From an optimization exercise on the open Yosys and OpenROAD flow, aimed at small area; shortcuts taken in it are not production practice. Only simulation tests tie the RTL to the original design; equivalence was not proved. Some runs may be left out. An edit can pass the tests and still lose a function that they never use. No activity file was given, so power comes from the tool's default toggle rates.

==> run_1/floorplan.png <==
Bar = 100 um. Pins as bars on the die edge.
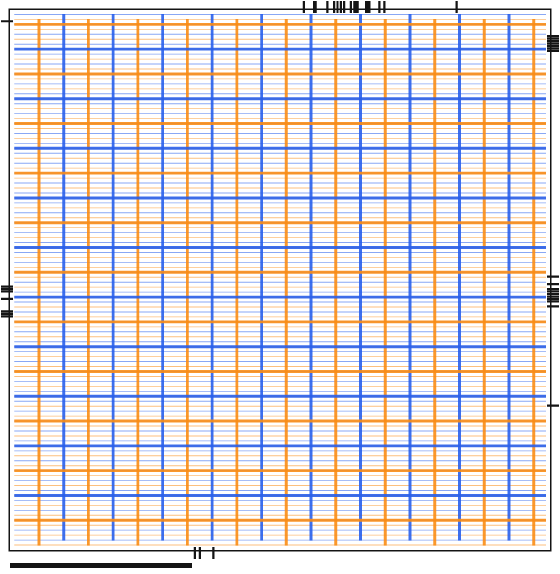
==> run_1/class_map.png <==
Bar = 100 um. Fill, decap, tap and diode cells in grey.
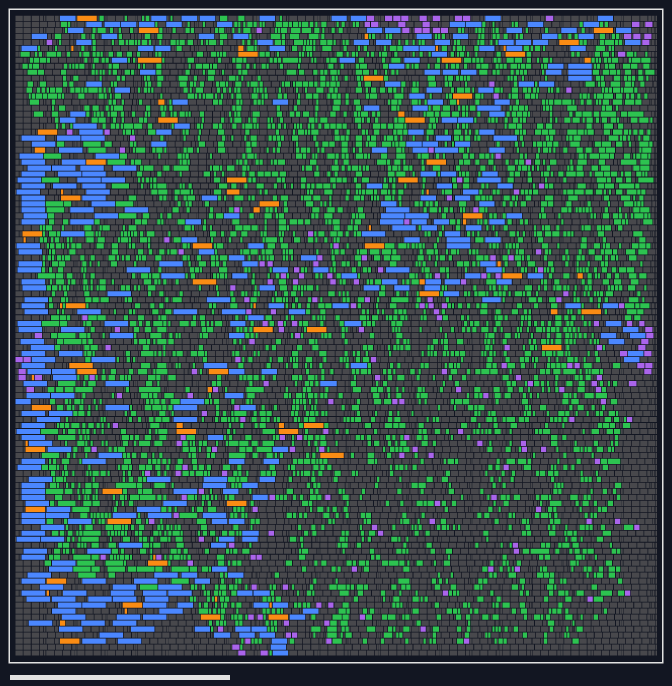
==> run_1/clock_wires.png <==
Bar = 100 um.
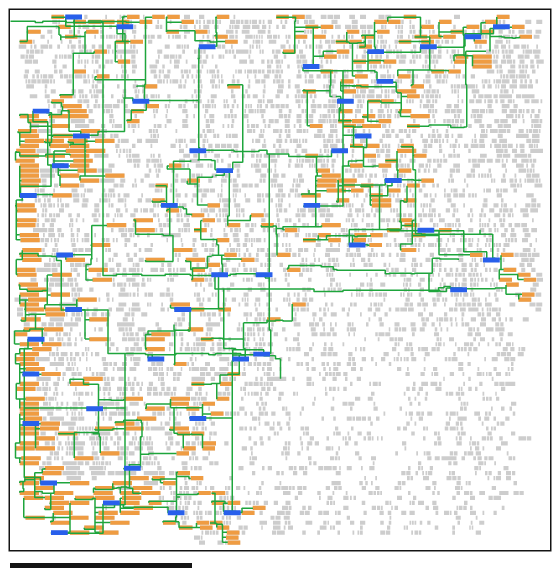
==> design/flow/config.mk <==
export PLATFORM = sky130hd
export DESIGN_NAME = tv80s
export DESIGN_NICKNAME = tv80s
export VERILOG_FILES = /design/flow/design.v
export SDC_FILE = /design/flow/constraint.sdc
export NUM_CORES = 4
export LEC_CHECK = 0
export CAP_MARGIN = 20
export CORE_MARGIN = 2
export CORE_UTILIZATION = 40
export SLEW_MARGIN = 20
==> design/flow/constraint.sdc <==
create_clock -name core_clock -period 14.0 [get_ports {clk}]
set_input_delay 2.8000 -clock core_clock [delete_from_list [all_inputs] [get_ports {clk}]]
set_output_delay 2.8000 -clock core_clock [all_outputs]
set_load 0.01 [all_outputs]
==> design/flow/design.v <==
module tv80_alu ( 
  Q, F_Out, 
  Arith16, Z16, ALU_Op, IR, ISet, BusA, BusB, F_In
  );
  parameter		Mode   = 0;
  parameter		Flag_C = 0;
  parameter		Flag_N = 1;
  parameter		Flag_P = 2;
  parameter		Flag_X = 3;
  parameter		Flag_H = 4;
  parameter		Flag_Y = 5;
  parameter		Flag_Z = 6;
  parameter		Flag_S = 7;
  input 		Arith16;
  input 		Z16;
  input [3:0]           ALU_Op ;
  input [5:0]           IR;
  input [1:0]           ISet;
  input [7:0]           BusA;
  input [7:0]           BusB;
  input [7:0]           F_In;
  output [7:0]          Q;
  output [7:0]          F_Out;
  reg [7:0]             Q;
  reg [7:0]             F_Out;
  function [4:0] AddSub4;
    input [3:0] A;
    input [3:0] B;
    input Sub;
    input Carry_In;
    begin
      AddSub4 = { 1'b0, A } + { 1'b0, (Sub)?~B:B } + Carry_In;
    end
  endfunction  
  function [3:0] AddSub3;
    input [2:0] A;
    input [2:0] B;
    input Sub;
    input Carry_In;
    begin
      AddSub3 = { 1'b0, A } + { 1'b0, (Sub)?~B:B } + Carry_In;
    end
  endfunction  
  function [1:0] AddSub1;
    input A;
    input B;
    input Sub;
    input Carry_In;
    begin
      AddSub1 = { 1'b0, A } + { 1'b0, (Sub)?~B:B } + Carry_In;
    end
  endfunction  
  reg UseCarry;
  reg Carry7_v;
  reg OverFlow_v;
  reg HalfCarry_v;
  reg Carry_v;
  reg [7:0] Q_v;
  reg [7:0] BitMask;
  always @( ALU_Op or BusA or BusB or F_In or IR)
    begin
      case (IR[5:3])
        3'b000 : BitMask = 8'b00000001;
        3'b001 : BitMask = 8'b00000010;
        3'b010 : BitMask = 8'b00000100; 
        3'b011 : BitMask = 8'b00001000; 
        3'b100 : BitMask = 8'b00010000; 
        3'b101 : BitMask = 8'b00100000; 
        3'b110 : BitMask = 8'b01000000; 
        default: BitMask = 8'b10000000; 
      endcase  
      UseCarry = ~ ALU_Op[2] && ALU_Op[0];
      { HalfCarry_v, Q_v[3:0] } = AddSub4(BusA[3:0], BusB[3:0], ALU_Op[1], ALU_Op[1] ^ (UseCarry && F_In[Flag_C]) );
      { Carry7_v, Q_v[6:4]  } = AddSub3(BusA[6:4], BusB[6:4], ALU_Op[1], HalfCarry_v);
      { Carry_v, Q_v[7] } = AddSub1(BusA[7], BusB[7], ALU_Op[1], Carry7_v);
      OverFlow_v = Carry_v ^ Carry7_v;
    end  
  reg [7:0] Q_t;
  reg [8:0] DAA_Q;
  always @ ( ALU_Op or Arith16 or BitMask or BusA or BusB
	    or Carry_v or F_In or HalfCarry_v or IR or ISet
	    or OverFlow_v or Q_v or Z16)
    begin
      Q_t = 8'h00;
      DAA_Q = 9'h000;
      F_Out = F_In;
      case (ALU_Op)
	4'b0000, 4'b0001,  4'b0010, 4'b0011, 4'b0100, 4'b0101, 4'b0110, 4'b0111 :
          begin
	    F_Out[Flag_N] = 1'b0;
	    F_Out[Flag_C] = 1'b0;
	    case (ALU_Op[2:0])
	      3'b000, 3'b001 :  
                begin
		  Q_t = Q_v;
		  F_Out[Flag_C] = Carry_v;
		  F_Out[Flag_H] = HalfCarry_v;
		  F_Out[Flag_P] = OverFlow_v;
                end
	      3'b010, 3'b011, 3'b111 :  
                begin
		  Q_t = Q_v;
		  F_Out[Flag_N] = 1'b1;
		  F_Out[Flag_C] = ~ Carry_v;
		  F_Out[Flag_H] = ~ HalfCarry_v;
		  F_Out[Flag_P] = OverFlow_v;
                end
	      3'b100 :  
                begin
		  Q_t[7:0] = BusA & BusB;
		  F_Out[Flag_H] = 1'b1;
                end
	      3'b101 :  
                begin
		  Q_t[7:0] = BusA ^ BusB;
		  F_Out[Flag_H] = 1'b0;
                end
	      default :  
                begin
		  Q_t[7:0] = BusA | BusB;
		  F_Out[Flag_H] = 1'b0;
                end
	    endcase  
	    if (ALU_Op[2:0] == 3'b111 ) 
              begin  
		F_Out[Flag_X] = BusB[3];
		F_Out[Flag_Y] = BusB[5];
	      end 
            else 
              begin
		F_Out[Flag_X] = Q_t[3];
		F_Out[Flag_Y] = Q_t[5];
	      end
	    if (Q_t[7:0] == 8'b00000000 ) 
              begin
		F_Out[Flag_Z] = 1'b1;
		if (Z16 == 1'b1 ) 
                  begin
		    F_Out[Flag_Z] = F_In[Flag_Z];	 
		  end
	      end 
            else 
              begin
		F_Out[Flag_Z] = 1'b0;
	      end  
	    F_Out[Flag_S] = Q_t[7];
	    case (ALU_Op[2:0])
	      3'b000, 3'b001, 3'b010, 3'b011, 3'b111 :  
                ;
	      default :
	        F_Out[Flag_P] = ~(^Q_t);                    
	    endcase  
	    if (Arith16 == 1'b1 ) 
              begin
		F_Out[Flag_S] = F_In[Flag_S];
		F_Out[Flag_Z] = F_In[Flag_Z];
		F_Out[Flag_P] = F_In[Flag_P];
	      end
          end  
	4'b1100 :
          begin
	    F_Out[Flag_H] = F_In[Flag_H];
	    F_Out[Flag_C] = F_In[Flag_C];
	    DAA_Q[7:0] = BusA;
	    DAA_Q[8] = 1'b0;
	    if (F_In[Flag_N] == 1'b0 ) 
              begin
		if (DAA_Q[3:0] > 9 || F_In[Flag_H] == 1'b1 ) 
                  begin
		    if ((DAA_Q[3:0] > 9) ) 
                      begin
			F_Out[Flag_H] = 1'b1;
		      end 
                    else 
                      begin
			F_Out[Flag_H] = 1'b0;
		      end
		    DAA_Q = DAA_Q + 6;
		  end  
		if (DAA_Q[8:4] > 9 || F_In[Flag_C] == 1'b1 ) 
                  begin
		    DAA_Q = DAA_Q + 96;  
		  end
	      end 
            else 
              begin
		if (DAA_Q[3:0] > 9 || F_In[Flag_H] == 1'b1 ) 
                  begin
		    if (DAA_Q[3:0] > 5 ) 
                      begin
			F_Out[Flag_H] = 1'b0;
		      end
		    DAA_Q[7:0] = DAA_Q[7:0] - 6;
		  end
		if (BusA > 153 || F_In[Flag_C] == 1'b1 ) 
                  begin
		    DAA_Q = DAA_Q - 352;  
		  end
	      end  
	    F_Out[Flag_X] = DAA_Q[3];
	    F_Out[Flag_Y] = DAA_Q[5];
	    F_Out[Flag_C] = F_In[Flag_C] || DAA_Q[8];
	    Q_t = DAA_Q[7:0];
	    if (DAA_Q[7:0] == 8'b00000000 ) 
              begin
		F_Out[Flag_Z] = 1'b1;
	      end 
            else 
              begin
		F_Out[Flag_Z] = 1'b0;
	      end
	    F_Out[Flag_S] = DAA_Q[7];
	    F_Out[Flag_P] = ~ (^DAA_Q);
          end  
	4'b1101, 4'b1110 :
          begin
	    Q_t[7:4] = BusA[7:4];
	    if (ALU_Op[0] == 1'b1 ) 
              begin
		Q_t[3:0] = BusB[7:4];
	      end 
            else 
              begin
		Q_t[3:0] = BusB[3:0];
	      end
	    F_Out[Flag_H] = 1'b0;
	    F_Out[Flag_N] = 1'b0;
	    F_Out[Flag_X] = Q_t[3];
	    F_Out[Flag_Y] = Q_t[5];
	    if (Q_t[7:0] == 8'b00000000 ) 
              begin
		F_Out[Flag_Z] = 1'b1;
	      end 
            else 
              begin
		F_Out[Flag_Z] = 1'b0;
	      end
	    F_Out[Flag_S] = Q_t[7];
            F_Out[Flag_P] = ~(^Q_t);
          end  
	4'b1001 :
          begin
	    Q_t[7:0] = BusB & BitMask;
	    F_Out[Flag_S] = Q_t[7];
	    if (Q_t[7:0] == 8'b00000000 ) 
              begin
		F_Out[Flag_Z] = 1'b1;
		F_Out[Flag_P] = 1'b1;
	      end 
            else 
              begin
		F_Out[Flag_Z] = 1'b0;
		F_Out[Flag_P] = 1'b0;
	      end
	    F_Out[Flag_H] = 1'b1;
	    F_Out[Flag_N] = 1'b0;
	    F_Out[Flag_X] = 1'b0;
	    F_Out[Flag_Y] = 1'b0;
	    if (IR[2:0] != 3'b110 ) 
              begin
		F_Out[Flag_X] = BusB[3];
		F_Out[Flag_Y] = BusB[5];
	      end
          end  
	4'b1010 :
	  Q_t[7:0] = BusB | BitMask;
	4'b1011 :
	  Q_t[7:0] = BusB & ~ BitMask;
	4'b1000 :
          begin
	    case (IR[5:3])
	      3'b000 :  
                begin
		  Q_t[7:1] = BusA[6:0];
		  Q_t[0] = BusA[7];
		  F_Out[Flag_C] = BusA[7];
                end
	      3'b010 :  
                begin
		  Q_t[7:1] = BusA[6:0];
		  Q_t[0] = F_In[Flag_C];
		  F_Out[Flag_C] = BusA[7];
                end
	      3'b001 :  
                begin
		  Q_t[6:0] = BusA[7:1];
		  Q_t[7] = BusA[0];
		  F_Out[Flag_C] = BusA[0];
                end
	      3'b011 :  
                begin                        
		  Q_t[6:0] = BusA[7:1];
		  Q_t[7] = F_In[Flag_C];
		  F_Out[Flag_C] = BusA[0];
                end
	      3'b100 :  
                begin
		  Q_t[7:1] = BusA[6:0];
		  Q_t[0] = 1'b0;
		  F_Out[Flag_C] = BusA[7];
                end
	      3'b110 :  
                begin
		  if (Mode == 3 ) 
                    begin
		      Q_t[7:4] = BusA[3:0];
		      Q_t[3:0] = BusA[7:4];
		      F_Out[Flag_C] = 1'b0;                            
		    end 
                  else 
                    begin
		      Q_t[7:1] = BusA[6:0];
		      Q_t[0] = 1'b1;
		      F_Out[Flag_C] = BusA[7];
		    end  
                end  
	      3'b101 :  
                begin
		  Q_t[6:0] = BusA[7:1];
		  Q_t[7] = BusA[7];
		  F_Out[Flag_C] = BusA[0];
                end
	      default :  
                begin
		  Q_t[6:0] = BusA[7:1];
		  Q_t[7] = 1'b0;
		  F_Out[Flag_C] = BusA[0];
                end
	    endcase  
	    F_Out[Flag_H] = 1'b0;
	    F_Out[Flag_N] = 1'b0;
	    F_Out[Flag_X] = Q_t[3];
	    F_Out[Flag_Y] = Q_t[5];
	    F_Out[Flag_S] = Q_t[7];
	    if (Q_t[7:0] == 8'b00000000 ) 
              begin
		F_Out[Flag_Z] = 1'b1;
	      end 
            else 
              begin
		F_Out[Flag_Z] = 1'b0;
	      end
            F_Out[Flag_P] = ~(^Q_t);
	    if (ISet == 2'b00 ) 
              begin
		F_Out[Flag_P] = F_In[Flag_P];
		F_Out[Flag_S] = F_In[Flag_S];
		F_Out[Flag_Z] = F_In[Flag_Z];
	      end
          end  
	default :
	  ;
      endcase  
      Q = Q_t;
    end  
endmodule  
module tv80_mcode 
  ( 
  MCycles, TStates, Prefix, Inc_PC, Inc_WZ, IncDec_16, Read_To_Reg, 
  Read_To_Acc, Set_BusA_To, Set_BusB_To, ALU_Op, Save_ALU, PreserveC, 
  Arith16, Set_Addr_To, IORQ, Jump, JumpE, JumpXY, Call, RstP, LDZ, 
  LDW, LDSPHL, Special_LD, ExchangeDH, ExchangeRp, ExchangeAF, 
  ExchangeRS, I_DJNZ, I_CPL, I_CCF, I_SCF, I_RETN, I_BT, I_BC, I_BTR, 
  I_RLD, I_RRD, I_INRC, SetDI, SetEI, IMode, Halt, NoRead, Write, 
  IR, ISet, MCycle, F, NMICycle, IntCycle
  );
  parameter             Mode   = 0;
  parameter             Flag_C = 0;
  parameter             Flag_N = 1;
  parameter             Flag_P = 2;
  parameter             Flag_X = 3;
  parameter             Flag_H = 4;
  parameter             Flag_Y = 5;
  parameter             Flag_Z = 6;
  parameter             Flag_S = 7;
  input [7:0]           IR;
  input [1:0]           ISet                    ;
  input [6:0]           MCycle                  ;
  input [7:0]           F                       ;
  input                 NMICycle                ;
  input                 IntCycle                ;
  output [2:0]          MCycles                 ;
  output [2:0]          TStates                 ;
  output [1:0]          Prefix                  ;  
  output                Inc_PC                  ;
  output                Inc_WZ                  ;
  output [3:0]          IncDec_16               ;  
  output                Read_To_Reg             ;
  output                Read_To_Acc             ;
  output [3:0]          Set_BusA_To     ;  
  output [3:0]          Set_BusB_To     ;  
  output [3:0]          ALU_Op                  ;
  output                Save_ALU                ;
  output                PreserveC               ;
  output                Arith16                 ;
  output [2:0]          Set_Addr_To             ;  
  output                IORQ                    ;
  output                Jump                    ;
  output                JumpE                   ;
  output                JumpXY                  ;
  output                Call                    ;
  output                RstP                    ;
  output                LDZ                     ;
  output                LDW                     ;
  output                LDSPHL                  ;
  output [2:0]          Special_LD              ;  
  output                ExchangeDH              ;
  output                ExchangeRp              ;
  output                ExchangeAF              ;
  output                ExchangeRS              ;
  output                I_DJNZ                  ;
  output                I_CPL                   ;
  output                I_CCF                   ;
  output                I_SCF                   ;
  output                I_RETN                  ;
  output                I_BT                    ;
  output                I_BC                    ;
  output                I_BTR                   ;
  output                I_RLD                   ;
  output                I_RRD                   ;
  output                I_INRC                  ;
  output                SetDI                   ;
  output                SetEI                   ;
  output [1:0]          IMode                   ;
  output                Halt                    ;
  output                NoRead                  ;
  output                Write   ;                
  reg [2:0]             MCycles                 ;
  reg [2:0]             TStates                 ;
  reg [1:0]             Prefix                  ;  
  reg                   Inc_PC                  ;
  reg                   Inc_WZ                  ;
  reg [3:0]             IncDec_16               ;  
  reg                   Read_To_Reg             ;
  reg                   Read_To_Acc             ;
  reg [3:0]             Set_BusA_To     ;  
  reg [3:0]             Set_BusB_To     ;  
  reg [3:0]             ALU_Op                  ;
  reg                   Save_ALU                ;
  reg                   PreserveC               ;
  reg                   Arith16                 ;
  reg [2:0]             Set_Addr_To             ;  
  reg                   IORQ                    ;
  reg                   Jump                    ;
  reg                   JumpE                   ;
  reg                   JumpXY                  ;
  reg                   Call                    ;
  reg                   RstP                    ;
  reg                   LDZ                     ;
  reg                   LDW                     ;
  reg                   LDSPHL                  ;
  reg [2:0]             Special_LD              ;  
  reg                   ExchangeDH              ;
  reg                   ExchangeRp              ;
  reg                   ExchangeAF              ;
  reg                   ExchangeRS              ;
  reg                   I_DJNZ                  ;
  reg                   I_CPL                   ;
  reg                   I_CCF                   ;
  reg                   I_SCF                   ;
  reg                   I_RETN                  ;
  reg                   I_BT                    ;
  reg                   I_BC                    ;
  reg                   I_BTR                   ;
  reg                   I_RLD                   ;
  reg                   I_RRD                   ;
  reg                   I_INRC                  ;
  reg                   SetDI                   ;
  reg                   SetEI                   ;
  reg [1:0]             IMode                   ;
  reg                   Halt                    ;
  reg                   NoRead                  ;
  reg                   Write   ;                
  parameter             aNone   = 3'b111;
  parameter             aBC     = 3'b000;
  parameter             aDE     = 3'b001;
  parameter             aXY     = 3'b010;
  parameter             aIOA    = 3'b100;
  parameter             aSP     = 3'b101;
  parameter             aZI     = 3'b110;
  function is_cc_true;
    input [7:0] F;
    input [2:0] cc;
    begin
      if (Mode == 3 ) 
        begin
          case (cc)
            3'b000  : is_cc_true = F[7] == 1'b0;  
            3'b001  : is_cc_true = F[7] == 1'b1;  
            3'b010  : is_cc_true = F[4] == 1'b0;  
            3'b011  : is_cc_true = F[4] == 1'b1;  
            3'b100  : is_cc_true = 0;
            3'b101  : is_cc_true = 0;
            3'b110  : is_cc_true = 0;
            3'b111  : is_cc_true = 0;
          endcase
        end 
      else 
        begin
          case (cc)
            3'b000  : is_cc_true = F[6] == 1'b0;  
            3'b001  : is_cc_true = F[6] == 1'b1;  
            3'b010  : is_cc_true = F[0] == 1'b0;  
            3'b011  : is_cc_true = F[0] == 1'b1;  
            3'b100  : is_cc_true = F[2] == 1'b0;  
            3'b101  : is_cc_true = F[2] == 1'b1;  
            3'b110  : is_cc_true = F[7] == 1'b0;  
            3'b111  : is_cc_true = F[7] == 1'b1;  
          endcase
        end
    end
  endfunction  
  reg [2:0] DDD;
  reg [2:0] SSS;
  reg [1:0] DPAIR;
  always @ ( F or IR or ISet or IntCycle or MCycle
            or NMICycle)
    begin
      DDD = IR[5:3];
      SSS = IR[2:0];
      DPAIR = IR[5:4];
      MCycles = 3'b001;
      if (MCycle[0] ) 
        begin
          TStates = 3'b100;
        end 
      else 
        begin
          TStates = 3'b011;
        end
      Prefix = 2'b00;
      Inc_PC = 1'b0;
      Inc_WZ = 1'b0;
      IncDec_16 = 4'b0000;
      Read_To_Acc = 1'b0;
      Read_To_Reg = 1'b0;
      Set_BusB_To = 4'b0000;
      Set_BusA_To = 4'b0000;
      ALU_Op = { 1'b0, IR[5:3] };
      Save_ALU = 1'b0;
      PreserveC = 1'b0;
      Arith16 = 1'b0;
      IORQ = 1'b0;
      Set_Addr_To = aNone;
      Jump = 1'b0;
      JumpE = 1'b0;
      JumpXY = 1'b0;
      Call = 1'b0;
      RstP = 1'b0;
      LDZ = 1'b0;
      LDW = 1'b0;
      LDSPHL = 1'b0;
      Special_LD = 3'b000;
      ExchangeDH = 1'b0;
      ExchangeRp = 1'b0;
      ExchangeAF = 1'b0;
      ExchangeRS = 1'b0;
      I_DJNZ = 1'b0;
      I_CPL = 1'b0;
      I_CCF = 1'b0;
      I_SCF = 1'b0;
      I_RETN = 1'b0;
      I_BT = 1'b0;
      I_BC = 1'b0;
      I_BTR = 1'b0;
      I_RLD = 1'b0;
      I_RRD = 1'b0;
      I_INRC = 1'b0;
      SetDI = 1'b0;
      SetEI = 1'b0;
      IMode = 2'b11;
      Halt = 1'b0;
      NoRead = 1'b0;
      Write = 1'b0;
      case (ISet)
        2'b00  :
          begin
            casex (IR)
              8'b01xxxxxx :
                begin
                  if (IR[5:0] == 6'b110110)
                    Halt = 1'b1;
                  else if (IR[2:0] == 3'b110)
                    begin
                      MCycles = 3'b010;
                      if (MCycle[0])
                        Set_Addr_To = aXY;
                      if (MCycle[1])
                        begin
                          Set_BusA_To[2:0] = DDD;
                          Read_To_Reg = 1'b1;
                        end
                    end  
                  else if (IR[5:3] == 3'b110)
                    begin
                      MCycles = 3'b010;
                      if (MCycle[0])
                        begin
                          Set_Addr_To = aXY;
                          Set_BusB_To[2:0] = SSS;
                          Set_BusB_To[3] = 1'b0;
                        end
                      if (MCycle[1])
                        Write = 1'b1;
                    end  
                  else
                    begin
                      Set_BusB_To[2:0] = SSS;
                      ExchangeRp = 1'b1;
                      Set_BusA_To[2:0] = DDD;
                      Read_To_Reg = 1'b1;
                    end  
                end  
              8'b00xxx110 :
                begin
                  if (IR[5:3] == 3'b110)
                    begin
                      MCycles = 3'b011;
                      if (MCycle[1])
                        begin
                          Inc_PC = 1'b1;
                          Set_Addr_To = aXY;
                          Set_BusB_To[2:0] = SSS;
                          Set_BusB_To[3] = 1'b0;
                        end
                      if (MCycle[2])
                        Write = 1'b1;
                    end  
                  else
                    begin
                      MCycles = 3'b010;
                      if (MCycle[1])
                        begin
                          Inc_PC = 1'b1;
                          Set_BusA_To[2:0] = DDD;
                          Read_To_Reg = 1'b1;
                        end
                    end
                end
              8'b00001010  :
                begin
                  MCycles = 3'b010;
                  if (MCycle[0])
                    Set_Addr_To = aBC;
                  if (MCycle[1])
                    Read_To_Acc = 1'b1;
                end  
              8'b00011010  :
                begin
                  MCycles = 3'b010;
                  if (MCycle[0])
                    Set_Addr_To = aDE;
                  if (MCycle[1])
                    Read_To_Acc = 1'b1;
                end  
              8'b00111010  :
                begin
                  if (Mode == 3 ) 
                    begin
                      MCycles = 3'b010;
                      if (MCycle[0])
                        Set_Addr_To = aXY;
                      if (MCycle[1])
                        begin
                          Read_To_Acc = 1'b1;
                          IncDec_16 = 4'b1110;
                        end
                    end 
                  else 
                    begin
                      MCycles = 3'b100;
                      if (MCycle[1])
                        begin
                          Inc_PC = 1'b1;
                          LDZ = 1'b1;
                        end
                      if (MCycle[2])
                        begin
                          Set_Addr_To = aZI;
                          Inc_PC = 1'b1;
                        end
                      if (MCycle[3])
                        begin
                          Read_To_Acc = 1'b1;
                        end
                    end  
                end  
              8'b00000010  :
                begin
                  MCycles = 3'b010;
                  if (MCycle[0])
                    begin
                      Set_Addr_To = aBC;
                      Set_BusB_To = 4'b0111;
                    end
                  if (MCycle[1])
                    begin
                      Write = 1'b1;
                    end
                end  
              8'b00010010  :
                begin
                  MCycles = 3'b010;
                  case (1'b1)  
                    MCycle[0] :
                      begin
                        Set_Addr_To = aDE;
                        Set_BusB_To = 4'b0111;
                      end
                    MCycle[1] :
                      Write = 1'b1;
                    default :;
                  endcase  
                end  
              8'b00110010  :
                begin
                  if (Mode == 3 ) 
                    begin
                      MCycles = 3'b010;
                      case (1'b1)  
                        MCycle[0] :
                          begin
                            Set_Addr_To = aXY;
                            Set_BusB_To = 4'b0111;
                          end
                        MCycle[1] :
                          begin
                            Write = 1'b1;
                            IncDec_16 = 4'b1110;
                          end
                        default :;
                      endcase  
                    end 
                  else 
                    begin
                      MCycles = 3'b100;
                      case (1'b1)  
                        MCycle[1] :
                          begin
                            Inc_PC = 1'b1;
                            LDZ = 1'b1;
                          end
                        MCycle[2] :
                          begin
                            Set_Addr_To = aZI;
                            Inc_PC = 1'b1;
                            Set_BusB_To = 4'b0111;
                          end
                        MCycle[3] :
                          begin
                            Write = 1'b1;
                          end
                        default :;
                      endcase
                    end  
                end  
              8'b00000001,8'b00010001,8'b00100001,8'b00110001  :
                begin
                  MCycles = 3'b011;
                  case (1'b1)  
                    MCycle[1] :
                      begin
                        Inc_PC = 1'b1;
                        Read_To_Reg = 1'b1;
                        if (DPAIR == 2'b11 ) 
                          begin
                            Set_BusA_To[3:0] = 4'b1000;
                          end 
                        else 
                          begin
                            Set_BusA_To[2:1] = DPAIR;
                            Set_BusA_To[0] = 1'b1;
                          end
                      end  
                    MCycle[2] :
                      begin
                        Inc_PC = 1'b1;
                        Read_To_Reg = 1'b1;
                        if (DPAIR == 2'b11 ) 
                          begin
                            Set_BusA_To[3:0] = 4'b1001;
                          end 
                        else 
                          begin
                            Set_BusA_To[2:1] = DPAIR;
                            Set_BusA_To[0] = 1'b0;
                          end
                      end  
                    default :;
                  endcase  
                end  
              8'b00101010  :
                begin
                  if (Mode == 3 ) 
                    begin
                      MCycles = 3'b010;
                      case (1'b1)  
                        MCycle[0] :
                          Set_Addr_To = aXY;
                        MCycle[1] :
                          begin
                            Read_To_Acc = 1'b1;
                            IncDec_16 = 4'b0110;
                          end
                        default :;
                      endcase
                    end 
                  else 
                    begin
                      MCycles = 3'b101;
                      case (1'b1)  
                        MCycle[1] :
                          begin
                            Inc_PC = 1'b1;
                            LDZ = 1'b1;
                          end
                        MCycle[2] :
                          begin
                            Set_Addr_To = aZI;
                            Inc_PC = 1'b1;
                            LDW = 1'b1;
                          end
                        MCycle[3] :
                          begin
                            Set_BusA_To[2:0] = 3'b101;  
                            Read_To_Reg = 1'b1;
                            Inc_WZ = 1'b1;
                            Set_Addr_To = aZI;
                          end
                        MCycle[4] :
                          begin
                            Set_BusA_To[2:0] = 3'b100;  
                            Read_To_Reg = 1'b1;
                          end
                        default :;
                      endcase
                    end  
                end  
              8'b00100010  :
                begin
                  if (Mode == 3 ) 
                    begin
                      MCycles = 3'b010;
                      case (1'b1)  
                        MCycle[0] :
                          begin
                            Set_Addr_To = aXY;
                            Set_BusB_To = 4'b0111;
                          end
                        MCycle[1] :
                          begin
                            Write = 1'b1;
                            IncDec_16 = 4'b0110;
                          end
                        default :;
                      endcase
                    end 
                  else 
                    begin
                      MCycles = 3'b101;
                      case (1'b1)  
                        MCycle[1] :
                          begin
                            Inc_PC = 1'b1;
                            LDZ = 1'b1;
                          end
                        MCycle[2] :
                          begin
                            Set_Addr_To = aZI;
                            Inc_PC = 1'b1;
                            LDW = 1'b1;
                            Set_BusB_To = 4'b0101;  
                          end
                        MCycle[3] :
                          begin
                            Inc_WZ = 1'b1;
                            Set_Addr_To = aZI;
                            Write = 1'b1;
                            Set_BusB_To = 4'b0100;  
                          end
                        MCycle[4] :                          
                          Write = 1'b1;
                        default :;
                      endcase
                    end  
                end  
              8'b11111001  :
                begin
                  TStates = 3'b110;
                  LDSPHL = 1'b1;
                end
              8'b11xx0101 :
                begin
                  MCycles = 3'b011;
                  case (1'b1)  
                    MCycle[0] :
                      begin
                        TStates = 3'b101;
                        IncDec_16 = 4'b1111;
                        Set_Addr_To = aSP;
                        if (DPAIR == 2'b11 ) 
                          begin
                            Set_BusB_To = 4'b0111;
                          end 
                        else
                          begin
                            Set_BusB_To[2:1] = DPAIR;
                            Set_BusB_To[0] = 1'b0;
                            Set_BusB_To[3] = 1'b0;
                          end
                      end  
                    MCycle[1] :
                      begin
                        IncDec_16 = 4'b1111;
                        Set_Addr_To = aSP;
                        if (DPAIR == 2'b11 ) 
                          begin
                            Set_BusB_To = 4'b1011;
                          end 
                        else 
                          begin
                            Set_BusB_To[2:1] = DPAIR;
                            Set_BusB_To[0] = 1'b1;
                            Set_BusB_To[3] = 1'b0;
                          end
                        Write = 1'b1;
                      end  
                    MCycle[2] :
                      Write = 1'b1;
                    default :;
                  endcase  
                end  
              8'b11xx0001 :
                begin
                  MCycles = 3'b011;
                  case (1'b1)  
                    MCycle[0] :
                      Set_Addr_To = aSP;
                    MCycle[1] :
                      begin
                        IncDec_16 = 4'b0111;
                        Set_Addr_To = aSP;
                        Read_To_Reg = 1'b1;
                        if (DPAIR == 2'b11 ) 
                          begin
                            Set_BusA_To[3:0] = 4'b1011;
                          end 
                        else 
                          begin
                            Set_BusA_To[2:1] = DPAIR;
                            Set_BusA_To[0] = 1'b1;
                          end
                      end  
                    MCycle[2] :
                      begin
                        IncDec_16 = 4'b0111;
                        Read_To_Reg = 1'b1;
                        if (DPAIR == 2'b11 ) 
                          begin
                            Set_BusA_To[3:0] = 4'b0111;
                          end 
                        else 
                          begin
                            Set_BusA_To[2:1] = DPAIR;
                            Set_BusA_To[0] = 1'b0;
                          end
                      end  
                    default :;
                  endcase  
                end  
              8'b11101011  :
                begin
                  if (Mode != 3 ) 
                    begin
                      ExchangeDH = 1'b1;
                    end
                end
              8'b00001000  :
                begin
                  if (Mode == 3 ) 
                    begin
                      MCycles = 3'b101;
                      case (1'b1)  
                        MCycle[1] :
                          begin
                            Inc_PC = 1'b1;
                            LDZ = 1'b1;
                          end
                        MCycle[2] :
                          begin
                            Set_Addr_To = aZI;
                            Inc_PC = 1'b1;
                            LDW = 1'b1;
                            Set_BusB_To = 4'b1000;
                          end
                        MCycle[3] :
                          begin
                            Inc_WZ = 1'b1;
                            Set_Addr_To = aZI;
                            Write = 1'b1;
                            Set_BusB_To = 4'b1001;
                          end
                        MCycle[4] :
                          Write = 1'b1;
                        default :;
                      endcase
                    end 
                  else if (Mode < 2 ) 
                    begin
                      ExchangeAF = 1'b1;
                    end
                end  
              8'b11011001  :
                begin
                  if (Mode == 3 ) 
                    begin
                      MCycles = 3'b011;
                      case (1'b1)  
                        MCycle[0] :
                          Set_Addr_To = aSP;
                        MCycle[1] :
                          begin
                            IncDec_16 = 4'b0111;
                            Set_Addr_To = aSP;
                            LDZ = 1'b1;
                          end
                        MCycle[2] :
                          begin
                            Jump = 1'b1;
                            IncDec_16 = 4'b0111;
                            I_RETN = 1'b1;
                            SetEI = 1'b1;
                          end
                        default :;
                      endcase
                    end 
                  else if (Mode < 2 ) 
                    begin
                      ExchangeRS = 1'b1;
                    end
                end  
              8'b11100011  :
                begin
                  if (Mode != 3 ) 
                    begin
                      MCycles = 3'b101;
                      case (1'b1)  
                        MCycle[0] :
                          Set_Addr_To = aSP;
                        MCycle[1] :
                          begin
                            Read_To_Reg = 1'b1;
                            Set_BusA_To = 4'b0101;
                            Set_BusB_To = 4'b0101;
                            Set_Addr_To = aSP;
                          end
                        MCycle[2] :
                          begin
                            IncDec_16 = 4'b0111;
                            Set_Addr_To = aSP;
                            TStates = 3'b100;
                            Write = 1'b1;
                          end
                        MCycle[3] :
                          begin
                            Read_To_Reg = 1'b1;
                            Set_BusA_To = 4'b0100;
                            Set_BusB_To = 4'b0100;
                            Set_Addr_To = aSP;
                          end
                        MCycle[4] :
                          begin
                            IncDec_16 = 4'b1111;
                            TStates = 3'b101;
                            Write = 1'b1;
                          end
                        default :;
                      endcase
                    end  
                end  
              8'b10xxxxxx :
                begin
                  if (IR[2:0] == 3'b110)
                    begin
                      MCycles = 3'b010;
                      case (1'b1)  
                        MCycle[0] :
                          Set_Addr_To = aXY;
                        MCycle[1] :
                          begin
                            Read_To_Reg = 1'b1;
                            Save_ALU = 1'b1;
                            Set_BusB_To[2:0] = SSS;
                            Set_BusA_To[2:0] = 3'b111;
                          end
                        default :;
                      endcase  
                    end  
                  else
                    begin
                      Set_BusB_To[2:0] = SSS;
                      Set_BusA_To[2:0] = 3'b111;
                      Read_To_Reg = 1'b1;
                      Save_ALU = 1'b1;
                    end  
                end  
              8'b11xxx110 :
                begin
                  MCycles = 3'b010;
                  if (MCycle[1] ) 
                    begin
                      Inc_PC = 1'b1;
                      Read_To_Reg = 1'b1;
                      Save_ALU = 1'b1;
                      Set_BusB_To[2:0] = SSS;
                      Set_BusA_To[2:0] = 3'b111;
                    end
                end
              8'b00xxx100 :
                begin
                  if (IR[5:3] == 3'b110)
                    begin
                      MCycles = 3'b011;
                      case (1'b1)  
                        MCycle[0] :
                          Set_Addr_To = aXY;
                        MCycle[1] :
                          begin
                            TStates = 3'b100;
                            Set_Addr_To = aXY;
                            Read_To_Reg = 1'b1;
                            Save_ALU = 1'b1;
                            PreserveC = 1'b1;
                            ALU_Op = 4'b0000;
                            Set_BusB_To = 4'b1010;
                            Set_BusA_To[2:0] = DDD;
                          end  
                        MCycle[2] :
                          Write = 1'b1;
                        default :;
                      endcase  
                    end  
                  else
                    begin
                      Set_BusB_To = 4'b1010;
                      Set_BusA_To[2:0] = DDD;
                      Read_To_Reg = 1'b1;
                      Save_ALU = 1'b1;
                      PreserveC = 1'b1;
                      ALU_Op = 4'b0000;
                    end
                end
              8'b00xxx101 :
                begin               
                  if (IR[5:3] == 3'b110)
                    begin
                      MCycles = 3'b011;
                      case (1'b1)  
                        MCycle[0] :
                          Set_Addr_To = aXY;
                        MCycle[1] :
                          begin
                            TStates = 3'b100;
                            Set_Addr_To = aXY;
                            ALU_Op = 4'b0010;
                            Read_To_Reg = 1'b1;
                            Save_ALU = 1'b1;
                            PreserveC = 1'b1;
                            Set_BusB_To = 4'b1010;
                            Set_BusA_To[2:0] = DDD;
                          end  
                        MCycle[2] :
                          Write = 1'b1;
                        default :;
                      endcase  
                    end
                  else
                    begin
                      Set_BusB_To = 4'b1010;
                      Set_BusA_To[2:0] = DDD;
                      Read_To_Reg = 1'b1;
                      Save_ALU = 1'b1;
                      PreserveC = 1'b1;
                      ALU_Op = 4'b0010;
                    end
                end
              8'b00100111  :
                begin
                  Set_BusA_To[2:0] = 3'b111;
                  Read_To_Reg = 1'b1;
                  ALU_Op = 4'b1100;
                  Save_ALU = 1'b1;
                end
              8'b00101111  :
                I_CPL = 1'b1;
              8'b00111111  :
                I_CCF = 1'b1;
              8'b00110111  :
                I_SCF = 1'b1;
              8'b00000000  :
                begin
                  if (NMICycle == 1'b1 ) 
                    begin
                      MCycles = 3'b011;
                      case (1'b1)  
                        MCycle[0] :
                          begin
                            TStates = 3'b101;
                            IncDec_16 = 4'b1111;
                            Set_Addr_To = aSP;
                            Set_BusB_To = 4'b1101;
                          end
                        MCycle[1] :
                          begin
                            TStates = 3'b100;
                            Write = 1'b1;
                            IncDec_16 = 4'b1111;
                            Set_Addr_To = aSP;
                            Set_BusB_To = 4'b1100;
                          end
                        MCycle[2] :
                          begin
                            TStates = 3'b100;
                            Write = 1'b1;
                          end
                        default :;
                      endcase  
                    end 
                  else if (IntCycle == 1'b1 ) 
                    begin
                      MCycles = 3'b101;
                      case (1'b1)  
                        MCycle[0] :
                          begin
                            LDZ = 1'b1;
                            TStates = 3'b101;
                            IncDec_16 = 4'b1111;
                            Set_Addr_To = aSP;
                            Set_BusB_To = 4'b1101;
                          end
                        MCycle[1] :
                          begin
                            TStates = 3'b100;
                            Write = 1'b1;
                            IncDec_16 = 4'b1111;
                            Set_Addr_To = aSP;
                            Set_BusB_To = 4'b1100;
                          end
                        MCycle[2] :
                          begin
                            TStates = 3'b100;
                            Write = 1'b1;
                          end
                        MCycle[3] :
                          begin
                            Inc_PC = 1'b1;
                            LDZ = 1'b1;
                          end
                        MCycle[4] :
                          Jump = 1'b1;
                        default :;
                      endcase
                    end
                end  
              8'b11110011  :
                SetDI = 1'b1;
              8'b11111011  :
                SetEI = 1'b1;
              8'b00xx1001  :
                begin
                  MCycles = 3'b011;
                  case (1'b1)  
                    MCycle[1] :
                      begin
                        NoRead = 1'b1;
                        ALU_Op = 4'b0000;
                        Read_To_Reg = 1'b1;
                        Save_ALU = 1'b1;
                        Set_BusA_To[2:0] = 3'b101;
                        case (IR[5:4])
                          0,1,2  :
                            begin
                              Set_BusB_To[2:1] = IR[5:4];
                              Set_BusB_To[0] = 1'b1;
                            end
                          default :
                            Set_BusB_To = 4'b1000;
                        endcase  
                        TStates = 3'b100;
                        Arith16 = 1'b1;
                      end  
                    MCycle[2] :
                      begin
                        NoRead = 1'b1;
                        Read_To_Reg = 1'b1;
                        Save_ALU = 1'b1;
                        ALU_Op = 4'b0001;
                        Set_BusA_To[2:0] = 3'b100;
                        case (IR[5:4])
                          0,1,2  :
                            Set_BusB_To[2:1] = IR[5:4];
                          default :
                            Set_BusB_To = 4'b1001;
                        endcase
                        Arith16 = 1'b1;
                      end  
                    default :;
                  endcase  
                end  
              8'b00xx0011 :
                begin
                  TStates = 3'b110;
                  IncDec_16[3:2] = 2'b01;
                  IncDec_16[1:0] = DPAIR;
                end
              8'b00xx1011 :
                begin
                  TStates = 3'b110;
                  IncDec_16[3:2] = 2'b11;
                  IncDec_16[1:0] = DPAIR;
                end
              8'b00000111,
                  8'b00010111,
                  8'b00001111,
                  8'b00011111 :
                    begin
                      Set_BusA_To[2:0] = 3'b111;
                      ALU_Op = 4'b1000;
                      Read_To_Reg = 1'b1;
                      Save_ALU = 1'b1;
                    end  
              8'b11000011  :
                begin
                  MCycles = 3'b011;
                  if (MCycle[1])
                    begin
                      Inc_PC = 1'b1;
                      LDZ = 1'b1;
                    end
                  if (MCycle[2])
                    begin
                      Inc_PC = 1'b1;
                      Jump = 1'b1;
                    end
                end  
              8'b11xxx010  :
                begin
                  if (IR[5] == 1'b1 && Mode == 3 ) 
                    begin
                      case (IR[4:3])
                        2'b00  :
                          begin
                            MCycles = 3'b010;
                            case (1'b1)  
                              MCycle[0] :
                                begin
                                  Set_Addr_To = aBC;
                                  Set_BusB_To   = 4'b0111;
                                end
                              MCycle[1] :
                                begin
                                  Write = 1'b1;
                                  IORQ = 1'b1;
                                end
                              default :;
                            endcase  
                          end  
                        2'b01  :
                          begin
                            MCycles = 3'b100;
                            case (1'b1)  
                              MCycle[1] :
                                begin
                                  Inc_PC = 1'b1;
                                  LDZ = 1'b1;
                                end
                              MCycle[2] :
                                begin
                                  Set_Addr_To = aZI;
                                  Inc_PC = 1'b1;
                                  Set_BusB_To = 4'b0111;
                                end
                              MCycle[3] :
                                Write = 1'b1;
                              default :;
                            endcase  
                          end  
                        2'b10  :
                          begin
                            MCycles = 3'b010;
                            case (1'b1)  
                              MCycle[0] :
                                Set_Addr_To = aBC;
                              MCycle[1] :
                                begin
                                  Read_To_Acc = 1'b1;
                                  IORQ = 1'b1;
                                end
                              default :;
                            endcase  
                          end  
                        2'b11  :
                          begin
                            MCycles = 3'b100;
                            case (1'b1)  
                              MCycle[1] :
                                begin
                                  Inc_PC = 1'b1;
                                  LDZ = 1'b1;
                                end
                              MCycle[2] :
                                begin
                                  Set_Addr_To = aZI;
                                  Inc_PC = 1'b1;
                                end
                              MCycle[3] :
                                Read_To_Acc = 1'b1;
                              default :;
                            endcase  
                          end
                      endcase
                    end 
                  else 
                    begin
                      MCycles = 3'b011;
                      case (1'b1)  
                        MCycle[1] :
                          begin
                            Inc_PC = 1'b1;
                            LDZ = 1'b1;
                          end
                        MCycle[2] :
                          begin
                            Inc_PC = 1'b1;
                            if (is_cc_true(F, IR[5:3]) ) 
                              begin
                                Jump = 1'b1;
                              end
                          end
                        default :;
                      endcase
                    end  
                end  
              8'b00011000  :
                begin
                  if (Mode != 2 ) 
                    begin
                      MCycles = 3'b011;
                      case (1'b1)  
                        MCycle[1] :
                          Inc_PC = 1'b1;
                        MCycle[2] :
                          begin
                            NoRead = 1'b1;
                            JumpE = 1'b1;
                            TStates = 3'b101;
                          end
                        default :;
                      endcase
                    end  
                end  
              8'b001xx000  :
                begin
                  if (Mode != 2 ) 
                    begin
                      MCycles = 3'd3;
                      case (1'b1)  
                        MCycle[1] :
                          begin
                            Inc_PC = 1'b1;
                            case (IR[4:3])
                              0 : MCycles = (F[Flag_Z]) ? 3'd2 : 3'd3;
                              1 : MCycles = (!F[Flag_Z]) ? 3'd2 : 3'd3;
                              2 : MCycles = (F[Flag_C]) ? 3'd2 : 3'd3;
                              3 : MCycles = (!F[Flag_C]) ? 3'd2 : 3'd3;
                            endcase
                          end
                        MCycle[2] :
                          begin
                            NoRead = 1'b1;
                            JumpE = 1'b1;
                            TStates = 3'd5;
                          end
                        default :;
                      endcase
                    end  
                end  
              8'b11101001  :
                JumpXY = 1'b1;
              8'b00010000  :
                begin
                  if (Mode == 3 ) 
                    begin
                      I_DJNZ = 1'b1;
                    end 
                  else if (Mode < 2 ) 
                    begin
                      MCycles = 3'b011;
                      case (1'b1)  
                        MCycle[0] :
                          begin
                            TStates = 3'b101;
                            I_DJNZ = 1'b1;
                            Set_BusB_To = 4'b1010;
                            Set_BusA_To[2:0] = 3'b000;
                            Read_To_Reg = 1'b1;
                            Save_ALU = 1'b1;
                            ALU_Op = 4'b0010;
                          end
                        MCycle[1] :
                          begin
                            I_DJNZ = 1'b1;
                            Inc_PC = 1'b1;
                          end
                        MCycle[2] :
                          begin
                            NoRead = 1'b1;
                            JumpE = 1'b1;
                            TStates = 3'b101;
                          end
                        default :;
                      endcase
                    end  
                end  
              8'b11001101  :
                begin
                  MCycles = 3'b101;
                  case (1'b1)  
                    MCycle[1] :
                      begin
                        Inc_PC = 1'b1;
                        LDZ = 1'b1;
                      end
                    MCycle[2] :
                      begin
                        IncDec_16 = 4'b1111;
                        Inc_PC = 1'b1;
                        TStates = 3'b100;
                        Set_Addr_To = aSP;
                        LDW = 1'b1;
                        Set_BusB_To = 4'b1101;
                      end
                    MCycle[3] :
                      begin
                        Write = 1'b1;
                        IncDec_16 = 4'b1111;
                        Set_Addr_To = aSP;
                        Set_BusB_To = 4'b1100;
                      end
                    MCycle[4] :
                      begin
                        Write = 1'b1;
                        Call = 1'b1;
                      end
                    default :;
                  endcase  
                end  
              8'b11xxx100  :
                begin
                  if (IR[5] == 1'b0 || Mode != 3 ) 
                    begin
                      MCycles = 3'b101;
                      case (1'b1)  
                        MCycle[1] :
                          begin
                            Inc_PC = 1'b1;
                            LDZ = 1'b1;
                          end
                        MCycle[2] :
                          begin
                            Inc_PC = 1'b1;
                            LDW = 1'b1;
                            if (is_cc_true(F, IR[5:3]) ) 
                              begin
                                IncDec_16 = 4'b1111;
                                Set_Addr_To = aSP;
                                TStates = 3'b100;
                                Set_BusB_To = 4'b1101;
                              end 
                            else 
                              begin
                                MCycles = 3'b011;
                              end  
                          end  
                        MCycle[3] :
                          begin
                            Write = 1'b1;
                            IncDec_16 = 4'b1111;
                            Set_Addr_To = aSP;
                            Set_BusB_To = 4'b1100;
                          end
                        MCycle[4] :
                          begin
                            Write = 1'b1;
                            Call = 1'b1;
                          end
                        default :;
                      endcase
                    end  
                end  
              8'b11001001  :
                begin
                  MCycles = 3'b011;
                  case (1'b1)  
                    MCycle[0] :
                      begin
                        TStates = 3'b101;
                        Set_Addr_To = aSP;
                      end
                    MCycle[1] :
                      begin
                        IncDec_16 = 4'b0111;
                        Set_Addr_To = aSP;
                        LDZ = 1'b1;
                      end
                    MCycle[2] :
                      begin
                        Jump = 1'b1;
                        IncDec_16 = 4'b0111;
                      end
                    default :;
                  endcase  
                end  
              8'b11000000,8'b11001000,8'b11010000,8'b11011000,8'b11100000,8'b11101000,8'b11110000,8'b11111000  :
                begin                  
                  if (IR[5] == 1'b1 && Mode == 3 ) 
                    begin
                      case (IR[4:3])
                        2'b00  :
                          begin
                            MCycles = 3'b011;
                            case (1'b1)  
                              MCycle[1] :
                                begin
                                  Inc_PC = 1'b1;
                                  Set_Addr_To = aIOA;
                                  Set_BusB_To   = 4'b0111;
                                end
                              MCycle[2] :
                                Write = 1'b1;
                              default :;
                            endcase  
                          end  
                        2'b01  :
                          begin
                            MCycles = 3'b011;
                            case (1'b1)  
                              MCycle[1] :
                                begin
                                  ALU_Op = 4'b0000;
                                  Inc_PC = 1'b1;
                                  Read_To_Reg = 1'b1;
                                  Save_ALU = 1'b1;
                                  Set_BusA_To = 4'b1000;
                                  Set_BusB_To = 4'b0110;
                                end
                              MCycle[2] :
                                begin
                                  NoRead = 1'b1;
                                  Read_To_Reg = 1'b1;
                                  Save_ALU = 1'b1;
                                  ALU_Op = 4'b0001;
                                  Set_BusA_To = 4'b1001;
                                  Set_BusB_To = 4'b1110;         
                                end
                              default :;
                            endcase  
                          end  
                        2'b10  :
                          begin
                            MCycles = 3'b011;
                            case (1'b1)  
                              MCycle[1] :
                                begin
                                  Inc_PC = 1'b1;
                                  Set_Addr_To = aIOA;
                                end
                              MCycle[2] :
                                Read_To_Acc = 1'b1;
                              default :;
                            endcase  
                          end  
                        2'b11  :
                          begin
                            MCycles = 3'b101;
                            case (1'b1)  
                              MCycle[1] :
                                begin
                                  Inc_PC = 1'b1;
                                  LDZ = 1'b1;
                                end
                              MCycle[2] :
                                begin
                                  Set_Addr_To = aZI;
                                  Inc_PC = 1'b1;
                                  LDW = 1'b1;
                                end
                              MCycle[3] :
                                begin
                                  Set_BusA_To[2:0] = 3'b101;  
                                  Read_To_Reg = 1'b1;
                                  Inc_WZ = 1'b1;
                                  Set_Addr_To = aZI;
                                end
                              MCycle[4] :
                                begin
                                  Set_BusA_To[2:0] = 3'b100;  
                                  Read_To_Reg = 1'b1;
                                end
                              default :;
                            endcase  
                          end  
                      endcase  
                    end 
                  else 
                    begin
                      MCycles = 3'b011;
                      case (1'b1)  
                        MCycle[0] :
                          begin
                            if (is_cc_true(F, IR[5:3]) )                              
                              begin
                                Set_Addr_To = aSP;
                              end 
                            else 
                              begin
                                MCycles = 3'b001;
                              end
                            TStates = 3'b101;
                          end  
                        MCycle[1] :
                          begin
                            IncDec_16 = 4'b0111;
                            Set_Addr_To = aSP;
                            LDZ = 1'b1;
                          end
                        MCycle[2] :
                          begin
                            Jump = 1'b1;
                            IncDec_16 = 4'b0111;
                          end
                        default :;
                      endcase
                    end  
                end  
              8'b11000111,8'b11001111,8'b11010111,8'b11011111,8'b11100111,8'b11101111,8'b11110111,8'b11111111  :
                begin
                  MCycles = 3'b011;
                  case (1'b1)  
                    MCycle[0] :
                      begin
                        TStates = 3'b101;
                        IncDec_16 = 4'b1111;
                        Set_Addr_To = aSP;
                        Set_BusB_To = 4'b1101;
                      end
                    MCycle[1] :
                      begin
                        Write = 1'b1;
                        IncDec_16 = 4'b1111;
                        Set_Addr_To = aSP;
                        Set_BusB_To = 4'b1100;
                      end
                    MCycle[2] :
                      begin
                        Write = 1'b1;
                        RstP = 1'b1;
                      end
                    default :;
                  endcase  
                end  
              8'b11011011  :
                begin
                  if (Mode != 3 ) 
                    begin
                      MCycles = 3'b011;
                      case (1'b1)  
                        MCycle[1] :
                          begin
                            Inc_PC = 1'b1;
                            Set_Addr_To = aIOA;
                          end
                        MCycle[2] :
                          begin
                            Read_To_Acc = 1'b1;
                            IORQ = 1'b1;
                          end
                        default :;
                      endcase
                    end  
                end  
              8'b11010011  :
                begin
                  if (Mode != 3 ) 
                    begin
                      MCycles = 3'b011;
                      case (1'b1)  
                        MCycle[1] :
                          begin
                            Inc_PC = 1'b1;
                            Set_Addr_To = aIOA;
                            Set_BusB_To = 4'b0111;
                          end
                        MCycle[2] :
                          begin
                            Write = 1'b1;
                            IORQ = 1'b1;
                          end
                        default :;
                      endcase
                    end  
                end  
              8'b11001011  :
                begin
                  if (Mode != 2 ) 
                    begin
                      Prefix = 2'b01;
                    end
                end              
              8'b11101101  :
                begin
                  if (Mode < 2 ) 
                    begin
                      Prefix = 2'b10;
                    end
                end
              8'b11011101,8'b11111101  :
                begin
                  if (Mode < 2 ) 
                    begin
                      Prefix = 2'b11;
                    end
                end
            endcase  
          end  
        2'b01  :
          begin
            Set_BusA_To[2:0] = IR[2:0];
            Set_BusB_To[2:0] = IR[2:0];
            casex (IR)
              8'b00000000,8'b00000001,8'b00000010,8'b00000011,8'b00000100,8'b00000101,8'b00000111,
              8'b00010000,8'b00010001,8'b00010010,8'b00010011,8'b00010100,8'b00010101,8'b00010111,
              8'b00001000,8'b00001001,8'b00001010,8'b00001011,8'b00001100,8'b00001101,8'b00001111,
              8'b00011000,8'b00011001,8'b00011010,8'b00011011,8'b00011100,8'b00011101,8'b00011111,
              8'b00100000,8'b00100001,8'b00100010,8'b00100011,8'b00100100,8'b00100101,8'b00100111,
              8'b00101000,8'b00101001,8'b00101010,8'b00101011,8'b00101100,8'b00101101,8'b00101111,
              8'b00110000,8'b00110001,8'b00110010,8'b00110011,8'b00110100,8'b00110101,8'b00110111,
              8'b00111000,8'b00111001,8'b00111010,8'b00111011,8'b00111100,8'b00111101,8'b00111111 :
                begin
                  if (MCycle[0] ) begin
                    ALU_Op = 4'b1000;
                    Read_To_Reg = 1'b1;
                    Save_ALU = 1'b1;
                  end
                end  
              8'b00xxx110  :
                begin
                  MCycles = 3'b011;
                  case (1'b1)  
                    MCycle[0], MCycle[6] :
                      Set_Addr_To = aXY;
                    MCycle[1] :
                      begin
                        ALU_Op = 4'b1000;
                        Read_To_Reg = 1'b1;
                        Save_ALU = 1'b1;
                        Set_Addr_To = aXY;
                        TStates = 3'b100;
                      end
                    MCycle[2] :
                      Write = 1'b1;
                    default :;
                  endcase  
                end  
              8'b01000000,8'b01000001,8'b01000010,8'b01000011,8'b01000100,8'b01000101,8'b01000111,
                  8'b01001000,8'b01001001,8'b01001010,8'b01001011,8'b01001100,8'b01001101,8'b01001111,
                  8'b01010000,8'b01010001,8'b01010010,8'b01010011,8'b01010100,8'b01010101,8'b01010111,
                  8'b01011000,8'b01011001,8'b01011010,8'b01011011,8'b01011100,8'b01011101,8'b01011111,
                  8'b01100000,8'b01100001,8'b01100010,8'b01100011,8'b01100100,8'b01100101,8'b01100111,
                  8'b01101000,8'b01101001,8'b01101010,8'b01101011,8'b01101100,8'b01101101,8'b01101111,
                  8'b01110000,8'b01110001,8'b01110010,8'b01110011,8'b01110100,8'b01110101,8'b01110111,
                  8'b01111000,8'b01111001,8'b01111010,8'b01111011,8'b01111100,8'b01111101,8'b01111111 :
                    begin
                      if (MCycle[0] )
                        begin
                          Set_BusB_To[2:0] = IR[2:0];
                          ALU_Op = 4'b1001;
                        end
                    end  
              8'b01000110,8'b01001110,8'b01010110,8'b01011110,8'b01100110,8'b01101110,8'b01110110,8'b01111110  :
                begin
                  MCycles = 3'b010;
                  case (1'b1)  
                    MCycle[0], MCycle[6] :
                      Set_Addr_To = aXY;
                    MCycle[1] :
                      begin
                        ALU_Op = 4'b1001;
                        TStates = 3'b100;
                      end
                    default :;
                  endcase  
                end  
              8'b11000000,8'b11000001,8'b11000010,8'b11000011,8'b11000100,8'b11000101,8'b11000111,
                  8'b11001000,8'b11001001,8'b11001010,8'b11001011,8'b11001100,8'b11001101,8'b11001111,
                  8'b11010000,8'b11010001,8'b11010010,8'b11010011,8'b11010100,8'b11010101,8'b11010111,
                  8'b11011000,8'b11011001,8'b11011010,8'b11011011,8'b11011100,8'b11011101,8'b11011111,
                  8'b11100000,8'b11100001,8'b11100010,8'b11100011,8'b11100100,8'b11100101,8'b11100111,
                  8'b11101000,8'b11101001,8'b11101010,8'b11101011,8'b11101100,8'b11101101,8'b11101111,
                  8'b11110000,8'b11110001,8'b11110010,8'b11110011,8'b11110100,8'b11110101,8'b11110111,
                  8'b11111000,8'b11111001,8'b11111010,8'b11111011,8'b11111100,8'b11111101,8'b11111111 :
                    begin
                      if (MCycle[0] ) 
                        begin
                          ALU_Op = 4'b1010;
                          Read_To_Reg = 1'b1;
                          Save_ALU = 1'b1;
                        end
                    end  
              8'b11000110,8'b11001110,8'b11010110,8'b11011110,8'b11100110,8'b11101110,8'b11110110,8'b11111110  :
                begin
                  MCycles = 3'b011;
                  case (1'b1)  
                    MCycle[0], MCycle[6] :
                      Set_Addr_To = aXY;
                    MCycle[1] :
                      begin
                        ALU_Op = 4'b1010;
                        Read_To_Reg = 1'b1;
                        Save_ALU = 1'b1;
                        Set_Addr_To = aXY;
                        TStates = 3'b100;
                      end
                    MCycle[2] :
                      Write = 1'b1;
                    default :;
                  endcase  
                end  
              8'b10000000,8'b10000001,8'b10000010,8'b10000011,8'b10000100,8'b10000101,8'b10000111,
                  8'b10001000,8'b10001001,8'b10001010,8'b10001011,8'b10001100,8'b10001101,8'b10001111,
                  8'b10010000,8'b10010001,8'b10010010,8'b10010011,8'b10010100,8'b10010101,8'b10010111,
                  8'b10011000,8'b10011001,8'b10011010,8'b10011011,8'b10011100,8'b10011101,8'b10011111,
                  8'b10100000,8'b10100001,8'b10100010,8'b10100011,8'b10100100,8'b10100101,8'b10100111,
                  8'b10101000,8'b10101001,8'b10101010,8'b10101011,8'b10101100,8'b10101101,8'b10101111,
                  8'b10110000,8'b10110001,8'b10110010,8'b10110011,8'b10110100,8'b10110101,8'b10110111,
                  8'b10111000,8'b10111001,8'b10111010,8'b10111011,8'b10111100,8'b10111101,8'b10111111 :
                    begin
                      if (MCycle[0] ) 
                        begin
                          ALU_Op = 4'b1011;
                          Read_To_Reg = 1'b1;
                          Save_ALU = 1'b1;
                        end
                    end  
              8'b10000110,8'b10001110,8'b10010110,8'b10011110,8'b10100110,8'b10101110,8'b10110110,8'b10111110  :
                begin
                  MCycles = 3'b011;
                  case (1'b1)  
                    MCycle[0], MCycle[6] :
                      Set_Addr_To = aXY;
                    MCycle[1] :
                      begin
                        ALU_Op = 4'b1011;
                        Read_To_Reg = 1'b1;
                        Save_ALU = 1'b1;
                        Set_Addr_To = aXY;
                        TStates = 3'b100;
                      end
                    MCycle[2] :
                      Write = 1'b1;
                    default :;
                  endcase  
                end  
            endcase  
          end  
        default :
          begin : default_ed_block
            casex (IR)
              8'b01010111  :
                begin
                  Special_LD = 3'b100;
                  TStates = 3'b101;
                end
              8'b01011111  :
                begin
                  Special_LD = 3'b101;
                  TStates = 3'b101;
                end
              8'b01000111  :
                begin
                  Special_LD = 3'b110;
                  TStates = 3'b101;
                end
              8'b01001111  :
                begin
                  Special_LD = 3'b111;
                  TStates = 3'b101;
                end
              8'b01001011,8'b01011011,8'b01101011,8'b01111011  :
                begin
                  MCycles = 3'b101;
                  case (1'b1)  
                    MCycle[1] :
                      begin
                        Inc_PC = 1'b1;
                        LDZ = 1'b1;
                      end
                    MCycle[2] :
                      begin
                        Set_Addr_To = aZI;
                        Inc_PC = 1'b1;
                        LDW = 1'b1;
                      end
                    MCycle[3] :
                      begin
                        Read_To_Reg = 1'b1;
                        if (IR[5:4] == 2'b11 ) 
                          begin
                            Set_BusA_To = 4'b1000;
                          end 
                        else 
                          begin
                            Set_BusA_To[2:1] = IR[5:4];
                            Set_BusA_To[0] = 1'b1;
                          end
                        Inc_WZ = 1'b1;
                        Set_Addr_To = aZI;
                      end  
                    MCycle[4] :
                      begin
                        Read_To_Reg = 1'b1;
                        if (IR[5:4] == 2'b11 ) 
                          begin
                            Set_BusA_To = 4'b1001;
                          end 
                        else 
                          begin
                            Set_BusA_To[2:1] = IR[5:4];
                            Set_BusA_To[0] = 1'b0;
                          end
                      end  
                    default :;
                  endcase  
                end  
              8'b01000011,8'b01010011,8'b01100011,8'b01110011  :
                begin
                  MCycles = 3'b101;
                  case (1'b1)  
                    MCycle[1] :
                      begin
                        Inc_PC = 1'b1;
                        LDZ = 1'b1;
                      end
                    MCycle[2] :
                      begin
                        Set_Addr_To = aZI;
                        Inc_PC = 1'b1;
                        LDW = 1'b1;
                        if (IR[5:4] == 2'b11 ) 
                          begin
                            Set_BusB_To = 4'b1000;
                          end 
                        else 
                          begin
                            Set_BusB_To[2:1] = IR[5:4];
                            Set_BusB_To[0] = 1'b1;
                            Set_BusB_To[3] = 1'b0;
                          end
                      end  
                    MCycle[3] :
                      begin
                        Inc_WZ = 1'b1;
                        Set_Addr_To = aZI;
                        Write = 1'b1;
                        if (IR[5:4] == 2'b11 ) 
                          begin
                            Set_BusB_To = 4'b1001;
                          end 
                        else 
                          begin
                            Set_BusB_To[2:1] = IR[5:4];
                            Set_BusB_To[0] = 1'b0;
                            Set_BusB_To[3] = 1'b0;
                          end
                      end  
                    MCycle[4] :
                      begin
                        Write = 1'b1;
                      end
                    default :;
                  endcase  
                end  
              8'b10100000 , 8'b10101000 , 8'b10110000 , 8'b10111000  :
                begin
                  MCycles = 3'b100;
                  case (1'b1)  
                    MCycle[0] :
                      begin
                        Set_Addr_To = aXY;
                        IncDec_16 = 4'b1100;  
                      end
                    MCycle[1] :
                      begin
                        Set_BusB_To = 4'b0110;
                        Set_BusA_To[2:0] = 3'b111;
                        ALU_Op = 4'b0000;
                        Set_Addr_To = aDE;
                        if (IR[3] == 1'b0 ) 
                          begin
                            IncDec_16 = 4'b0110;  
                          end 
                        else 
                          begin
                            IncDec_16 = 4'b1110;
                          end
                      end  
                    MCycle[2] :
                      begin
                        I_BT = 1'b1;
                        TStates = 3'b101;
                        Write = 1'b1;
                        if (IR[3] == 1'b0 ) 
                          begin
                            IncDec_16 = 4'b0101;  
                          end 
                        else 
                          begin
                            IncDec_16 = 4'b1101;
                          end
                      end  
                    MCycle[3] :
                      begin
                        NoRead = 1'b1;
                        TStates = 3'b101;
                      end
                    default :;
                  endcase  
                end  
              8'b10100001 , 8'b10101001 , 8'b10110001 , 8'b10111001  :
                begin
                  MCycles = 3'b100;
                  case (1'b1)  
                    MCycle[0] :
                      begin
                        Set_Addr_To = aXY;
                        IncDec_16 = 4'b1100;  
                      end
                    MCycle[1] :
                      begin
                        Set_BusB_To = 4'b0110;
                        Set_BusA_To[2:0] = 3'b111;
                        ALU_Op = 4'b0111;
                        Save_ALU = 1'b1;
                        PreserveC = 1'b1;
                        if (IR[3] == 1'b0 ) 
                          begin
                            IncDec_16 = 4'b0110;
                          end 
                        else 
                          begin
                            IncDec_16 = 4'b1110;
                          end
                      end  
                    MCycle[2] :
                      begin
                        NoRead = 1'b1;
                        I_BC = 1'b1;
                        TStates = 3'b101;
                      end
                    MCycle[3] :
                      begin
                        NoRead = 1'b1;
                        TStates = 3'b101;
                      end
                    default :;
                  endcase  
                end  
              8'b01000100,8'b01001100,8'b01010100,8'b01011100,8'b01100100,8'b01101100,8'b01110100,8'b01111100  :
                begin
                  ALU_Op = 4'b0010;
                  Set_BusB_To = 4'b0111;
                  Set_BusA_To = 4'b1010;
                  Read_To_Acc = 1'b1;
                  Save_ALU = 1'b1;
                end
              8'b01000110,8'b01001110,8'b01100110,8'b01101110  :
                begin
                  IMode = 2'b00;
                end
              8'b01010110,8'b01110110  :
                IMode = 2'b01;
              8'b01011110,8'b01110111  :
                IMode = 2'b10;
              8'b01001010,8'b01011010,8'b01101010,8'b01111010  :
                begin
                  MCycles = 3'b011;
                  case (1'b1)  
                    MCycle[1] :
                      begin
                        NoRead = 1'b1;
                        ALU_Op = 4'b0001;
                        Read_To_Reg = 1'b1;
                        Save_ALU = 1'b1;
                        Set_BusA_To[2:0] = 3'b101;
                        case (IR[5:4])
                          0,1,2  :
                            begin
                              Set_BusB_To[2:1] = IR[5:4];
                              Set_BusB_To[0] = 1'b1;
                            end
                          default :
                            Set_BusB_To = 4'b1000;
                        endcase
                        TStates = 3'b100;
                      end  
                    MCycle[2] :
                      begin
                        NoRead = 1'b1;
                        Read_To_Reg = 1'b1;
                        Save_ALU = 1'b1;
                        ALU_Op = 4'b0001;
                        Set_BusA_To[2:0] = 3'b100;
                        case (IR[5:4])
                          0,1,2  :
                            begin
                              Set_BusB_To[2:1] = IR[5:4];
                              Set_BusB_To[0] = 1'b0;
                            end
                          default :
                            Set_BusB_To = 4'b1001;
                        endcase  
                      end  
                    default :;
                  endcase  
                end  
              8'b01000010,8'b01010010,8'b01100010,8'b01110010  :
                begin
                  MCycles = 3'b011;
                  case (1'b1)  
                    MCycle[1] :
                      begin
                        NoRead = 1'b1;
                        ALU_Op = 4'b0011;
                        Read_To_Reg = 1'b1;
                        Save_ALU = 1'b1;
                        Set_BusA_To[2:0] = 3'b101;
                        case (IR[5:4])
                          0,1,2  :
                            begin
                              Set_BusB_To[2:1] = IR[5:4];
                              Set_BusB_To[0] = 1'b1;
                            end
                          default :
                            Set_BusB_To = 4'b1000;
                        endcase
                        TStates = 3'b100;
                      end  
                    MCycle[2] :
                      begin
                        NoRead = 1'b1;
                        ALU_Op = 4'b0011;
                        Read_To_Reg = 1'b1;
                        Save_ALU = 1'b1;
                        Set_BusA_To[2:0] = 3'b100;
                        case (IR[5:4])
                          0,1,2  :
                            Set_BusB_To[2:1] = IR[5:4];
                          default :
                            Set_BusB_To = 4'b1001;
                        endcase
                      end  
                    default :;
                  endcase  
                end  
              8'b01101111  :
                begin
                  MCycles = 3'b100;
                  case (1'b1)  
                    MCycle[1] :
                      begin
                        NoRead = 1'b1;
                        Set_Addr_To = aXY;
                      end
                    MCycle[2] :
                      begin
                        Read_To_Reg = 1'b1;
                        Set_BusB_To[2:0] = 3'b110;
                        Set_BusA_To[2:0] = 3'b111;
                        ALU_Op = 4'b1101;
                        TStates = 3'b100;
                        Set_Addr_To = aXY;
                        Save_ALU = 1'b1;
                      end
                    MCycle[3] :
                      begin
                        I_RLD = 1'b1;
                        Write = 1'b1;
                      end
                    default :;
                  endcase  
                end  
              8'b01100111  :
                begin
                  MCycles = 3'b100;
                  case (1'b1)  
                    MCycle[1] :
                      Set_Addr_To = aXY;
                    MCycle[2] :
                      begin
                        Read_To_Reg = 1'b1;
                        Set_BusB_To[2:0] = 3'b110;
                        Set_BusA_To[2:0] = 3'b111;
                        ALU_Op = 4'b1110;
                        TStates = 3'b100;
                        Set_Addr_To = aXY;
                        Save_ALU = 1'b1;
                      end
                    MCycle[3] :
                      begin
                        I_RRD = 1'b1;
                        Write = 1'b1;
                      end
                    default :;
                  endcase  
                end  
              8'b01000101,8'b01001101,8'b01010101,8'b01011101,8'b01100101,8'b01101101,8'b01110101,8'b01111101  :
                begin
                  MCycles = 3'b011;
                  case (1'b1)  
                    MCycle[0] :
                      Set_Addr_To = aSP;
                    MCycle[1] :
                      begin
                        IncDec_16 = 4'b0111;
                        Set_Addr_To = aSP;
                        LDZ = 1'b1;
                      end
                    MCycle[2] :
                      begin
                        Jump = 1'b1;
                        IncDec_16 = 4'b0111;
                        I_RETN = 1'b1;
                      end
                    default :;
                  endcase  
                end  
              8'b01000000,8'b01001000,8'b01010000,8'b01011000,8'b01100000,8'b01101000,8'b01110000,8'b01111000  :
                begin
                  MCycles = 3'b010;
                  case (1'b1)  
                    MCycle[0] :
                      Set_Addr_To = aBC;
                    MCycle[1] :
                      begin
                        IORQ = 1'b1;
                        if (IR[5:3] != 3'b110 ) 
                          begin
                            Read_To_Reg = 1'b1;
                            Set_BusA_To[2:0] = IR[5:3];
                          end
                        I_INRC = 1'b1;
                      end
                    default :;
                  endcase  
                end  
              8'b01000001,8'b01001001,8'b01010001,8'b01011001,8'b01100001,8'b01101001,8'b01110001,8'b01111001  :
                begin
                  MCycles = 3'b010;
                  case (1'b1)  
                    MCycle[0] :
                      begin
                        Set_Addr_To = aBC;
                        Set_BusB_To[2:0]        = IR[5:3];
                        if (IR[5:3] == 3'b110 ) 
                          begin
                            Set_BusB_To[3] = 1'b1;
                          end
                      end
                    MCycle[1] :
                      begin
                        Write = 1'b1;
                        IORQ = 1'b1;
                      end
                    default :;
                  endcase  
                end  
              8'b10100010 , 8'b10101010 , 8'b10110010 , 8'b10111010  :
                begin
                  MCycles = 3'b100;
                  case (1'b1)  
                    MCycle[0] :
                      begin
                        Set_Addr_To = aBC;
                        Set_BusB_To = 4'b1010;
                        Set_BusA_To = 4'b0000;
                        Read_To_Reg = 1'b1;
                        Save_ALU = 1'b1;
                        ALU_Op = 4'b0010;
                      end
                    MCycle[1] :
                      begin
                        IORQ = 1'b1;
                        Set_BusB_To = 4'b0110;
                        Set_Addr_To = aXY;
                      end
                    MCycle[2] :
                      begin
                        if (IR[3] == 1'b0 ) 
                          begin
			    IncDec_16 = 4'b0110;
                          end 
                        else 
                          begin
			    IncDec_16 = 4'b1110;
                          end
                        TStates = 3'b100;
                        Write = 1'b1;
                        I_BTR = 1'b1;
                      end  
                    MCycle[3] :
                      begin
                        NoRead = 1'b1;
                        TStates = 3'b101;
                      end
                    default :;
                  endcase  
                end  
              8'b10100011 , 8'b10101011 , 8'b10110011 , 8'b10111011  :
                begin
                  MCycles = 3'b100;
                  case (1'b1)  
                    MCycle[0] :
                      begin
                        TStates = 3'b101;
                        Set_Addr_To = aXY;
                        Set_BusB_To = 4'b1010;
                        Set_BusA_To = 4'b0000;
                        Read_To_Reg = 1'b1;
                        Save_ALU = 1'b1;
                        ALU_Op = 4'b0010;
                      end
                    MCycle[1] :
                      begin
                        Set_BusB_To = 4'b0110;
                        Set_Addr_To = aBC;
                        if (IR[3] == 1'b0 ) 
                          begin
                            IncDec_16 = 4'b0110;
                          end 
                        else 
                          begin
                            IncDec_16 = 4'b1110;
                          end
                      end
                    MCycle[2] :
                      begin
                        if (IR[3] == 1'b0 ) 
                          begin
                            IncDec_16 = 4'b0010;
                          end 
                        else 
                          begin
                            IncDec_16 = 4'b1010;
                          end
                        IORQ = 1'b1;
                        Write = 1'b1;
                        I_BTR = 1'b1;
                      end  
                    MCycle[3] :
                      begin
                        NoRead = 1'b1;
                        TStates = 3'b101;
                      end
                    default :;
                  endcase  
                end  
            endcase  
          end  
      endcase  
      if (Mode == 1 ) 
        begin
          if (MCycle[0] ) 
            begin
            end 
          else 
            begin
              TStates = 3'b011;
            end
        end
      if (Mode == 3 ) 
        begin
          if (MCycle[0] ) 
            begin
            end 
          else 
            begin
              TStates = 3'b100;
            end
        end
      if (Mode < 2 ) 
        begin
          if (MCycle[5] ) 
            begin
              Inc_PC = 1'b1;
              if (Mode == 1 ) 
                begin
                  Set_Addr_To = aXY;
                  TStates = 3'b100;
                  Set_BusB_To[2:0] = SSS;
                  Set_BusB_To[3] = 1'b0;
                end
              if (IR == 8'b00110110 || IR == 8'b11001011 ) 
                begin
                  Set_Addr_To = aNone;
                end
            end
          if (MCycle[6] ) 
            begin
              if (Mode == 0 ) 
                begin
                  TStates = 3'b101;
                end
              if (ISet != 2'b01 ) 
                begin
                  Set_Addr_To = aXY;
                end
              Set_BusB_To[2:0] = SSS;
              Set_BusB_To[3] = 1'b0;
              if (IR == 8'b00110110 || ISet == 2'b01 ) 
                begin
                  Inc_PC = 1'b1;
                end 
              else 
                begin
                  NoRead = 1'b1;
                end
            end
        end  
    end  
endmodule  
module tv80_reg ( 
  DOBH, DOAL, DOCL, DOBL, DOCH, DOAH, 
  AddrC, AddrA, AddrB, DIH, DIL, clk, CEN, WEH, WEL
  );
    input  [2:0] AddrC;
    output [7:0] DOBH;
    input  [2:0] AddrA;
    input  [2:0] AddrB;
    input  [7:0] DIH;
    output [7:0] DOAL;
    output [7:0] DOCL;
    input  [7:0] DIL;
    output [7:0] DOBL;
    output [7:0] DOCH;
    output [7:0] DOAH;
    input  clk, CEN, WEH, WEL;
  reg [7:0] RegsH [0:7];
  reg [7:0] RegsL [0:7];
  always @(posedge clk)
    begin
      if (CEN)
        begin
          if (WEH) RegsH[AddrA] <= DIH;
          if (WEL) RegsL[AddrA] <= DIL;
        end
    end
  assign DOAH = RegsH[AddrA];
  assign DOAL = RegsL[AddrA];
  assign DOBH = RegsH[AddrB];
  assign DOBL = RegsL[AddrB];
  assign DOCH = RegsH[AddrC];
  assign DOCL = RegsL[AddrC];
  wire [7:0] H = RegsH[2];
  wire [7:0] L = RegsL[2];
endmodule
module tv80_core ( 
  m1_n, iorq, no_read, write, rfsh_n, halt_n, busak_n, A, dout, mc, ts, 
  intcycle_n, IntE, stop, 
  reset_n, clk, cen, wait_n, int_n, nmi_n, busrq_n, dinst, di
  );
  parameter Mode = 1;    
  parameter IOWait = 1;  
  parameter Flag_C = 0;
  parameter Flag_N = 1;
  parameter Flag_P = 2;
  parameter Flag_X = 3;
  parameter Flag_H = 4;
  parameter Flag_Y = 5;
  parameter Flag_Z = 6;
  parameter Flag_S = 7;
  input     reset_n;            
  input     clk;                
  input     cen;                
  input     wait_n;             
  input     int_n;              
  input     nmi_n;              
  input     busrq_n;            
  output    m1_n;               
  output    iorq;               
  output    no_read;            
  output    write;              
  output    rfsh_n;             
  output    halt_n;             
  output    busak_n;            
  output [15:0] A; 
  input [7:0]   dinst;  
  input [7:0]   di;     
  output [7:0]  dout;     
  output [6:0]  mc;     
  output [6:0]  ts;     
  output        intcycle_n;     
  output        IntE;           
  output        stop;           
  reg    m1_n;          
  reg    iorq;          
  reg    rfsh_n;                
  reg    halt_n;                
  reg    busak_n;               
  reg [15:0] A; 
  reg [7:0]  dout;        
  reg [6:0]  mc;        
  reg [6:0]  ts;        
  reg   intcycle_n;     
  reg   IntE;           
  reg   stop;           
  parameter     aNone    = 3'b111;
  parameter     aBC      = 3'b000;
  parameter     aDE      = 3'b001;
  parameter     aXY      = 3'b010;
  parameter     aIOA     = 3'b100;
  parameter     aSP      = 3'b101;
  parameter     aZI      = 3'b110;
  reg [7:0]     ACC, F;
  reg [7:0]     Ap, Fp;
  reg [7:0]     I;
  reg [7:0]     R;
  reg [15:0]    SP, PC;
  reg [7:0]     RegDIH;
  reg [7:0]     RegDIL;
  wire [15:0]   RegBusA;
  wire [15:0]   RegBusB;
  wire [15:0]   RegBusC;
  reg [2:0]     RegAddrA_r;
  reg [2:0]     RegAddrA;
  reg [2:0]     RegAddrB_r;
  reg [2:0]     RegAddrB;
  reg [2:0]     RegAddrC;
  reg           RegWEH;
  reg           RegWEL;
  reg           Alternate;
  reg [15:0]    TmpAddr;         
  reg [7:0]     IR;              
  reg [1:0]     ISet;            
  reg [15:0]    RegBusA_r;
  reg [15:0]    ID16;
  reg [7:0]     Save_Mux;
  reg [6:0]     tstate;
  reg [6:0]     mcycle;
  reg           last_mcycle, last_tstate;
  reg           IntE_FF1;
  reg           IntE_FF2;
  reg           Halt_FF;
  reg           BusReq_s;
  reg           BusAck;
  reg           ClkEn;
  reg           NMI_s;
  reg           INT_s;
  reg [1:0]     IStatus;
  reg [7:0]     DI_Reg;
  reg           T_Res;
  reg [1:0]     XY_State;
  reg [2:0]     Pre_XY_F_M;
  reg           NextIs_XY_Fetch;
  reg           XY_Ind;
  reg           No_BTR;
  reg           BTR_r;
  reg           Auto_Wait;
  reg           Auto_Wait_t1;
  reg           Auto_Wait_t2;
  reg           IncDecZ;
  reg [7:0]     BusB;
  reg [7:0]     BusA;
  wire [7:0]    ALU_Q;
  wire [7:0]    F_Out;
  reg [4:0]     Read_To_Reg_r;
  reg           Arith16_r;
  reg           Z16_r;
  reg [3:0]     ALU_Op_r;
  reg           Save_ALU_r;
  reg           PreserveC_r;
  reg [2:0]     mcycles;
  wire [2:0]    mcycles_d;
  wire [2:0]    tstates;
  reg           IntCycle;
  reg           NMICycle;
  wire          Inc_PC;
  wire          Inc_WZ;
  wire [3:0]    IncDec_16;
  wire [1:0]    Prefix;
  wire          Read_To_Acc;
  wire          Read_To_Reg;
  wire [3:0]     Set_BusB_To;
  wire [3:0]     Set_BusA_To;
  wire [3:0]     ALU_Op;
  wire           Save_ALU;
  wire           PreserveC;
  wire           Arith16;
  wire [2:0]     Set_Addr_To;
  wire           Jump;
  wire           JumpE;
  wire           JumpXY;
  wire           Call;
  wire           RstP;
  wire           LDZ;
  wire           LDW;
  wire           LDSPHL;
  wire           iorq_i;
  wire [2:0]     Special_LD;
  wire           ExchangeDH;
  wire           ExchangeRp;
  wire           ExchangeAF;
  wire           ExchangeRS;
  wire           I_DJNZ;
  wire           I_CPL;
  wire           I_CCF;
  wire           I_SCF;
  wire           I_RETN;
  wire           I_BT;
  wire           I_BC;
  wire           I_BTR;
  wire           I_RLD;
  wire           I_RRD;
  wire           I_INRC;
  wire           SetDI;
  wire           SetEI;
  wire [1:0]     IMode;
  wire           Halt;
  reg [15:0]     PC16;
  reg [15:0]     PC16_B;
  reg [15:0]     SP16, SP16_A, SP16_B;
  reg [15:0]     ID16_B;
  reg            Oldnmi_n;
  tv80_mcode #(Mode, Flag_C, Flag_N, Flag_P, Flag_X, Flag_H, Flag_Y, Flag_Z, Flag_S) i_mcode
    (
     .IR                   (IR),
     .ISet                 (ISet),
     .MCycle               (mcycle),
     .F                    (F),
     .NMICycle             (NMICycle),
     .IntCycle             (IntCycle),
     .MCycles              (mcycles_d),
     .TStates              (tstates),
     .Prefix               (Prefix),
     .Inc_PC               (Inc_PC),
     .Inc_WZ               (Inc_WZ),
     .IncDec_16            (IncDec_16),
     .Read_To_Acc          (Read_To_Acc),
     .Read_To_Reg          (Read_To_Reg),
     .Set_BusB_To          (Set_BusB_To),
     .Set_BusA_To          (Set_BusA_To),
     .ALU_Op               (ALU_Op),
     .Save_ALU             (Save_ALU),
     .PreserveC            (PreserveC),
     .Arith16              (Arith16),
     .Set_Addr_To          (Set_Addr_To),
     .IORQ                 (iorq_i),
     .Jump                 (Jump),
     .JumpE                (JumpE),
     .JumpXY               (JumpXY),
     .Call                 (Call),
     .RstP                 (RstP),
     .LDZ                  (LDZ),
     .LDW                  (LDW),
     .LDSPHL               (LDSPHL),
     .Special_LD           (Special_LD),
     .ExchangeDH           (ExchangeDH),
     .ExchangeRp           (ExchangeRp),
     .ExchangeAF           (ExchangeAF),
     .ExchangeRS           (ExchangeRS),
     .I_DJNZ               (I_DJNZ),
     .I_CPL                (I_CPL),
     .I_CCF                (I_CCF),
     .I_SCF                (I_SCF),
     .I_RETN               (I_RETN),
     .I_BT                 (I_BT),
     .I_BC                 (I_BC),
     .I_BTR                (I_BTR),
     .I_RLD                (I_RLD),
     .I_RRD                (I_RRD),
     .I_INRC               (I_INRC),
     .SetDI                (SetDI),
     .SetEI                (SetEI),
     .IMode                (IMode),
     .Halt                 (Halt),
     .NoRead               (no_read),
     .Write                (write)
     );
  tv80_alu #(Mode, Flag_C, Flag_N, Flag_P, Flag_X, Flag_H, Flag_Y, Flag_Z, Flag_S) i_alu
    (
     .Arith16              (Arith16_r),
     .Z16                  (Z16_r),
     .ALU_Op               (ALU_Op_r),
     .IR                   (IR[5:0]),
     .ISet                 (ISet),
     .BusA                 (BusA),
     .BusB                 (BusB),
     .F_In                 (F),
     .Q                    (ALU_Q),
     .F_Out                (F_Out)
     );
  function [6:0] number_to_bitvec;
    input [2:0] num;
    begin
      case (num)
        1 : number_to_bitvec = 7'b0000001;
        2 : number_to_bitvec = 7'b0000010;
        3 : number_to_bitvec = 7'b0000100;
        4 : number_to_bitvec = 7'b0001000;
        5 : number_to_bitvec = 7'b0010000;
        6 : number_to_bitvec = 7'b0100000;
        7 : number_to_bitvec = 7'b1000000;
        default : number_to_bitvec = 7'b0000000;
      endcase  
    end
  endfunction  
  always @( mcycle or mcycles or tstate or tstates)
    begin
      case (mcycles)
        1 : last_mcycle = mcycle[0];
        2 : last_mcycle = mcycle[1];
        3 : last_mcycle = mcycle[2];
        4 : last_mcycle = mcycle[3];
        5 : last_mcycle = mcycle[4];
        6 : last_mcycle = mcycle[5];
        7 : last_mcycle = mcycle[6];
        default : last_mcycle = 1'b0;
      endcase  
      case (tstates)
        0 : last_tstate = tstate[0];
        1 : last_tstate = tstate[1];
        2 : last_tstate = tstate[2];
        3 : last_tstate = tstate[3];
        4 : last_tstate = tstate[4];
        5 : last_tstate = tstate[5];
        6 : last_tstate = tstate[6];
        default : last_tstate = 1'b0;
      endcase
    end  
  always @( ALU_Q or BusAck or BusB or DI_Reg
           or ExchangeRp or IR or Save_ALU_r or Set_Addr_To or XY_Ind
           or XY_State or cen or last_tstate or mcycle)
    begin
      ClkEn = cen && ~ BusAck;
      if (last_tstate)
        T_Res = 1'b1;
      else T_Res = 1'b0;
      if (XY_State != 2'b00 && XY_Ind == 1'b0 &&
          ((Set_Addr_To == aXY) ||
           (mcycle[0] && IR == 8'b11001011) ||
           (mcycle[0] && IR == 8'b00110110)))
        NextIs_XY_Fetch = 1'b1;
      else 
        NextIs_XY_Fetch = 1'b0;
      if (ExchangeRp)
        Save_Mux = BusB;
      else if (!Save_ALU_r)
        Save_Mux = DI_Reg;
      else
        Save_Mux = ALU_Q;
    end  
  always @ (posedge clk)
    begin
      if (reset_n == 1'b0 ) 
        begin
          PC <= 0;   
          A <= 0;
          TmpAddr <= 0;
          IR <= 8'b00000000;
          ISet <= 2'b00;
          XY_State <= 2'b00;
          IStatus <= 2'b00;
          mcycles <= 3'b000;
          dout <= 8'b00000000;
          ACC <= 8'hFF;
          F <= 8'hFF;
          Ap <= 8'hFF;
          Fp <= 8'hFF;
          I <= 0;
          R <= 0;
          SP <= 16'hFFFF;
          Alternate <= 1'b0;
          Read_To_Reg_r <= 5'b00000;
          Arith16_r <= 1'b0;
          BTR_r <= 1'b0;
          Z16_r <= 1'b0;
          ALU_Op_r <= 4'b0000;
          Save_ALU_r <= 1'b0;
          PreserveC_r <= 1'b0;
          XY_Ind <= 1'b0;
        end 
      else 
        begin
          if (ClkEn == 1'b1 ) 
            begin
              ALU_Op_r <= 4'b0000;
              Save_ALU_r <= 1'b0;
              Read_To_Reg_r <= 5'b00000;
              mcycles <= mcycles_d;
              if (IMode != 2'b11 ) 
                begin
                  IStatus <= IMode;
                end
              Arith16_r <= Arith16;
              PreserveC_r <= PreserveC;
              if (ISet == 2'b10 && ALU_Op[2] == 1'b0 && ALU_Op[0] == 1'b1 && mcycle[2] ) 
                begin
                  Z16_r <= 1'b1;
                end 
              else 
                begin
                  Z16_r <= 1'b0;
                end
              if (mcycle[0] && (tstate[1] | tstate[2] | tstate[3] )) 
                begin
                  if (tstate[2] && wait_n == 1'b1 ) 
                    begin
                      if (Mode < 2 ) 
                        begin
                          A[7:0] <= R;
                          A[15:8] <= I;
                          R[6:0] <= R[6:0] + 1;
                        end
                      if (Jump == 1'b0 && Call == 1'b0 && NMICycle == 1'b0 && IntCycle == 1'b0 && ~ (Halt_FF == 1'b1 || Halt == 1'b1) ) 
                        begin
                          PC <= PC16;
                        end
                      if (IntCycle == 1'b1 && IStatus == 2'b01 ) 
                        begin
                          IR <= 8'b11111111;
                        end 
                      else if (Halt_FF == 1'b1 || (IntCycle == 1'b1 && IStatus == 2'b10) || NMICycle == 1'b1 ) 
                        begin
                          IR <= 8'b00000000;
                        end 
                      else 
                        begin
                          IR <= dinst;
                        end
                      ISet <= 2'b00;
                      if (Prefix != 2'b00 ) 
                        begin
                          if (Prefix == 2'b11 ) 
                            begin
                              if (IR[5] == 1'b1 ) 
                                begin
                                  XY_State <= 2'b10;
                                end 
                              else 
                                begin
                                  XY_State <= 2'b01;
                                end
                            end 
                          else 
                            begin
                              if (Prefix == 2'b10 ) 
                                begin
                                  XY_State <= 2'b00;
                                  XY_Ind <= 1'b0;
                                end
                              ISet <= Prefix;
                            end
                        end 
                      else 
                        begin
                          XY_State <= 2'b00;
                          XY_Ind <= 1'b0;
                        end
                    end  
                end 
              else 
                begin
                  if (mcycle[5] ) 
                    begin
                      XY_Ind <= 1'b1;
                      if (Prefix == 2'b01 ) 
                        begin
                          ISet <= 2'b01;
                        end
                    end
                  if (T_Res == 1'b1 ) 
                    begin
                      BTR_r <= (I_BT || I_BC || I_BTR) && ~ No_BTR;
                      if (Jump == 1'b1 ) 
                        begin
                          A[15:8] <= DI_Reg;
                          A[7:0] <= TmpAddr[7:0];
                          PC[15:8] <= DI_Reg;
                          PC[7:0] <= TmpAddr[7:0];
                        end 
                      else if (JumpXY == 1'b1 ) 
                        begin
                          A <= RegBusC;
                          PC <= RegBusC;
                        end else if (Call == 1'b1 || RstP == 1'b1 ) 
                          begin
                            A <= TmpAddr;
                            PC <= TmpAddr;
                          end 
                        else if (last_mcycle && NMICycle == 1'b1 ) 
                          begin
                            A <= 16'b0000000001100110;
                            PC <= 16'b0000000001100110;
                          end 
                        else if (mcycle[2] && IntCycle == 1'b1 && IStatus == 2'b10 ) 
                          begin
                            A[15:8] <= I;
                            A[7:0] <= TmpAddr[7:0];
                            PC[15:8] <= I;
                            PC[7:0] <= TmpAddr[7:0];
                          end 
                        else 
                          begin
                            case (Set_Addr_To)
                              aXY :
                                begin
                                  if (XY_State == 2'b00 ) 
                                    begin
                                      A <= RegBusC;
                                    end 
                                  else 
                                    begin
                                      if (NextIs_XY_Fetch == 1'b1 )
                                        begin
                                          A <= PC;
                                        end 
                                      else 
                                        begin
                                          A <= TmpAddr;
                                        end
                                    end  
                                end  
                              aIOA :
                                begin
                                  if (Mode == 3 ) 
                                    begin
                                      A[15:8] <= 8'hFF;
                                    end 
                                  else if (Mode == 2 ) 
                                    begin
                                      A[15:8] <= DI_Reg;
                                    end 
                                  else 
                                    begin
                                      A[15:8] <= ACC;
                                    end
                                  A[7:0] <= DI_Reg;
                                end  
                              aSP :
                                begin
                                  A <= SP;
                                end
                              aBC :
                                begin
                                  if (Mode == 3 && iorq_i == 1'b1 ) 
                                    begin
                                      A[15:8] <= 8'hFF;
                                      A[7:0] <= RegBusC[7:0];
                                    end 
                                  else 
                                    begin
                                      A <= RegBusC;
                                    end
                                end  
                              aDE :
                                begin
                                  A <= RegBusC;
                                end
                              aZI :
                                begin                                  
                                  if (Inc_WZ == 1'b1 ) 
                                    begin
                                      A <= TmpAddr + 1;
                                    end 
                                  else 
                                    begin
                                      A[15:8] <= DI_Reg;
                                      A[7:0] <= TmpAddr[7:0];
                                    end
                                end  
                              default   :
                                begin                                    
                                  A <= PC;
                                end
                            endcase  
                          end  
                      Save_ALU_r <= Save_ALU;
                      ALU_Op_r <= ALU_Op;
                      if (I_CPL == 1'b1 ) 
                        begin
                          ACC <= ~ ACC;
                          F[Flag_Y] <= ~ ACC[5];
                          F[Flag_H] <= 1'b1;
                          F[Flag_X] <= ~ ACC[3];
                          F[Flag_N] <= 1'b1;
                        end
                      if (I_CCF == 1'b1 ) 
                        begin
                          F[Flag_C] <= ~ F[Flag_C];
                          F[Flag_Y] <= ACC[5];
                          F[Flag_H] <= F[Flag_C];
                          F[Flag_X] <= ACC[3];
                          F[Flag_N] <= 1'b0;
                        end
                      if (I_SCF == 1'b1 ) 
                        begin
                          F[Flag_C] <= 1'b1;
                          F[Flag_Y] <= ACC[5];
                          F[Flag_H] <= 1'b0;
                          F[Flag_X] <= ACC[3];
                          F[Flag_N] <= 1'b0;
                        end
                    end  
                  if (tstate[2] && wait_n == 1'b1 ) 
                    begin
                      if (ISet == 2'b01 && mcycle[6] ) 
                        begin
                          IR <= dinst;
                        end
                      if (JumpE == 1'b1 ) 
                        begin
                          PC <= PC16;
                        end 
                      else if (Inc_PC == 1'b1 ) 
                        begin
                          PC <= PC16;
                        end
                      if (BTR_r == 1'b1 ) 
                        begin
                          PC <= PC16;
                        end
                      if (RstP == 1'b1 ) 
                        begin
                          TmpAddr <= { 10'h0, IR[5:3], 3'h0 };
                        end
                    end
                  if (tstate[3] && mcycle[5] ) 
                    begin
                      TmpAddr <= SP16;
                    end
                  if ((tstate[2] && wait_n == 1'b1) || (tstate[4] && mcycle[0]) ) 
                    begin
                      if (IncDec_16[2:0] == 3'b111 ) 
                        begin
                          SP <= SP16;
                        end
                    end
                  if (LDSPHL == 1'b1 ) 
                    begin
                      SP <= RegBusC;
                    end
                  if (ExchangeAF == 1'b1 ) 
                    begin
                      Ap <= ACC;
                      ACC <= Ap;
                      Fp <= F;
                      F <= Fp;
                    end
                  if (ExchangeRS == 1'b1 ) 
                    begin
                      Alternate <= ~ Alternate;
                    end
                end  
              if (tstate[3] ) 
                begin
                  if (LDZ == 1'b1 ) 
                    begin
                      TmpAddr[7:0] <= DI_Reg;
                    end
                  if (LDW == 1'b1 ) 
                    begin
                      TmpAddr[15:8] <= DI_Reg;
                    end
                  if (Special_LD[2] == 1'b1 ) 
                    begin
                      case (Special_LD[1:0])
                        2'b00 :
                          begin
                            ACC <= I;
                            F[Flag_P] <= IntE_FF2;
                          end
                        2'b01 :
                          begin
                            ACC <= R;
                            F[Flag_P] <= IntE_FF2;
                          end
                        2'b10 :
                          I <= ACC;
                        default :
                          R <= ACC;
                      endcase
                    end
                end  
              if ((I_DJNZ == 1'b0 && Save_ALU_r == 1'b1) || ALU_Op_r == 4'b1001 ) 
                begin
                  if (Mode == 3 ) 
                    begin
                      F[6] <= F_Out[6];
                      F[5] <= F_Out[5];
                      F[7] <= F_Out[7];
                      if (PreserveC_r == 1'b0 ) 
                        begin
                          F[4] <= F_Out[4];
                        end
                    end 
                  else 
                    begin
                      F[7:1] <= F_Out[7:1];
                      if (PreserveC_r == 1'b0 ) 
                        begin
                          F[Flag_C] <= F_Out[0];
                        end
                    end
                end  
              if (T_Res == 1'b1 && I_INRC == 1'b1 ) 
                begin
                  F[Flag_H] <= 1'b0;
                  F[Flag_N] <= 1'b0;
                  if (DI_Reg[7:0] == 8'b00000000 ) 
                    begin
                      F[Flag_Z] <= 1'b1;
                    end 
                  else 
                    begin
                      F[Flag_Z] <= 1'b0;
                    end
                  F[Flag_S] <= DI_Reg[7];
                  F[Flag_P] <= ~ (^DI_Reg[7:0]);
                end  
              if (tstate[1] && Auto_Wait_t1 == 1'b0 ) 
                begin
                  dout <= BusB;
                  if (I_RLD == 1'b1 ) 
                    begin
                      dout[3:0] <= BusA[3:0];
                      dout[7:4] <= BusB[3:0];
                    end
                  if (I_RRD == 1'b1 ) 
                    begin
                      dout[3:0] <= BusB[7:4];
                      dout[7:4] <= BusA[3:0];
                    end
                end
              if (T_Res == 1'b1 ) 
                begin
                  Read_To_Reg_r[3:0] <= Set_BusA_To;
                  Read_To_Reg_r[4] <= Read_To_Reg;
                  if (Read_To_Acc == 1'b1 ) 
                    begin
                      Read_To_Reg_r[3:0] <= 4'b0111;
                      Read_To_Reg_r[4] <= 1'b1;
                    end
                end
              if (tstate[1] && I_BT == 1'b1 ) 
                begin
                  F[Flag_X] <= ALU_Q[3];
                  F[Flag_Y] <= ALU_Q[1];
                  F[Flag_H] <= 1'b0;
                  F[Flag_N] <= 1'b0;
                end
              if (I_BC == 1'b1 || I_BT == 1'b1 ) 
                begin
                  F[Flag_P] <= IncDecZ;
                end
              if ((tstate[1] && Save_ALU_r == 1'b0 && Auto_Wait_t1 == 1'b0) ||
                  (Save_ALU_r == 1'b1 && ALU_Op_r != 4'b0111) ) 
                begin
                  case (Read_To_Reg_r)
                    5'b10111 :
                      ACC <= Save_Mux;
                    5'b10110 :
                      dout <= Save_Mux;
                    5'b11000 :
                      SP[7:0] <= Save_Mux;
                    5'b11001 :
                      SP[15:8] <= Save_Mux;
                    5'b11011 :
                      F <= Save_Mux;
                  endcase
                end  
            end  
        end  
    end
  always @ (posedge clk)
    begin
      if (ClkEn == 1'b1 ) 
        begin
          RegAddrA_r <=  { Alternate, Set_BusA_To[2:1] };
          if (XY_Ind == 1'b0 && XY_State != 2'b00 && Set_BusA_To[2:1] == 2'b10 ) 
            begin
              RegAddrA_r <= { XY_State[1],  2'b11 };
            end
          RegAddrB_r <= { Alternate, Set_BusB_To[2:1] };
          if (XY_Ind == 1'b0 && XY_State != 2'b00 && Set_BusB_To[2:1] == 2'b10 ) 
            begin
              RegAddrB_r <= { XY_State[1],  2'b11 };
            end
          RegAddrC <= { Alternate,  Set_Addr_To[1:0] };
          if ((JumpXY == 1'b1 || LDSPHL == 1'b1) ) 
            begin
              RegAddrC <= { Alternate, 2'b10 };
            end
          if (((JumpXY == 1'b1 || LDSPHL == 1'b1) && XY_State != 2'b00) || (mcycle[5]) ) 
            begin
              RegAddrC <= { XY_State[1],  2'b11 };
            end
          if (I_DJNZ == 1'b1 && Save_ALU_r == 1'b1 && Mode < 2 ) 
            begin
              IncDecZ <= F_Out[Flag_Z];
            end
          if ((tstate[2] || (tstate[3] && mcycle[0])) && IncDec_16[2:0] == 3'b100 ) 
            begin
              if (ID16 == 0 ) 
                begin
                  IncDecZ <= 1'b0;
                end 
              else 
                begin
                  IncDecZ <= 1'b1;
                end
            end
          RegBusA_r <= RegBusA;
        end
    end  
  always @( Alternate or ExchangeDH or IncDec_16
           or RegAddrA_r or RegAddrB_r or XY_State or mcycle or tstate)
    begin
      if ((tstate[2] || (tstate[3] && mcycle[0] && IncDec_16[2] == 1'b1)) && XY_State == 2'b00)
        RegAddrA = { Alternate, IncDec_16[1:0] };
      else if ((tstate[2] || (tstate[3] && mcycle[0] && IncDec_16[2] == 1'b1)) && IncDec_16[1:0] == 2'b10)
        RegAddrA = { XY_State[1], 2'b11 };
      else if (ExchangeDH == 1'b1 && tstate[3])
        RegAddrA = { Alternate, 2'b10 };
      else if (ExchangeDH == 1'b1 && tstate[4])
        RegAddrA = { Alternate, 2'b01 };
      else
        RegAddrA = RegAddrA_r;
      if (ExchangeDH == 1'b1 && tstate[3])
        RegAddrB = { Alternate, 2'b01 };
      else
        RegAddrB = RegAddrB_r;
    end  
  always @( ALU_Op_r or Auto_Wait_t1 or ExchangeDH
           or IncDec_16 or Read_To_Reg_r or Save_ALU_r or mcycle
           or tstate or wait_n)
    begin
      RegWEH = 1'b0;
      RegWEL = 1'b0;
      if ((tstate[1] && Save_ALU_r == 1'b0 && Auto_Wait_t1 == 1'b0) ||
          (Save_ALU_r == 1'b1 && ALU_Op_r != 4'b0111) ) 
        begin
          case (Read_To_Reg_r)
            5'b10000 , 5'b10001 , 5'b10010 , 5'b10011 , 5'b10100 , 5'b10101 :
              begin
                RegWEH = ~ Read_To_Reg_r[0];
                RegWEL = Read_To_Reg_r[0];
              end
          endcase  
        end  
      if (ExchangeDH == 1'b1 && (tstate[3] || tstate[4]) ) 
        begin
          RegWEH = 1'b1;
          RegWEL = 1'b1;
        end
      if (IncDec_16[2] == 1'b1 && ((tstate[2] && wait_n == 1'b1 && mcycle != 3'b001) || (tstate[3] && mcycle[0])) ) 
        begin
          case (IncDec_16[1:0])
            2'b00 , 2'b01 , 2'b10 :
              begin
                RegWEH = 1'b1;
                RegWEL = 1'b1;
              end
          endcase
        end
    end  
  always @( ExchangeDH or ID16 or IncDec_16 or RegBusA_r
           or RegBusB or Save_Mux or mcycle or tstate)
    begin
      RegDIH = Save_Mux;
      RegDIL = Save_Mux;
      if (ExchangeDH == 1'b1 && tstate[3] ) 
        begin
          RegDIH = RegBusB[15:8];
          RegDIL = RegBusB[7:0];
        end
      else if (ExchangeDH == 1'b1 && tstate[4] ) 
        begin
          RegDIH = RegBusA_r[15:8];
          RegDIL = RegBusA_r[7:0];
        end
      else if (IncDec_16[2] == 1'b1 && ((tstate[2] && mcycle != 3'b001) || (tstate[3] && mcycle[0])) ) 
        begin
          RegDIH = ID16[15:8];
          RegDIL = ID16[7:0];
        end
    end
  tv80_reg i_reg
    (
     .clk                  (clk),
     .CEN                  (ClkEn),
     .WEH                  (RegWEH),
     .WEL                  (RegWEL),
     .AddrA                (RegAddrA),
     .AddrB                (RegAddrB),
     .AddrC                (RegAddrC),
     .DIH                  (RegDIH),
     .DIL                  (RegDIL),
     .DOAH                 (RegBusA[15:8]),
     .DOAL                 (RegBusA[7:0]),
     .DOBH                 (RegBusB[15:8]),
     .DOBL                 (RegBusB[7:0]),
     .DOCH                 (RegBusC[15:8]),
     .DOCL                 (RegBusC[7:0])
     );
  always @ (posedge clk)
    begin
      if (ClkEn == 1'b1 ) 
        begin
          case (Set_BusB_To)
            4'b0111 :
              BusB <= ACC;
            4'b0000 , 4'b0001 , 4'b0010 , 4'b0011 , 4'b0100 , 4'b0101 :
              begin
                if (Set_BusB_To[0] == 1'b1 ) 
                  begin
                    BusB <= RegBusB[7:0];
                  end 
                else 
                  begin
                    BusB <= RegBusB[15:8];
                  end
              end
            4'b0110 :
              BusB <= DI_Reg;
            4'b1000 :
              BusB <= SP[7:0];
            4'b1001 :
              BusB <= SP[15:8];
            4'b1010 :
              BusB <= 8'b00000001;
            4'b1011 :
              BusB <= F;
            4'b1100 :
              BusB <= PC[7:0];
            4'b1101 :
              BusB <= PC[15:8];
            4'b1110 :
              BusB <= 8'b00000000;
            default :
              BusB <= 8'h00;
          endcase
          case (Set_BusA_To)
            4'b0111 :
              BusA <= ACC;
            4'b0000 , 4'b0001 , 4'b0010 , 4'b0011 , 4'b0100 , 4'b0101 :
              begin
                if (Set_BusA_To[0] == 1'b1 )
                  begin
                    BusA <= RegBusA[7:0];
                  end 
                else 
                  begin
                    BusA <= RegBusA[15:8];
                  end
              end
            4'b0110 :
              BusA <= DI_Reg;
            4'b1000 :
              BusA <= SP[7:0];
            4'b1001 :
              BusA <= SP[15:8];
            4'b1010 :
              BusA <= 8'b00000000;
            default :
              ;
          endcase
        end
    end
  always @ (posedge clk)
    begin
      if (reset_n == 1'b0 ) 
        begin
          rfsh_n <= 1'b1;
        end 
      else
        begin
          if (cen == 1'b1 ) 
            begin
              if (mcycle[0] && ((tstate[2]  && wait_n == 1'b1) || tstate[3]) ) 
                begin
                  rfsh_n <= 1'b0;
                end 
              else 
                begin
                  rfsh_n <= 1'b1;
                end
            end
        end
    end
  always @( BusAck or Halt_FF or I_DJNZ or IntCycle
           or IntE_FF1 or di or iorq_i or mcycle or tstate)
    begin
      mc = mcycle;
      ts = tstate;
      DI_Reg = di;
      halt_n = ~ Halt_FF;
      busak_n = ~ BusAck;
      intcycle_n = ~ IntCycle;
      IntE = IntE_FF1;
      iorq = iorq_i;
      stop = I_DJNZ;
    end
  always @ (posedge clk)
    begin : sync_inputs
      if (reset_n == 1'b0 ) 
        begin
          BusReq_s <= 1'b0;
          INT_s <= 1'b0;
          NMI_s <= 1'b0;
          Oldnmi_n <= 1'b0;
        end 
      else
        begin
          if (cen == 1'b1 ) 
            begin
              BusReq_s <= ~ busrq_n;
              INT_s <= ~ int_n;
              if (NMICycle == 1'b1 ) 
                begin
                  NMI_s <= 1'b0;
                end 
              else if (nmi_n == 1'b0 && Oldnmi_n == 1'b1 ) 
                begin
                  NMI_s <= 1'b1;
                end
              Oldnmi_n <= nmi_n;
            end
        end
    end
  always @ (posedge clk)
    begin
      if (reset_n == 1'b0 ) 
        begin
          mcycle <= 7'b0000001;
          tstate <= 7'b0000001;
          Pre_XY_F_M <= 3'b000;
          Halt_FF <= 1'b0;
          BusAck <= 1'b0;
          NMICycle <= 1'b0;
          IntCycle <= 1'b0;
          IntE_FF1 <= 1'b0;
          IntE_FF2 <= 1'b0;
          No_BTR <= 1'b0;
          Auto_Wait_t1 <= 1'b0;
          Auto_Wait_t2 <= 1'b0;
          m1_n <= 1'b1;
        end 
      else
        begin
          if (cen == 1'b1 ) 
            begin
              if (T_Res == 1'b1 ) 
                begin
                  Auto_Wait_t1 <= 1'b0;
                end 
              else 
                begin
                  Auto_Wait_t1 <= Auto_Wait || iorq_i;
                end
              Auto_Wait_t2 <= Auto_Wait_t1;
              No_BTR <= (I_BT && (~ IR[4] || ~ F[Flag_P])) ||
                        (I_BC && (~ IR[4] || F[Flag_Z] || ~ F[Flag_P])) ||
                        (I_BTR && (~ IR[4] || F[Flag_Z]));
              if (tstate[2] ) 
                begin
                  if (SetEI == 1'b1 ) 
                    begin
                      IntE_FF1 <= 1'b1;
                      IntE_FF2 <= 1'b1;
                    end
                  if (I_RETN == 1'b1 ) 
                    begin
                      IntE_FF1 <= IntE_FF2;
                    end
                end
              if (tstate[3] ) 
                begin
                  if (SetDI == 1'b1 ) 
                    begin
                      IntE_FF1 <= 1'b0;
                      IntE_FF2 <= 1'b0;
                    end
                end
              if (IntCycle == 1'b1 || NMICycle == 1'b1 ) 
                begin
                  Halt_FF <= 1'b0;
                end
              if (mcycle[0] && tstate[2] && wait_n == 1'b1 ) 
                begin
                  m1_n <= 1'b1;
                end
              if (BusReq_s == 1'b1 && BusAck == 1'b1 ) 
                begin
                end 
              else 
                begin
                  BusAck <= 1'b0;
                  if (tstate[2] && wait_n == 1'b0 ) 
                    begin
                    end 
                  else if (T_Res == 1'b1 ) 
                    begin
                      if (Halt == 1'b1 ) 
                        begin
                          Halt_FF <= 1'b1;
                        end
                      if (BusReq_s == 1'b1 ) 
                        begin
                          BusAck <= 1'b1;
                        end 
                      else 
                        begin
                          tstate <= 7'b0000010;
                          if (NextIs_XY_Fetch == 1'b1 ) 
                            begin
                              mcycle <= 7'b0100000;
                              Pre_XY_F_M <= mcycle;
                              if (IR == 8'b00110110 && Mode == 0 ) 
                                begin
                                  Pre_XY_F_M <= 3'b010;
                                end
                            end 
                          else if ((mcycle[6]) || (mcycle[5] && Mode == 1 && ISet != 2'b01) ) 
                            begin
                              mcycle <= number_to_bitvec(Pre_XY_F_M + 1);
                            end 
                          else if ((last_mcycle) ||
                                   No_BTR == 1'b1 ||
                                   (mcycle[1] && I_DJNZ == 1'b1 && IncDecZ == 1'b1) ) 
                            begin
                              m1_n <= 1'b0;
                              mcycle <= 7'b0000001;
                              IntCycle <= 1'b0;
                              NMICycle <= 1'b0;
                              if (NMI_s == 1'b1 && Prefix == 2'b00 ) 
                                begin
                                  NMICycle <= 1'b1;
                                  IntE_FF1 <= 1'b0;
                                end 
                              else if ((IntE_FF1 == 1'b1 && INT_s == 1'b1) && Prefix == 2'b00 && SetEI == 1'b0 ) 
                                begin
                                  IntCycle <= 1'b1;
                                  IntE_FF1 <= 1'b0;
                                  IntE_FF2 <= 1'b0;
                                end
                            end 
                          else 
                            begin
                              mcycle <= { mcycle[5:0], mcycle[6] };
                            end
                        end
                    end 
                  else 
                    begin    
                      if ( ~(Auto_Wait == 1'b1 && Auto_Wait_t2 == 1'b0) &&
                           ~(IOWait == 1 && iorq_i == 1'b1 && Auto_Wait_t1 == 1'b0) ) 
                        begin
                          tstate <= { tstate[5:0], tstate[6] };
                        end
                    end
                end
              if (tstate[0]) 
                begin
                  m1_n <= 1'b0;
                end
            end
        end
    end
  always @( BTR_r or DI_Reg or IncDec_16 or JumpE or PC
           or RegBusA or RegBusC or SP or tstate)
    begin
      if (JumpE == 1'b1 ) 
        begin
          PC16_B = { {8{DI_Reg[7]}}, DI_Reg };
        end 
      else if (BTR_r == 1'b1 ) 
        begin
          PC16_B = -2;
        end
      else
        begin
          PC16_B = 1;
        end
      if (tstate[3])
        begin
          SP16_A = RegBusC;
          SP16_B = { {8{DI_Reg[7]}}, DI_Reg };
        end
      else
        begin
          SP16_A = SP;
          if (IncDec_16[3] == 1'b1)
            SP16_B = -1;
          else
            SP16_B = 1;
        end
      if (IncDec_16[3])  
        ID16_B = -1;
      else
        ID16_B = 1;
      ID16 = RegBusA + ID16_B;
      PC16 = PC + PC16_B;
      SP16 = SP16_A + SP16_B;
    end  
  always @( IntCycle or NMICycle or mcycle)
    begin
      Auto_Wait = 1'b0;
      if (IntCycle == 1'b1 || NMICycle == 1'b1 ) 
        begin
          if (mcycle[0] ) 
            begin
              Auto_Wait = 1'b1;
            end
        end
    end  
endmodule  
module tv80s ( 
  m1_n, mreq_n, iorq_n, rd_n, wr_n, rfsh_n, halt_n, busak_n, A, dout, 
  reset_n, clk, wait_n, int_n, nmi_n, busrq_n, di
  );
  parameter Mode = 0;     
  parameter T2Write = 1;  
  parameter IOWait  = 1;  
  input         reset_n; 
  input         clk; 
  input         wait_n; 
  input         int_n; 
  input         nmi_n; 
  input         busrq_n; 
  output        m1_n; 
  output        mreq_n; 
  output        iorq_n; 
  output        rd_n; 
  output        wr_n; 
  output        rfsh_n; 
  output        halt_n; 
  output        busak_n; 
  output [15:0] A;
  input [7:0]   di;
  output [7:0]  dout;
  reg           mreq_n; 
  reg           iorq_n; 
  reg           rd_n; 
  reg           wr_n; 
  wire          cen;
  wire          intcycle_n;
  wire          no_read;
  wire          write;
  wire          iorq;
  reg [7:0]     di_reg;
  wire [6:0]    mcycle;
  wire [6:0]    tstate;
  assign    cen = 1;
  tv80_core #(Mode, IOWait) i_tv80_core
    (
     .cen (cen),
     .m1_n (m1_n),
     .iorq (iorq),
     .no_read (no_read),
     .write (write),
     .rfsh_n (rfsh_n),
     .halt_n (halt_n),
     .wait_n (wait_n),
     .int_n (int_n),
     .nmi_n (nmi_n),
     .reset_n (reset_n),
     .busrq_n (busrq_n),
     .busak_n (busak_n),
     .clk (clk),
     .IntE (),
     .stop (),
     .A (A),
     .dinst (di),
     .di (di_reg),
     .dout (dout),
     .mc (mcycle),
     .ts (tstate),
     .intcycle_n (intcycle_n)
     );  
  always @(posedge clk)
    begin
      if (!reset_n)
        begin
          rd_n   <= 1'b1;
          wr_n   <= 1'b1;
          iorq_n <= 1'b1;
          mreq_n <= 1'b1;
          di_reg <= 0;
        end
      else
        begin
          rd_n <= 1'b1;
          wr_n <= 1'b1;
          iorq_n <= 1'b1;
          mreq_n <= 1'b1;
          if (mcycle[0])
            begin
              if (tstate[1] || (tstate[2] && wait_n == 1'b0))
                begin
                  rd_n <= ~ intcycle_n;
                  mreq_n <= ~ intcycle_n;
                  iorq_n <= intcycle_n;
                end
              if (tstate[3])
            mreq_n <= 1'b0;
            end  
          else
            begin
              if ((tstate[1] || (tstate[2] && wait_n == 1'b0)) && no_read == 1'b0 && write == 1'b0)
                begin
                  rd_n <= 1'b0;
                  iorq_n <= ~ iorq;
                  mreq_n <= iorq;
                end
              if (T2Write == 0)
                begin                          
                  if (tstate[2] && write == 1'b1)
                    begin
                      wr_n <= 1'b0;
                      iorq_n <= ~ iorq;
                      mreq_n <= iorq;
                    end
                end
              else
                begin
                  if ((tstate[1] || (tstate[2] && wait_n == 1'b0)) && write == 1'b1)
                    begin
                      wr_n <= 1'b0;
                      iorq_n <= ~ iorq;
                      mreq_n <= iorq;
                  end
                end  
            end  
          if (tstate[2] && wait_n == 1'b1)
            di_reg <= di;
        end  
    end  
endmodule  
==> design/flow/run.sh <==
#!/bin/bash
# synth_recipe.tcl (not shown) runs the flow's synth.tcl, then flattens the netlist and writes it again
# the make line also repeats each setting of config.mk as NAME=value (left out here)
make -C /OpenROAD-flow-scripts/flow DESIGN_CONFIG=/design/flow/config.mk WORK_HOME=/design/flow/orfs CLKGATE_MAP_FILE= SYNTH_SCRIPT=/design/flow/synth_recipe.tcl finish
==> results.py, run 1 <==
metrics = {
    "status": {
        "status": "complete, no violations",
    },
    "sta": {
        "finalClockSkew_ns": 0.0270,
        "final.period_utilization_pct": 63.8,
        "rsz0062_at_grt": "false",
        "hold_viol_final": 0,
        "layout_min_cycle_time_ns": 8.93,
        "tns_ns": 0,
        "fmax_mhz": 112,
        "finalSetupViolCount": 0,
        "worst_pin_slew_ns": 1.21,
        "slew_violations": 0,
        "maxSlewHeadroom_pct": 16.7,
        "whs_ns": 0.455,
        "setup_slack_ns": 5.07,
    },
    "grt": {
        "grt_pass1_wl_um": 281000,
        "grt_max_degree": 63,
        "grt_pass1_vias": 36400,
        "grt.overflow.total": 0,
        "grt_antenna_before_repair": 19,
        "grt_usage_pct": 44.5,
    },
    "placement": {
        "pre_cts_ws_ns": 5.34,
        "portBuffers": 45,
        "dpl.hpwl_um": 150000,
        "dpl_cell_area_sq_um": 36000,
        "routabilityCongestion": 1.09,
    },
    "worst_setup_path": {
        "critPathMostFrequentCell": "o21ai_0",
        "cp.arrival_ns": 9.40,
        "critical_path_class": "register to register",
        "cp.required_ns": 14.48,
        "crit_fanout": 51,
        "cpMaxStageDelayCell": "dfxtp_4",
        "end_kind": "register",
        "cpPeakStageDelay_ns": 0.77,
        "reg2regPathDepth": 31,
        "start_kind": "register",
    },
    "route": {
        "drt_iter0_markers": 6547,
        "vias_per_cell": 7.12,
        "post_drt_wl_per_cell_um": 35.6,
        "vias": 40200,
        "remaining_drc_errors": 0,
        "first_pass_iters": 9,
        "wirelength_um": 201000,
        "drtAntennaViolNets": 0,
    },
    "yosys": {
        "synth_top_family_by_area": "compound AO/OA/AOI/OAI gates",
        "synth_xor_xnor_area_share_pct": 2.67,
        "synth_compound_area_share_pct": 29.8,
        "ys_seq_area_share_pct": 26.5,
        "synth_commonest_cells": "nand2_1 (592), nor2_1 (485), a21oi_1 (429)",
        "yosys.area_share.simple_pct": 23.9,
        "synth_edf_count": 170,
        "synth.most_common_cell": "nand2_1",
        "synth_flop_cell": "dfxtp_1",
        "yosys-top-cells-area": "edfxtp_1 (15%), dfxtp_1 (12%), nand2_1 (6.5%)",
        "synthAdderAreaFrac_pct": 4.24,
        "synthArstFlopShare_pct": 0,
        "syn_avg_cell_area_sq_um": 7.48,
        "ys_ff_latch": 367,
        "synth_largest_type_area_fraction_pct": 14.9,
        "ys_warn_count": 5,
        "synth.area.mux_share_pct": 6.91,
        "yosysUniqueCellTypes": 115,
        "mappedNetlistArea_sq_um": 34200,
        "synth_nets": 4691,
        "syn_inst": 4566,
        "yosysTopAreaCell": "edfxtp_1",
    },
    "clocking": {
        "cts-buffers-inserted": 45,
        "cts_setup_buffers": 0,
        "clock-root-buffer": "clkbuf_16",
        "clk_pin_slew_ns": 0.06,
        "htreeDepth": 2,
        "clock_sinks": 367,
        "cts-resized-gates": 0,
        "postCtsHoldBufs": 0,
        "clk_path_buf_depth": 3,
        "clk_latency_ns": 0.62,
        "cts_tree": "built",
    },
    "cells_and_area": {
        "top_regs": "i_tv80_core.i_reg.RegsH: 64 flops, i_tv80_core.i_reg.RegsL: 64 flops",
        "drive_above_1_share_pct": 9.04,
        "fin_nets": 4579,
        "syn2layout_area_growth_pct": 9.74,
    },
    "power_and_ir_drop": {
        "p_leak_nw": 13.6,
        "p_comb_share_pct": 66.8,
        "pwr-share-clk_pct": 13.4,
        "power.switching_fraction_pct": 54.5,
        "max-vdd-ir-drop_mv": 0.227,
        "pwr-share-seq_pct": 19.8,
        "p_int_mw": 4.15,
        "power.switching_mw": 4.98,
        "power_density_nw_per_um2": 244,
    },
    "floorplanning": {
        "ios": 46,
        "start_util_pct": 40.2,
        "die_w_um": 296,
        "dieArea_sq_um": 87700,
    },
    "hold_path": {
        "whs_path_depth": 2,
        "hold_class": "register to register",
    },
    "run": {
        "drv_cap": 0,
    },
}
About floorplan.png:
[orange] VSS
[blue] VDD
met5 straps: 21
met4 straps: 21
die height: 296 um
core area: 84900 sq um

About class_map.png:
[orange] clock drivers and dummy loads | cells: 84
[purple] remaining buffers and delay cells | cells: 224
[green] remaining logic cells | cells: 3816
[blue] registers | cells: 367
fin area: 37500 sq um
Final Util: 44.2%
Seq/total area: 24.2%
Rows: 107

About clock_wires.png:
[orange] flip-flops | count: 367
[green] clock wires | length: 6200 um
[blue] clock-net drivers | count: 45
flops lie: all over the die

[run 1: power by group through the flow]
stage          combinational, mW  sequential [mW]  clock (mW)
2_1_floorplan               3.79             1.58           0
3_3_place_gp                5.80             1.81           0
3_5_place_dp                5.80             1.80           0
4_1_cts                     5.82             1.78        1.23
5_1_grt                     6.39             1.81        1.27
6_report                    6.10             1.81        1.22
[run 1: cells by family (layout without fill, tap and decap cells)]
group                    count (synthesis)  in the layout
buffers and inverters                  515            440
flip-flops                             367            367
AO/OA/AOI/OAI                         1543           1543
adder cells (fa/ha/maj)                111            111
XOR/XNOR                               104            104
multiplexers                           188            188
AND/OR/NAND/NOR                       1738           1738
other                                    0              5
[run 1: layer usage]
layer / wire (um) / global-route usage [%] / part of all wire (%)
met1: 75900 / 57.0 / 38
met2: 83300 / 65.2 / 41
met3: 26800 / 14.4 / 13
met4: 14600 / 26.5 / 7.3
met5: 126 / 0 / 0.063
[run 1: layout by cell type (no fill, tap or decap), drive strengths merged, types with 45 or more instances in the layout]
cell    synthesis  layout
a211oi         73      73
a21oi         429     429
a221oi         60      60
a31oi          61      61
and3           46      46
buf            67     180
clkbuf        316      57
dfxtp         197     197
edfxtp        170     170
ha            103     103
inv           129     132
mux2i         130     130
nand2         594     594
nand3         144     144
nor2          486     486
nor2b          45      45
nor3          130     130
o211ai         83      83
o21ai         311     311
o22ai          95      95
xnor2          76      76
[run 1: cell type report]
type	count	area, sq um
Antenna cell	5	12.5
Multi-Input combinational cell	3684	23200
Clock buffer	57	1180
Timing Repair Buffer	224	1790
Inverter	132	499
Clock inverter	27	300
Tap cell	1144	1430
Sequential cell	367	9070
Fill cell	8937	47400
[run 1: worst paths after layout]
check	startpoint	to	slack, ns
hold reg to reg	i_tv80_core.Pre_XY_F_M[2]	i_tv80_core.Pre_XY_F_M[2]	0.46
setup / recovery	i_tv80_core.IR[3]	i_tv80_core.SP[14]	5.07
setup reg to reg	i_tv80_core.IR[3]	i_tv80_core.SP[14]	5.07
hold / removal	i_tv80_core.Pre_XY_F_M[2]	i_tv80_core.Pre_XY_F_M[2]	0.46
[run 1: worst max-delay path, delay by kind of cell (launching register included)]
family	cells	cell delay, ns
AO/OA/AOI/OAI	17	3.48
XOR/XNOR	1	0.12
adder cells (fa/ha/maj)	1	0.37
buffers and inverters	3	1.33
flip-flops	1	0.77
AND/OR/NAND/NOR	9	2.63
[run 1: stage by stage]
step	instances	util (%)	total power, mW
floorplan	4566	-	5.37
global placement	5551	42.4	7.61
detailed placement	5551	42.4	7.60
CTS	5635	44.1	8.83
global route	5635	44.1	9.47
finish	5640	44.2	9.13
==> run_1/layers.png <==
Bar = 100 um. Only two layers are drawn.
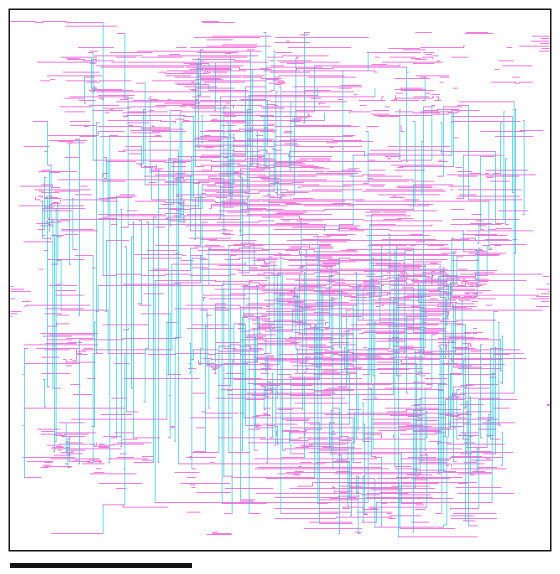

## Run 2: what changed since run 1
--- a/design/flow/design.v
+++ b/design/flow/design.v
@@ -2564,12 +2564,24 @@
           if (WEL) RegsL[AddrA] <= DIL;
         end
     end
-  assign DOAH = RegsH[AddrA];
-  assign DOAL = RegsL[AddrA];
-  assign DOBH = RegsH[AddrB];
-  assign DOBL = RegsL[AddrB];
-  assign DOCH = RegsH[AddrC];
-  assign DOCL = RegsL[AddrC];
+  function [7:0] rd8;
+    input [2:0] a;
+    input [63:0] r;
+    integer k;
+    begin
+      rd8 = 8'h00;
+      for (k = 0; k < 8; k = k + 1)
+        rd8 = rd8 | (r[k*8 +: 8] & {8{a == k}});
+    end
+  endfunction
+  wire [63:0] allH = {RegsH[7], RegsH[6], RegsH[5], RegsH[4], RegsH[3], RegsH[2], RegsH[1], RegsH[0]};
+  wire [63:0] allL = {RegsL[7], RegsL[6], RegsL[5], RegsL[4], RegsL[3], RegsL[2], RegsL[1], RegsL[0]};
+  assign DOAH = rd8(AddrA, allH);
+  assign DOAL = rd8(AddrA, allL);
+  assign DOBH = rd8(AddrB, allH);
+  assign DOBL = rd8(AddrB, allL);
+  assign DOCH = rd8(AddrC, allH);
+  assign DOCL = rd8(AddrC, allL);
   wire [7:0] H = RegsH[2];
   wire [7:0] L = RegsL[2];
 endmodule
@@ -2654,8 +2666,10 @@
   reg [15:0]    RegBusA_r;
   reg [15:0]    ID16;
   reg [7:0]     Save_Mux;
-  reg [6:0]     tstate;
-  reg [6:0]     mcycle;
+  reg [2:0]     tstate_b;
+  reg [2:0]     mcycle_b;
+  wire [6:0]    tstate = 7'b0000001 << tstate_b;
+  wire [6:0]    mcycle = 7'b0000001 << mcycle_b;
   reg           last_mcycle, last_tstate;
   reg           IntE_FF1;
   reg           IntE_FF2;
@@ -2825,26 +2839,8 @@
   endfunction  
   always @( mcycle or mcycles or tstate or tstates)
     begin
-      case (mcycles)
-        1 : last_mcycle = mcycle[0];
-        2 : last_mcycle = mcycle[1];
-        3 : last_mcycle = mcycle[2];
-        4 : last_mcycle = mcycle[3];
-        5 : last_mcycle = mcycle[4];
-        6 : last_mcycle = mcycle[5];
-        7 : last_mcycle = mcycle[6];
-        default : last_mcycle = 1'b0;
-      endcase  
-      case (tstates)
-        0 : last_tstate = tstate[0];
-        1 : last_tstate = tstate[1];
-        2 : last_tstate = tstate[2];
-        3 : last_tstate = tstate[3];
-        4 : last_tstate = tstate[4];
-        5 : last_tstate = tstate[5];
-        6 : last_tstate = tstate[6];
-        default : last_tstate = 1'b0;
-      endcase
+      last_mcycle = (mcycle_b + 3'd1 == mcycles);
+      last_tstate = (tstate_b == tstates);
     end  
   always @( ALU_Q or BusAck or BusB or DI_Reg
            or ExchangeRp or IR or Save_ALU_r or Set_Addr_To or XY_Ind
@@ -2870,35 +2866,6 @@
     end  
   always @ (posedge clk)
     begin
-      if (reset_n == 1'b0 ) 
-        begin
-          PC <= 0;   
-          A <= 0;
-          TmpAddr <= 0;
-          IR <= 8'b00000000;
-          ISet <= 2'b00;
-          XY_State <= 2'b00;
-          IStatus <= 2'b00;
-          mcycles <= 3'b000;
-          dout <= 8'b00000000;
-          ACC <= 8'hFF;
-          F <= 8'hFF;
-          Ap <= 8'hFF;
-          Fp <= 8'hFF;
-          I <= 0;
-          R <= 0;
-          SP <= 16'hFFFF;
-          Alternate <= 1'b0;
-          Read_To_Reg_r <= 5'b00000;
-          Arith16_r <= 1'b0;
-          BTR_r <= 1'b0;
-          Z16_r <= 1'b0;
-          ALU_Op_r <= 4'b0000;
-          Save_ALU_r <= 1'b0;
-          PreserveC_r <= 1'b0;
-          XY_Ind <= 1'b0;
-        end 
-      else 
         begin
           if (ClkEn == 1'b1 ) 
             begin
@@ -3289,6 +3256,28 @@
                 end  
             end  
         end  
+      if (reset_n == 1'b0 )
+        begin
+          PC <= 0;   
+          A <= 0;
+          TmpAddr <= 0;
+          IR <= 8'b00000000;
+          ISet <= 2'b00;
+          XY_State <= 2'b00;
+          IStatus <= 2'b00;
+          mcycles <= 3'b000;
+          I <= 0;
+          R <= 0;
+          Alternate <= 1'b0;
+          Read_To_Reg_r <= 5'b00000;
+          Arith16_r <= 1'b0;
+          BTR_r <= 1'b0;
+          Z16_r <= 1'b0;
+          ALU_Op_r <= 4'b0000;
+          Save_ALU_r <= 1'b0;
+          PreserveC_r <= 1'b0;
+          XY_Ind <= 1'b0;
+        end 
     end
   always @ (posedge clk)
     begin
@@ -3328,9 +3317,10 @@
                   IncDecZ <= 1'b1;
                 end
             end
-          RegBusA_r <= RegBusA;
         end
     end  
+  always @ (posedge clk)
+    RegBusA_r <= RegBusA;
   always @( Alternate or ExchangeDH or IncDec_16
            or RegAddrA_r or RegAddrB_r or XY_State or mcycle or tstate)
     begin
@@ -3550,8 +3540,8 @@
     begin
       if (reset_n == 1'b0 ) 
         begin
-          mcycle <= 7'b0000001;
-          tstate <= 7'b0000001;
+          mcycle_b <= 3'd0;
+          tstate_b <= 3'd0;
           Pre_XY_F_M <= 3'b000;
           Halt_FF <= 1'b0;
           BusAck <= 1'b0;
@@ -3629,10 +3619,10 @@
                         end 
                       else 
                         begin
-                          tstate <= 7'b0000010;
+                          tstate_b <= 3'd1;
                           if (NextIs_XY_Fetch == 1'b1 ) 
                             begin
-                              mcycle <= 7'b0100000;
+                              mcycle_b <= 3'd5;
                               Pre_XY_F_M <= mcycle;
                               if (IR == 8'b00110110 && Mode == 0 ) 
                                 begin
@@ -3641,14 +3631,14 @@
                             end 
                           else if ((mcycle[6]) || (mcycle[5] && Mode == 1 && ISet != 2'b01) ) 
                             begin
-                              mcycle <= number_to_bitvec(Pre_XY_F_M + 1);
+                              mcycle_b <= Pre_XY_F_M;
                             end 
                           else if ((last_mcycle) ||
                                    No_BTR == 1'b1 ||
                                    (mcycle[1] && I_DJNZ == 1'b1 && IncDecZ == 1'b1) ) 
                             begin
                               m1_n <= 1'b0;
-                              mcycle <= 7'b0000001;
+                              mcycle_b <= 3'd0;
                               IntCycle <= 1'b0;
                               NMICycle <= 1'b0;
                               if (NMI_s == 1'b1 && Prefix == 2'b00 ) 
@@ -3665,7 +3655,7 @@
                             end 
                           else 
                             begin
-                              mcycle <= { mcycle[5:0], mcycle[6] };
+                              mcycle_b <= (mcycle_b == 3'd6) ? 3'd0 : mcycle_b + 3'd1;
                             end
                         end
                     end 
@@ -3674,7 +3664,7 @@
                       if ( ~(Auto_Wait == 1'b1 && Auto_Wait_t2 == 1'b0) &&
                            ~(IOWait == 1 && iorq_i == 1'b1 && Auto_Wait_t1 == 1'b0) ) 
                         begin
-                          tstate <= { tstate[5:0], tstate[6] };
+                          tstate_b <= (tstate_b == 3'd6) ? 3'd0 : tstate_b + 3'd1;
                         end
                     end
                 end
@@ -3798,15 +3788,6 @@
      );  
   always @(posedge clk)
     begin
-      if (!reset_n)
-        begin
-          rd_n   <= 1'b1;
-          wr_n   <= 1'b1;
-          iorq_n <= 1'b1;
-          mreq_n <= 1'b1;
-          di_reg <= 0;
-        end
-      else
         begin
           rd_n <= 1'b1;
           wr_n <= 1'b1;
@@ -3852,6 +3833,13 @@
             end  
           if (tstate[2] && wait_n == 1'b1)
             di_reg <= di;
-        end  
+        end
+      if (!reset_n)
+        begin
+          rd_n   <= 1'b1;
+          wr_n   <= 1'b1;
+          iorq_n <= 1'b1;
+          mreq_n <= 1'b1;
+        end
     end  
 endmodule  
==> design/flow/flow/run.sh (new file) <==
#!/bin/bash
# Layout flow: the standard ORFS flow (standard.sh) with an area-oriented synthesis:
#  - ABC maps the combinational logic with flow/abc_area.script instead of ORFS's
#    delay-oriented script (no buffering or upsizing at synthesis),
#  - adders use a ripple-carry $lcu (flow/lcu_ripple.v) instead of Kogge-Stone,
#    and are left to ABC rather than mapped to full/half-adder cells.
# Flip-flop mapping, register names and every step after synthesis are the standard flow's own.
set -euo pipefail
W=$PWD
ABC_SCRIPT=$W/flow/abc_area.script

# ORFS synth.tcl with only the abc call's script replaced
sed 's#log_cmd abc {\*}$abc_args#log_cmd abc -script '"$ABC_SCRIPT"' {*}[lrange $abc_args 2 end]#' \
  "$FLOW_HOME/scripts/synth.tcl" > "$W/synth_area.tcl"
grep -q "abc -script $ABC_SCRIPT" "$W/synth_area.tcl"

# synth_recipe.tcl, sourcing the patched synth.tcl
sed 's#^source \$::env(SCRIPTS_DIR)/synth.tcl$#source '"$W"'/synth_area.tcl#' \
  "$W/synth_recipe.tcl" > "$W/synth_recipe_area.tcl"
grep -q "synth_area.tcl" "$W/synth_recipe_area.tcl"

# standard.sh, using the patched synthesis script and no adder-cell mapping
sed -e 's#SYNTH_SCRIPT=[^ ]*#SYNTH_SCRIPT='"$W"'/synth_recipe_area.tcl#' \
    -e 's#CLKGATE_MAP_FILE= #CLKGATE_MAP_FILE= ADDER_MAP_FILE= #' \
  "$W/standard.sh" > "$W/standard_area.sh"
grep -q "synth_recipe_area.tcl" "$W/standard_area.sh"
grep -q "ADDER_MAP_FILE= " "$W/standard_area.sh"

export SYNTH_OPERATIONS_ARGS="-extra-map $W/flow/lcu_ripple.v"
if [[ -f $W/flow/cts_args ]]; then
  export CTS_ARGS="$(cat $W/flow/cts_args)"
fi

bash "$W/standard_area.sh" ${ORFS_TARGETS:-finish} > "$W/flow_make.log" 2>&1
==> design/flow/flow/abc_area.script (new file) <==
&get -n
&st
&deepsyn -T 60 -I 4
&dch -f
&nf -a -F 8 -A 4 -R 1000
&put
==> design/flow/flow/cts_args (new file) <==
-sink_clustering_enable -repair_clock_nets -buf_list "sky130_fd_sc_hd__clkbuf_8" -sink_clustering_size 12 -sink_clustering_max_diameter 80 -dont_use_dummy_load
==> design/flow/flow/lcu_ripple.v (new file) <==
(* techmap_celltype = "$lcu" *)
module _80_lcu_ripple (P, G, CI, CO);
	parameter WIDTH = 2;

	(* force_downto *)
	input [WIDTH-1:0] P, G;
	input CI;

	(* force_downto *)
	output [WIDTH-1:0] CO;

	integer i;
	(* force_downto *)
	reg [WIDTH-1:0] g;

	wire [1023:0] _TECHMAP_DO_ = "proc; opt -fast";

	always @* begin
		g = G;
		g[0] = g[0] | (P[0] & CI);
		for (i = 1; i < WIDTH; i = i + 1)
			g[i] = g[i] | P[i] & g[i - 1];
	end

	assign CO = g;
endmodule
==> design/flow/standard.sh (new file) <==
#!/bin/bash
# synth_recipe.tcl (not shown) runs the flow's synth.tcl, then flattens the netlist and writes it again
# the make line also repeats each setting of config.mk as NAME=value (left out here)
make -C /OpenROAD-flow-scripts/flow DESIGN_CONFIG=/design/flow/config.mk WORK_HOME=/design/flow/orfs CLKGATE_MAP_FILE= SYNTH_SCRIPT=/design/flow/synth_recipe.tcl "${@:-finish}"
--- a/design/flow/config.mk
+++ b/design/flow/config.mk
@@ -8,4 +8,5 @@
 export CAP_MARGIN = 20
 export CORE_MARGIN = 2
 export CORE_UTILIZATION = 40
-export SLEW_MARGIN = 20
+export GPL_TIMING_DRIVEN = 0
+export SLEW_MARGIN = 10
removed: design/flow/run.sh
==> run_2/layers.png <==
Bar = 100 um. Only two layers are drawn.
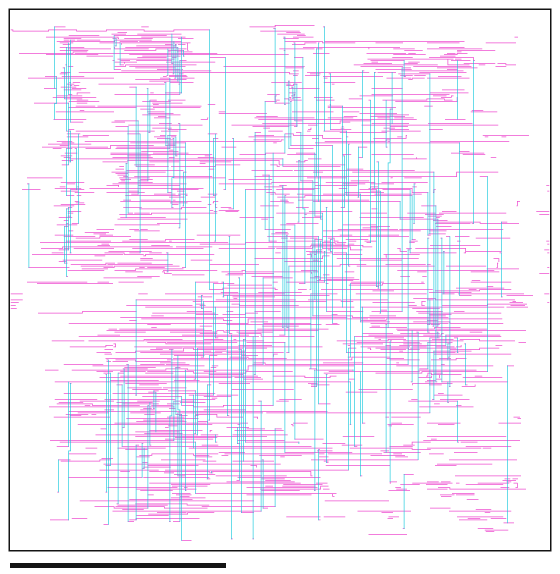
[magenta] M3 | wire length: 19200 um
[cyan] M4 | wire length: 7950 um

==> run_2/floorplan.png <==
Bar = 100 um. Pins as bars on the die edge.
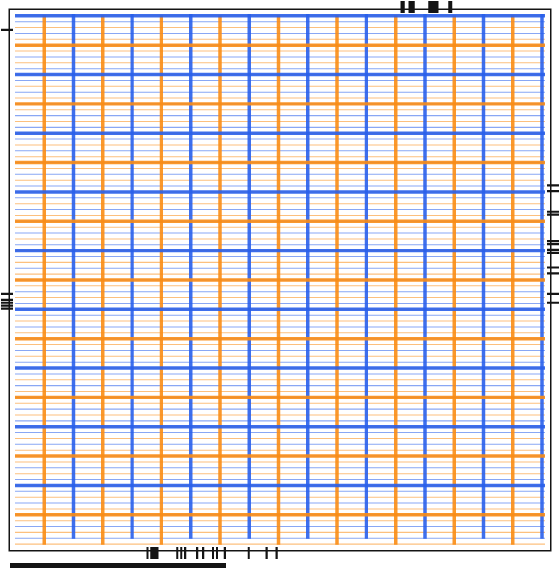
[blue] VDD
[orange] VSS
met1 rails: 91
met5 straps: 18
rows: 90
met4 straps: 18
signal pins: 46

==> results.py, run 2 <==
metrics = {
    "status": {
        "status": "complete, no violations",
    },
    "sta": {
        "hold_viol_final": 0,
        "finalSetupViolCount": 0,
        "fmax_mhz": 78.1,
        "rsz0062_at_grt": "false",
        "worst_pin_slew_ns": 1.29,
        "finalClockSkew_ns": 0.0994,
        "slew_violations": 0,
        "layout_min_cycle_time_ns": 12.80,
        "whs_ns": 0.465,
        "maxSlewHeadroom_pct": 13.8,
        "final.period_utilization_pct": 91.4,
    },
    "clocking": {
        "cts_setup_buffers": 0,
        "cts-resized-gates": 0,
        "clk_path_buf_depth": 3,
        "cts_tree": "built",
        "clk_pin_slew_ns": 0.08,
        "clk_latency_ns": 0.70,
        "htreeDepth": 2,
        "postCtsHoldBufs": 0,
        "clock_sinks": 359,
    },
    "cells_and_area": {
        "mostFrequentLayoutCell": "nand2_1",
        "drive_above_1_share_pct": 6.40,
        "syn2layout_area_growth_pct": 13.7,
        "top_regs": "i_tv80_core.i_reg.RegsH: 64 flops, i_tv80_core.i_reg.RegsL: 64 flops",
        "final_util_pct": 45.8,
        "fin_nets": 3125,
    },
    "floorplanning": {
        "dieArea_sq_um": 62600,
        "ios": 46,
        "die_w_um": 250,
        "core_sq_um": 60100,
        "placementRows": 90,
        "dieHeight_um": 250,
        "start_util_pct": 40.3,
    },
    "yosys": {
        "yosysTopAreaCell": "edfxtp_1",
        "synth_commonest_cells": "nand2_1 (376), nor2_1 (346), a21oi_1 (260)",
        "syn_inst": 2937,
        "synth_edf_count": 218,
        "yosys-top-cells-area": "edfxtp_1 (27%), dfxtp_1 (12%), nand2_1 (5.8%)",
        "ys_ff_latch": 359,
        "synth_largest_type_area_fraction_pct": 27.0,
        "synth.most_common_cell": "nand2_1",
        "ys_warn_count": 5,
        "synth_flop_cell": "edfxtp_1",
        "ys_seq_area_share_pct": 38.6,
        "synthArstFlopShare_pct": 0,
        "synth_nets": 2951,
    },
    "route": {
        "drt_iter0_markers": 5433,
        "remaining_drc_errors": 0,
        "vias_per_cell": 7.44,
        "first_pass_iters": 13,
        "vias": 29000,
        "drtAntennaViolNets": 0,
        "post_drt_wl_per_cell_um": 35.1,
    },
    "grt": {
        "use_met3_pct": 12.0,
        "grt_pass1_wl_um": 194000,
        "grt.overflow.total": 0,
        "grtUsageMet1_pct": 56.4,
        "grt_antenna_before_repair": 4,
        "grt_max_degree": 70,
        "grt-busiest-layer": "met2",
        "grt_use_met2_pct": 62.3,
        "grt_pass1_vias": 26500,
        "grt_usage_pct": 42.1,
    },
    "placement": {
        "portBuffers": 45,
        "routabilityCongestion": 1.03,
    },
    "power_and_ir_drop": {
        "total_power_mw": 3.95,
        "p_leak_nw": 9.15,
        "max-vdd-ir-drop_mv": 0.0813,
    },
    "worst_setup_path": {
        "timing.rr.end": "i_tv80_core.i_reg.RegsH[4][7]",
        "critical_path_class": "register to register",
        "cpMaxStageDelayCell": "nor2_1",
        "cp.required_ns": 14.36,
        "crit_fanout": 23,
        "cp.arrival_ns": 13.16,
        "crit_path_start": "i_tv80_core.IR[5]",
        "reg2regPathDepth": 45,
        "r2r_start": "i_tv80_core.IR[5]",
        "endpoint": "i_tv80_core.i_reg.RegsH[4][7]",
        "cpPeakStageDelay_ns": 0.90,
        "end_kind": "register",
    },
    "hold_path": {
        "whs_path_depth": 2,
        "hp-start": "i_tv80_core.Pre_XY_F_M[0]",
        "hold_class": "register to register",
    },
    "run": {
        "drv_cap": 0,
    },
}
==> run_2/top_view.png <==
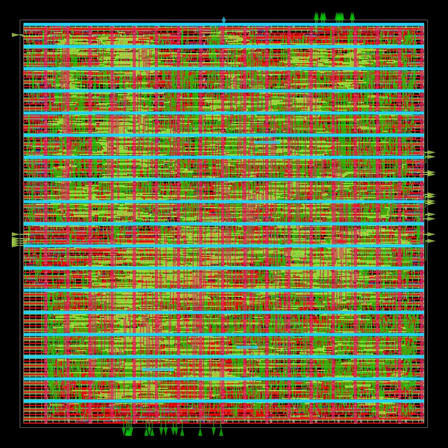
routed wire length: 137000 um
final cell count without fillers: 3897

[run 2: cell count changes in the layout (fill, tap and decap cells not counted), moves of 51 or more]
cell,before,now
buf_4,180,30
a222oi_1,9,78
clkinv_1,9,72
nand2_1,592,376
dfxtp_1,187,136
o211ai_1,83,27
a22oi_1,43,111
a21oi_1,423,256
inv_1,121,0
mux2i_1,129,12
nor2_1,481,329
o22ai_1,94,43
ha_1,103,0
[run 2: kinds of logic (layout without fill, tap and decap cells)]
group                      after synthesis  count (layout)  share of synthesized area (%)
other                                    0               6                              0
and+or+nand+nor                       1214            1214                           23.0
buffers and inverters                   74             246                           1.15
xor gates and xnor gates               117             117                           4.23
muxes                                   13              13                          0.542
adders and majority gates                7               7                          0.289
DFF                                    359             359                           38.6
AOI/OAI and AO/OA                     1153            1153                           32.2
[run 2: layer usage]
layer | wire length, um | up-vias
met1 | 52600 | 13900
li1 | - | 12000
met3 | 19200 | 469
met5 | 42 | -
met4 | 7950 | 6
met2 | 57000 | 2533
[run 2: area by class of cell]
class,count,area [sq um]
multi-input combinational,2504,14900
timing repair buffer,131,1450
fill,5949,32600
antenna,6,15.0
sequential,359,9380
tap,782,978
inverter,74,284
clock buffer,41,564
[run 2: critical path: cells and delay by family, from the launching register on]
| family | cells | cell delay (ns) |
|---|---|---|
| AO/OA/AOI/OAI | 16 | 3.89 |
| XOR/XNOR | 2 | 1.02 |
| adder cells (fa/ha/maj) | 1 | 0.40 |
| buffers and inverters | 2 | 0.88 |
| flip-flops | 1 | 0.87 |
| multiplexers | 1 | 0.17 |
| AND/OR/NAND/NOR | 23 | 5.22 |
[run 2: metrics by stage]
stage | worst slack [ns] | instance area [sq um] | cells
after global placement | 0.483 | 25700 | 3764
after floorplan | 4.98 | 24300 | 2937
final | 1.20 | 27600 | 3897
after global routing | 0.734 | 27600 | 3892
after CTS | 1.97 | 27400 | 3876
after detailed placement | 1.93 | 26800 | 3835
[run 2: where the power goes]
| part | internal, mW | total [mW] | switching (mW) |
|---|---|---|---|
| combinational | 0.617 | 1.69 | 1.07 |
| clock | 0.260 | 0.659 | 0.400 |
| sequential | 1.27 | 1.60 | 0.332 |
| total | 2.14 | 3.95 | 1.81 |
[run 2: how the worst min path moves through the flow]
| stage | endpoint | slack, ns |
|---|---|---|
| final | i_tv80_core.Pre_XY_F_M[0] | 0.47 |
| after global routing | i_tv80_core.Pre_XY_F_M[0] | 0.48 |
| after global placement | i_tv80_core.BTR_r | 0.44 |
| after floorplan | i_tv80_core.Z16_r | 0.42 |
| after detailed placement | i_tv80_core.Z16_r | 0.45 |
| after CTS | i_tv80_core.Pre_XY_F_M[0] | 0.46 |
==> run_2/clock_wires.png <==
Bar = 100 um.
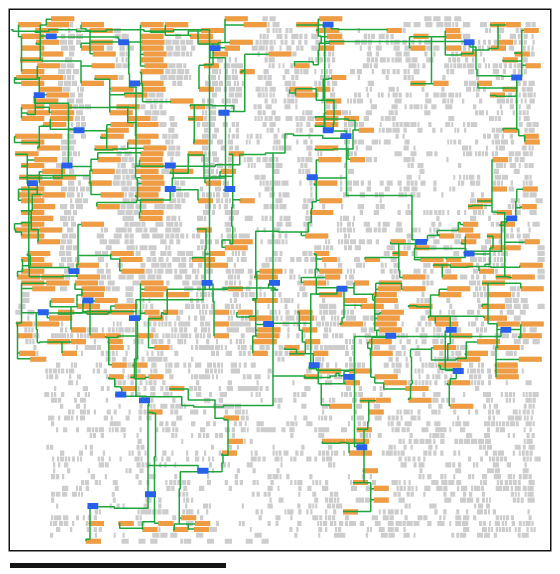

## Run 3: what changed since run 2
--- a/design/flow/design.v
+++ b/design/flow/design.v
@@ -2893,13 +2893,13 @@
                     begin
                       if (Mode < 2 ) 
                         begin
-                          A[7:0] <= R;
-                          A[15:8] <= I;
+                          ;  
+                          ;  
                           R[6:0] <= R[6:0] + 1;
                         end
                       if (Jump == 1'b0 && Call == 1'b0 && NMICycle == 1'b0 && IntCycle == 1'b0 && ~ (Halt_FF == 1'b1 || Halt == 1'b1) ) 
                         begin
-                          PC <= PC16;
+                          ;  
                         end
                       if (IntCycle == 1'b1 && IStatus == 2'b01 ) 
                         begin
@@ -2959,31 +2959,31 @@
                       BTR_r <= (I_BT || I_BC || I_BTR) && ~ No_BTR;
                       if (Jump == 1'b1 ) 
                         begin
-                          A[15:8] <= DI_Reg;
-                          A[7:0] <= TmpAddr[7:0];
-                          PC[15:8] <= DI_Reg;
-                          PC[7:0] <= TmpAddr[7:0];
+                          ;  
+                          ;  
+                          ;  
+                          ;  
                         end 
                       else if (JumpXY == 1'b1 ) 
                         begin
-                          A <= RegBusC;
-                          PC <= RegBusC;
+                          ;  
+                          ;  
                         end else if (Call == 1'b1 || RstP == 1'b1 ) 
                           begin
-                            A <= TmpAddr;
-                            PC <= TmpAddr;
+                            ;  
+                            ;  
                           end 
                         else if (last_mcycle && NMICycle == 1'b1 ) 
                           begin
-                            A <= 16'b0000000001100110;
-                            PC <= 16'b0000000001100110;
+                            ;  
+                            ;  
                           end 
                         else if (mcycle[2] && IntCycle == 1'b1 && IStatus == 2'b10 ) 
                           begin
-                            A[15:8] <= I;
-                            A[7:0] <= TmpAddr[7:0];
-                            PC[15:8] <= I;
-                            PC[7:0] <= TmpAddr[7:0];
+                            ;  
+                            ;  
+                            ;  
+                            ;  
                           end 
                         else 
                           begin
@@ -2992,17 +2992,17 @@
                                 begin
                                   if (XY_State == 2'b00 ) 
                                     begin
-                                      A <= RegBusC;
+                                      ;  
                                     end 
                                   else 
                                     begin
                                       if (NextIs_XY_Fetch == 1'b1 )
                                         begin
-                                          A <= PC;
+                                          ;  
                                         end 
                                       else 
                                         begin
-                                          A <= TmpAddr;
+                                          ;  
                                         end
                                     end  
                                 end  
@@ -3010,53 +3010,53 @@
                                 begin
                                   if (Mode == 3 ) 
                                     begin
-                                      A[15:8] <= 8'hFF;
+                                      ;  
                                     end 
                                   else if (Mode == 2 ) 
                                     begin
-                                      A[15:8] <= DI_Reg;
+                                      ;  
                                     end 
                                   else 
                                     begin
-                                      A[15:8] <= ACC;
+                                      ;  
                                     end
-                                  A[7:0] <= DI_Reg;
+                                  ;  
                                 end  
                               aSP :
                                 begin
-                                  A <= SP;
+                                  ;  
                                 end
                               aBC :
                                 begin
                                   if (Mode == 3 && iorq_i == 1'b1 ) 
                                     begin
-                                      A[15:8] <= 8'hFF;
-                                      A[7:0] <= RegBusC[7:0];
+                                      ;  
+                                      ;  
                                     end 
                                   else 
                                     begin
-                                      A <= RegBusC;
+                                      ;  
                                     end
                                 end  
                               aDE :
                                 begin
-                                  A <= RegBusC;
+                                  ;  
                                 end
                               aZI :
                                 begin                                  
                                   if (Inc_WZ == 1'b1 ) 
                                     begin
-                                      A <= TmpAddr + 1;
+                                      ;  
                                     end 
                                   else 
                                     begin
-                                      A[15:8] <= DI_Reg;
-                                      A[7:0] <= TmpAddr[7:0];
+                                      ;  
+                                      ;  
                                     end
                                 end  
                               default   :
                                 begin                                    
-                                  A <= PC;
+                                  ;  
                                 end
                             endcase  
                           end  
@@ -3095,15 +3095,15 @@
                         end
                       if (JumpE == 1'b1 ) 
                         begin
-                          PC <= PC16;
+                          ;  
                         end 
                       else if (Inc_PC == 1'b1 ) 
                         begin
-                          PC <= PC16;
+                          ;  
                         end
                       if (BTR_r == 1'b1 ) 
                         begin
-                          PC <= PC16;
+                          ;  
                         end
                       if (RstP == 1'b1 ) 
                         begin
@@ -3258,8 +3258,8 @@
         end  
       if (reset_n == 1'b0 )
         begin
-          PC <= 0;   
-          A <= 0;
+          ;  
+          ;  
           TmpAddr <= 0;
           IR <= 8'b00000000;
           ISet <= 2'b00;
@@ -3279,6 +3279,79 @@
           XY_Ind <= 1'b0;
         end 
     end
+  reg [15:0] JumpTarget;
+  reg        JumpTarget_v;
+  reg [15:0] AddrSel;
+  always @*
+    begin
+      JumpTarget_v = 1'b1;
+      if (Jump == 1'b1)
+        JumpTarget = { DI_Reg, TmpAddr[7:0] };
+      else if (JumpXY == 1'b1)
+        JumpTarget = RegBusC;
+      else if (Call == 1'b1 || RstP == 1'b1)
+        JumpTarget = TmpAddr;
+      else if (last_mcycle && NMICycle == 1'b1)
+        JumpTarget = 16'b0000000001100110;
+      else
+        begin
+          JumpTarget = { I, TmpAddr[7:0] };
+          JumpTarget_v = mcycle[2] && IntCycle == 1'b1 && IStatus == 2'b10;
+        end
+      case (Set_Addr_To)
+        aXY :
+          if (XY_State == 2'b00)
+            AddrSel = RegBusC;
+          else if (NextIs_XY_Fetch == 1'b1)
+            AddrSel = PC;
+          else
+            AddrSel = TmpAddr;
+        aIOA :
+          AddrSel = { ACC, DI_Reg };
+        aSP :
+          AddrSel = SP;
+        aBC, aDE :
+          AddrSel = RegBusC;
+        aZI :
+          if (Inc_WZ == 1'b1)
+            AddrSel = TmpAddr + 1;
+          else
+            AddrSel = { DI_Reg, TmpAddr[7:0] };
+        default :
+          AddrSel = PC;
+      endcase
+    end
+  always @ (posedge clk)
+    begin
+      if (ClkEn == 1'b1)
+        begin
+          if (mcycle[0] && (tstate[1] | tstate[2] | tstate[3]))
+            begin
+              if (tstate[2] && wait_n == 1'b1)
+                begin
+                  A <= { I, R };
+                  if (Jump == 1'b0 && Call == 1'b0 && NMICycle == 1'b0 && IntCycle == 1'b0 && ~ (Halt_FF == 1'b1 || Halt == 1'b1) )
+                    PC <= PC16;
+                end
+            end
+          else
+            begin
+              if (T_Res == 1'b1)
+                begin
+                  A <= JumpTarget_v ? JumpTarget : AddrSel;
+                  if (JumpTarget_v)
+                    PC <= JumpTarget;
+                end
+              if (tstate[2] && wait_n == 1'b1 && (JumpE == 1'b1 || Inc_PC == 1'b1 || BTR_r == 1'b1))
+                PC <= PC16;
+            end
+        end
+      if (reset_n == 1'b0)
+        begin
+          PC <= 0;
+          A <= 0;
+        end
+    end
   always @ (posedge clk)
     begin
       if (ClkEn == 1'b1 ) 
--- a/design/flow/flow/run.sh
+++ b/design/flow/flow/run.sh
@@ -4,7 +4,9 @@
 #    delay-oriented script (no buffering or upsizing at synthesis),
 #  - adders use a ripple-carry $lcu (flow/lcu_ripple.v) instead of Kogge-Stone,
 #    and are left to ABC rather than mapped to full/half-adder cells.
-# Flip-flop mapping, register names and every step after synthesis are the standard flow's own.
+# After synthesis: the standard flow's own steps, except port buffers of the smallest buffer cell,
+# and clock-tree options from flow/cts_args (smaller clock buffers, no dummy loads).
+# Flip-flop mapping and register names are the standard flow's own.
 set -euo pipefail
 W=$PWD
 ABC_SCRIPT=$W/flow/abc_area.script
@@ -27,6 +29,8 @@
 grep -q "ADDER_MAP_FILE= " "$W/standard_area.sh"
 
 export SYNTH_OPERATIONS_ARGS="-extra-map $W/flow/lcu_ripple.v"
+# input and output port buffers: the smallest buffer cell
+export BUFFER_PORTS_ARGS="-buffer_cell sky130_fd_sc_hd__buf_1"
 if [[ -f $W/flow/cts_args ]]; then
   export CTS_ARGS="$(cat $W/flow/cts_args)"
 fi
==> run_3/clock_wires.png <==
Bar = 50 um.
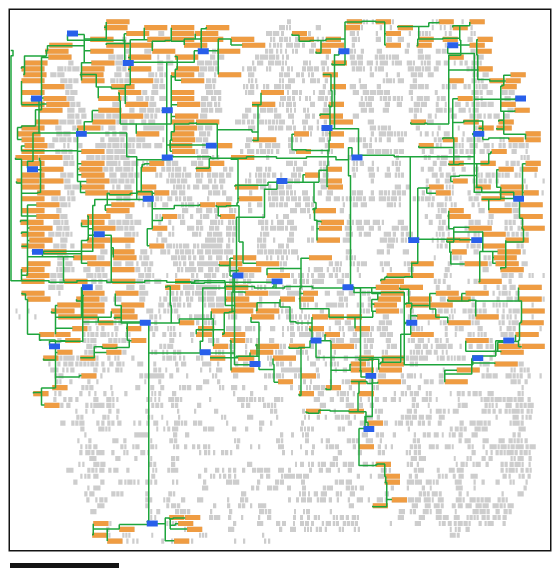
[orange] flip-flops | count: 359
[blue] clock-net drivers | count: 37
[green] clock wires | length: 5120 um
routed clock nets: 38
Clk power: 0.619 mW
Post-Route Skew: 0.122 ns
clk latency of the worst-skew pair: 0.68 ns
clock power share: 10.7%

==> run_3/floorplan.png <==
Bar = 50 um. Pins as bars on the die edge.
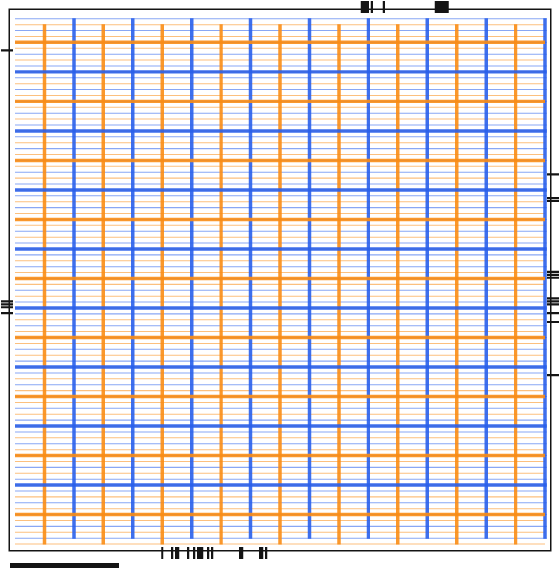
[orange] VSS
[blue] VDD
signal pins: 46
met5 straps: 17

==> results.py, run 3 <==
metrics = {
    "status": {
        "status": "complete, no violations",
    },
    "grt": {
        "grt.overflow.total": 0,
        "grt_usage_pct": 40.6,
        "grt_antenna_before_repair": 4,
        "grt_pass1_vias": 26000,
        "grt_max_degree": 58,
        "grt_pass1_wl_um": 186000,
    },
    "cells_and_area": {
        "top_regs": "i_tv80_core.i_reg.RegsH: 64 flops, i_tv80_core.i_reg.RegsL: 64 flops",
        "fillers": 5818,
        "fin_nets": 3035,
        "mostFrequentLayoutCells": "nand2_1 (379), nor2_1 (290), o21ai_0 (240)",
        "drive_above_1_share_pct": 6.66,
        "syn2layout_area_growth_pct": 12.3,
        "mostFrequentLayoutCell": "nand2_1",
    },
    "sta": {
        "final.period_utilization_pct": 92.4,
        "worst_pin_slew_ns": 1.34,
        "tns_ns": 0,
        "finalSetupViolCount": 0,
        "rsz0062_at_grt": "false",
        "layout_min_cycle_time_ns": 12.94,
        "fmax_mhz": 77.3,
        "hold_viol_final": 0,
        "slew_violations": 0,
        "maxSlewHeadroom_pct": 10.9,
    },
    "placement": {
        "dpl.hpwl_um": 96800,
        "portBuffers": 45,
        "routabilityCongestion": 1.04,
    },
    "yosys": {
        "yosys-top-cells-area": "edfxtp_1 (27%), dfxtp_1 (12%), nand2_1 (5.9%)",
        "synth.most_common_cell": "nand2_1",
        "yosysTopAreaCell": "edfxtp_1",
        "yosysUniqueCellTypes": 66,
        "syn_avg_cell_area_sq_um": 8.42,
        "ys_ff_latch": 359,
        "ys_warn_count": 5,
        "synth_largest_type_area_fraction_pct": 27.3,
        "synth_flop_cell": "edfxtp_1",
        "synth_commonest_cells": "nand2_1 (379), nor2_1 (307), o21ai_0 (244)",
        "synth_edf_count": 218,
        "ys_seq_area_share_pct": 39.1,
        "synth_nets": 2861,
        "mappedNetlistArea_sq_um": 24000,
        "synthArstFlopShare_pct": 0,
        "syn_inst": 2847,
    },
    "hold_path": {
        "hold_class": "register to register",
    },
    "power_and_ir_drop": {
        "p_leak_nw": 8.69,
        "max-vdd-ir-drop_mv": 0.0927,
        "power_density_nw_per_um2": 214,
        "total_power_mw": 5.77,
    },
    "route": {
        "drt_iter0_markers": 5099,
        "first_pass_iters": 14,
        "drtAntennaViolNets": 0,
        "m1WireLength_um": 49600,
        "met2WireLength_um": 53400,
        "wirelength_um": 131000,
        "route.met3.wl_um": 18600,
        "remaining_drc_errors": 0,
        "dr.max_layer_used": "met5",
        "vias": 28100,
        "vias_per_cell": 7.42,
        "post_drt_wl_per_cell_um": 34.4,
    },
    "worst_setup_path": {
        "critPathMostFrequentCell": "o21ai_0",
        "crit_fanout": 25,
        "cpPeakStageDelay_ns": 0.91,
        "end_kind": "register",
        "cp_top_family": "compound AO/OA/AOI/OAI gates",
        "start_kind": "register",
        "cp.required_ns": 14.36,
        "critical_path_class": "register to register",
        "cpMaxStageDelayCell": "nor2b_1",
        "cp.arrival_ns": 13.30,
        "worstPathBufferInverterCount": 3,
    },
    "floorplanning": {
        "die_w_um": 249,
        "dieArea_sq_um": 61900,
        "ios": 46,
        "placementRows": 89,
        "start_util_pct": 40.5,
        "dieHeight_um": 249,
        "core_sq_um": 59100,
    },
    "clocking": {
        "cts_tree": "built",
        "clk_path_buf_depth": 3,
        "clock-root-buffer": "clkbuf_8",
        "htreeDepth": 2,
        "clock_sinks": 359,
        "cts-buffers-inserted": 37,
        "clk_pin_slew_ns": 0.09,
    },
    "run": {
        "drv_cap": 0,
    },
}
==> run_3/class_map.png <==
Bar = 50 um. Fill, decap, tap and diode cells in grey.
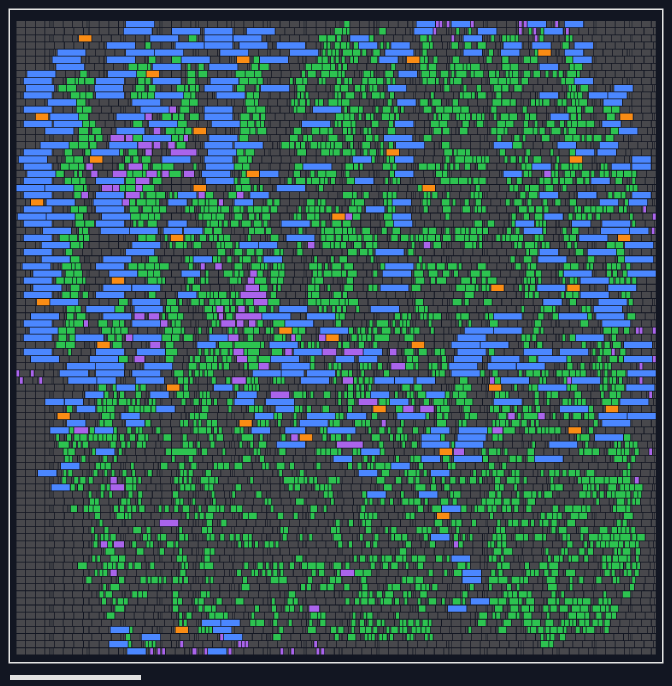
[orange] clock-net drivers | cells: 37
[blue] registers | cells: 359
[purple] remaining buffers and delay cells | cells: 135
[green] remaining logic cells | cells: 2488

## run 3: changes by cell type in the layout (fill, tap and decap cells not counted), moves of 15 or more
cell             delta
a22oi_1            -54
clkdlybuf4s50_1    -44
buf_1              +44
xnor2_1            +22
a211oi_1           +18
a222oi_1           +25
nand3_1            -37
nor2_1             -39
a221o_1            -23
a22o_1             +15
a21oi_1            -52
## run 3: timing repair
action / in CTS / in global routing
hold buffers: 0 / 0
endpoints found under the setup margin: 0 / 5
gates resized for setup: 0 / 2
setup buffers: 0 / 0
## run 3: logic make-up after synthesis
kind of cell	after synthesis	share of synthesized area [%]
fa+ha+maj	6	0.250
buf+inv	77	1.21
simple gates	1184	22.9
compound gates	1068	30.9
mux	21	0.908
flops	359	39.1
xor+xnor	132	4.82
## run 3: report_power, final
group,switching (mW),total [mW],internal (mW)
sequential,0.431,1.79,1.35
clock,0.383,0.619,0.236
combinational,2.23,3.36,1.13
total,3.05,5.77,2.72
## run 3: final timing paths
path | from | to | slack [ns] | cells after the start
worst max-delay path | i_tv80_core.IR[5] | i_tv80_core.SP[15] | 1.06 | 51
worst min-delay path | i_tv80_core.A[3] | i_tv80_core.A[3] | 0.45 | 2
worst max register to register | i_tv80_core.IR[5] | i_tv80_core.SP[15] | 1.06 | 51
worst min register to register | i_tv80_core.A[3] | i_tv80_core.A[3] | 0.45 | 2
## run 3: through the flow
stage / utilization, % / hold slack (ns) / worst slack [ns] / instance area, sq um / std cells
after floorplan: - / 0.416 / 3.44 / 24000 / 2847
after global placement: 42.5 / 0.429 / -2.44 / 25100 / 3665
after detailed placement: 44.4 / 0.438 / 0.965 / 26300 / 3736
after CTS: 45.3 / 0.450 / 0.944 / 26800 / 3773
after global routing: 45.5 / 0.470 / 0.377 / 26900 / 3793
final: 45.5 / 0.446 / 1.06 / 26900 / 3793
## run 3: worst min-delay path: stages, from the launching register on
cell and delay, ns:
dfxtp_1 0.32, nand2_1 0.05, nand2_1 0.04
## run 3: cell type report
cell class                 instances  area (sq um)  area share, %
sequential                       359          9380           34.8
antenna                            1          2.50        0.00929
timing repair buffer             135          1130           4.21
multi-input combinational       2411         14600           54.4
inverter                          77           294           1.09
tap                              773           967           3.59
clock buffer                      37           509           1.89
## run 3: layer usage
layer  vias to the layer above  track usage (%)
li1                      11700                -
met1                     13500             53.3
met2                      2419             59.0
met3                       554             13.0
met4                         6             22.1
met5                         -                0
==> run_3/layers.png <==
Bar = 50 um. Only two layers are drawn.
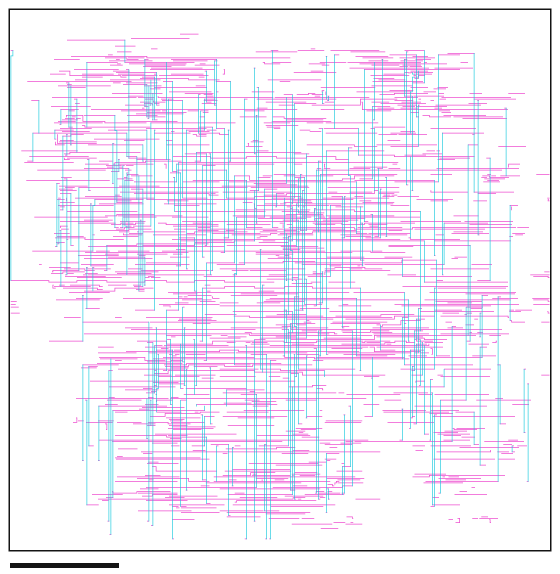

## Run 4: large edit since run 3, in outline
design/flow/design.v: 3918 -> 3974 lines; modules unchanged: 3
  tv80_alu: edited, 356 -> 282 lines
  tv80_core: edited, 1211 -> 1341 lines
==> module tv80_alu as of run 4 <==
module tv80_alu ( 
  Q, F_Out, 
  Arith16, Z16, ALU_Op, IR, ISet, BusA, BusB, F_In
  );
  parameter		Mode   = 0;
  parameter		Flag_C = 0;
  parameter		Flag_N = 1;
  parameter		Flag_P = 2;
  parameter		Flag_X = 3;
  parameter		Flag_H = 4;
  parameter		Flag_Y = 5;
  parameter		Flag_Z = 6;
  parameter		Flag_S = 7;
  input 		Arith16;
  input 		Z16;
  input [3:0]           ALU_Op ;
  input [5:0]           IR;
  input [1:0]           ISet;
  input [7:0]           BusA;
  input [7:0]           BusB;
  input [7:0]           F_In;
  output [7:0]          Q;
  output [7:0]          F_Out;
  reg [7:0]             Q;
  reg [7:0]             F_Out;
  function [4:0] AddSub4;
    input [3:0] A;
    input [3:0] B;
    input Sub;
    input Carry_In;
    begin
      AddSub4 = { 1'b0, A } + { 1'b0, (Sub)?~B:B } + Carry_In;
    end
  endfunction  
  function [3:0] AddSub3;
    input [2:0] A;
    input [2:0] B;
    input Sub;
    input Carry_In;
    begin
      AddSub3 = { 1'b0, A } + { 1'b0, (Sub)?~B:B } + Carry_In;
    end
  endfunction  
  function [1:0] AddSub1;
    input A;
    input B;
    input Sub;
    input Carry_In;
    begin
      AddSub1 = { 1'b0, A } + { 1'b0, (Sub)?~B:B } + Carry_In;
    end
  endfunction  
  reg UseCarry;
  reg Carry7_v;
  reg OverFlow_v;
  reg HalfCarry_v;
  reg Carry_v;
  reg [7:0] Q_v;
  reg [7:0] BitMask;
  always @( ALU_Op or BusA or BusB or F_In or IR)
    begin
      case (IR[5:3])
        3'b000 : BitMask = 8'b00000001;
        3'b001 : BitMask = 8'b00000010;
        3'b010 : BitMask = 8'b00000100; 
        3'b011 : BitMask = 8'b00001000; 
        3'b100 : BitMask = 8'b00010000; 
        3'b101 : BitMask = 8'b00100000; 
        3'b110 : BitMask = 8'b01000000; 
        default: BitMask = 8'b10000000; 
      endcase  
      UseCarry = ~ ALU_Op[2] && ALU_Op[0];
      { HalfCarry_v, Q_v[3:0] } = AddSub4(BusA[3:0], BusB[3:0], ALU_Op[1], ALU_Op[1] ^ (UseCarry && F_In[Flag_C]) );
      { Carry7_v, Q_v[6:4]  } = AddSub3(BusA[6:4], BusB[6:4], ALU_Op[1], HalfCarry_v);
      { Carry_v, Q_v[7] } = AddSub1(BusA[7], BusB[7], ALU_Op[1], Carry7_v);
      OverFlow_v = Carry_v ^ Carry7_v;
    end  
  reg [7:0] Q_t;
  reg [8:0] DAA_Q;
  reg       DAA_H;
  always @ ( ALU_Op or BitMask or BusA or BusB
	    or F_In or IR or Q_v)
    begin
      Q_t = 8'h00;
      DAA_Q = 9'h000;
      DAA_H = F_In[Flag_H];
      case (ALU_Op)
	4'b0000, 4'b0001,  4'b0010, 4'b0011, 4'b0100, 4'b0101, 4'b0110, 4'b0111 :
	  case (ALU_Op[2:0])
	    3'b100 : Q_t = BusA & BusB;    
	    3'b101 : Q_t = BusA ^ BusB;    
	    3'b110 : Q_t = BusA | BusB;    
	    default : Q_t = Q_v;           
	  endcase
	4'b1100 :
          begin
	    DAA_Q[7:0] = BusA;
	    DAA_Q[8] = 1'b0;
	    if (F_In[Flag_N] == 1'b0 )
              begin
		if (DAA_Q[3:0] > 9 || F_In[Flag_H] == 1'b1 )
                  begin
		    DAA_H = (DAA_Q[3:0] > 9);
		    DAA_Q = DAA_Q + 6;
		  end
		if (DAA_Q[8:4] > 9 || F_In[Flag_C] == 1'b1 )
                  begin
		    DAA_Q = DAA_Q + 96;  
		  end
	      end
            else
              begin
		if (DAA_Q[3:0] > 9 || F_In[Flag_H] == 1'b1 )
                  begin
		    if (DAA_Q[3:0] > 5 )
                      begin
			DAA_H = 1'b0;
		      end
		    DAA_Q[7:0] = DAA_Q[7:0] - 6;
		  end
		if (BusA > 153 || F_In[Flag_C] == 1'b1 )
                  begin
		    DAA_Q = DAA_Q - 352;  
		  end
	      end
	    Q_t = DAA_Q[7:0];
          end
	4'b1101, 4'b1110 :
          begin
	    Q_t[7:4] = BusA[7:4];
	    if (ALU_Op[0] == 1'b1 )
	      Q_t[3:0] = BusB[7:4];
	    else
	      Q_t[3:0] = BusB[3:0];
          end
	4'b1001 :
	  Q_t[7:0] = BusB & BitMask;
	4'b1010 :
	  Q_t[7:0] = BusB | BitMask;
	4'b1011 :
	  Q_t[7:0] = BusB & ~ BitMask;
	4'b1000 :
	  case (IR[5:3])
	    3'b000 : Q_t = { BusA[6:0], BusA[7] };       
	    3'b010 : Q_t = { BusA[6:0], F_In[Flag_C] };  
	    3'b001 : Q_t = { BusA[0], BusA[7:1] };       
	    3'b011 : Q_t = { F_In[Flag_C], BusA[7:1] };  
	    3'b100 : Q_t = { BusA[6:0], 1'b0 };          
	    3'b110 : Q_t = { BusA[6:0], 1'b1 };          
	    3'b101 : Q_t = { BusA[7], BusA[7:1] };       
	    default : Q_t = { 1'b0, BusA[7:1] };         
	  endcase
	default :
	  ;
      endcase
      Q = Q_t;
    end
  wire Q_zero = (Q == 8'b00000000);
  wire Q_par  = ~(^Q);
  always @ ( ALU_Op or Arith16 or BusA or BusB or Carry_v
	    or DAA_H or DAA_Q or F_In or HalfCarry_v or IR or ISet
	    or OverFlow_v or Q or Q_par or Q_zero or Z16)
    begin
      F_Out = F_In;
      case (ALU_Op)
	4'b0000, 4'b0001,  4'b0010, 4'b0011, 4'b0100, 4'b0101, 4'b0110, 4'b0111 :
          begin
	    F_Out[Flag_N] = 1'b0;
	    F_Out[Flag_C] = 1'b0;
	    case (ALU_Op[2:0])
	      3'b000, 3'b001 :  
                begin
		  F_Out[Flag_C] = Carry_v;
		  F_Out[Flag_H] = HalfCarry_v;
		  F_Out[Flag_P] = OverFlow_v;
                end
	      3'b010, 3'b011, 3'b111 :  
                begin
		  F_Out[Flag_N] = 1'b1;
		  F_Out[Flag_C] = ~ Carry_v;
		  F_Out[Flag_H] = ~ HalfCarry_v;
		  F_Out[Flag_P] = OverFlow_v;
                end
	      3'b100 :  
                begin
		  F_Out[Flag_H] = 1'b1;
		  F_Out[Flag_P] = Q_par;
                end
	      default :  
                begin
		  F_Out[Flag_H] = 1'b0;
		  F_Out[Flag_P] = Q_par;
                end
	    endcase
	    if (ALU_Op[2:0] == 3'b111 )
              begin  
		F_Out[Flag_X] = BusB[3];
		F_Out[Flag_Y] = BusB[5];
	      end
            else
              begin
		F_Out[Flag_X] = Q[3];
		F_Out[Flag_Y] = Q[5];
	      end
	    if (Q_zero)
              begin
		F_Out[Flag_Z] = 1'b1;
		if (Z16 == 1'b1 )
		  F_Out[Flag_Z] = F_In[Flag_Z];	 
	      end
            else
	      F_Out[Flag_Z] = 1'b0;
	    F_Out[Flag_S] = Q[7];
	    if (Arith16 == 1'b1 )
              begin
		F_Out[Flag_S] = F_In[Flag_S];
		F_Out[Flag_Z] = F_In[Flag_Z];
		F_Out[Flag_P] = F_In[Flag_P];
	      end
          end
	4'b1100 :
          begin
	    F_Out[Flag_H] = DAA_H;
	    F_Out[Flag_X] = Q[3];
	    F_Out[Flag_Y] = Q[5];
	    F_Out[Flag_C] = F_In[Flag_C] || DAA_Q[8];
	    F_Out[Flag_Z] = Q_zero;
	    F_Out[Flag_S] = Q[7];
	    F_Out[Flag_P] = Q_par ^ DAA_Q[8];    
          end
	4'b1101, 4'b1110 :
          begin
	    F_Out[Flag_H] = 1'b0;
	    F_Out[Flag_N] = 1'b0;
	    F_Out[Flag_X] = Q[3];
	    F_Out[Flag_Y] = Q[5];
	    F_Out[Flag_Z] = Q_zero;
	    F_Out[Flag_S] = Q[7];
            F_Out[Flag_P] = Q_par;
          end
	4'b1001 :
          begin
	    F_Out[Flag_S] = Q[7];
	    F_Out[Flag_Z] = Q_zero;
	    F_Out[Flag_P] = Q_zero;
	    F_Out[Flag_H] = 1'b1;
	    F_Out[Flag_N] = 1'b0;
	    F_Out[Flag_X] = 1'b0;
	    F_Out[Flag_Y] = 1'b0;
	    if (IR[2:0] != 3'b110 )
              begin
		F_Out[Flag_X] = BusB[3];
		F_Out[Flag_Y] = BusB[5];
	      end
          end
	4'b1000 :
          begin
	    case (IR[5:3])
	      3'b000, 3'b010, 3'b100, 3'b110 :  
		F_Out[Flag_C] = BusA[7];
	      default :                         
		F_Out[Flag_C] = BusA[0];
	    endcase
	    F_Out[Flag_H] = 1'b0;
	    F_Out[Flag_N] = 1'b0;
	    F_Out[Flag_X] = Q[3];
	    F_Out[Flag_Y] = Q[5];
	    F_Out[Flag_S] = Q[7];
	    F_Out[Flag_Z] = Q_zero;
            F_Out[Flag_P] = Q_par;
	    if (ISet == 2'b00 )
              begin
		F_Out[Flag_P] = F_In[Flag_P];
		F_Out[Flag_S] = F_In[Flag_S];
		F_Out[Flag_Z] = F_In[Flag_Z];
	      end
          end
	default :
	  ;
      endcase
    end
endmodule  
==> run_4/layers.png <==
Bar = 50 um. Only two layers are drawn.
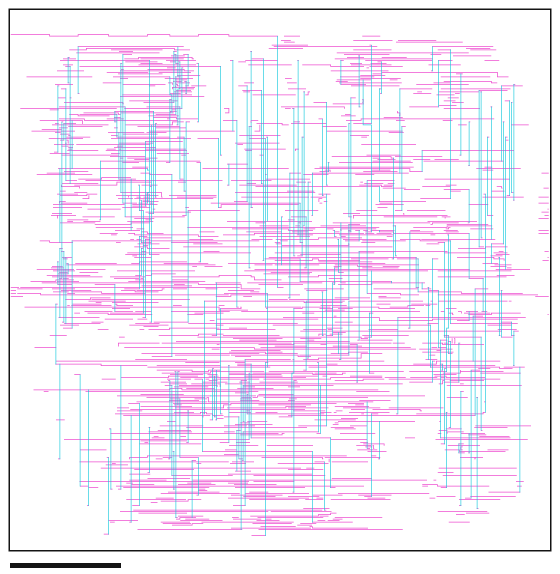
[magenta] M3 | wire length: 18200 um
[cyan] M4 | wire length: 7310 um

==> run_4/floorplan.png <==
Bar = 50 um. Pins as bars on the die edge.
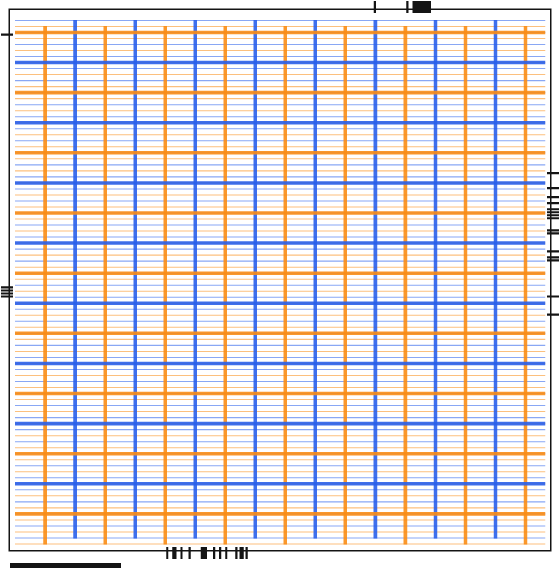
[orange] VSS
[blue] VDD
met4 straps: 17
rows: 87
met1 rails: 88
signal pins: 46
met5 straps: 17

==> run_4/clock_wires.png <==
Bar = 50 um.
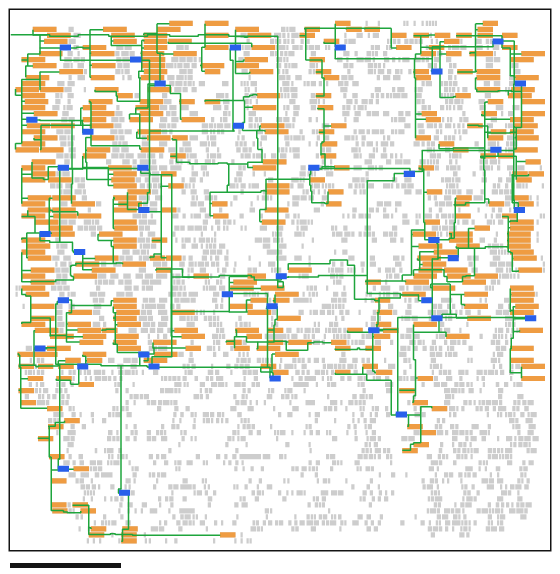
[green] clock wires | length: 5040 um
[orange] flip-flops | count: 359
[blue] clock-net drivers | count: 38
routed clock nets: 39
clock power share: 13.8%
Clk power: 0.625 mW
Post-Route Skew: 0.130 ns

==> results.py, run 4 <==
metrics = {
    "cells_and_area": {
        "fillers": 5576,
        "top_regs": "i_tv80_core.i_reg.RegsH: 64 flops, i_tv80_core.i_reg.RegsL: 64 flops",
        "syn2layout_area_growth_pct": 11.9,
        "drive_above_1_share_pct": 6.38,
        "fin_cells": 3595,
        "fin_nets": 2854,
        "mostFrequentLayoutCell": "nand2_1",
    },
    "yosys": {
        "synth_top_family_by_area": "compound AO/OA/AOI/OAI gates",
        "yosysTopAreaCell": "edfxtp_1",
        "yosys.area_share.simple_pct": 23.9,
        "syn_inst": 2676,
        "synth_commonest_cells": "nand2_1 (370), nor2_1 (299), edfxtp_1 (218)",
        "synthAdderAreaFrac_pct": 0.391,
        "yosysUniqueCellTypes": 65,
        "yosys-top-cells-area": "edfxtp_1 (28%), dfxtp_1 (12%), nand2_1 (6.0%)",
        "synth.most_common_cell": "nand2_1",
        "synth_nets": 2690,
        "ys_ff_latch": 359,
        "synth_edf_count": 218,
        "synthArstFlopShare_pct": 0,
        "ys_seq_area_share_pct": 40.6,
        "synth_largest_type_area_fraction_pct": 28.4,
        "synth.area.mux_share_pct": 0.494,
        "mappedNetlistArea_sq_um": 23100,
    },
    "route": {
        "drt_iter0_markers": 5012,
        "post_drt_wl_per_cell_um": 35.1,
        "vias_per_cell": 7.43,
        "first_pass_iters": 10,
        "vias": 26700,
        "drtAntennaViolNets": 0,
    },
    "grt": {
        "grt_pass1_wl_um": 178000,
        "grt_usage_pct": 41.0,
        "grt_antenna_before_repair": 5,
        "grt_pass1_vias": 24700,
    },
    "power_and_ir_drop": {
        "p_comb_share_pct": 52.7,
        "power.switching_mw": 2.25,
        "p_int_mw": 2.27,
        "total_power_mw": 4.52,
        "p_leak_nw": 8.44,
        "power.switching_fraction_pct": 49.7,
        "pwr-share-seq_pct": 33.5,
    },
    "clocking": {
        "htreeDepth": 2,
        "cts-buffers-inserted": 38,
        "cts-resized-gates": 0,
        "clk_pin_slew_ns": 0.08,
        "clock_sinks": 359,
        "clk_path_buf_depth": 3,
        "postCtsHoldBufs": 0,
        "cts_setup_buffers": 0,
        "clock-root-buffer": "clkbuf_8",
    },
    "worst_setup_path": {
        "cp.arrival_ns": 13.50,
        "crit_fanout": 18,
        "cp.required_ns": 14.36,
        "cpPeakStageDelay_ns": 1.29,
        "cp_top_family": "simple AND/OR/NAND/NOR gates",
        "critical_path_class": "register to register",
        "start_kind": "register",
    },
    "sta": {
        "rsz0062_at_grt": "false",
        "finalSetupViolCount": 0,
        "maxSlewHeadroom_pct": 0.935,
        "fmax_mhz": 76.1,
        "hold_viol_final": 0,
        "tns_ns": 0,
        "final.period_utilization_pct": 93.9,
        "worst_pin_slew_ns": 1.48,
        "layout_min_cycle_time_ns": 13.14,
        "whs_ns": 0.445,
        "slew_violations": 0,
    },
    "floorplanning": {
        "start_util_pct": 40.6,
        "dieHeight_um": 244,
        "core_sq_um": 56700,
        "placementRows": 87,
    },
    "run": {
        "drv_cap": 0,
    },
    "placement": {
        "portBuffers": 45,
        "dp.cells": 3548,
        "dpl.hpwl_um": 93700,
    },
    "status": {
        "status": "complete, no violations",
    },
}
run 4: power groups by stage:
stage	clock network, mW	logic (mW)	registers, mW
final	0.625	2.38	1.51
after detailed placement	0	2.25	1.52
after floorplan	0	1.35	1.42
after CTS	0.621	2.26	1.50
after global routing	0.662	2.47	1.51
after global placement	0	2.11	1.53
run 4: final timing paths:
| path | start | endpoint | slack, ns | cells past startpoint |
|---|---|---|---|---|
| worst max register to register | i_tv80_core.IR[0] | i_tv80_core.IncDecZ | 0.86 | 48 |
| worst max-delay path | i_tv80_core.IR[0] | i_tv80_core.IncDecZ | 0.86 | 48 |
| worst min register to register | i_tv80_core.A[1] | i_tv80_core.A[1] | 0.45 | 2 |
| worst min-delay path | i_tv80_core.A[1] | i_tv80_core.A[1] | 0.45 | 2 |
run 4: worst register-to-register path, delay by kind of cell, from the launching register on:
family / cells / cell delay [ns]
AND/OR/NAND/NOR: 25 / 7.89
AO/OA/AOI/OAI: 16 / 2.39
flip-flops: 1 / 0.97
adder cells (fa/ha/maj): 2 / 0.81
XOR/XNOR: 3 / 0.50
buffers and inverters: 2 / 0.33
run 4: final cells by class:
cell class	instances	area (sq um)	share of cell area [%]
sequential	359	9380	36.4
antenna	1	2.50	0.00970
timing repair buffer	124	1000	3.89
clock buffer	38	523	2.03
multi-input combinational	2272	13800	53.4
inverter	45	171	0.665
tap	756	946	3.67
run 4: cell families (layout without fill, tap and decap cells):
family | after synthesis | count (layout)
AND/OR/NAND/NOR | 1174 | 1174
AO/OA/AOI/OAI | 980 | 980
flip-flops | 359 | 359
XOR/XNOR | 98 | 98
buffers and inverters | 45 | 207
multiplexers | 11 | 11
adder cells (fa/ha/maj) | 9 | 9
other | 0 | 1
run 4: metrics by stage:
stage                     setup slack [ns]  area, sq um  util, %
after detailed placement              1.74        25200     44.5
final                                0.860        25800     45.5
after CTS                             1.73        25700     45.4
after global placement               0.279        24200     42.6
after floorplan                       4.91        23100        -
after global routing                 0.624        25800     45.5
run 4: metal layers:
layer	vias up	part of all wire (%)	wire length, um	track usage (%)
li1	11100	-	-	-
met1	12900	38	48300	54.1
met2	2256	41	52200	60.4
met3	496	14	18200	13.9
met4	4	5.8	7310	19.1
met5	-	0.018	23	0
==> run_4/top_view.png <==
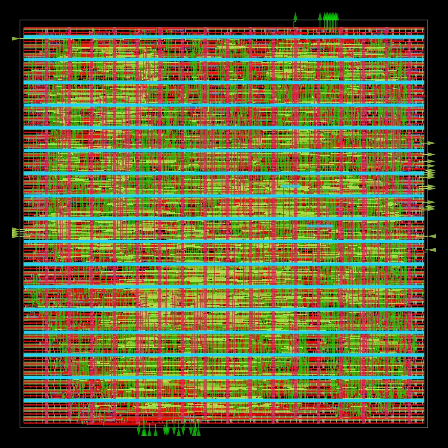

## Run 5: what changed since run 4
--- a/design/flow/config.mk
+++ b/design/flow/config.mk
@@ -9,4 +9,4 @@
 export CORE_MARGIN = 2
 export CORE_UTILIZATION = 40
 export GPL_TIMING_DRIVEN = 0
-export SLEW_MARGIN = 10
+export SLEW_MARGIN = 0
==> run_5/top_view.png <==
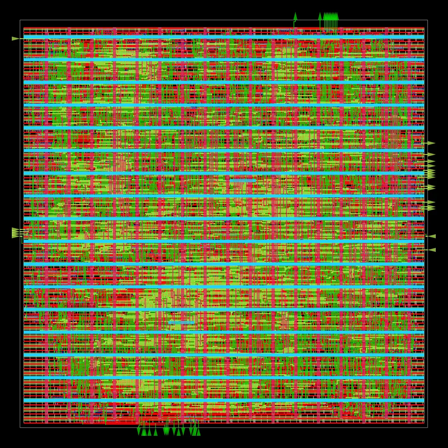
Rows: 87
IO Pins: 46
fin area: 25700 sq um

==> run_5/layers.png <==
Bar = 50 um. Only two layers are drawn.
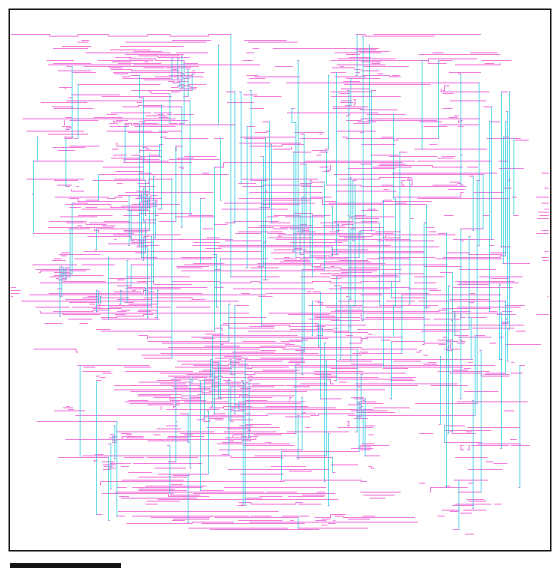
[magenta] M3 | wire length: 17100 um
[cyan] M4 | wire length: 6650 um
routed wire length: 126000 um
DR vias: 26700
drt wl/cell: 35.0 um

==> run_5/clock_wires.png <==
Bar = 50 um.
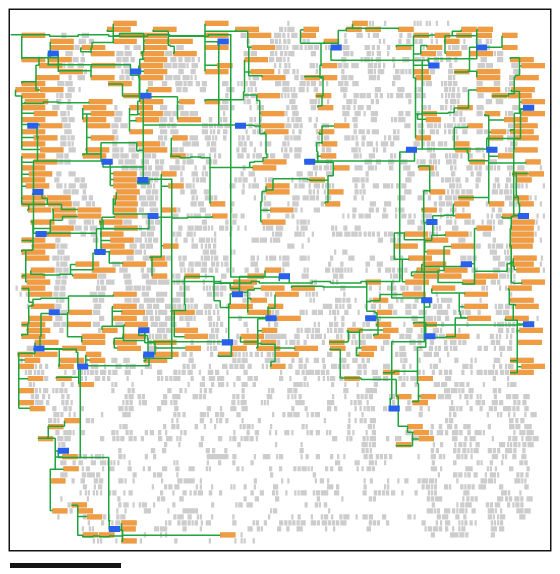
[green] clock wires | length: 4840 um
[blue] clock-net drivers | count: 38
[orange] flip-flops | count: 359
routed clock nets: 39

==> results.py, run 5 <==
metrics = {
    "status": {
        "status": "complete, no violations",
    },
    "route": {
        "drtAntennaViolNets": 0,
        "drt_iter0_markers": 4950,
        "first_pass_iters": 13,
        "remaining_drc_errors": 0,
        "vias_per_cell": 7.44,
    },
    "worst_setup_path": {
        "cp.required_ns": 14.34,
        "critical_path_class": "register to register",
        "cp.arrival_ns": 13.24,
        "crit_fanout": 18,
        "reg2regPathDepth": 48,
        "timing.rr.end": "i_tv80_core.IncDecZ",
        "ff2ff_setup_slack_ns": 1.10,
        "start_kind": "register",
        "r2r_start": "i_tv80_core.IR[0]",
        "worstPathBufferInverterCount": 2,
        "critPathMostFrequentCell": "nand2_1",
        "cp_top_family": "simple AND/OR/NAND/NOR gates",
        "cpPeakStageDelay_ns": 1.19,
        "end_kind": "register",
        "cpMaxStageDelayCell": "nor3b_1",
    },
    "sta": {
        "slew_violations": 0,
        "final.period_utilization_pct": 92.1,
        "finalSetupViolCount": 0,
        "tns_ns": 0,
        "whs_ns": 0.446,
        "fmax_mhz": 77.5,
        "worst_pin_slew_ns": 1.35,
        "maxSlewHeadroom_pct": 10.0,
        "rsz0062_at_grt": "false",
        "finalClockSkew_ns": 0.111,
        "layout_min_cycle_time_ns": 12.90,
        "hold_viol_final": 0,
    },
    "cells_and_area": {
        "syn2layout_area_growth_pct": 11.4,
        "fillers": 5691,
        "fin_nets": 2843,
        "mostFrequentLayoutCells": "nand2_1 (370), nor2_1 (284), edfxtp_1 (218)",
        "mostFrequentLayoutCell": "nand2_1",
        "top_regs": "i_tv80_core.i_reg.RegsH: 64 flops, i_tv80_core.i_reg.RegsL: 64 flops",
        "drive_above_1_share_pct": 5.80,
    },
    "power_and_ir_drop": {
        "power.switching_fraction_pct": 49.6,
        "pwr-share-clk_pct": 13.6,
        "p_leak_nw": 8.38,
        "power.switching_mw": 2.23,
        "p_comb_share_pct": 52.7,
        "power_density_nw_per_um2": 175,
        "max-vdd-ir-drop_mv": 0.118,
        "p_int_mw": 2.27,
        "pwr-share-seq_pct": 33.7,
    },
    "yosys": {
        "syn_avg_cell_area_sq_um": 8.61,
        "synth_commonest_cells": "nand2_1 (370), nor2_1 (299), edfxtp_1 (218)",
        "ys_seq_area_share_pct": 40.6,
        "synth_largest_type_area_fraction_pct": 28.4,
        "yosys-top-cells-area": "edfxtp_1 (28%), dfxtp_1 (12%), nand2_1 (6.0%)",
        "ys_ff_latch": 359,
        "yosysUniqueCellTypes": 65,
        "mappedNetlistArea_sq_um": 23100,
        "yosysTopAreaCell": "edfxtp_1",
        "ys_warn_count": 5,
        "synth_nets": 2690,
        "syn_inst": 2676,
        "synth_edf_count": 218,
        "synthArstFlopShare_pct": 0,
        "synth.most_common_cell": "nand2_1",
        "synth_flop_cell": "edfxtp_1",
    },
    "clocking": {
        "clk_path_buf_depth": 3,
        "htreeDepth": 2,
        "cts_setup_buffers": 0,
        "cts-buffers-inserted": 38,
        "cts_tree": "built",
        "clk_latency_ns": 0.68,
        "cts-resized-gates": 0,
        "clk_pin_slew_ns": 0.07,
        "postCtsHoldBufs": 0,
        "clock-root-buffer": "clkbuf_8",
        "clock_sinks": 359,
    },
    "grt": {
        "grt.overflow.total": 0,
        "grt_max_degree": 41,
        "grt_antenna_before_repair": 4,
        "grt_usage_pct": 40.9,
        "grt_pass1_vias": 24800,
        "grt_pass1_wl_um": 178000,
    },
    "hold_path": {
        "hold_class": "register to register",
        "hp-start": "i_tv80_core.A[1]",
        "whs_path_depth": 2,
        "hold_end": "i_tv80_core.A[1]",
    },
    "placement": {
        "routabilityCongestion": 1.05,
        "portBuffers": 45,
        "dpl.hpwl_um": 93300,
    },
    "floorplanning": {
        "dieArea_sq_um": 59600,
        "start_util_pct": 40.6,
        "dieHeight_um": 244,
        "die_w_um": 244,
        "core_sq_um": 56700,
    },
    "run": {
        "drv_cap": 0,
    },
}
[run 5: cell counts after synthesis]
Identical to the previous run, type by type.
[run 5: final cells by class]
cell class,count,area [sq um],share of cell area (%)
tap,756,946,3.68
multi-input combinational,2272,13700,53.5
timing repair buffer,113,930,3.62
clock buffer,38,523,2.04
inverter,45,171,0.667
antenna,1,2.50,0.00974
sequential,359,9380,36.5
[run 5: how the worst max path moves through the flow]
stage	slack, ns	depth (start not counted)	start	to
floorplan	4.91	48	i_tv80_core.IR[3]	i_tv80_core.i_reg.RegsH[0][7]
global placement	0.28	48	i_tv80_core.IR[3]	i_tv80_core.IncDecZ
detailed placement	1.76	48	i_tv80_core.IR[0]	i_tv80_core.IncDecZ
CTS	1.71	48	i_tv80_core.IR[0]	i_tv80_core.IncDecZ
global route	0.76	48	i_tv80_core.IR[0]	i_tv80_core.IncDecZ
finish	1.10	48	i_tv80_core.IR[0]	i_tv80_core.IncDecZ
[run 5: worst reg2reg max path, delay by kind of cell (launching register included)]
| family | cells | cell delay, ns |
|---|---|---|
| AOI/OAI and AO/OA | 16 | 2.40 |
| xor gates and xnor gates | 3 | 0.49 |
| and+or+nand+nor | 25 | 7.69 |
| DFF | 1 | 0.91 |
| adders and majority gates | 2 | 0.81 |
| buffers and inverters | 2 | 0.33 |
[run 5: per-stage QoR]
stage | util (%) | area (sq um) | cells | setup WS [ns] | power [mW]
2_1_floorplan | - | 23100 | 2676 | 4.91 | 2.77
3_3_place_gp | 42.6 | 24200 | 3477 | 0.279 | 3.63
3_5_place_dp | 44.3 | 25100 | 3539 | 1.76 | 3.77
4_1_cts | 45.2 | 25600 | 3577 | 1.71 | 4.37
5_1_grt | 45.3 | 25700 | 3584 | 0.758 | 4.65
6_report | 45.3 | 25700 | 3584 | 1.10 | 4.51
[run 5: power groups by stage]
stage	Clock (mW)	Combinational (mW)	Sequential, mW
after floorplan	0	1.35	1.42
after global placement	0	2.11	1.53
after detailed placement	0	2.24	1.53
after CTS	0.618	2.25	1.50
after global routing	0.657	2.47	1.52
final	0.614	2.37	1.52
[run 5: cells by family after synthesis]
group	count (synthesis)	share of synthesized area [%]
adder cells (fa/ha/maj)	9	0.391
XOR/XNOR	98	3.72
AO/OA/AOI/OAI	980	30.2
buffers and inverters	45	0.733
multiplexers	11	0.494
AND/OR/NAND/NOR	1174	23.9
flip-flops	359	40.6
[run 5: layer usage]
| metal | vias to the layer above | share of wire, % | GRT usage [%] |
|---|---|---|---|
| met4 | 4 | 5.3 | 17.3 |
| met3 | 442 | 14 | 12.7 |
| li1 | 11100 | - | - |
| met5 | - | 0.022 | 0 |
| met1 | 13000 | 39 | 55.0 |
| met2 | 2191 | 42 | 60.7 |
==> run_5/class_map.png <==
Bar = 50 um. Fill, decap, tap and diode cells in grey.
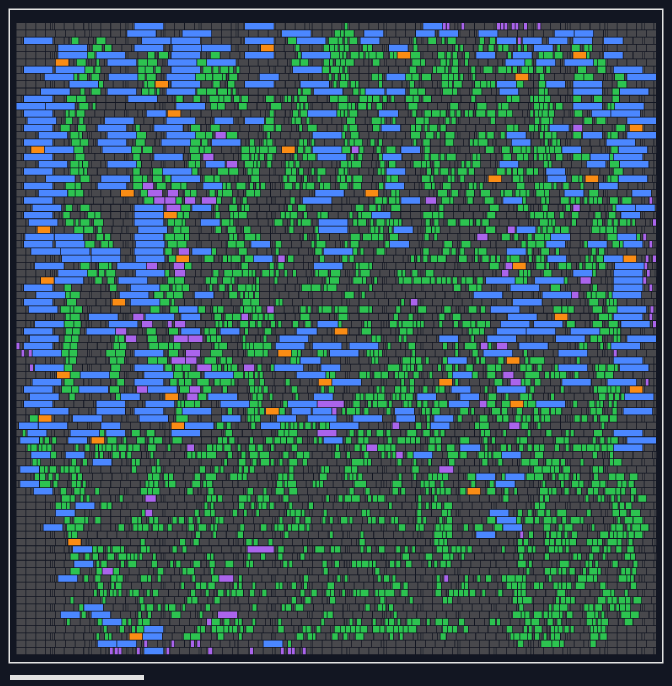

## Run 6: what changed since run 5
==> design/flow/flow/cts_args (replaced) <==
-sink_clustering_enable -repair_clock_nets -buf_list "sky130_fd_sc_hd__clkbuf_4" -sink_clustering_size 8 -sink_clustering_max_diameter 60 -dont_use_dummy_load
--- a/design/flow/config.mk
+++ b/design/flow/config.mk
@@ -9,4 +9,4 @@
 export CORE_MARGIN = 2
 export CORE_UTILIZATION = 40
 export GPL_TIMING_DRIVEN = 0
-export SLEW_MARGIN = 0
+export SLEW_MARGIN = 10
==> run_6/class_map.png <==
Bar = 50 um. Fill, decap, tap and diode cells in grey.
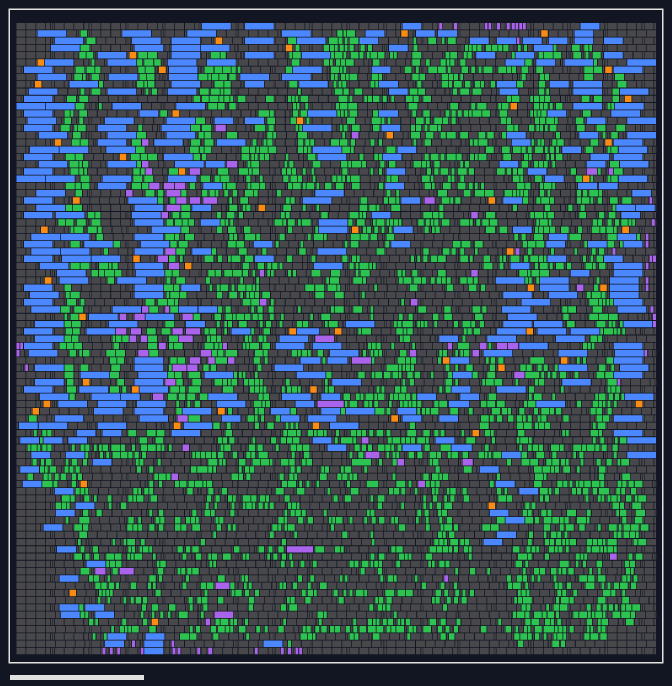
[blue] registers | cells: 359
[green] remaining logic cells | cells: 2317
[orange] clock-net drivers | cells: 53
[purple] remaining buffers and delay cells | cells: 124
core area: 56700 sq um
fin area: 25700 sq um
Final Util: 45.2%
Seq/total area: 36.5%

==> run_6/clock_wires.png <==
Bar = 50 um.
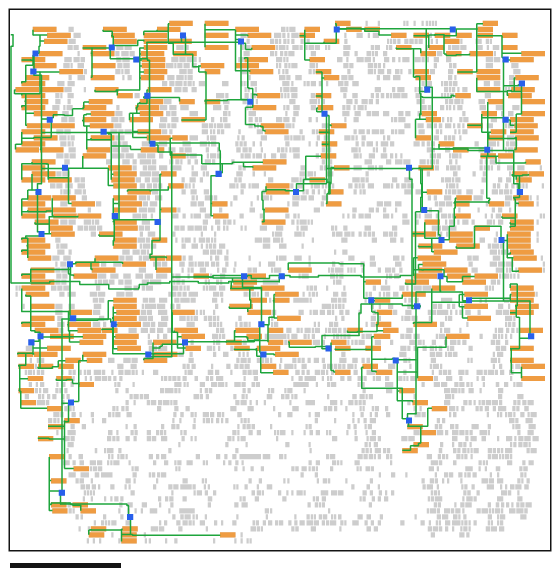
[green] clock wires | length: 5150 um
[orange] flip-flops | count: 359
[blue] clock-net drivers | count: 53
routed clock nets: 54
Clk power: 0.551 mW
Post-Route Skew: 0.155 ns

==> run_6/layers.png <==
Bar = 50 um. Only two layers are drawn.
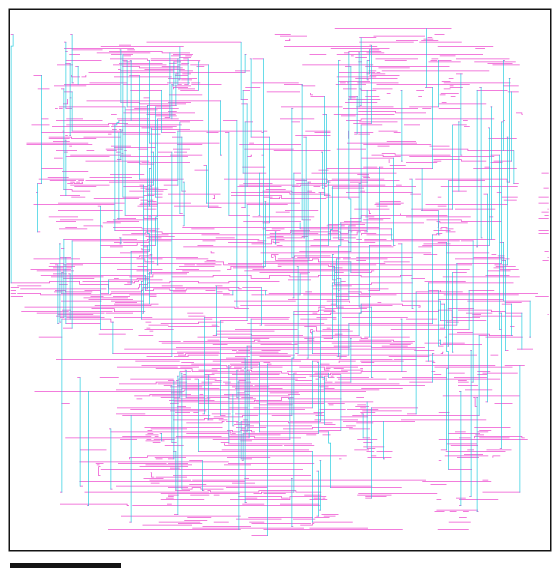
[magenta] M3 | wire length: 18300 um
[cyan] M4 | wire length: 7540 um

==> results.py, run 6 <==
metrics = {
    "status": {
        "status": "complete, no violations",
    },
    "floorplanning": {
        "start_util_pct": 40.6,
        "die_w_um": 244,
        "placementRows": 87,
        "dieArea_sq_um": 59600,
    },
    "clocking": {
        "cts-buffers-inserted": 53,
        "cts_setup_buffers": 0,
        "clk_latency_ns": 0.89,
        "postCtsHoldBufs": 0,
        "htreeDepth": 2,
        "cts_tree": "built",
        "clock-root-buffer": "clkbuf_4",
        "clk_pin_slew_ns": 0.09,
        "clk_path_buf_depth": 3,
        "cts-resized-gates": 0,
    },
    "yosys": {
        "synthArstFlopShare_pct": 0,
        "yosys-top-cells-area": "edfxtp_1 (28%), dfxtp_1 (12%), nand2_1 (6.0%)",
        "synth_commonest_cells": "nand2_1 (370), nor2_1 (299), edfxtp_1 (218)",
        "synth_largest_type_area_fraction_pct": 28.4,
        "synth_edf_count": 218,
        "ys_seq_area_share_pct": 40.6,
        "ys_warn_count": 5,
        "syn_inst": 2676,
    },
    "cells_and_area": {
        "fin_nets": 2869,
        "drive_above_1_share_pct": 6.87,
        "mostFrequentLayoutCell": "nand2_1",
        "top_regs": "i_tv80_core.i_reg.RegsH: 64 flops, i_tv80_core.i_reg.RegsL: 64 flops",
        "fin_cells": 3610,
        "seq_area_sq_um": 9380,
        "multi_input_area_sq_um": 13800,
        "fillers": 5613,
    },
    "route": {
        "vias_per_cell": 7.46,
        "drt_iter0_markers": 5145,
        "first_pass_iters": 12,
        "post_drt_wl_per_cell_um": 35.0,
        "remaining_drc_errors": 0,
        "vias": 26900,
    },
    "placement": {
        "routabilityCongestion": 1.05,
        "dp.cells": 3548,
        "portBuffers": 45,
        "dpl.hpwl_um": 93700,
    },
    "worst_setup_path": {
        "end_kind": "register",
        "crit_fanout": 18,
        "cp_top_family": "simple AND/OR/NAND/NOR gates",
        "critical_path_class": "register to register",
        "cp.required_ns": 14.54,
    },
    "sta": {
        "final.period_utilization_pct": 93.8,
        "maxSlewHeadroom_pct": 6.46,
        "rsz0062_at_grt": "false",
        "hold_viol_final": 0,
        "slew_violations": 0,
        "tns_ns": 0,
        "finalSetupViolCount": 0,
        "whs_ns": 0.448,
        "worst_pin_slew_ns": 1.40,
        "layout_min_cycle_time_ns": 13.13,
    },
    "power_and_ir_drop": {
        "p_leak_nw": 8.41,
        "max-vdd-ir-drop_mv": 0.108,
        "power_density_nw_per_um2": 173,
    },
    "grt": {
        "grt_max_degree": 56,
        "grt_pass1_wl_um": 179000,
        "grt_antenna_before_repair": 5,
        "grt.overflow.total": 0,
    },
    "run": {
        "drv_cap": 0,
    },
}
## run 6: power breakdown
group | internal, mW | switching, mW
combinational | 0.755 | 1.63
sequential | 1.27 | 0.239
clock | 0.172 | 0.378
## run 6: metal layers
layer / global-route usage [%] / wire [um] / vias to the layer above
met5: 0 / 28 / -
met4: 19.9 / 7540 / 4
met3: 14.1 / 18300 / 508
met2: 60.3 / 52300 / 2321
met1: 54.1 / 48200 / 13000
li1: - / - / 11100
## run 6: final cells by class
cell class | count | share of cell area (%)
Timing Repair Buffer | 124 | 3.90
Tap cell | 756 | 3.69
Multi-Input combinational cell | 2272 | 53.6
Inverter | 45 | 0.668
Clock buffer | 53 | 1.55
Sequential cell | 359 | 36.5
Antenna cell | 1 | 0.00975
## run 6: cells by family (layout without fill, tap and decap cells)
family	after synthesis	count (layout)	synth area share [%]
AO/OA/AOI/OAI	980	980	30.2
XOR/XNOR	98	98	3.72
adder cells (fa/ha/maj)	9	9	0.391
buffers and inverters	45	222	0.733
flip-flops	359	359	40.6
multiplexers	11	11	0.494
other	0	1	0
AND/OR/NAND/NOR	1174	1174	23.9
## run 6: final timing paths
| path | cells after the start | start | end | slack [ns] |
|---|---|---|---|---|
| worst min register to register | 2 | i_tv80_core.A[1] | i_tv80_core.A[1] | 0.45 |
| worst max-delay path | 48 | i_tv80_core.IR[0] | i_tv80_core.IncDecZ | 0.87 |
| worst max register to register | 48 | i_tv80_core.IR[0] | i_tv80_core.IncDecZ | 0.87 |
| worst min-delay path | 2 | i_tv80_core.A[1] | i_tv80_core.A[1] | 0.45 |
## run 6: stage by stage
stage	util [%]	worst slack (ns)
after floorplan	-	4.91
after global placement	42.6	0.279
after detailed placement	44.5	1.74
after CTS	45.2	1.70
after global routing	45.2	0.620
final	45.2	0.868
## run 6: worst register-to-register path: cells and delay by family (launching register included)
kind	cells	cell delay (ns)
and+or+nand+nor	25	7.83
AOI/OAI and AO/OA	16	2.42
DFF	1	0.97
adders and majority gates	2	0.81
xor gates and xnor gates	3	0.49
buffers and inverters	2	0.33
==> run_6/top_view.png <==
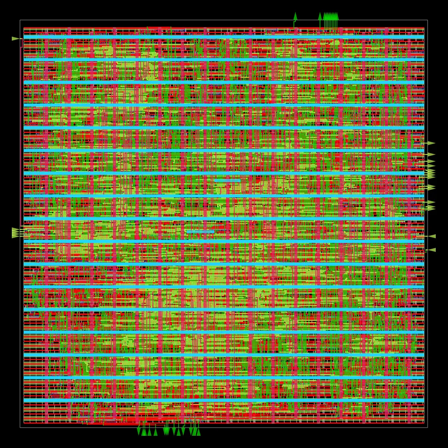

## Run 7: what changed since run 6
--- a/design/flow/config.mk
+++ b/design/flow/config.mk
@@ -9,4 +9,4 @@
 export CORE_MARGIN = 2
 export CORE_UTILIZATION = 40
 export GPL_TIMING_DRIVEN = 0
-export SLEW_MARGIN = 10
+export SLEW_MARGIN = 0
==> run_7/top_view.png <==
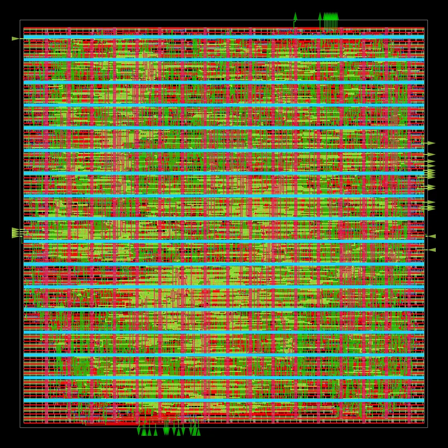
final cell count without fillers: 3603
fin area: 25600 sq um
routed wire length: 126000 um
die width: 244 um
die height: 244 um

==> run_7/class_map.png <==
Bar = 50 um. Fill, decap, tap and diode cells in grey.
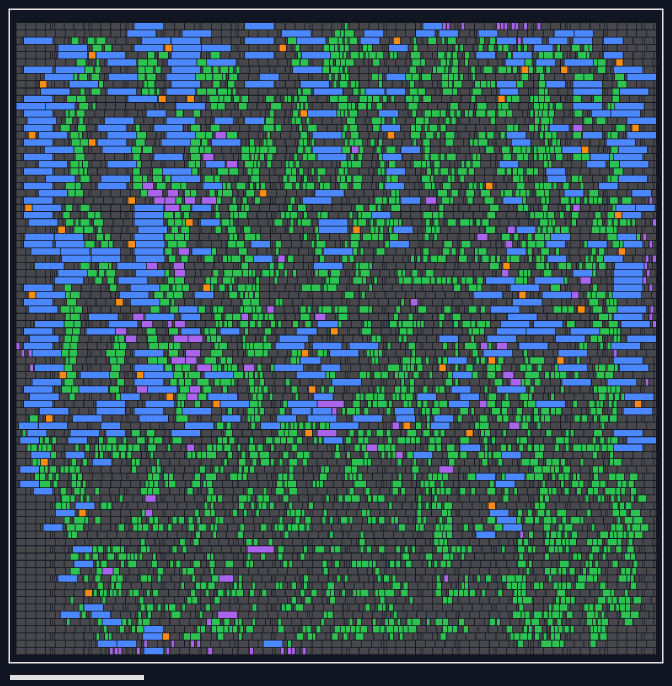
[blue] registers | cells: 359
[orange] clock-net drivers | cells: 53
[purple] remaining buffers and delay cells | cells: 114
[green] remaining logic cells | cells: 2317
Final Util: 45.1%
Seq/total area: 36.7%

==> run_7/layers.png <==
Bar = 50 um. Only two layers are drawn.
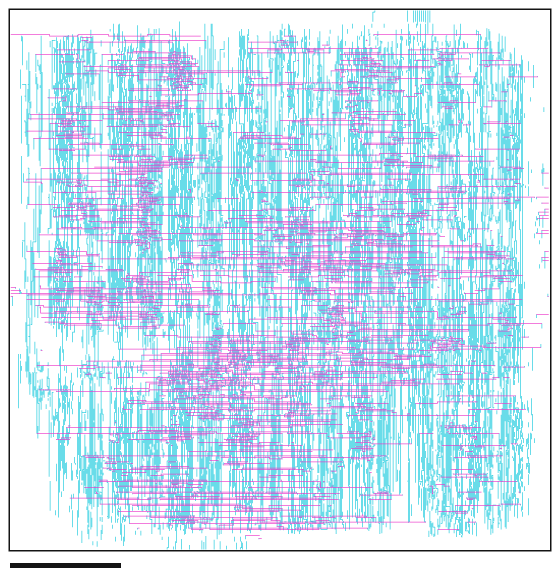
[magenta] M3 | wire length: 17800 um
[cyan] M2 | wire length: 52.0 mm
DR vias: 26700
gr usage total: 41.0%
drt wl/cell: 35.0 um

==> results.py, run 7 <==
metrics = {
    "run": {
        "drv_cap": 0,
    },
    "hold_path": {
        "hp-start": "i_tv80_core.A[1]",
        "hold_class": "register to register",
        "whs_path_depth": 2,
    },
    "status": {
        "status": "complete, no violations",
    },
    "yosys": {
        "synth_flop_cell": "edfxtp_1",
        "syn_inst": 2676,
        "synth_largest_type_area_fraction_pct": 28.4,
        "synth_nets": 2690,
        "ys_seq_area_share_pct": 40.6,
        "synth_edf_count": 218,
        "synthArstFlopShare_pct": 0,
        "yosysTopAreaCell": "edfxtp_1",
        "ys_ff_latch": 359,
        "mappedNetlistArea_sq_um": 23100,
        "yosysUniqueCellTypes": 65,
        "syn_avg_cell_area_sq_um": 8.61,
        "synth_commonest_cells": "nand2_1 (370), nor2_1 (299), edfxtp_1 (218)",
        "synth.most_common_cell": "nand2_1",
        "ys_warn_count": 5,
        "yosys-top-cells-area": "edfxtp_1 (28%), dfxtp_1 (12%), nand2_1 (6.0%)",
    },
    "cells_and_area": {
        "drive_above_1_share_pct": 6.33,
        "top_regs": "i_tv80_core.i_reg.RegsH: 64 flops, i_tv80_core.i_reg.RegsL: 64 flops",
        "mostFrequentLayoutCell": "nand2_1",
        "syn2layout_area_growth_pct": 10.9,
        "fin_nets": 2859,
        "mostFrequentLayoutCells": "nand2_1 (370), nor2_1 (284), edfxtp_1 (218)",
    },
    "clocking": {
        "clk_path_buf_depth": 3,
        "clock_sinks": 359,
        "clk_pin_slew_ns": 0.10,
        "cts-resized-gates": 0,
        "clock-root-buffer": "clkbuf_4",
        "cts_setup_buffers": 0,
        "cts_tree": "built",
        "postCtsHoldBufs": 0,
        "htreeDepth": 2,
        "clk_latency_ns": 0.86,
        "cts-buffers-inserted": 53,
    },
    "power_and_ir_drop": {
        "total_power_mw": 4.44,
        "power_density_nw_per_um2": 174,
        "pwr-share-seq_pct": 34.3,
        "p_int_mw": 2.20,
        "power.switching_mw": 2.24,
        "p_comb_share_pct": 53.5,
        "pwr-share-clk_pct": 12.2,
        "max-vdd-ir-drop_mv": 0.117,
        "p_leak_nw": 8.36,
        "power.switching_fraction_pct": 50.4,
    },
    "route": {
        "first_pass_iters": 11,
        "drtAntennaViolNets": 0,
        "vias_per_cell": 7.42,
        "drt_iter0_markers": 4879,
        "remaining_drc_errors": 0,
    },
    "placement": {
        "routabilityCongestion": 1.05,
        "dp.cells": 3539,
        "portBuffers": 45,
        "pre_cts_ws_ns": 1.76,
        "dpl.hpwl_um": 93300,
    },
    "grt": {
        "grt_pass1_vias": 24900,
        "grt.overflow.total": 0,
        "grt_max_degree": 41,
        "grt_antenna_before_repair": 4,
        "grt_pass1_wl_um": 179000,
    },
    "worst_setup_path": {
        "cp.arrival_ns": 13.43,
        "cpMaxStageDelayCell": "nor3b_1",
        "end_kind": "register",
        "critical_path_class": "register to register",
        "critPathMostFrequentCell": "nand2_1",
        "crit_fanout": 18,
        "cpPeakStageDelay_ns": 1.17,
        "start_kind": "register",
        "r2r_start": "i_tv80_core.IR[0]",
        "reg2regPathDepth": 48,
        "crit_path_start": "i_tv80_core.IR[0]",
        "cp.required_ns": 14.53,
    },
    "sta": {
        "slew_violations": 0,
        "whs_ns": 0.450,
        "worst_pin_slew_ns": 1.31,
        "setup_slack_ns": 1.10,
        "tns_ns": 0,
        "fmax_mhz": 77.5,
        "finalClockSkew_ns": 0.166,
        "rsz0062_at_grt": "false",
        "finalSetupViolCount": 0,
        "layout_min_cycle_time_ns": 12.90,
        "hold_viol_final": 0,
        "maxSlewHeadroom_pct": 12.6,
        "final.period_utilization_pct": 92.2,
    },
    "floorplanning": {
        "start_util_pct": 40.6,
        "core_sq_um": 56700,
        "dieArea_sq_um": 59600,
        "placementRows": 87,
        "ios": 46,
    },
}
-- run 7: layout make-up --
| type | count | area, sq um |
|---|---|---|
| diodes | 4 | 10.0 |
| inverters | 45 | 171 |
| well taps | 756 | 946 |
| clock buffers | 53 | 398 |
| repair buffers | 114 | 941 |
| multi-input cells | 2272 | 13700 |
| flip-flops and latches | 359 | 9380 |
| fillers | 5743 | 31100 |
-- run 7: metal layers --
metal	wire (um)	track usage, %
met1	49000	54.7
met4	7320	17.8
met3	17800	13.3
met5	0	0
met2	52000	60.9
-- run 7: critical path, delay by kind of cell (launching register included) --
family | cells | cell delay (ns)
DFF | 1 | 0.98
xor gates and xnor gates | 3 | 0.50
AOI/OAI and AO/OA | 16 | 2.36
adders and majority gates | 2 | 0.81
buffers and inverters | 2 | 0.33
and+or+nand+nor | 25 | 7.58
-- run 7: worst paths after layout --
kind / end / slack (ns)
worst max-delay path: i_tv80_core.IncDecZ / 1.10
worst max register to register: i_tv80_core.IncDecZ / 1.10
worst min-delay path: i_tv80_core.A[1] / 0.45
worst min register to register: i_tv80_core.A[1] / 0.45
-- run 7: logic make-up (layout without fill, tap and decap cells) --
logic type	Yosys count	after routing	synth area share, %
other	0	4	0
AO/OA/AOI/OAI	980	980	30.2
XOR/XNOR	98	98	3.72
multiplexers	11	11	0.494
AND/OR/NAND/NOR	1174	1174	23.9
adder cells (fa/ha/maj)	9	9	0.391
buffers and inverters	45	212	0.733
flip-flops	359	359	40.6
-- run 7: stage by stage --
stage	utilization (%)	cell area, sq um
3_3_place_gp	42.6	24200
3_5_place_dp	44.3	25100
2_1_floorplan	-	23100
5_1_grt	45.1	25600
4_1_cts	45.0	25500
6_report	45.1	25600
-- run 7: power by group through the flow --
stage                     Sequential, mW  Clock, mW  Combinational, mW
after floorplan                     1.42          0               1.35
after global placement              1.53          0               2.11
after detailed placement            1.53          0               2.24
after CTS                           1.50      0.549               2.25
after global routing                1.52      0.588               2.47
final                               1.52      0.543               2.38
==> run_7/clock_wires.png <==
Bar = 50 um.
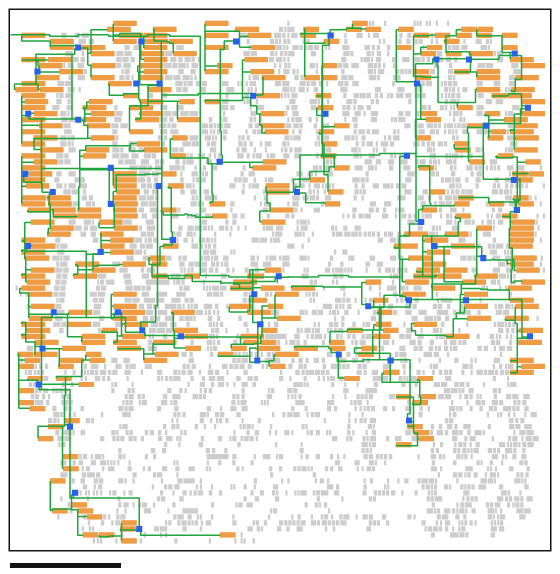

## Run 8: what changed since run 7
--- a/design/flow/config.mk
+++ b/design/flow/config.mk
@@ -5,7 +5,7 @@
 export SDC_FILE = /design/flow/constraint.sdc
 export NUM_CORES = 4
 export LEC_CHECK = 0
-export CAP_MARGIN = 20
+export CAP_MARGIN = 10
 export CORE_MARGIN = 2
 export CORE_UTILIZATION = 40
 export GPL_TIMING_DRIVEN = 0
==> run_8/clock_wires.png <==
Bar = 50 um.
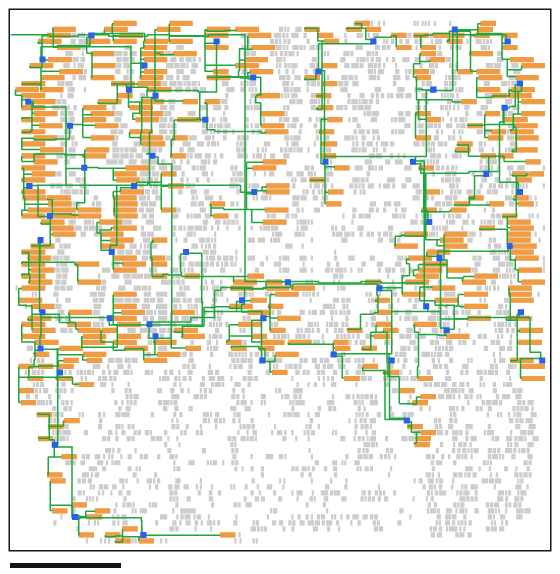
[orange] flip-flops | count: 359
[blue] clock-net drivers | count: 54
[green] clock wires | length: 5170 um
routed clock nets: 55
Clk power: 0.554 mW
clk latency of the worst-skew pair: 0.91 ns
clock power share: 12.5%

==> run_8/layers.png <==
Bar = 50 um. Only two layers are drawn.
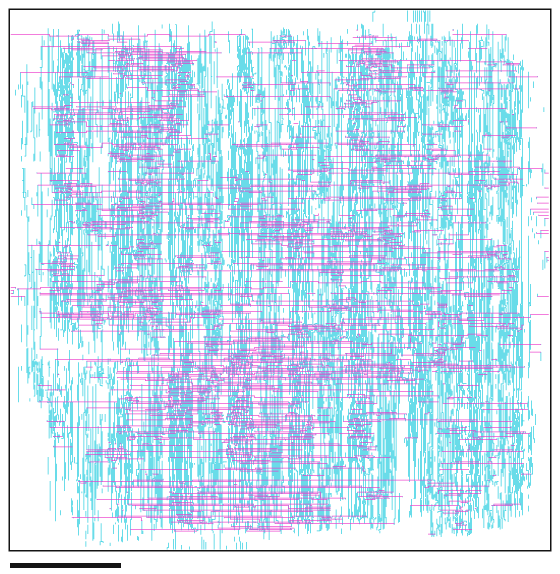
[cyan] M2 | wire length: 52.2 mm
[magenta] M3 | wire length: 18300 um

==> run_8/class_map.png <==
Bar = 50 um. Fill, decap, tap and diode cells in grey.
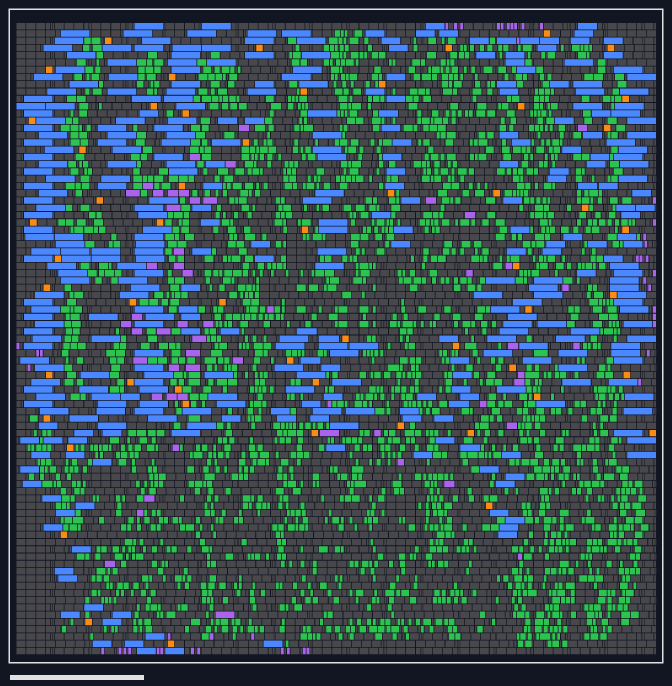
[purple] remaining buffers and delay cells | cells: 99
[orange] clock-net drivers | cells: 54
[blue] registers | cells: 359
[green] remaining logic cells | cells: 2317
Final Util: 44.8%
Seq/total area: 36.9%

==> results.py, run 8 <==
metrics = {
    "worst_setup_path": {
        "critical_path_class": "register to register",
        "ff2ff_setup_slack_ns": 0.95,
        "cp.arrival_ns": 13.62,
        "crit_fanout": 18,
        "timing.rr.end": "i_tv80_core.IncDecZ",
        "r2r_start": "i_tv80_core.IR[0]",
        "reg2regPathDepth": 48,
        "start_kind": "register",
        "end_kind": "register",
        "cp.required_ns": 14.57,
        "cpMaxStageDelayCell": "nor3b_1",
        "critPathMostFrequentCell": "nand2_1",
        "cpPeakStageDelay_ns": 1.24,
    },
    "grt": {
        "grtUsageMet1_pct": 54.8,
        "grt_antenna_before_repair": 5,
        "use_met3_pct": 13.1,
        "grt_pass1_wl_um": 179000,
        "grt_max_degree": 41,
        "grt_pass1_vias": 24700,
        "grt.overflow.total": 0,
        "grt-busiest-layer": "met2",
        "grt_use_met2_pct": 60.8,
    },
    "placement": {
        "dpl.hpwl_um": 92800,
        "portBuffers": 45,
        "dpl_cell_area_sq_um": 25000,
        "routabilityCongestion": 1.05,
    },
    "yosys": {
        "yosysUniqueCellTypes": 65,
        "ys_seq_area_share_pct": 40.6,
        "syn_avg_cell_area_sq_um": 8.61,
        "synth_largest_type_area_fraction_pct": 28.4,
        "synthArstFlopShare_pct": 0,
        "ys_warn_count": 5,
        "ys_ff_latch": 359,
        "synth_nets": 2690,
        "synth_flop_cell": "edfxtp_1",
        "yosys-top-cells-area": "edfxtp_1 (28%), dfxtp_1 (12%), nand2_1 (6.0%)",
        "mappedNetlistArea_sq_um": 23100,
        "synth_commonest_cells": "nand2_1 (370), nor2_1 (299), edfxtp_1 (218)",
        "syn_inst": 2676,
        "yosysTopAreaCell": "edfxtp_1",
        "synth.most_common_cell": "nand2_1",
        "synth_edf_count": 218,
    },
    "route": {
        "post_drt_wl_per_cell_um": 35.1,
        "vias": 26800,
        "remaining_drc_errors": 0,
        "first_pass_iters": 14,
        "drtAntennaViolNets": 0,
        "drt_iter0_markers": 5066,
        "wirelength_um": 126000,
        "vias_per_cell": 7.47,
    },
    "hold_path": {
        "whs_path_depth": 2,
        "hold_end": "i_tv80_core.A[1]",
        "hp-start": "i_tv80_core.A[1]",
        "hold_class": "register to register",
    },
    "clocking": {
        "htreeDepth": 2,
        "cts-resized-gates": 0,
        "cts_tree": "built",
        "clk_pin_slew_ns": 0.10,
        "cts_setup_buffers": 0,
        "cts-buffers-inserted": 54,
        "clock-root-buffer": "clkbuf_4",
        "clk_path_buf_depth": 3,
        "clock_sinks": 359,
        "postCtsHoldBufs": 0,
    },
    "cells_and_area": {
        "mostFrequentLayoutCell": "nand2_1",
        "top_regs": "i_tv80_core.i_reg.RegsH: 64 flops, i_tv80_core.i_reg.RegsL: 64 flops",
        "syn2layout_area_growth_pct": 10.2,
        "fillers": 5711,
        "seq_area_sq_um": 9380,
        "mostFrequentLayoutCells": "nand2_1 (370), nor2_1 (284), edfxtp_1 (218)",
        "fin_nets": 2845,
        "stdcell_area_sq_um": 25400,
        "multi_input_area_sq_um": 13700,
        "drive_above_1_share_pct": 5.90,
    },
    "sta": {
        "maxSlewHeadroom_pct": 6.29,
        "rsz0062_at_grt": "false",
        "fmax_mhz": 76.6,
        "finalSetupViolCount": 0,
        "hold_viol_final": 0,
        "final.period_utilization_pct": 93.2,
        "worst_pin_slew_ns": 1.40,
        "finalClockSkew_ns": 0.154,
        "layout_min_cycle_time_ns": 13.05,
        "tns_ns": 0,
        "slew_violations": 0,
    },
    "power_and_ir_drop": {
        "p_leak_nw": 8.28,
        "power_density_nw_per_um2": 174,
        "max-vdd-ir-drop_mv": 0.118,
        "total_power_mw": 4.43,
    },
    "floorplanning": {
        "dieArea_sq_um": 59600,
        "start_util_pct": 40.6,
        "die_w_um": 244,
        "core_sq_um": 56700,
        "ios": 46,
        "placementRows": 87,
        "dieHeight_um": 244,
    },
    "run": {
        "drv_cap": 0,
    },
    "status": {
        "status": "complete, no violations",
    },
}
## run 8: layout make-up
type	count	area share (%)
antenna	4	0.0394
clock buffer	54	1.60
inverter	45	0.675
multi-input combinational	2272	54.0
sequential	359	36.9
tap	756	3.72
timing repair buffer	99	3.03
## run 8: worst max path at each step
| stage | from | endpoint |
|---|---|---|
| final | i_tv80_core.IR[0] | i_tv80_core.IncDecZ |
| after global routing | i_tv80_core.IR[0] | i_tv80_core.IncDecZ |
| after CTS | i_tv80_core.IR[0] | i_tv80_core.IncDecZ |
| after detailed placement | i_tv80_core.IR[0] | i_tv80_core.IncDecZ |
| after global placement | i_tv80_core.IR[3] | i_tv80_core.IncDecZ |
| after floorplan | i_tv80_core.IR[3] | i_tv80_core.i_reg.RegsH[0][7] |
## run 8: cell families after synthesis
kind of cell	Yosys count	synth area share (%)
DFF	359	40.6
and+or+nand+nor	1174	23.9
muxes	11	0.494
xor gates and xnor gates	98	3.72
buffers and inverters	45	0.733
adders and majority gates	9	0.391
AOI/OAI and AO/OA	980	30.2
## run 8: worst max-delay path: cells and delay by family (launching register included)
family | cells | cell delay, ns
AOI/OAI and AO/OA | 16 | 2.38
xor gates and xnor gates | 3 | 0.49
adders and majority gates | 2 | 0.81
buffers and inverters | 2 | 0.32
DFF | 1 | 0.95
and+or+nand+nor | 25 | 7.81
## run 8: routing by layer
metal | vias up | wire (um)
met5 | - | 0
met2 | 2310 | 52200
met4 | 0 | 6910
met3 | 461 | 18300
met1 | 13000 | 48800
li1 | 11100 | -
## run 8: where the power goes
| group | switching (mW) | internal, mW |
|---|---|---|
| Clock | 0.379 | 0.175 |
| Sequential | 0.247 | 1.27 |
| Combinational | 1.62 | 0.742 |
| Total | 2.24 | 2.19 |
## run 8: through the flow
stage               instances  utilization [%]  hold slack (ns)  worst slack [ns]
floorplan                2676                -            0.444              4.91
global placement         3477             42.6            0.432             0.279
detailed placement       3527             44.0            0.437              1.70
CTS                      3581             44.7            0.450              1.69
global route             3586             44.8            0.475             0.582
finish                   3589             44.8            0.446             0.951
==> run_8/top_view.png <==
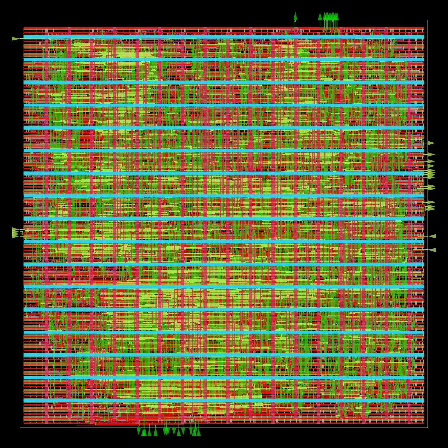

## Run 9: what changed since run 8
--- a/design/flow/config.mk
+++ b/design/flow/config.mk
@@ -5,7 +5,7 @@
 export SDC_FILE = /design/flow/constraint.sdc
 export NUM_CORES = 4
 export LEC_CHECK = 0
-export CAP_MARGIN = 10
+export CAP_MARGIN = 0
 export CORE_MARGIN = 2
 export CORE_UTILIZATION = 40
 export GPL_TIMING_DRIVEN = 0
==> run_9/top_view.png <==
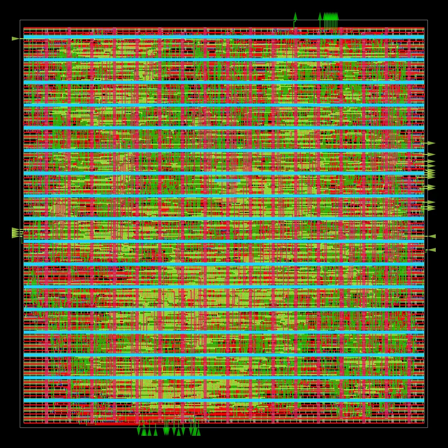
fin area: 25300 sq um
die area: 59600 sq um
final cell count without fillers: 3580
Final Util: 44.7%
routed wire length: 126000 um

==> run_9/class_map.png <==
Bar = 50 um. Fill, decap, tap and diode cells in grey.
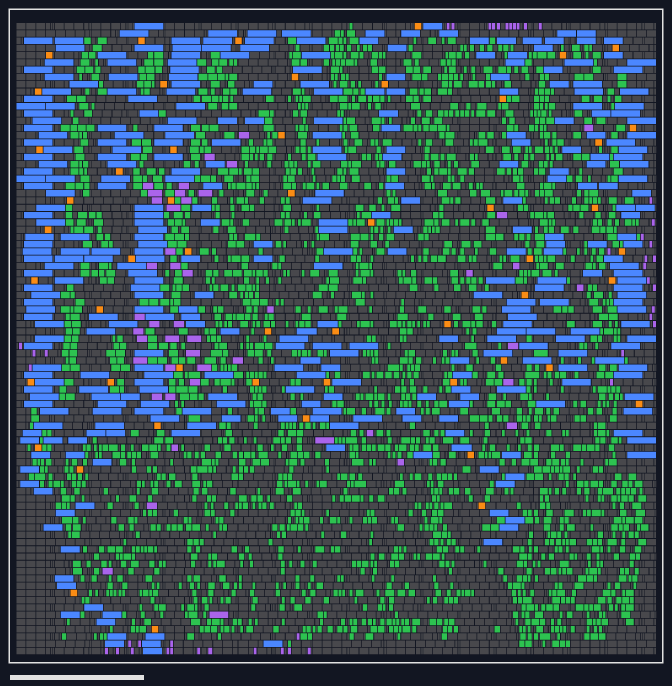
[purple] remaining buffers and delay cells | cells: 91
[blue] registers | cells: 359
[orange] clock-net drivers | cells: 52
[green] remaining logic cells | cells: 2317

==> run_9/clock_wires.png <==
Bar = 50 um.
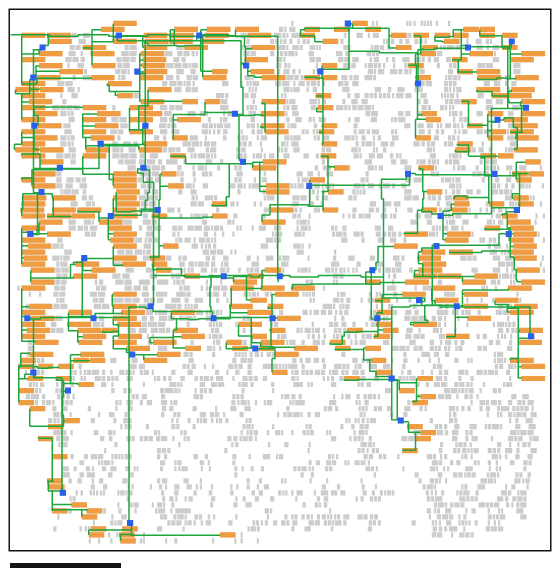
[orange] flip-flops | count: 359
[green] clock wires | length: 5050 um
[blue] clock-net drivers | count: 52
routed clock nets: 53
Clk power: 0.541 mW
clk latency of the worst-skew pair: 0.87 ns

==> results.py, run 9 <==
metrics = {
    "clocking": {
        "cts-resized-gates": 0,
        "clock-root-buffer": "clkbuf_4",
        "postCtsHoldBufs": 0,
        "clock_sinks": 359,
        "cts_tree": "built",
        "htreeDepth": 2,
        "clk_path_buf_depth": 3,
        "clk_pin_slew_ns": 0.09,
        "cts_setup_buffers": 0,
        "cts-buffers-inserted": 52,
    },
    "run": {
        "drv_cap": 2,
    },
    "yosys": {
        "synth_commonest_cells": "nand2_1 (370), nor2_1 (299), edfxtp_1 (218)",
        "synth_edf_count": 218,
        "mappedNetlistArea_sq_um": 23100,
        "ys_seq_area_share_pct": 40.6,
        "synth_flop_cell": "edfxtp_1",
        "yosysTopAreaCell": "edfxtp_1",
        "synthArstFlopShare_pct": 0,
        "ys_warn_count": 5,
        "synth.most_common_cell": "nand2_1",
        "syn_avg_cell_area_sq_um": 8.61,
        "yosysUniqueCellTypes": 65,
        "syn_inst": 2676,
        "ys_ff_latch": 359,
        "yosys-top-cells-area": "edfxtp_1 (28%), dfxtp_1 (12%), nand2_1 (6.0%)",
    },
    "sta": {
        "slew_violations": 1,
        "tns_ns": 0,
        "worst_pin_slew_ns": 1.50,
        "finalSetupViolCount": 0,
        "finalClockSkew_ns": 0.144,
        "rsz0062_at_grt": "false",
        "maxSlewHeadroom_pct": -0.265,
        "hold_viol_final": 0,
        "fmax_mhz": 76.3,
        "whs_ns": 0.449,
    },
    "route": {
        "remaining_drc_errors": 0,
        "route.met3.wl_um": 18600,
        "dr.max_layer_used": "met5",
        "m1WireLength_um": 48400,
        "post_drt_wl_per_cell_um": 35.3,
        "first_pass_iters": 10,
        "vias": 26700,
    },
    "cells_and_area": {
        "top_regs": "i_tv80_core.i_reg.RegsH: 64 flops, i_tv80_core.i_reg.RegsL: 64 flops",
        "mostFrequentLayoutCell": "nand2_1",
        "syn2layout_area_growth_pct": 9.93,
        "fillers": 5681,
        "mostFrequentLayoutCells": "nand2_1 (370), nor2_1 (284), edfxtp_1 (218)",
        "multi_input_area_sq_um": 13700,
        "fin_nets": 2835,
        "drive_above_1_share_pct": 5.60,
    },
    "power_and_ir_drop": {
        "max-vdd-ir-drop_mv": 0.117,
        "p_leak_nw": 8.23,
        "p_int_mw": 2.18,
        "pwr-share-clk_pct": 12.3,
        "power.switching_mw": 2.23,
    },
    "worst_setup_path": {
        "crit_fanout": 18,
        "worstPathBufferInverterCount": 2,
        "start_kind": "register",
        "critical_path_class": "register to register",
        "cp.arrival_ns": 13.66,
        "critPathMostFrequentCell": "nand2_1",
        "end_kind": "register",
    },
    "placement": {
        "routabilityCongestion": 1.05,
        "dpl_cell_area_sq_um": 24900,
    },
    "grt": {
        "grt_antenna_before_repair": 7,
        "grt.overflow.total": 0,
        "grt_pass1_wl_um": 179000,
    },
    "floorplanning": {
        "dieHeight_um": 244,
        "placementRows": 87,
        "core_sq_um": 56700,
        "start_util_pct": 40.6,
    },
    "hold_path": {
        "hold_class": "register to register",
    },
    "status": {
        "so.violations": "max-capacitance violations, max-slew violations",
        "status": "complete, but fails checks",
    },
}
[run 9: logic make-up after synthesis]
logic type	after synthesis	share of synthesized area, %
and+or+nand+nor	1174	23.9
adders and majority gates	9	0.391
buffers and inverters	45	0.733
AOI/OAI and AO/OA	980	30.2
muxes	11	0.494
xor gates and xnor gates	98	3.72
DFF	359	40.6
[run 9: final timing paths]
check                         start                  end  slack [ns]  cells after the start
setup / recovery  i_tv80_core.IR[0]  i_tv80_core.IncDecZ        0.89                     48
hold / removal     i_tv80_core.A[1]     i_tv80_core.A[1]        0.45                      2
setup reg to reg  i_tv80_core.IR[0]  i_tv80_core.IncDecZ        0.89                     48
hold reg to reg    i_tv80_core.A[1]     i_tv80_core.A[1]        0.45                      2
[run 9: through the flow]
| stage | instances | total power [mW] | setup WS (ns) | utilization [%] |
|---|---|---|---|---|
| final | 3580 | 4.41 | 0.892 | 44.7 |
| after global routing | 3577 | 4.55 | 0.557 | 44.7 |
| after CTS | 3575 | 4.28 | 1.71 | 44.7 |
| after detailed placement | 3523 | 3.75 | 1.72 | 44.0 |
| after global placement | 3477 | 3.63 | 0.279 | 42.6 |
| after floorplan | 2676 | 2.77 | 4.91 | - |
[run 9: final cells by class]
type                            instances  share of cell area, %
Tap cell                              756                   3.73
Sequential cell                       359                   37.0
Antenna cell                            5                 0.0494
Timing Repair Buffer                   91                   2.79
Inverter                               45                  0.676
Clock buffer                           52                   1.54
Multi-Input combinational cell       2272                   54.2
[run 9: power by group through the flow]
stage	logic (mW)	registers, mW	clock network (mW)
global route	2.44	1.52	0.591
finish	2.35	1.52	0.541
CTS	2.22	1.51	0.549
global placement	2.11	1.53	0
detailed placement	2.22	1.53	0
floorplan	1.35	1.42	0
[run 9: metal layers]
metal	global-route usage, %	vias up
li1	-	11100
met1	54.4	12900
met2	60.2	2265
met3	13.7	479
met4	18.7	2
met5	0	-
[run 9: worst reg2reg max path, delay by kind of cell (launching register included)]
family | cells | cell delay [ns]
AOI/OAI and AO/OA | 16 | 2.37
xor gates and xnor gates | 3 | 0.49
adders and majority gates | 2 | 0.81
buffers and inverters | 2 | 0.33
DFF | 1 | 0.93
and+or+nand+nor | 25 | 7.94

## port drivers added, routing unchanged
No port has a modelled driver above. Below, the same layouts with a new extraction and two added sets of constraints.
Step 1: set_driving_cell puts a clkbuf_16 on clk and a buf_2 on each other input, an assumption about the parent block.
Step 2 also shifts input and output timing later by t, the mid clock arrival at the registers, as if the neighbouring blocks saw the same clock.
a / b / c = ideal ports / drivers / drivers and shift; a / b = the first two.
run | t (ns) | setup WS [ns] | worst setup path at the end | slew at the worst register clock pin (ns) | pins driven straight from the clock port
run 1 | 0.680 | 5.074 / 5.074 / 5.074 | register to register | 0.08 / 0.08 | 1
run 2 | 0.708 | 1.202 / 1.202 / 1.202 | register to register | 0.10 / 0.10 | 1
run 3 | 0.669 | 1.063 / 1.063 / 1.063 | register to register | 0.10 / 0.10 | 1
run 4 | 0.688 | 0.860 / 0.860 / 0.860 | register to register | 0.11 / 0.11 | 1
run 5 | 0.689 | 1.104 / 1.104 / 1.104 | register to register | 0.10 / 0.10 | 1
run 6 | 0.871 | 0.868 / 0.868 / 0.868 | register to register | 0.12 / 0.12 | 1
run 7 | 0.841 | 1.098 / 1.098 / 1.098 | register to register | 0.12 / 0.12 | 1
run 8 | 0.879 | 0.951 / 0.951 / 0.951 | register to register | 0.12 / 0.12 | 1
run 9 | 0.859 | 0.892 / 0.892 / 0.892 | register to register | 0.11 / 0.11 | 1
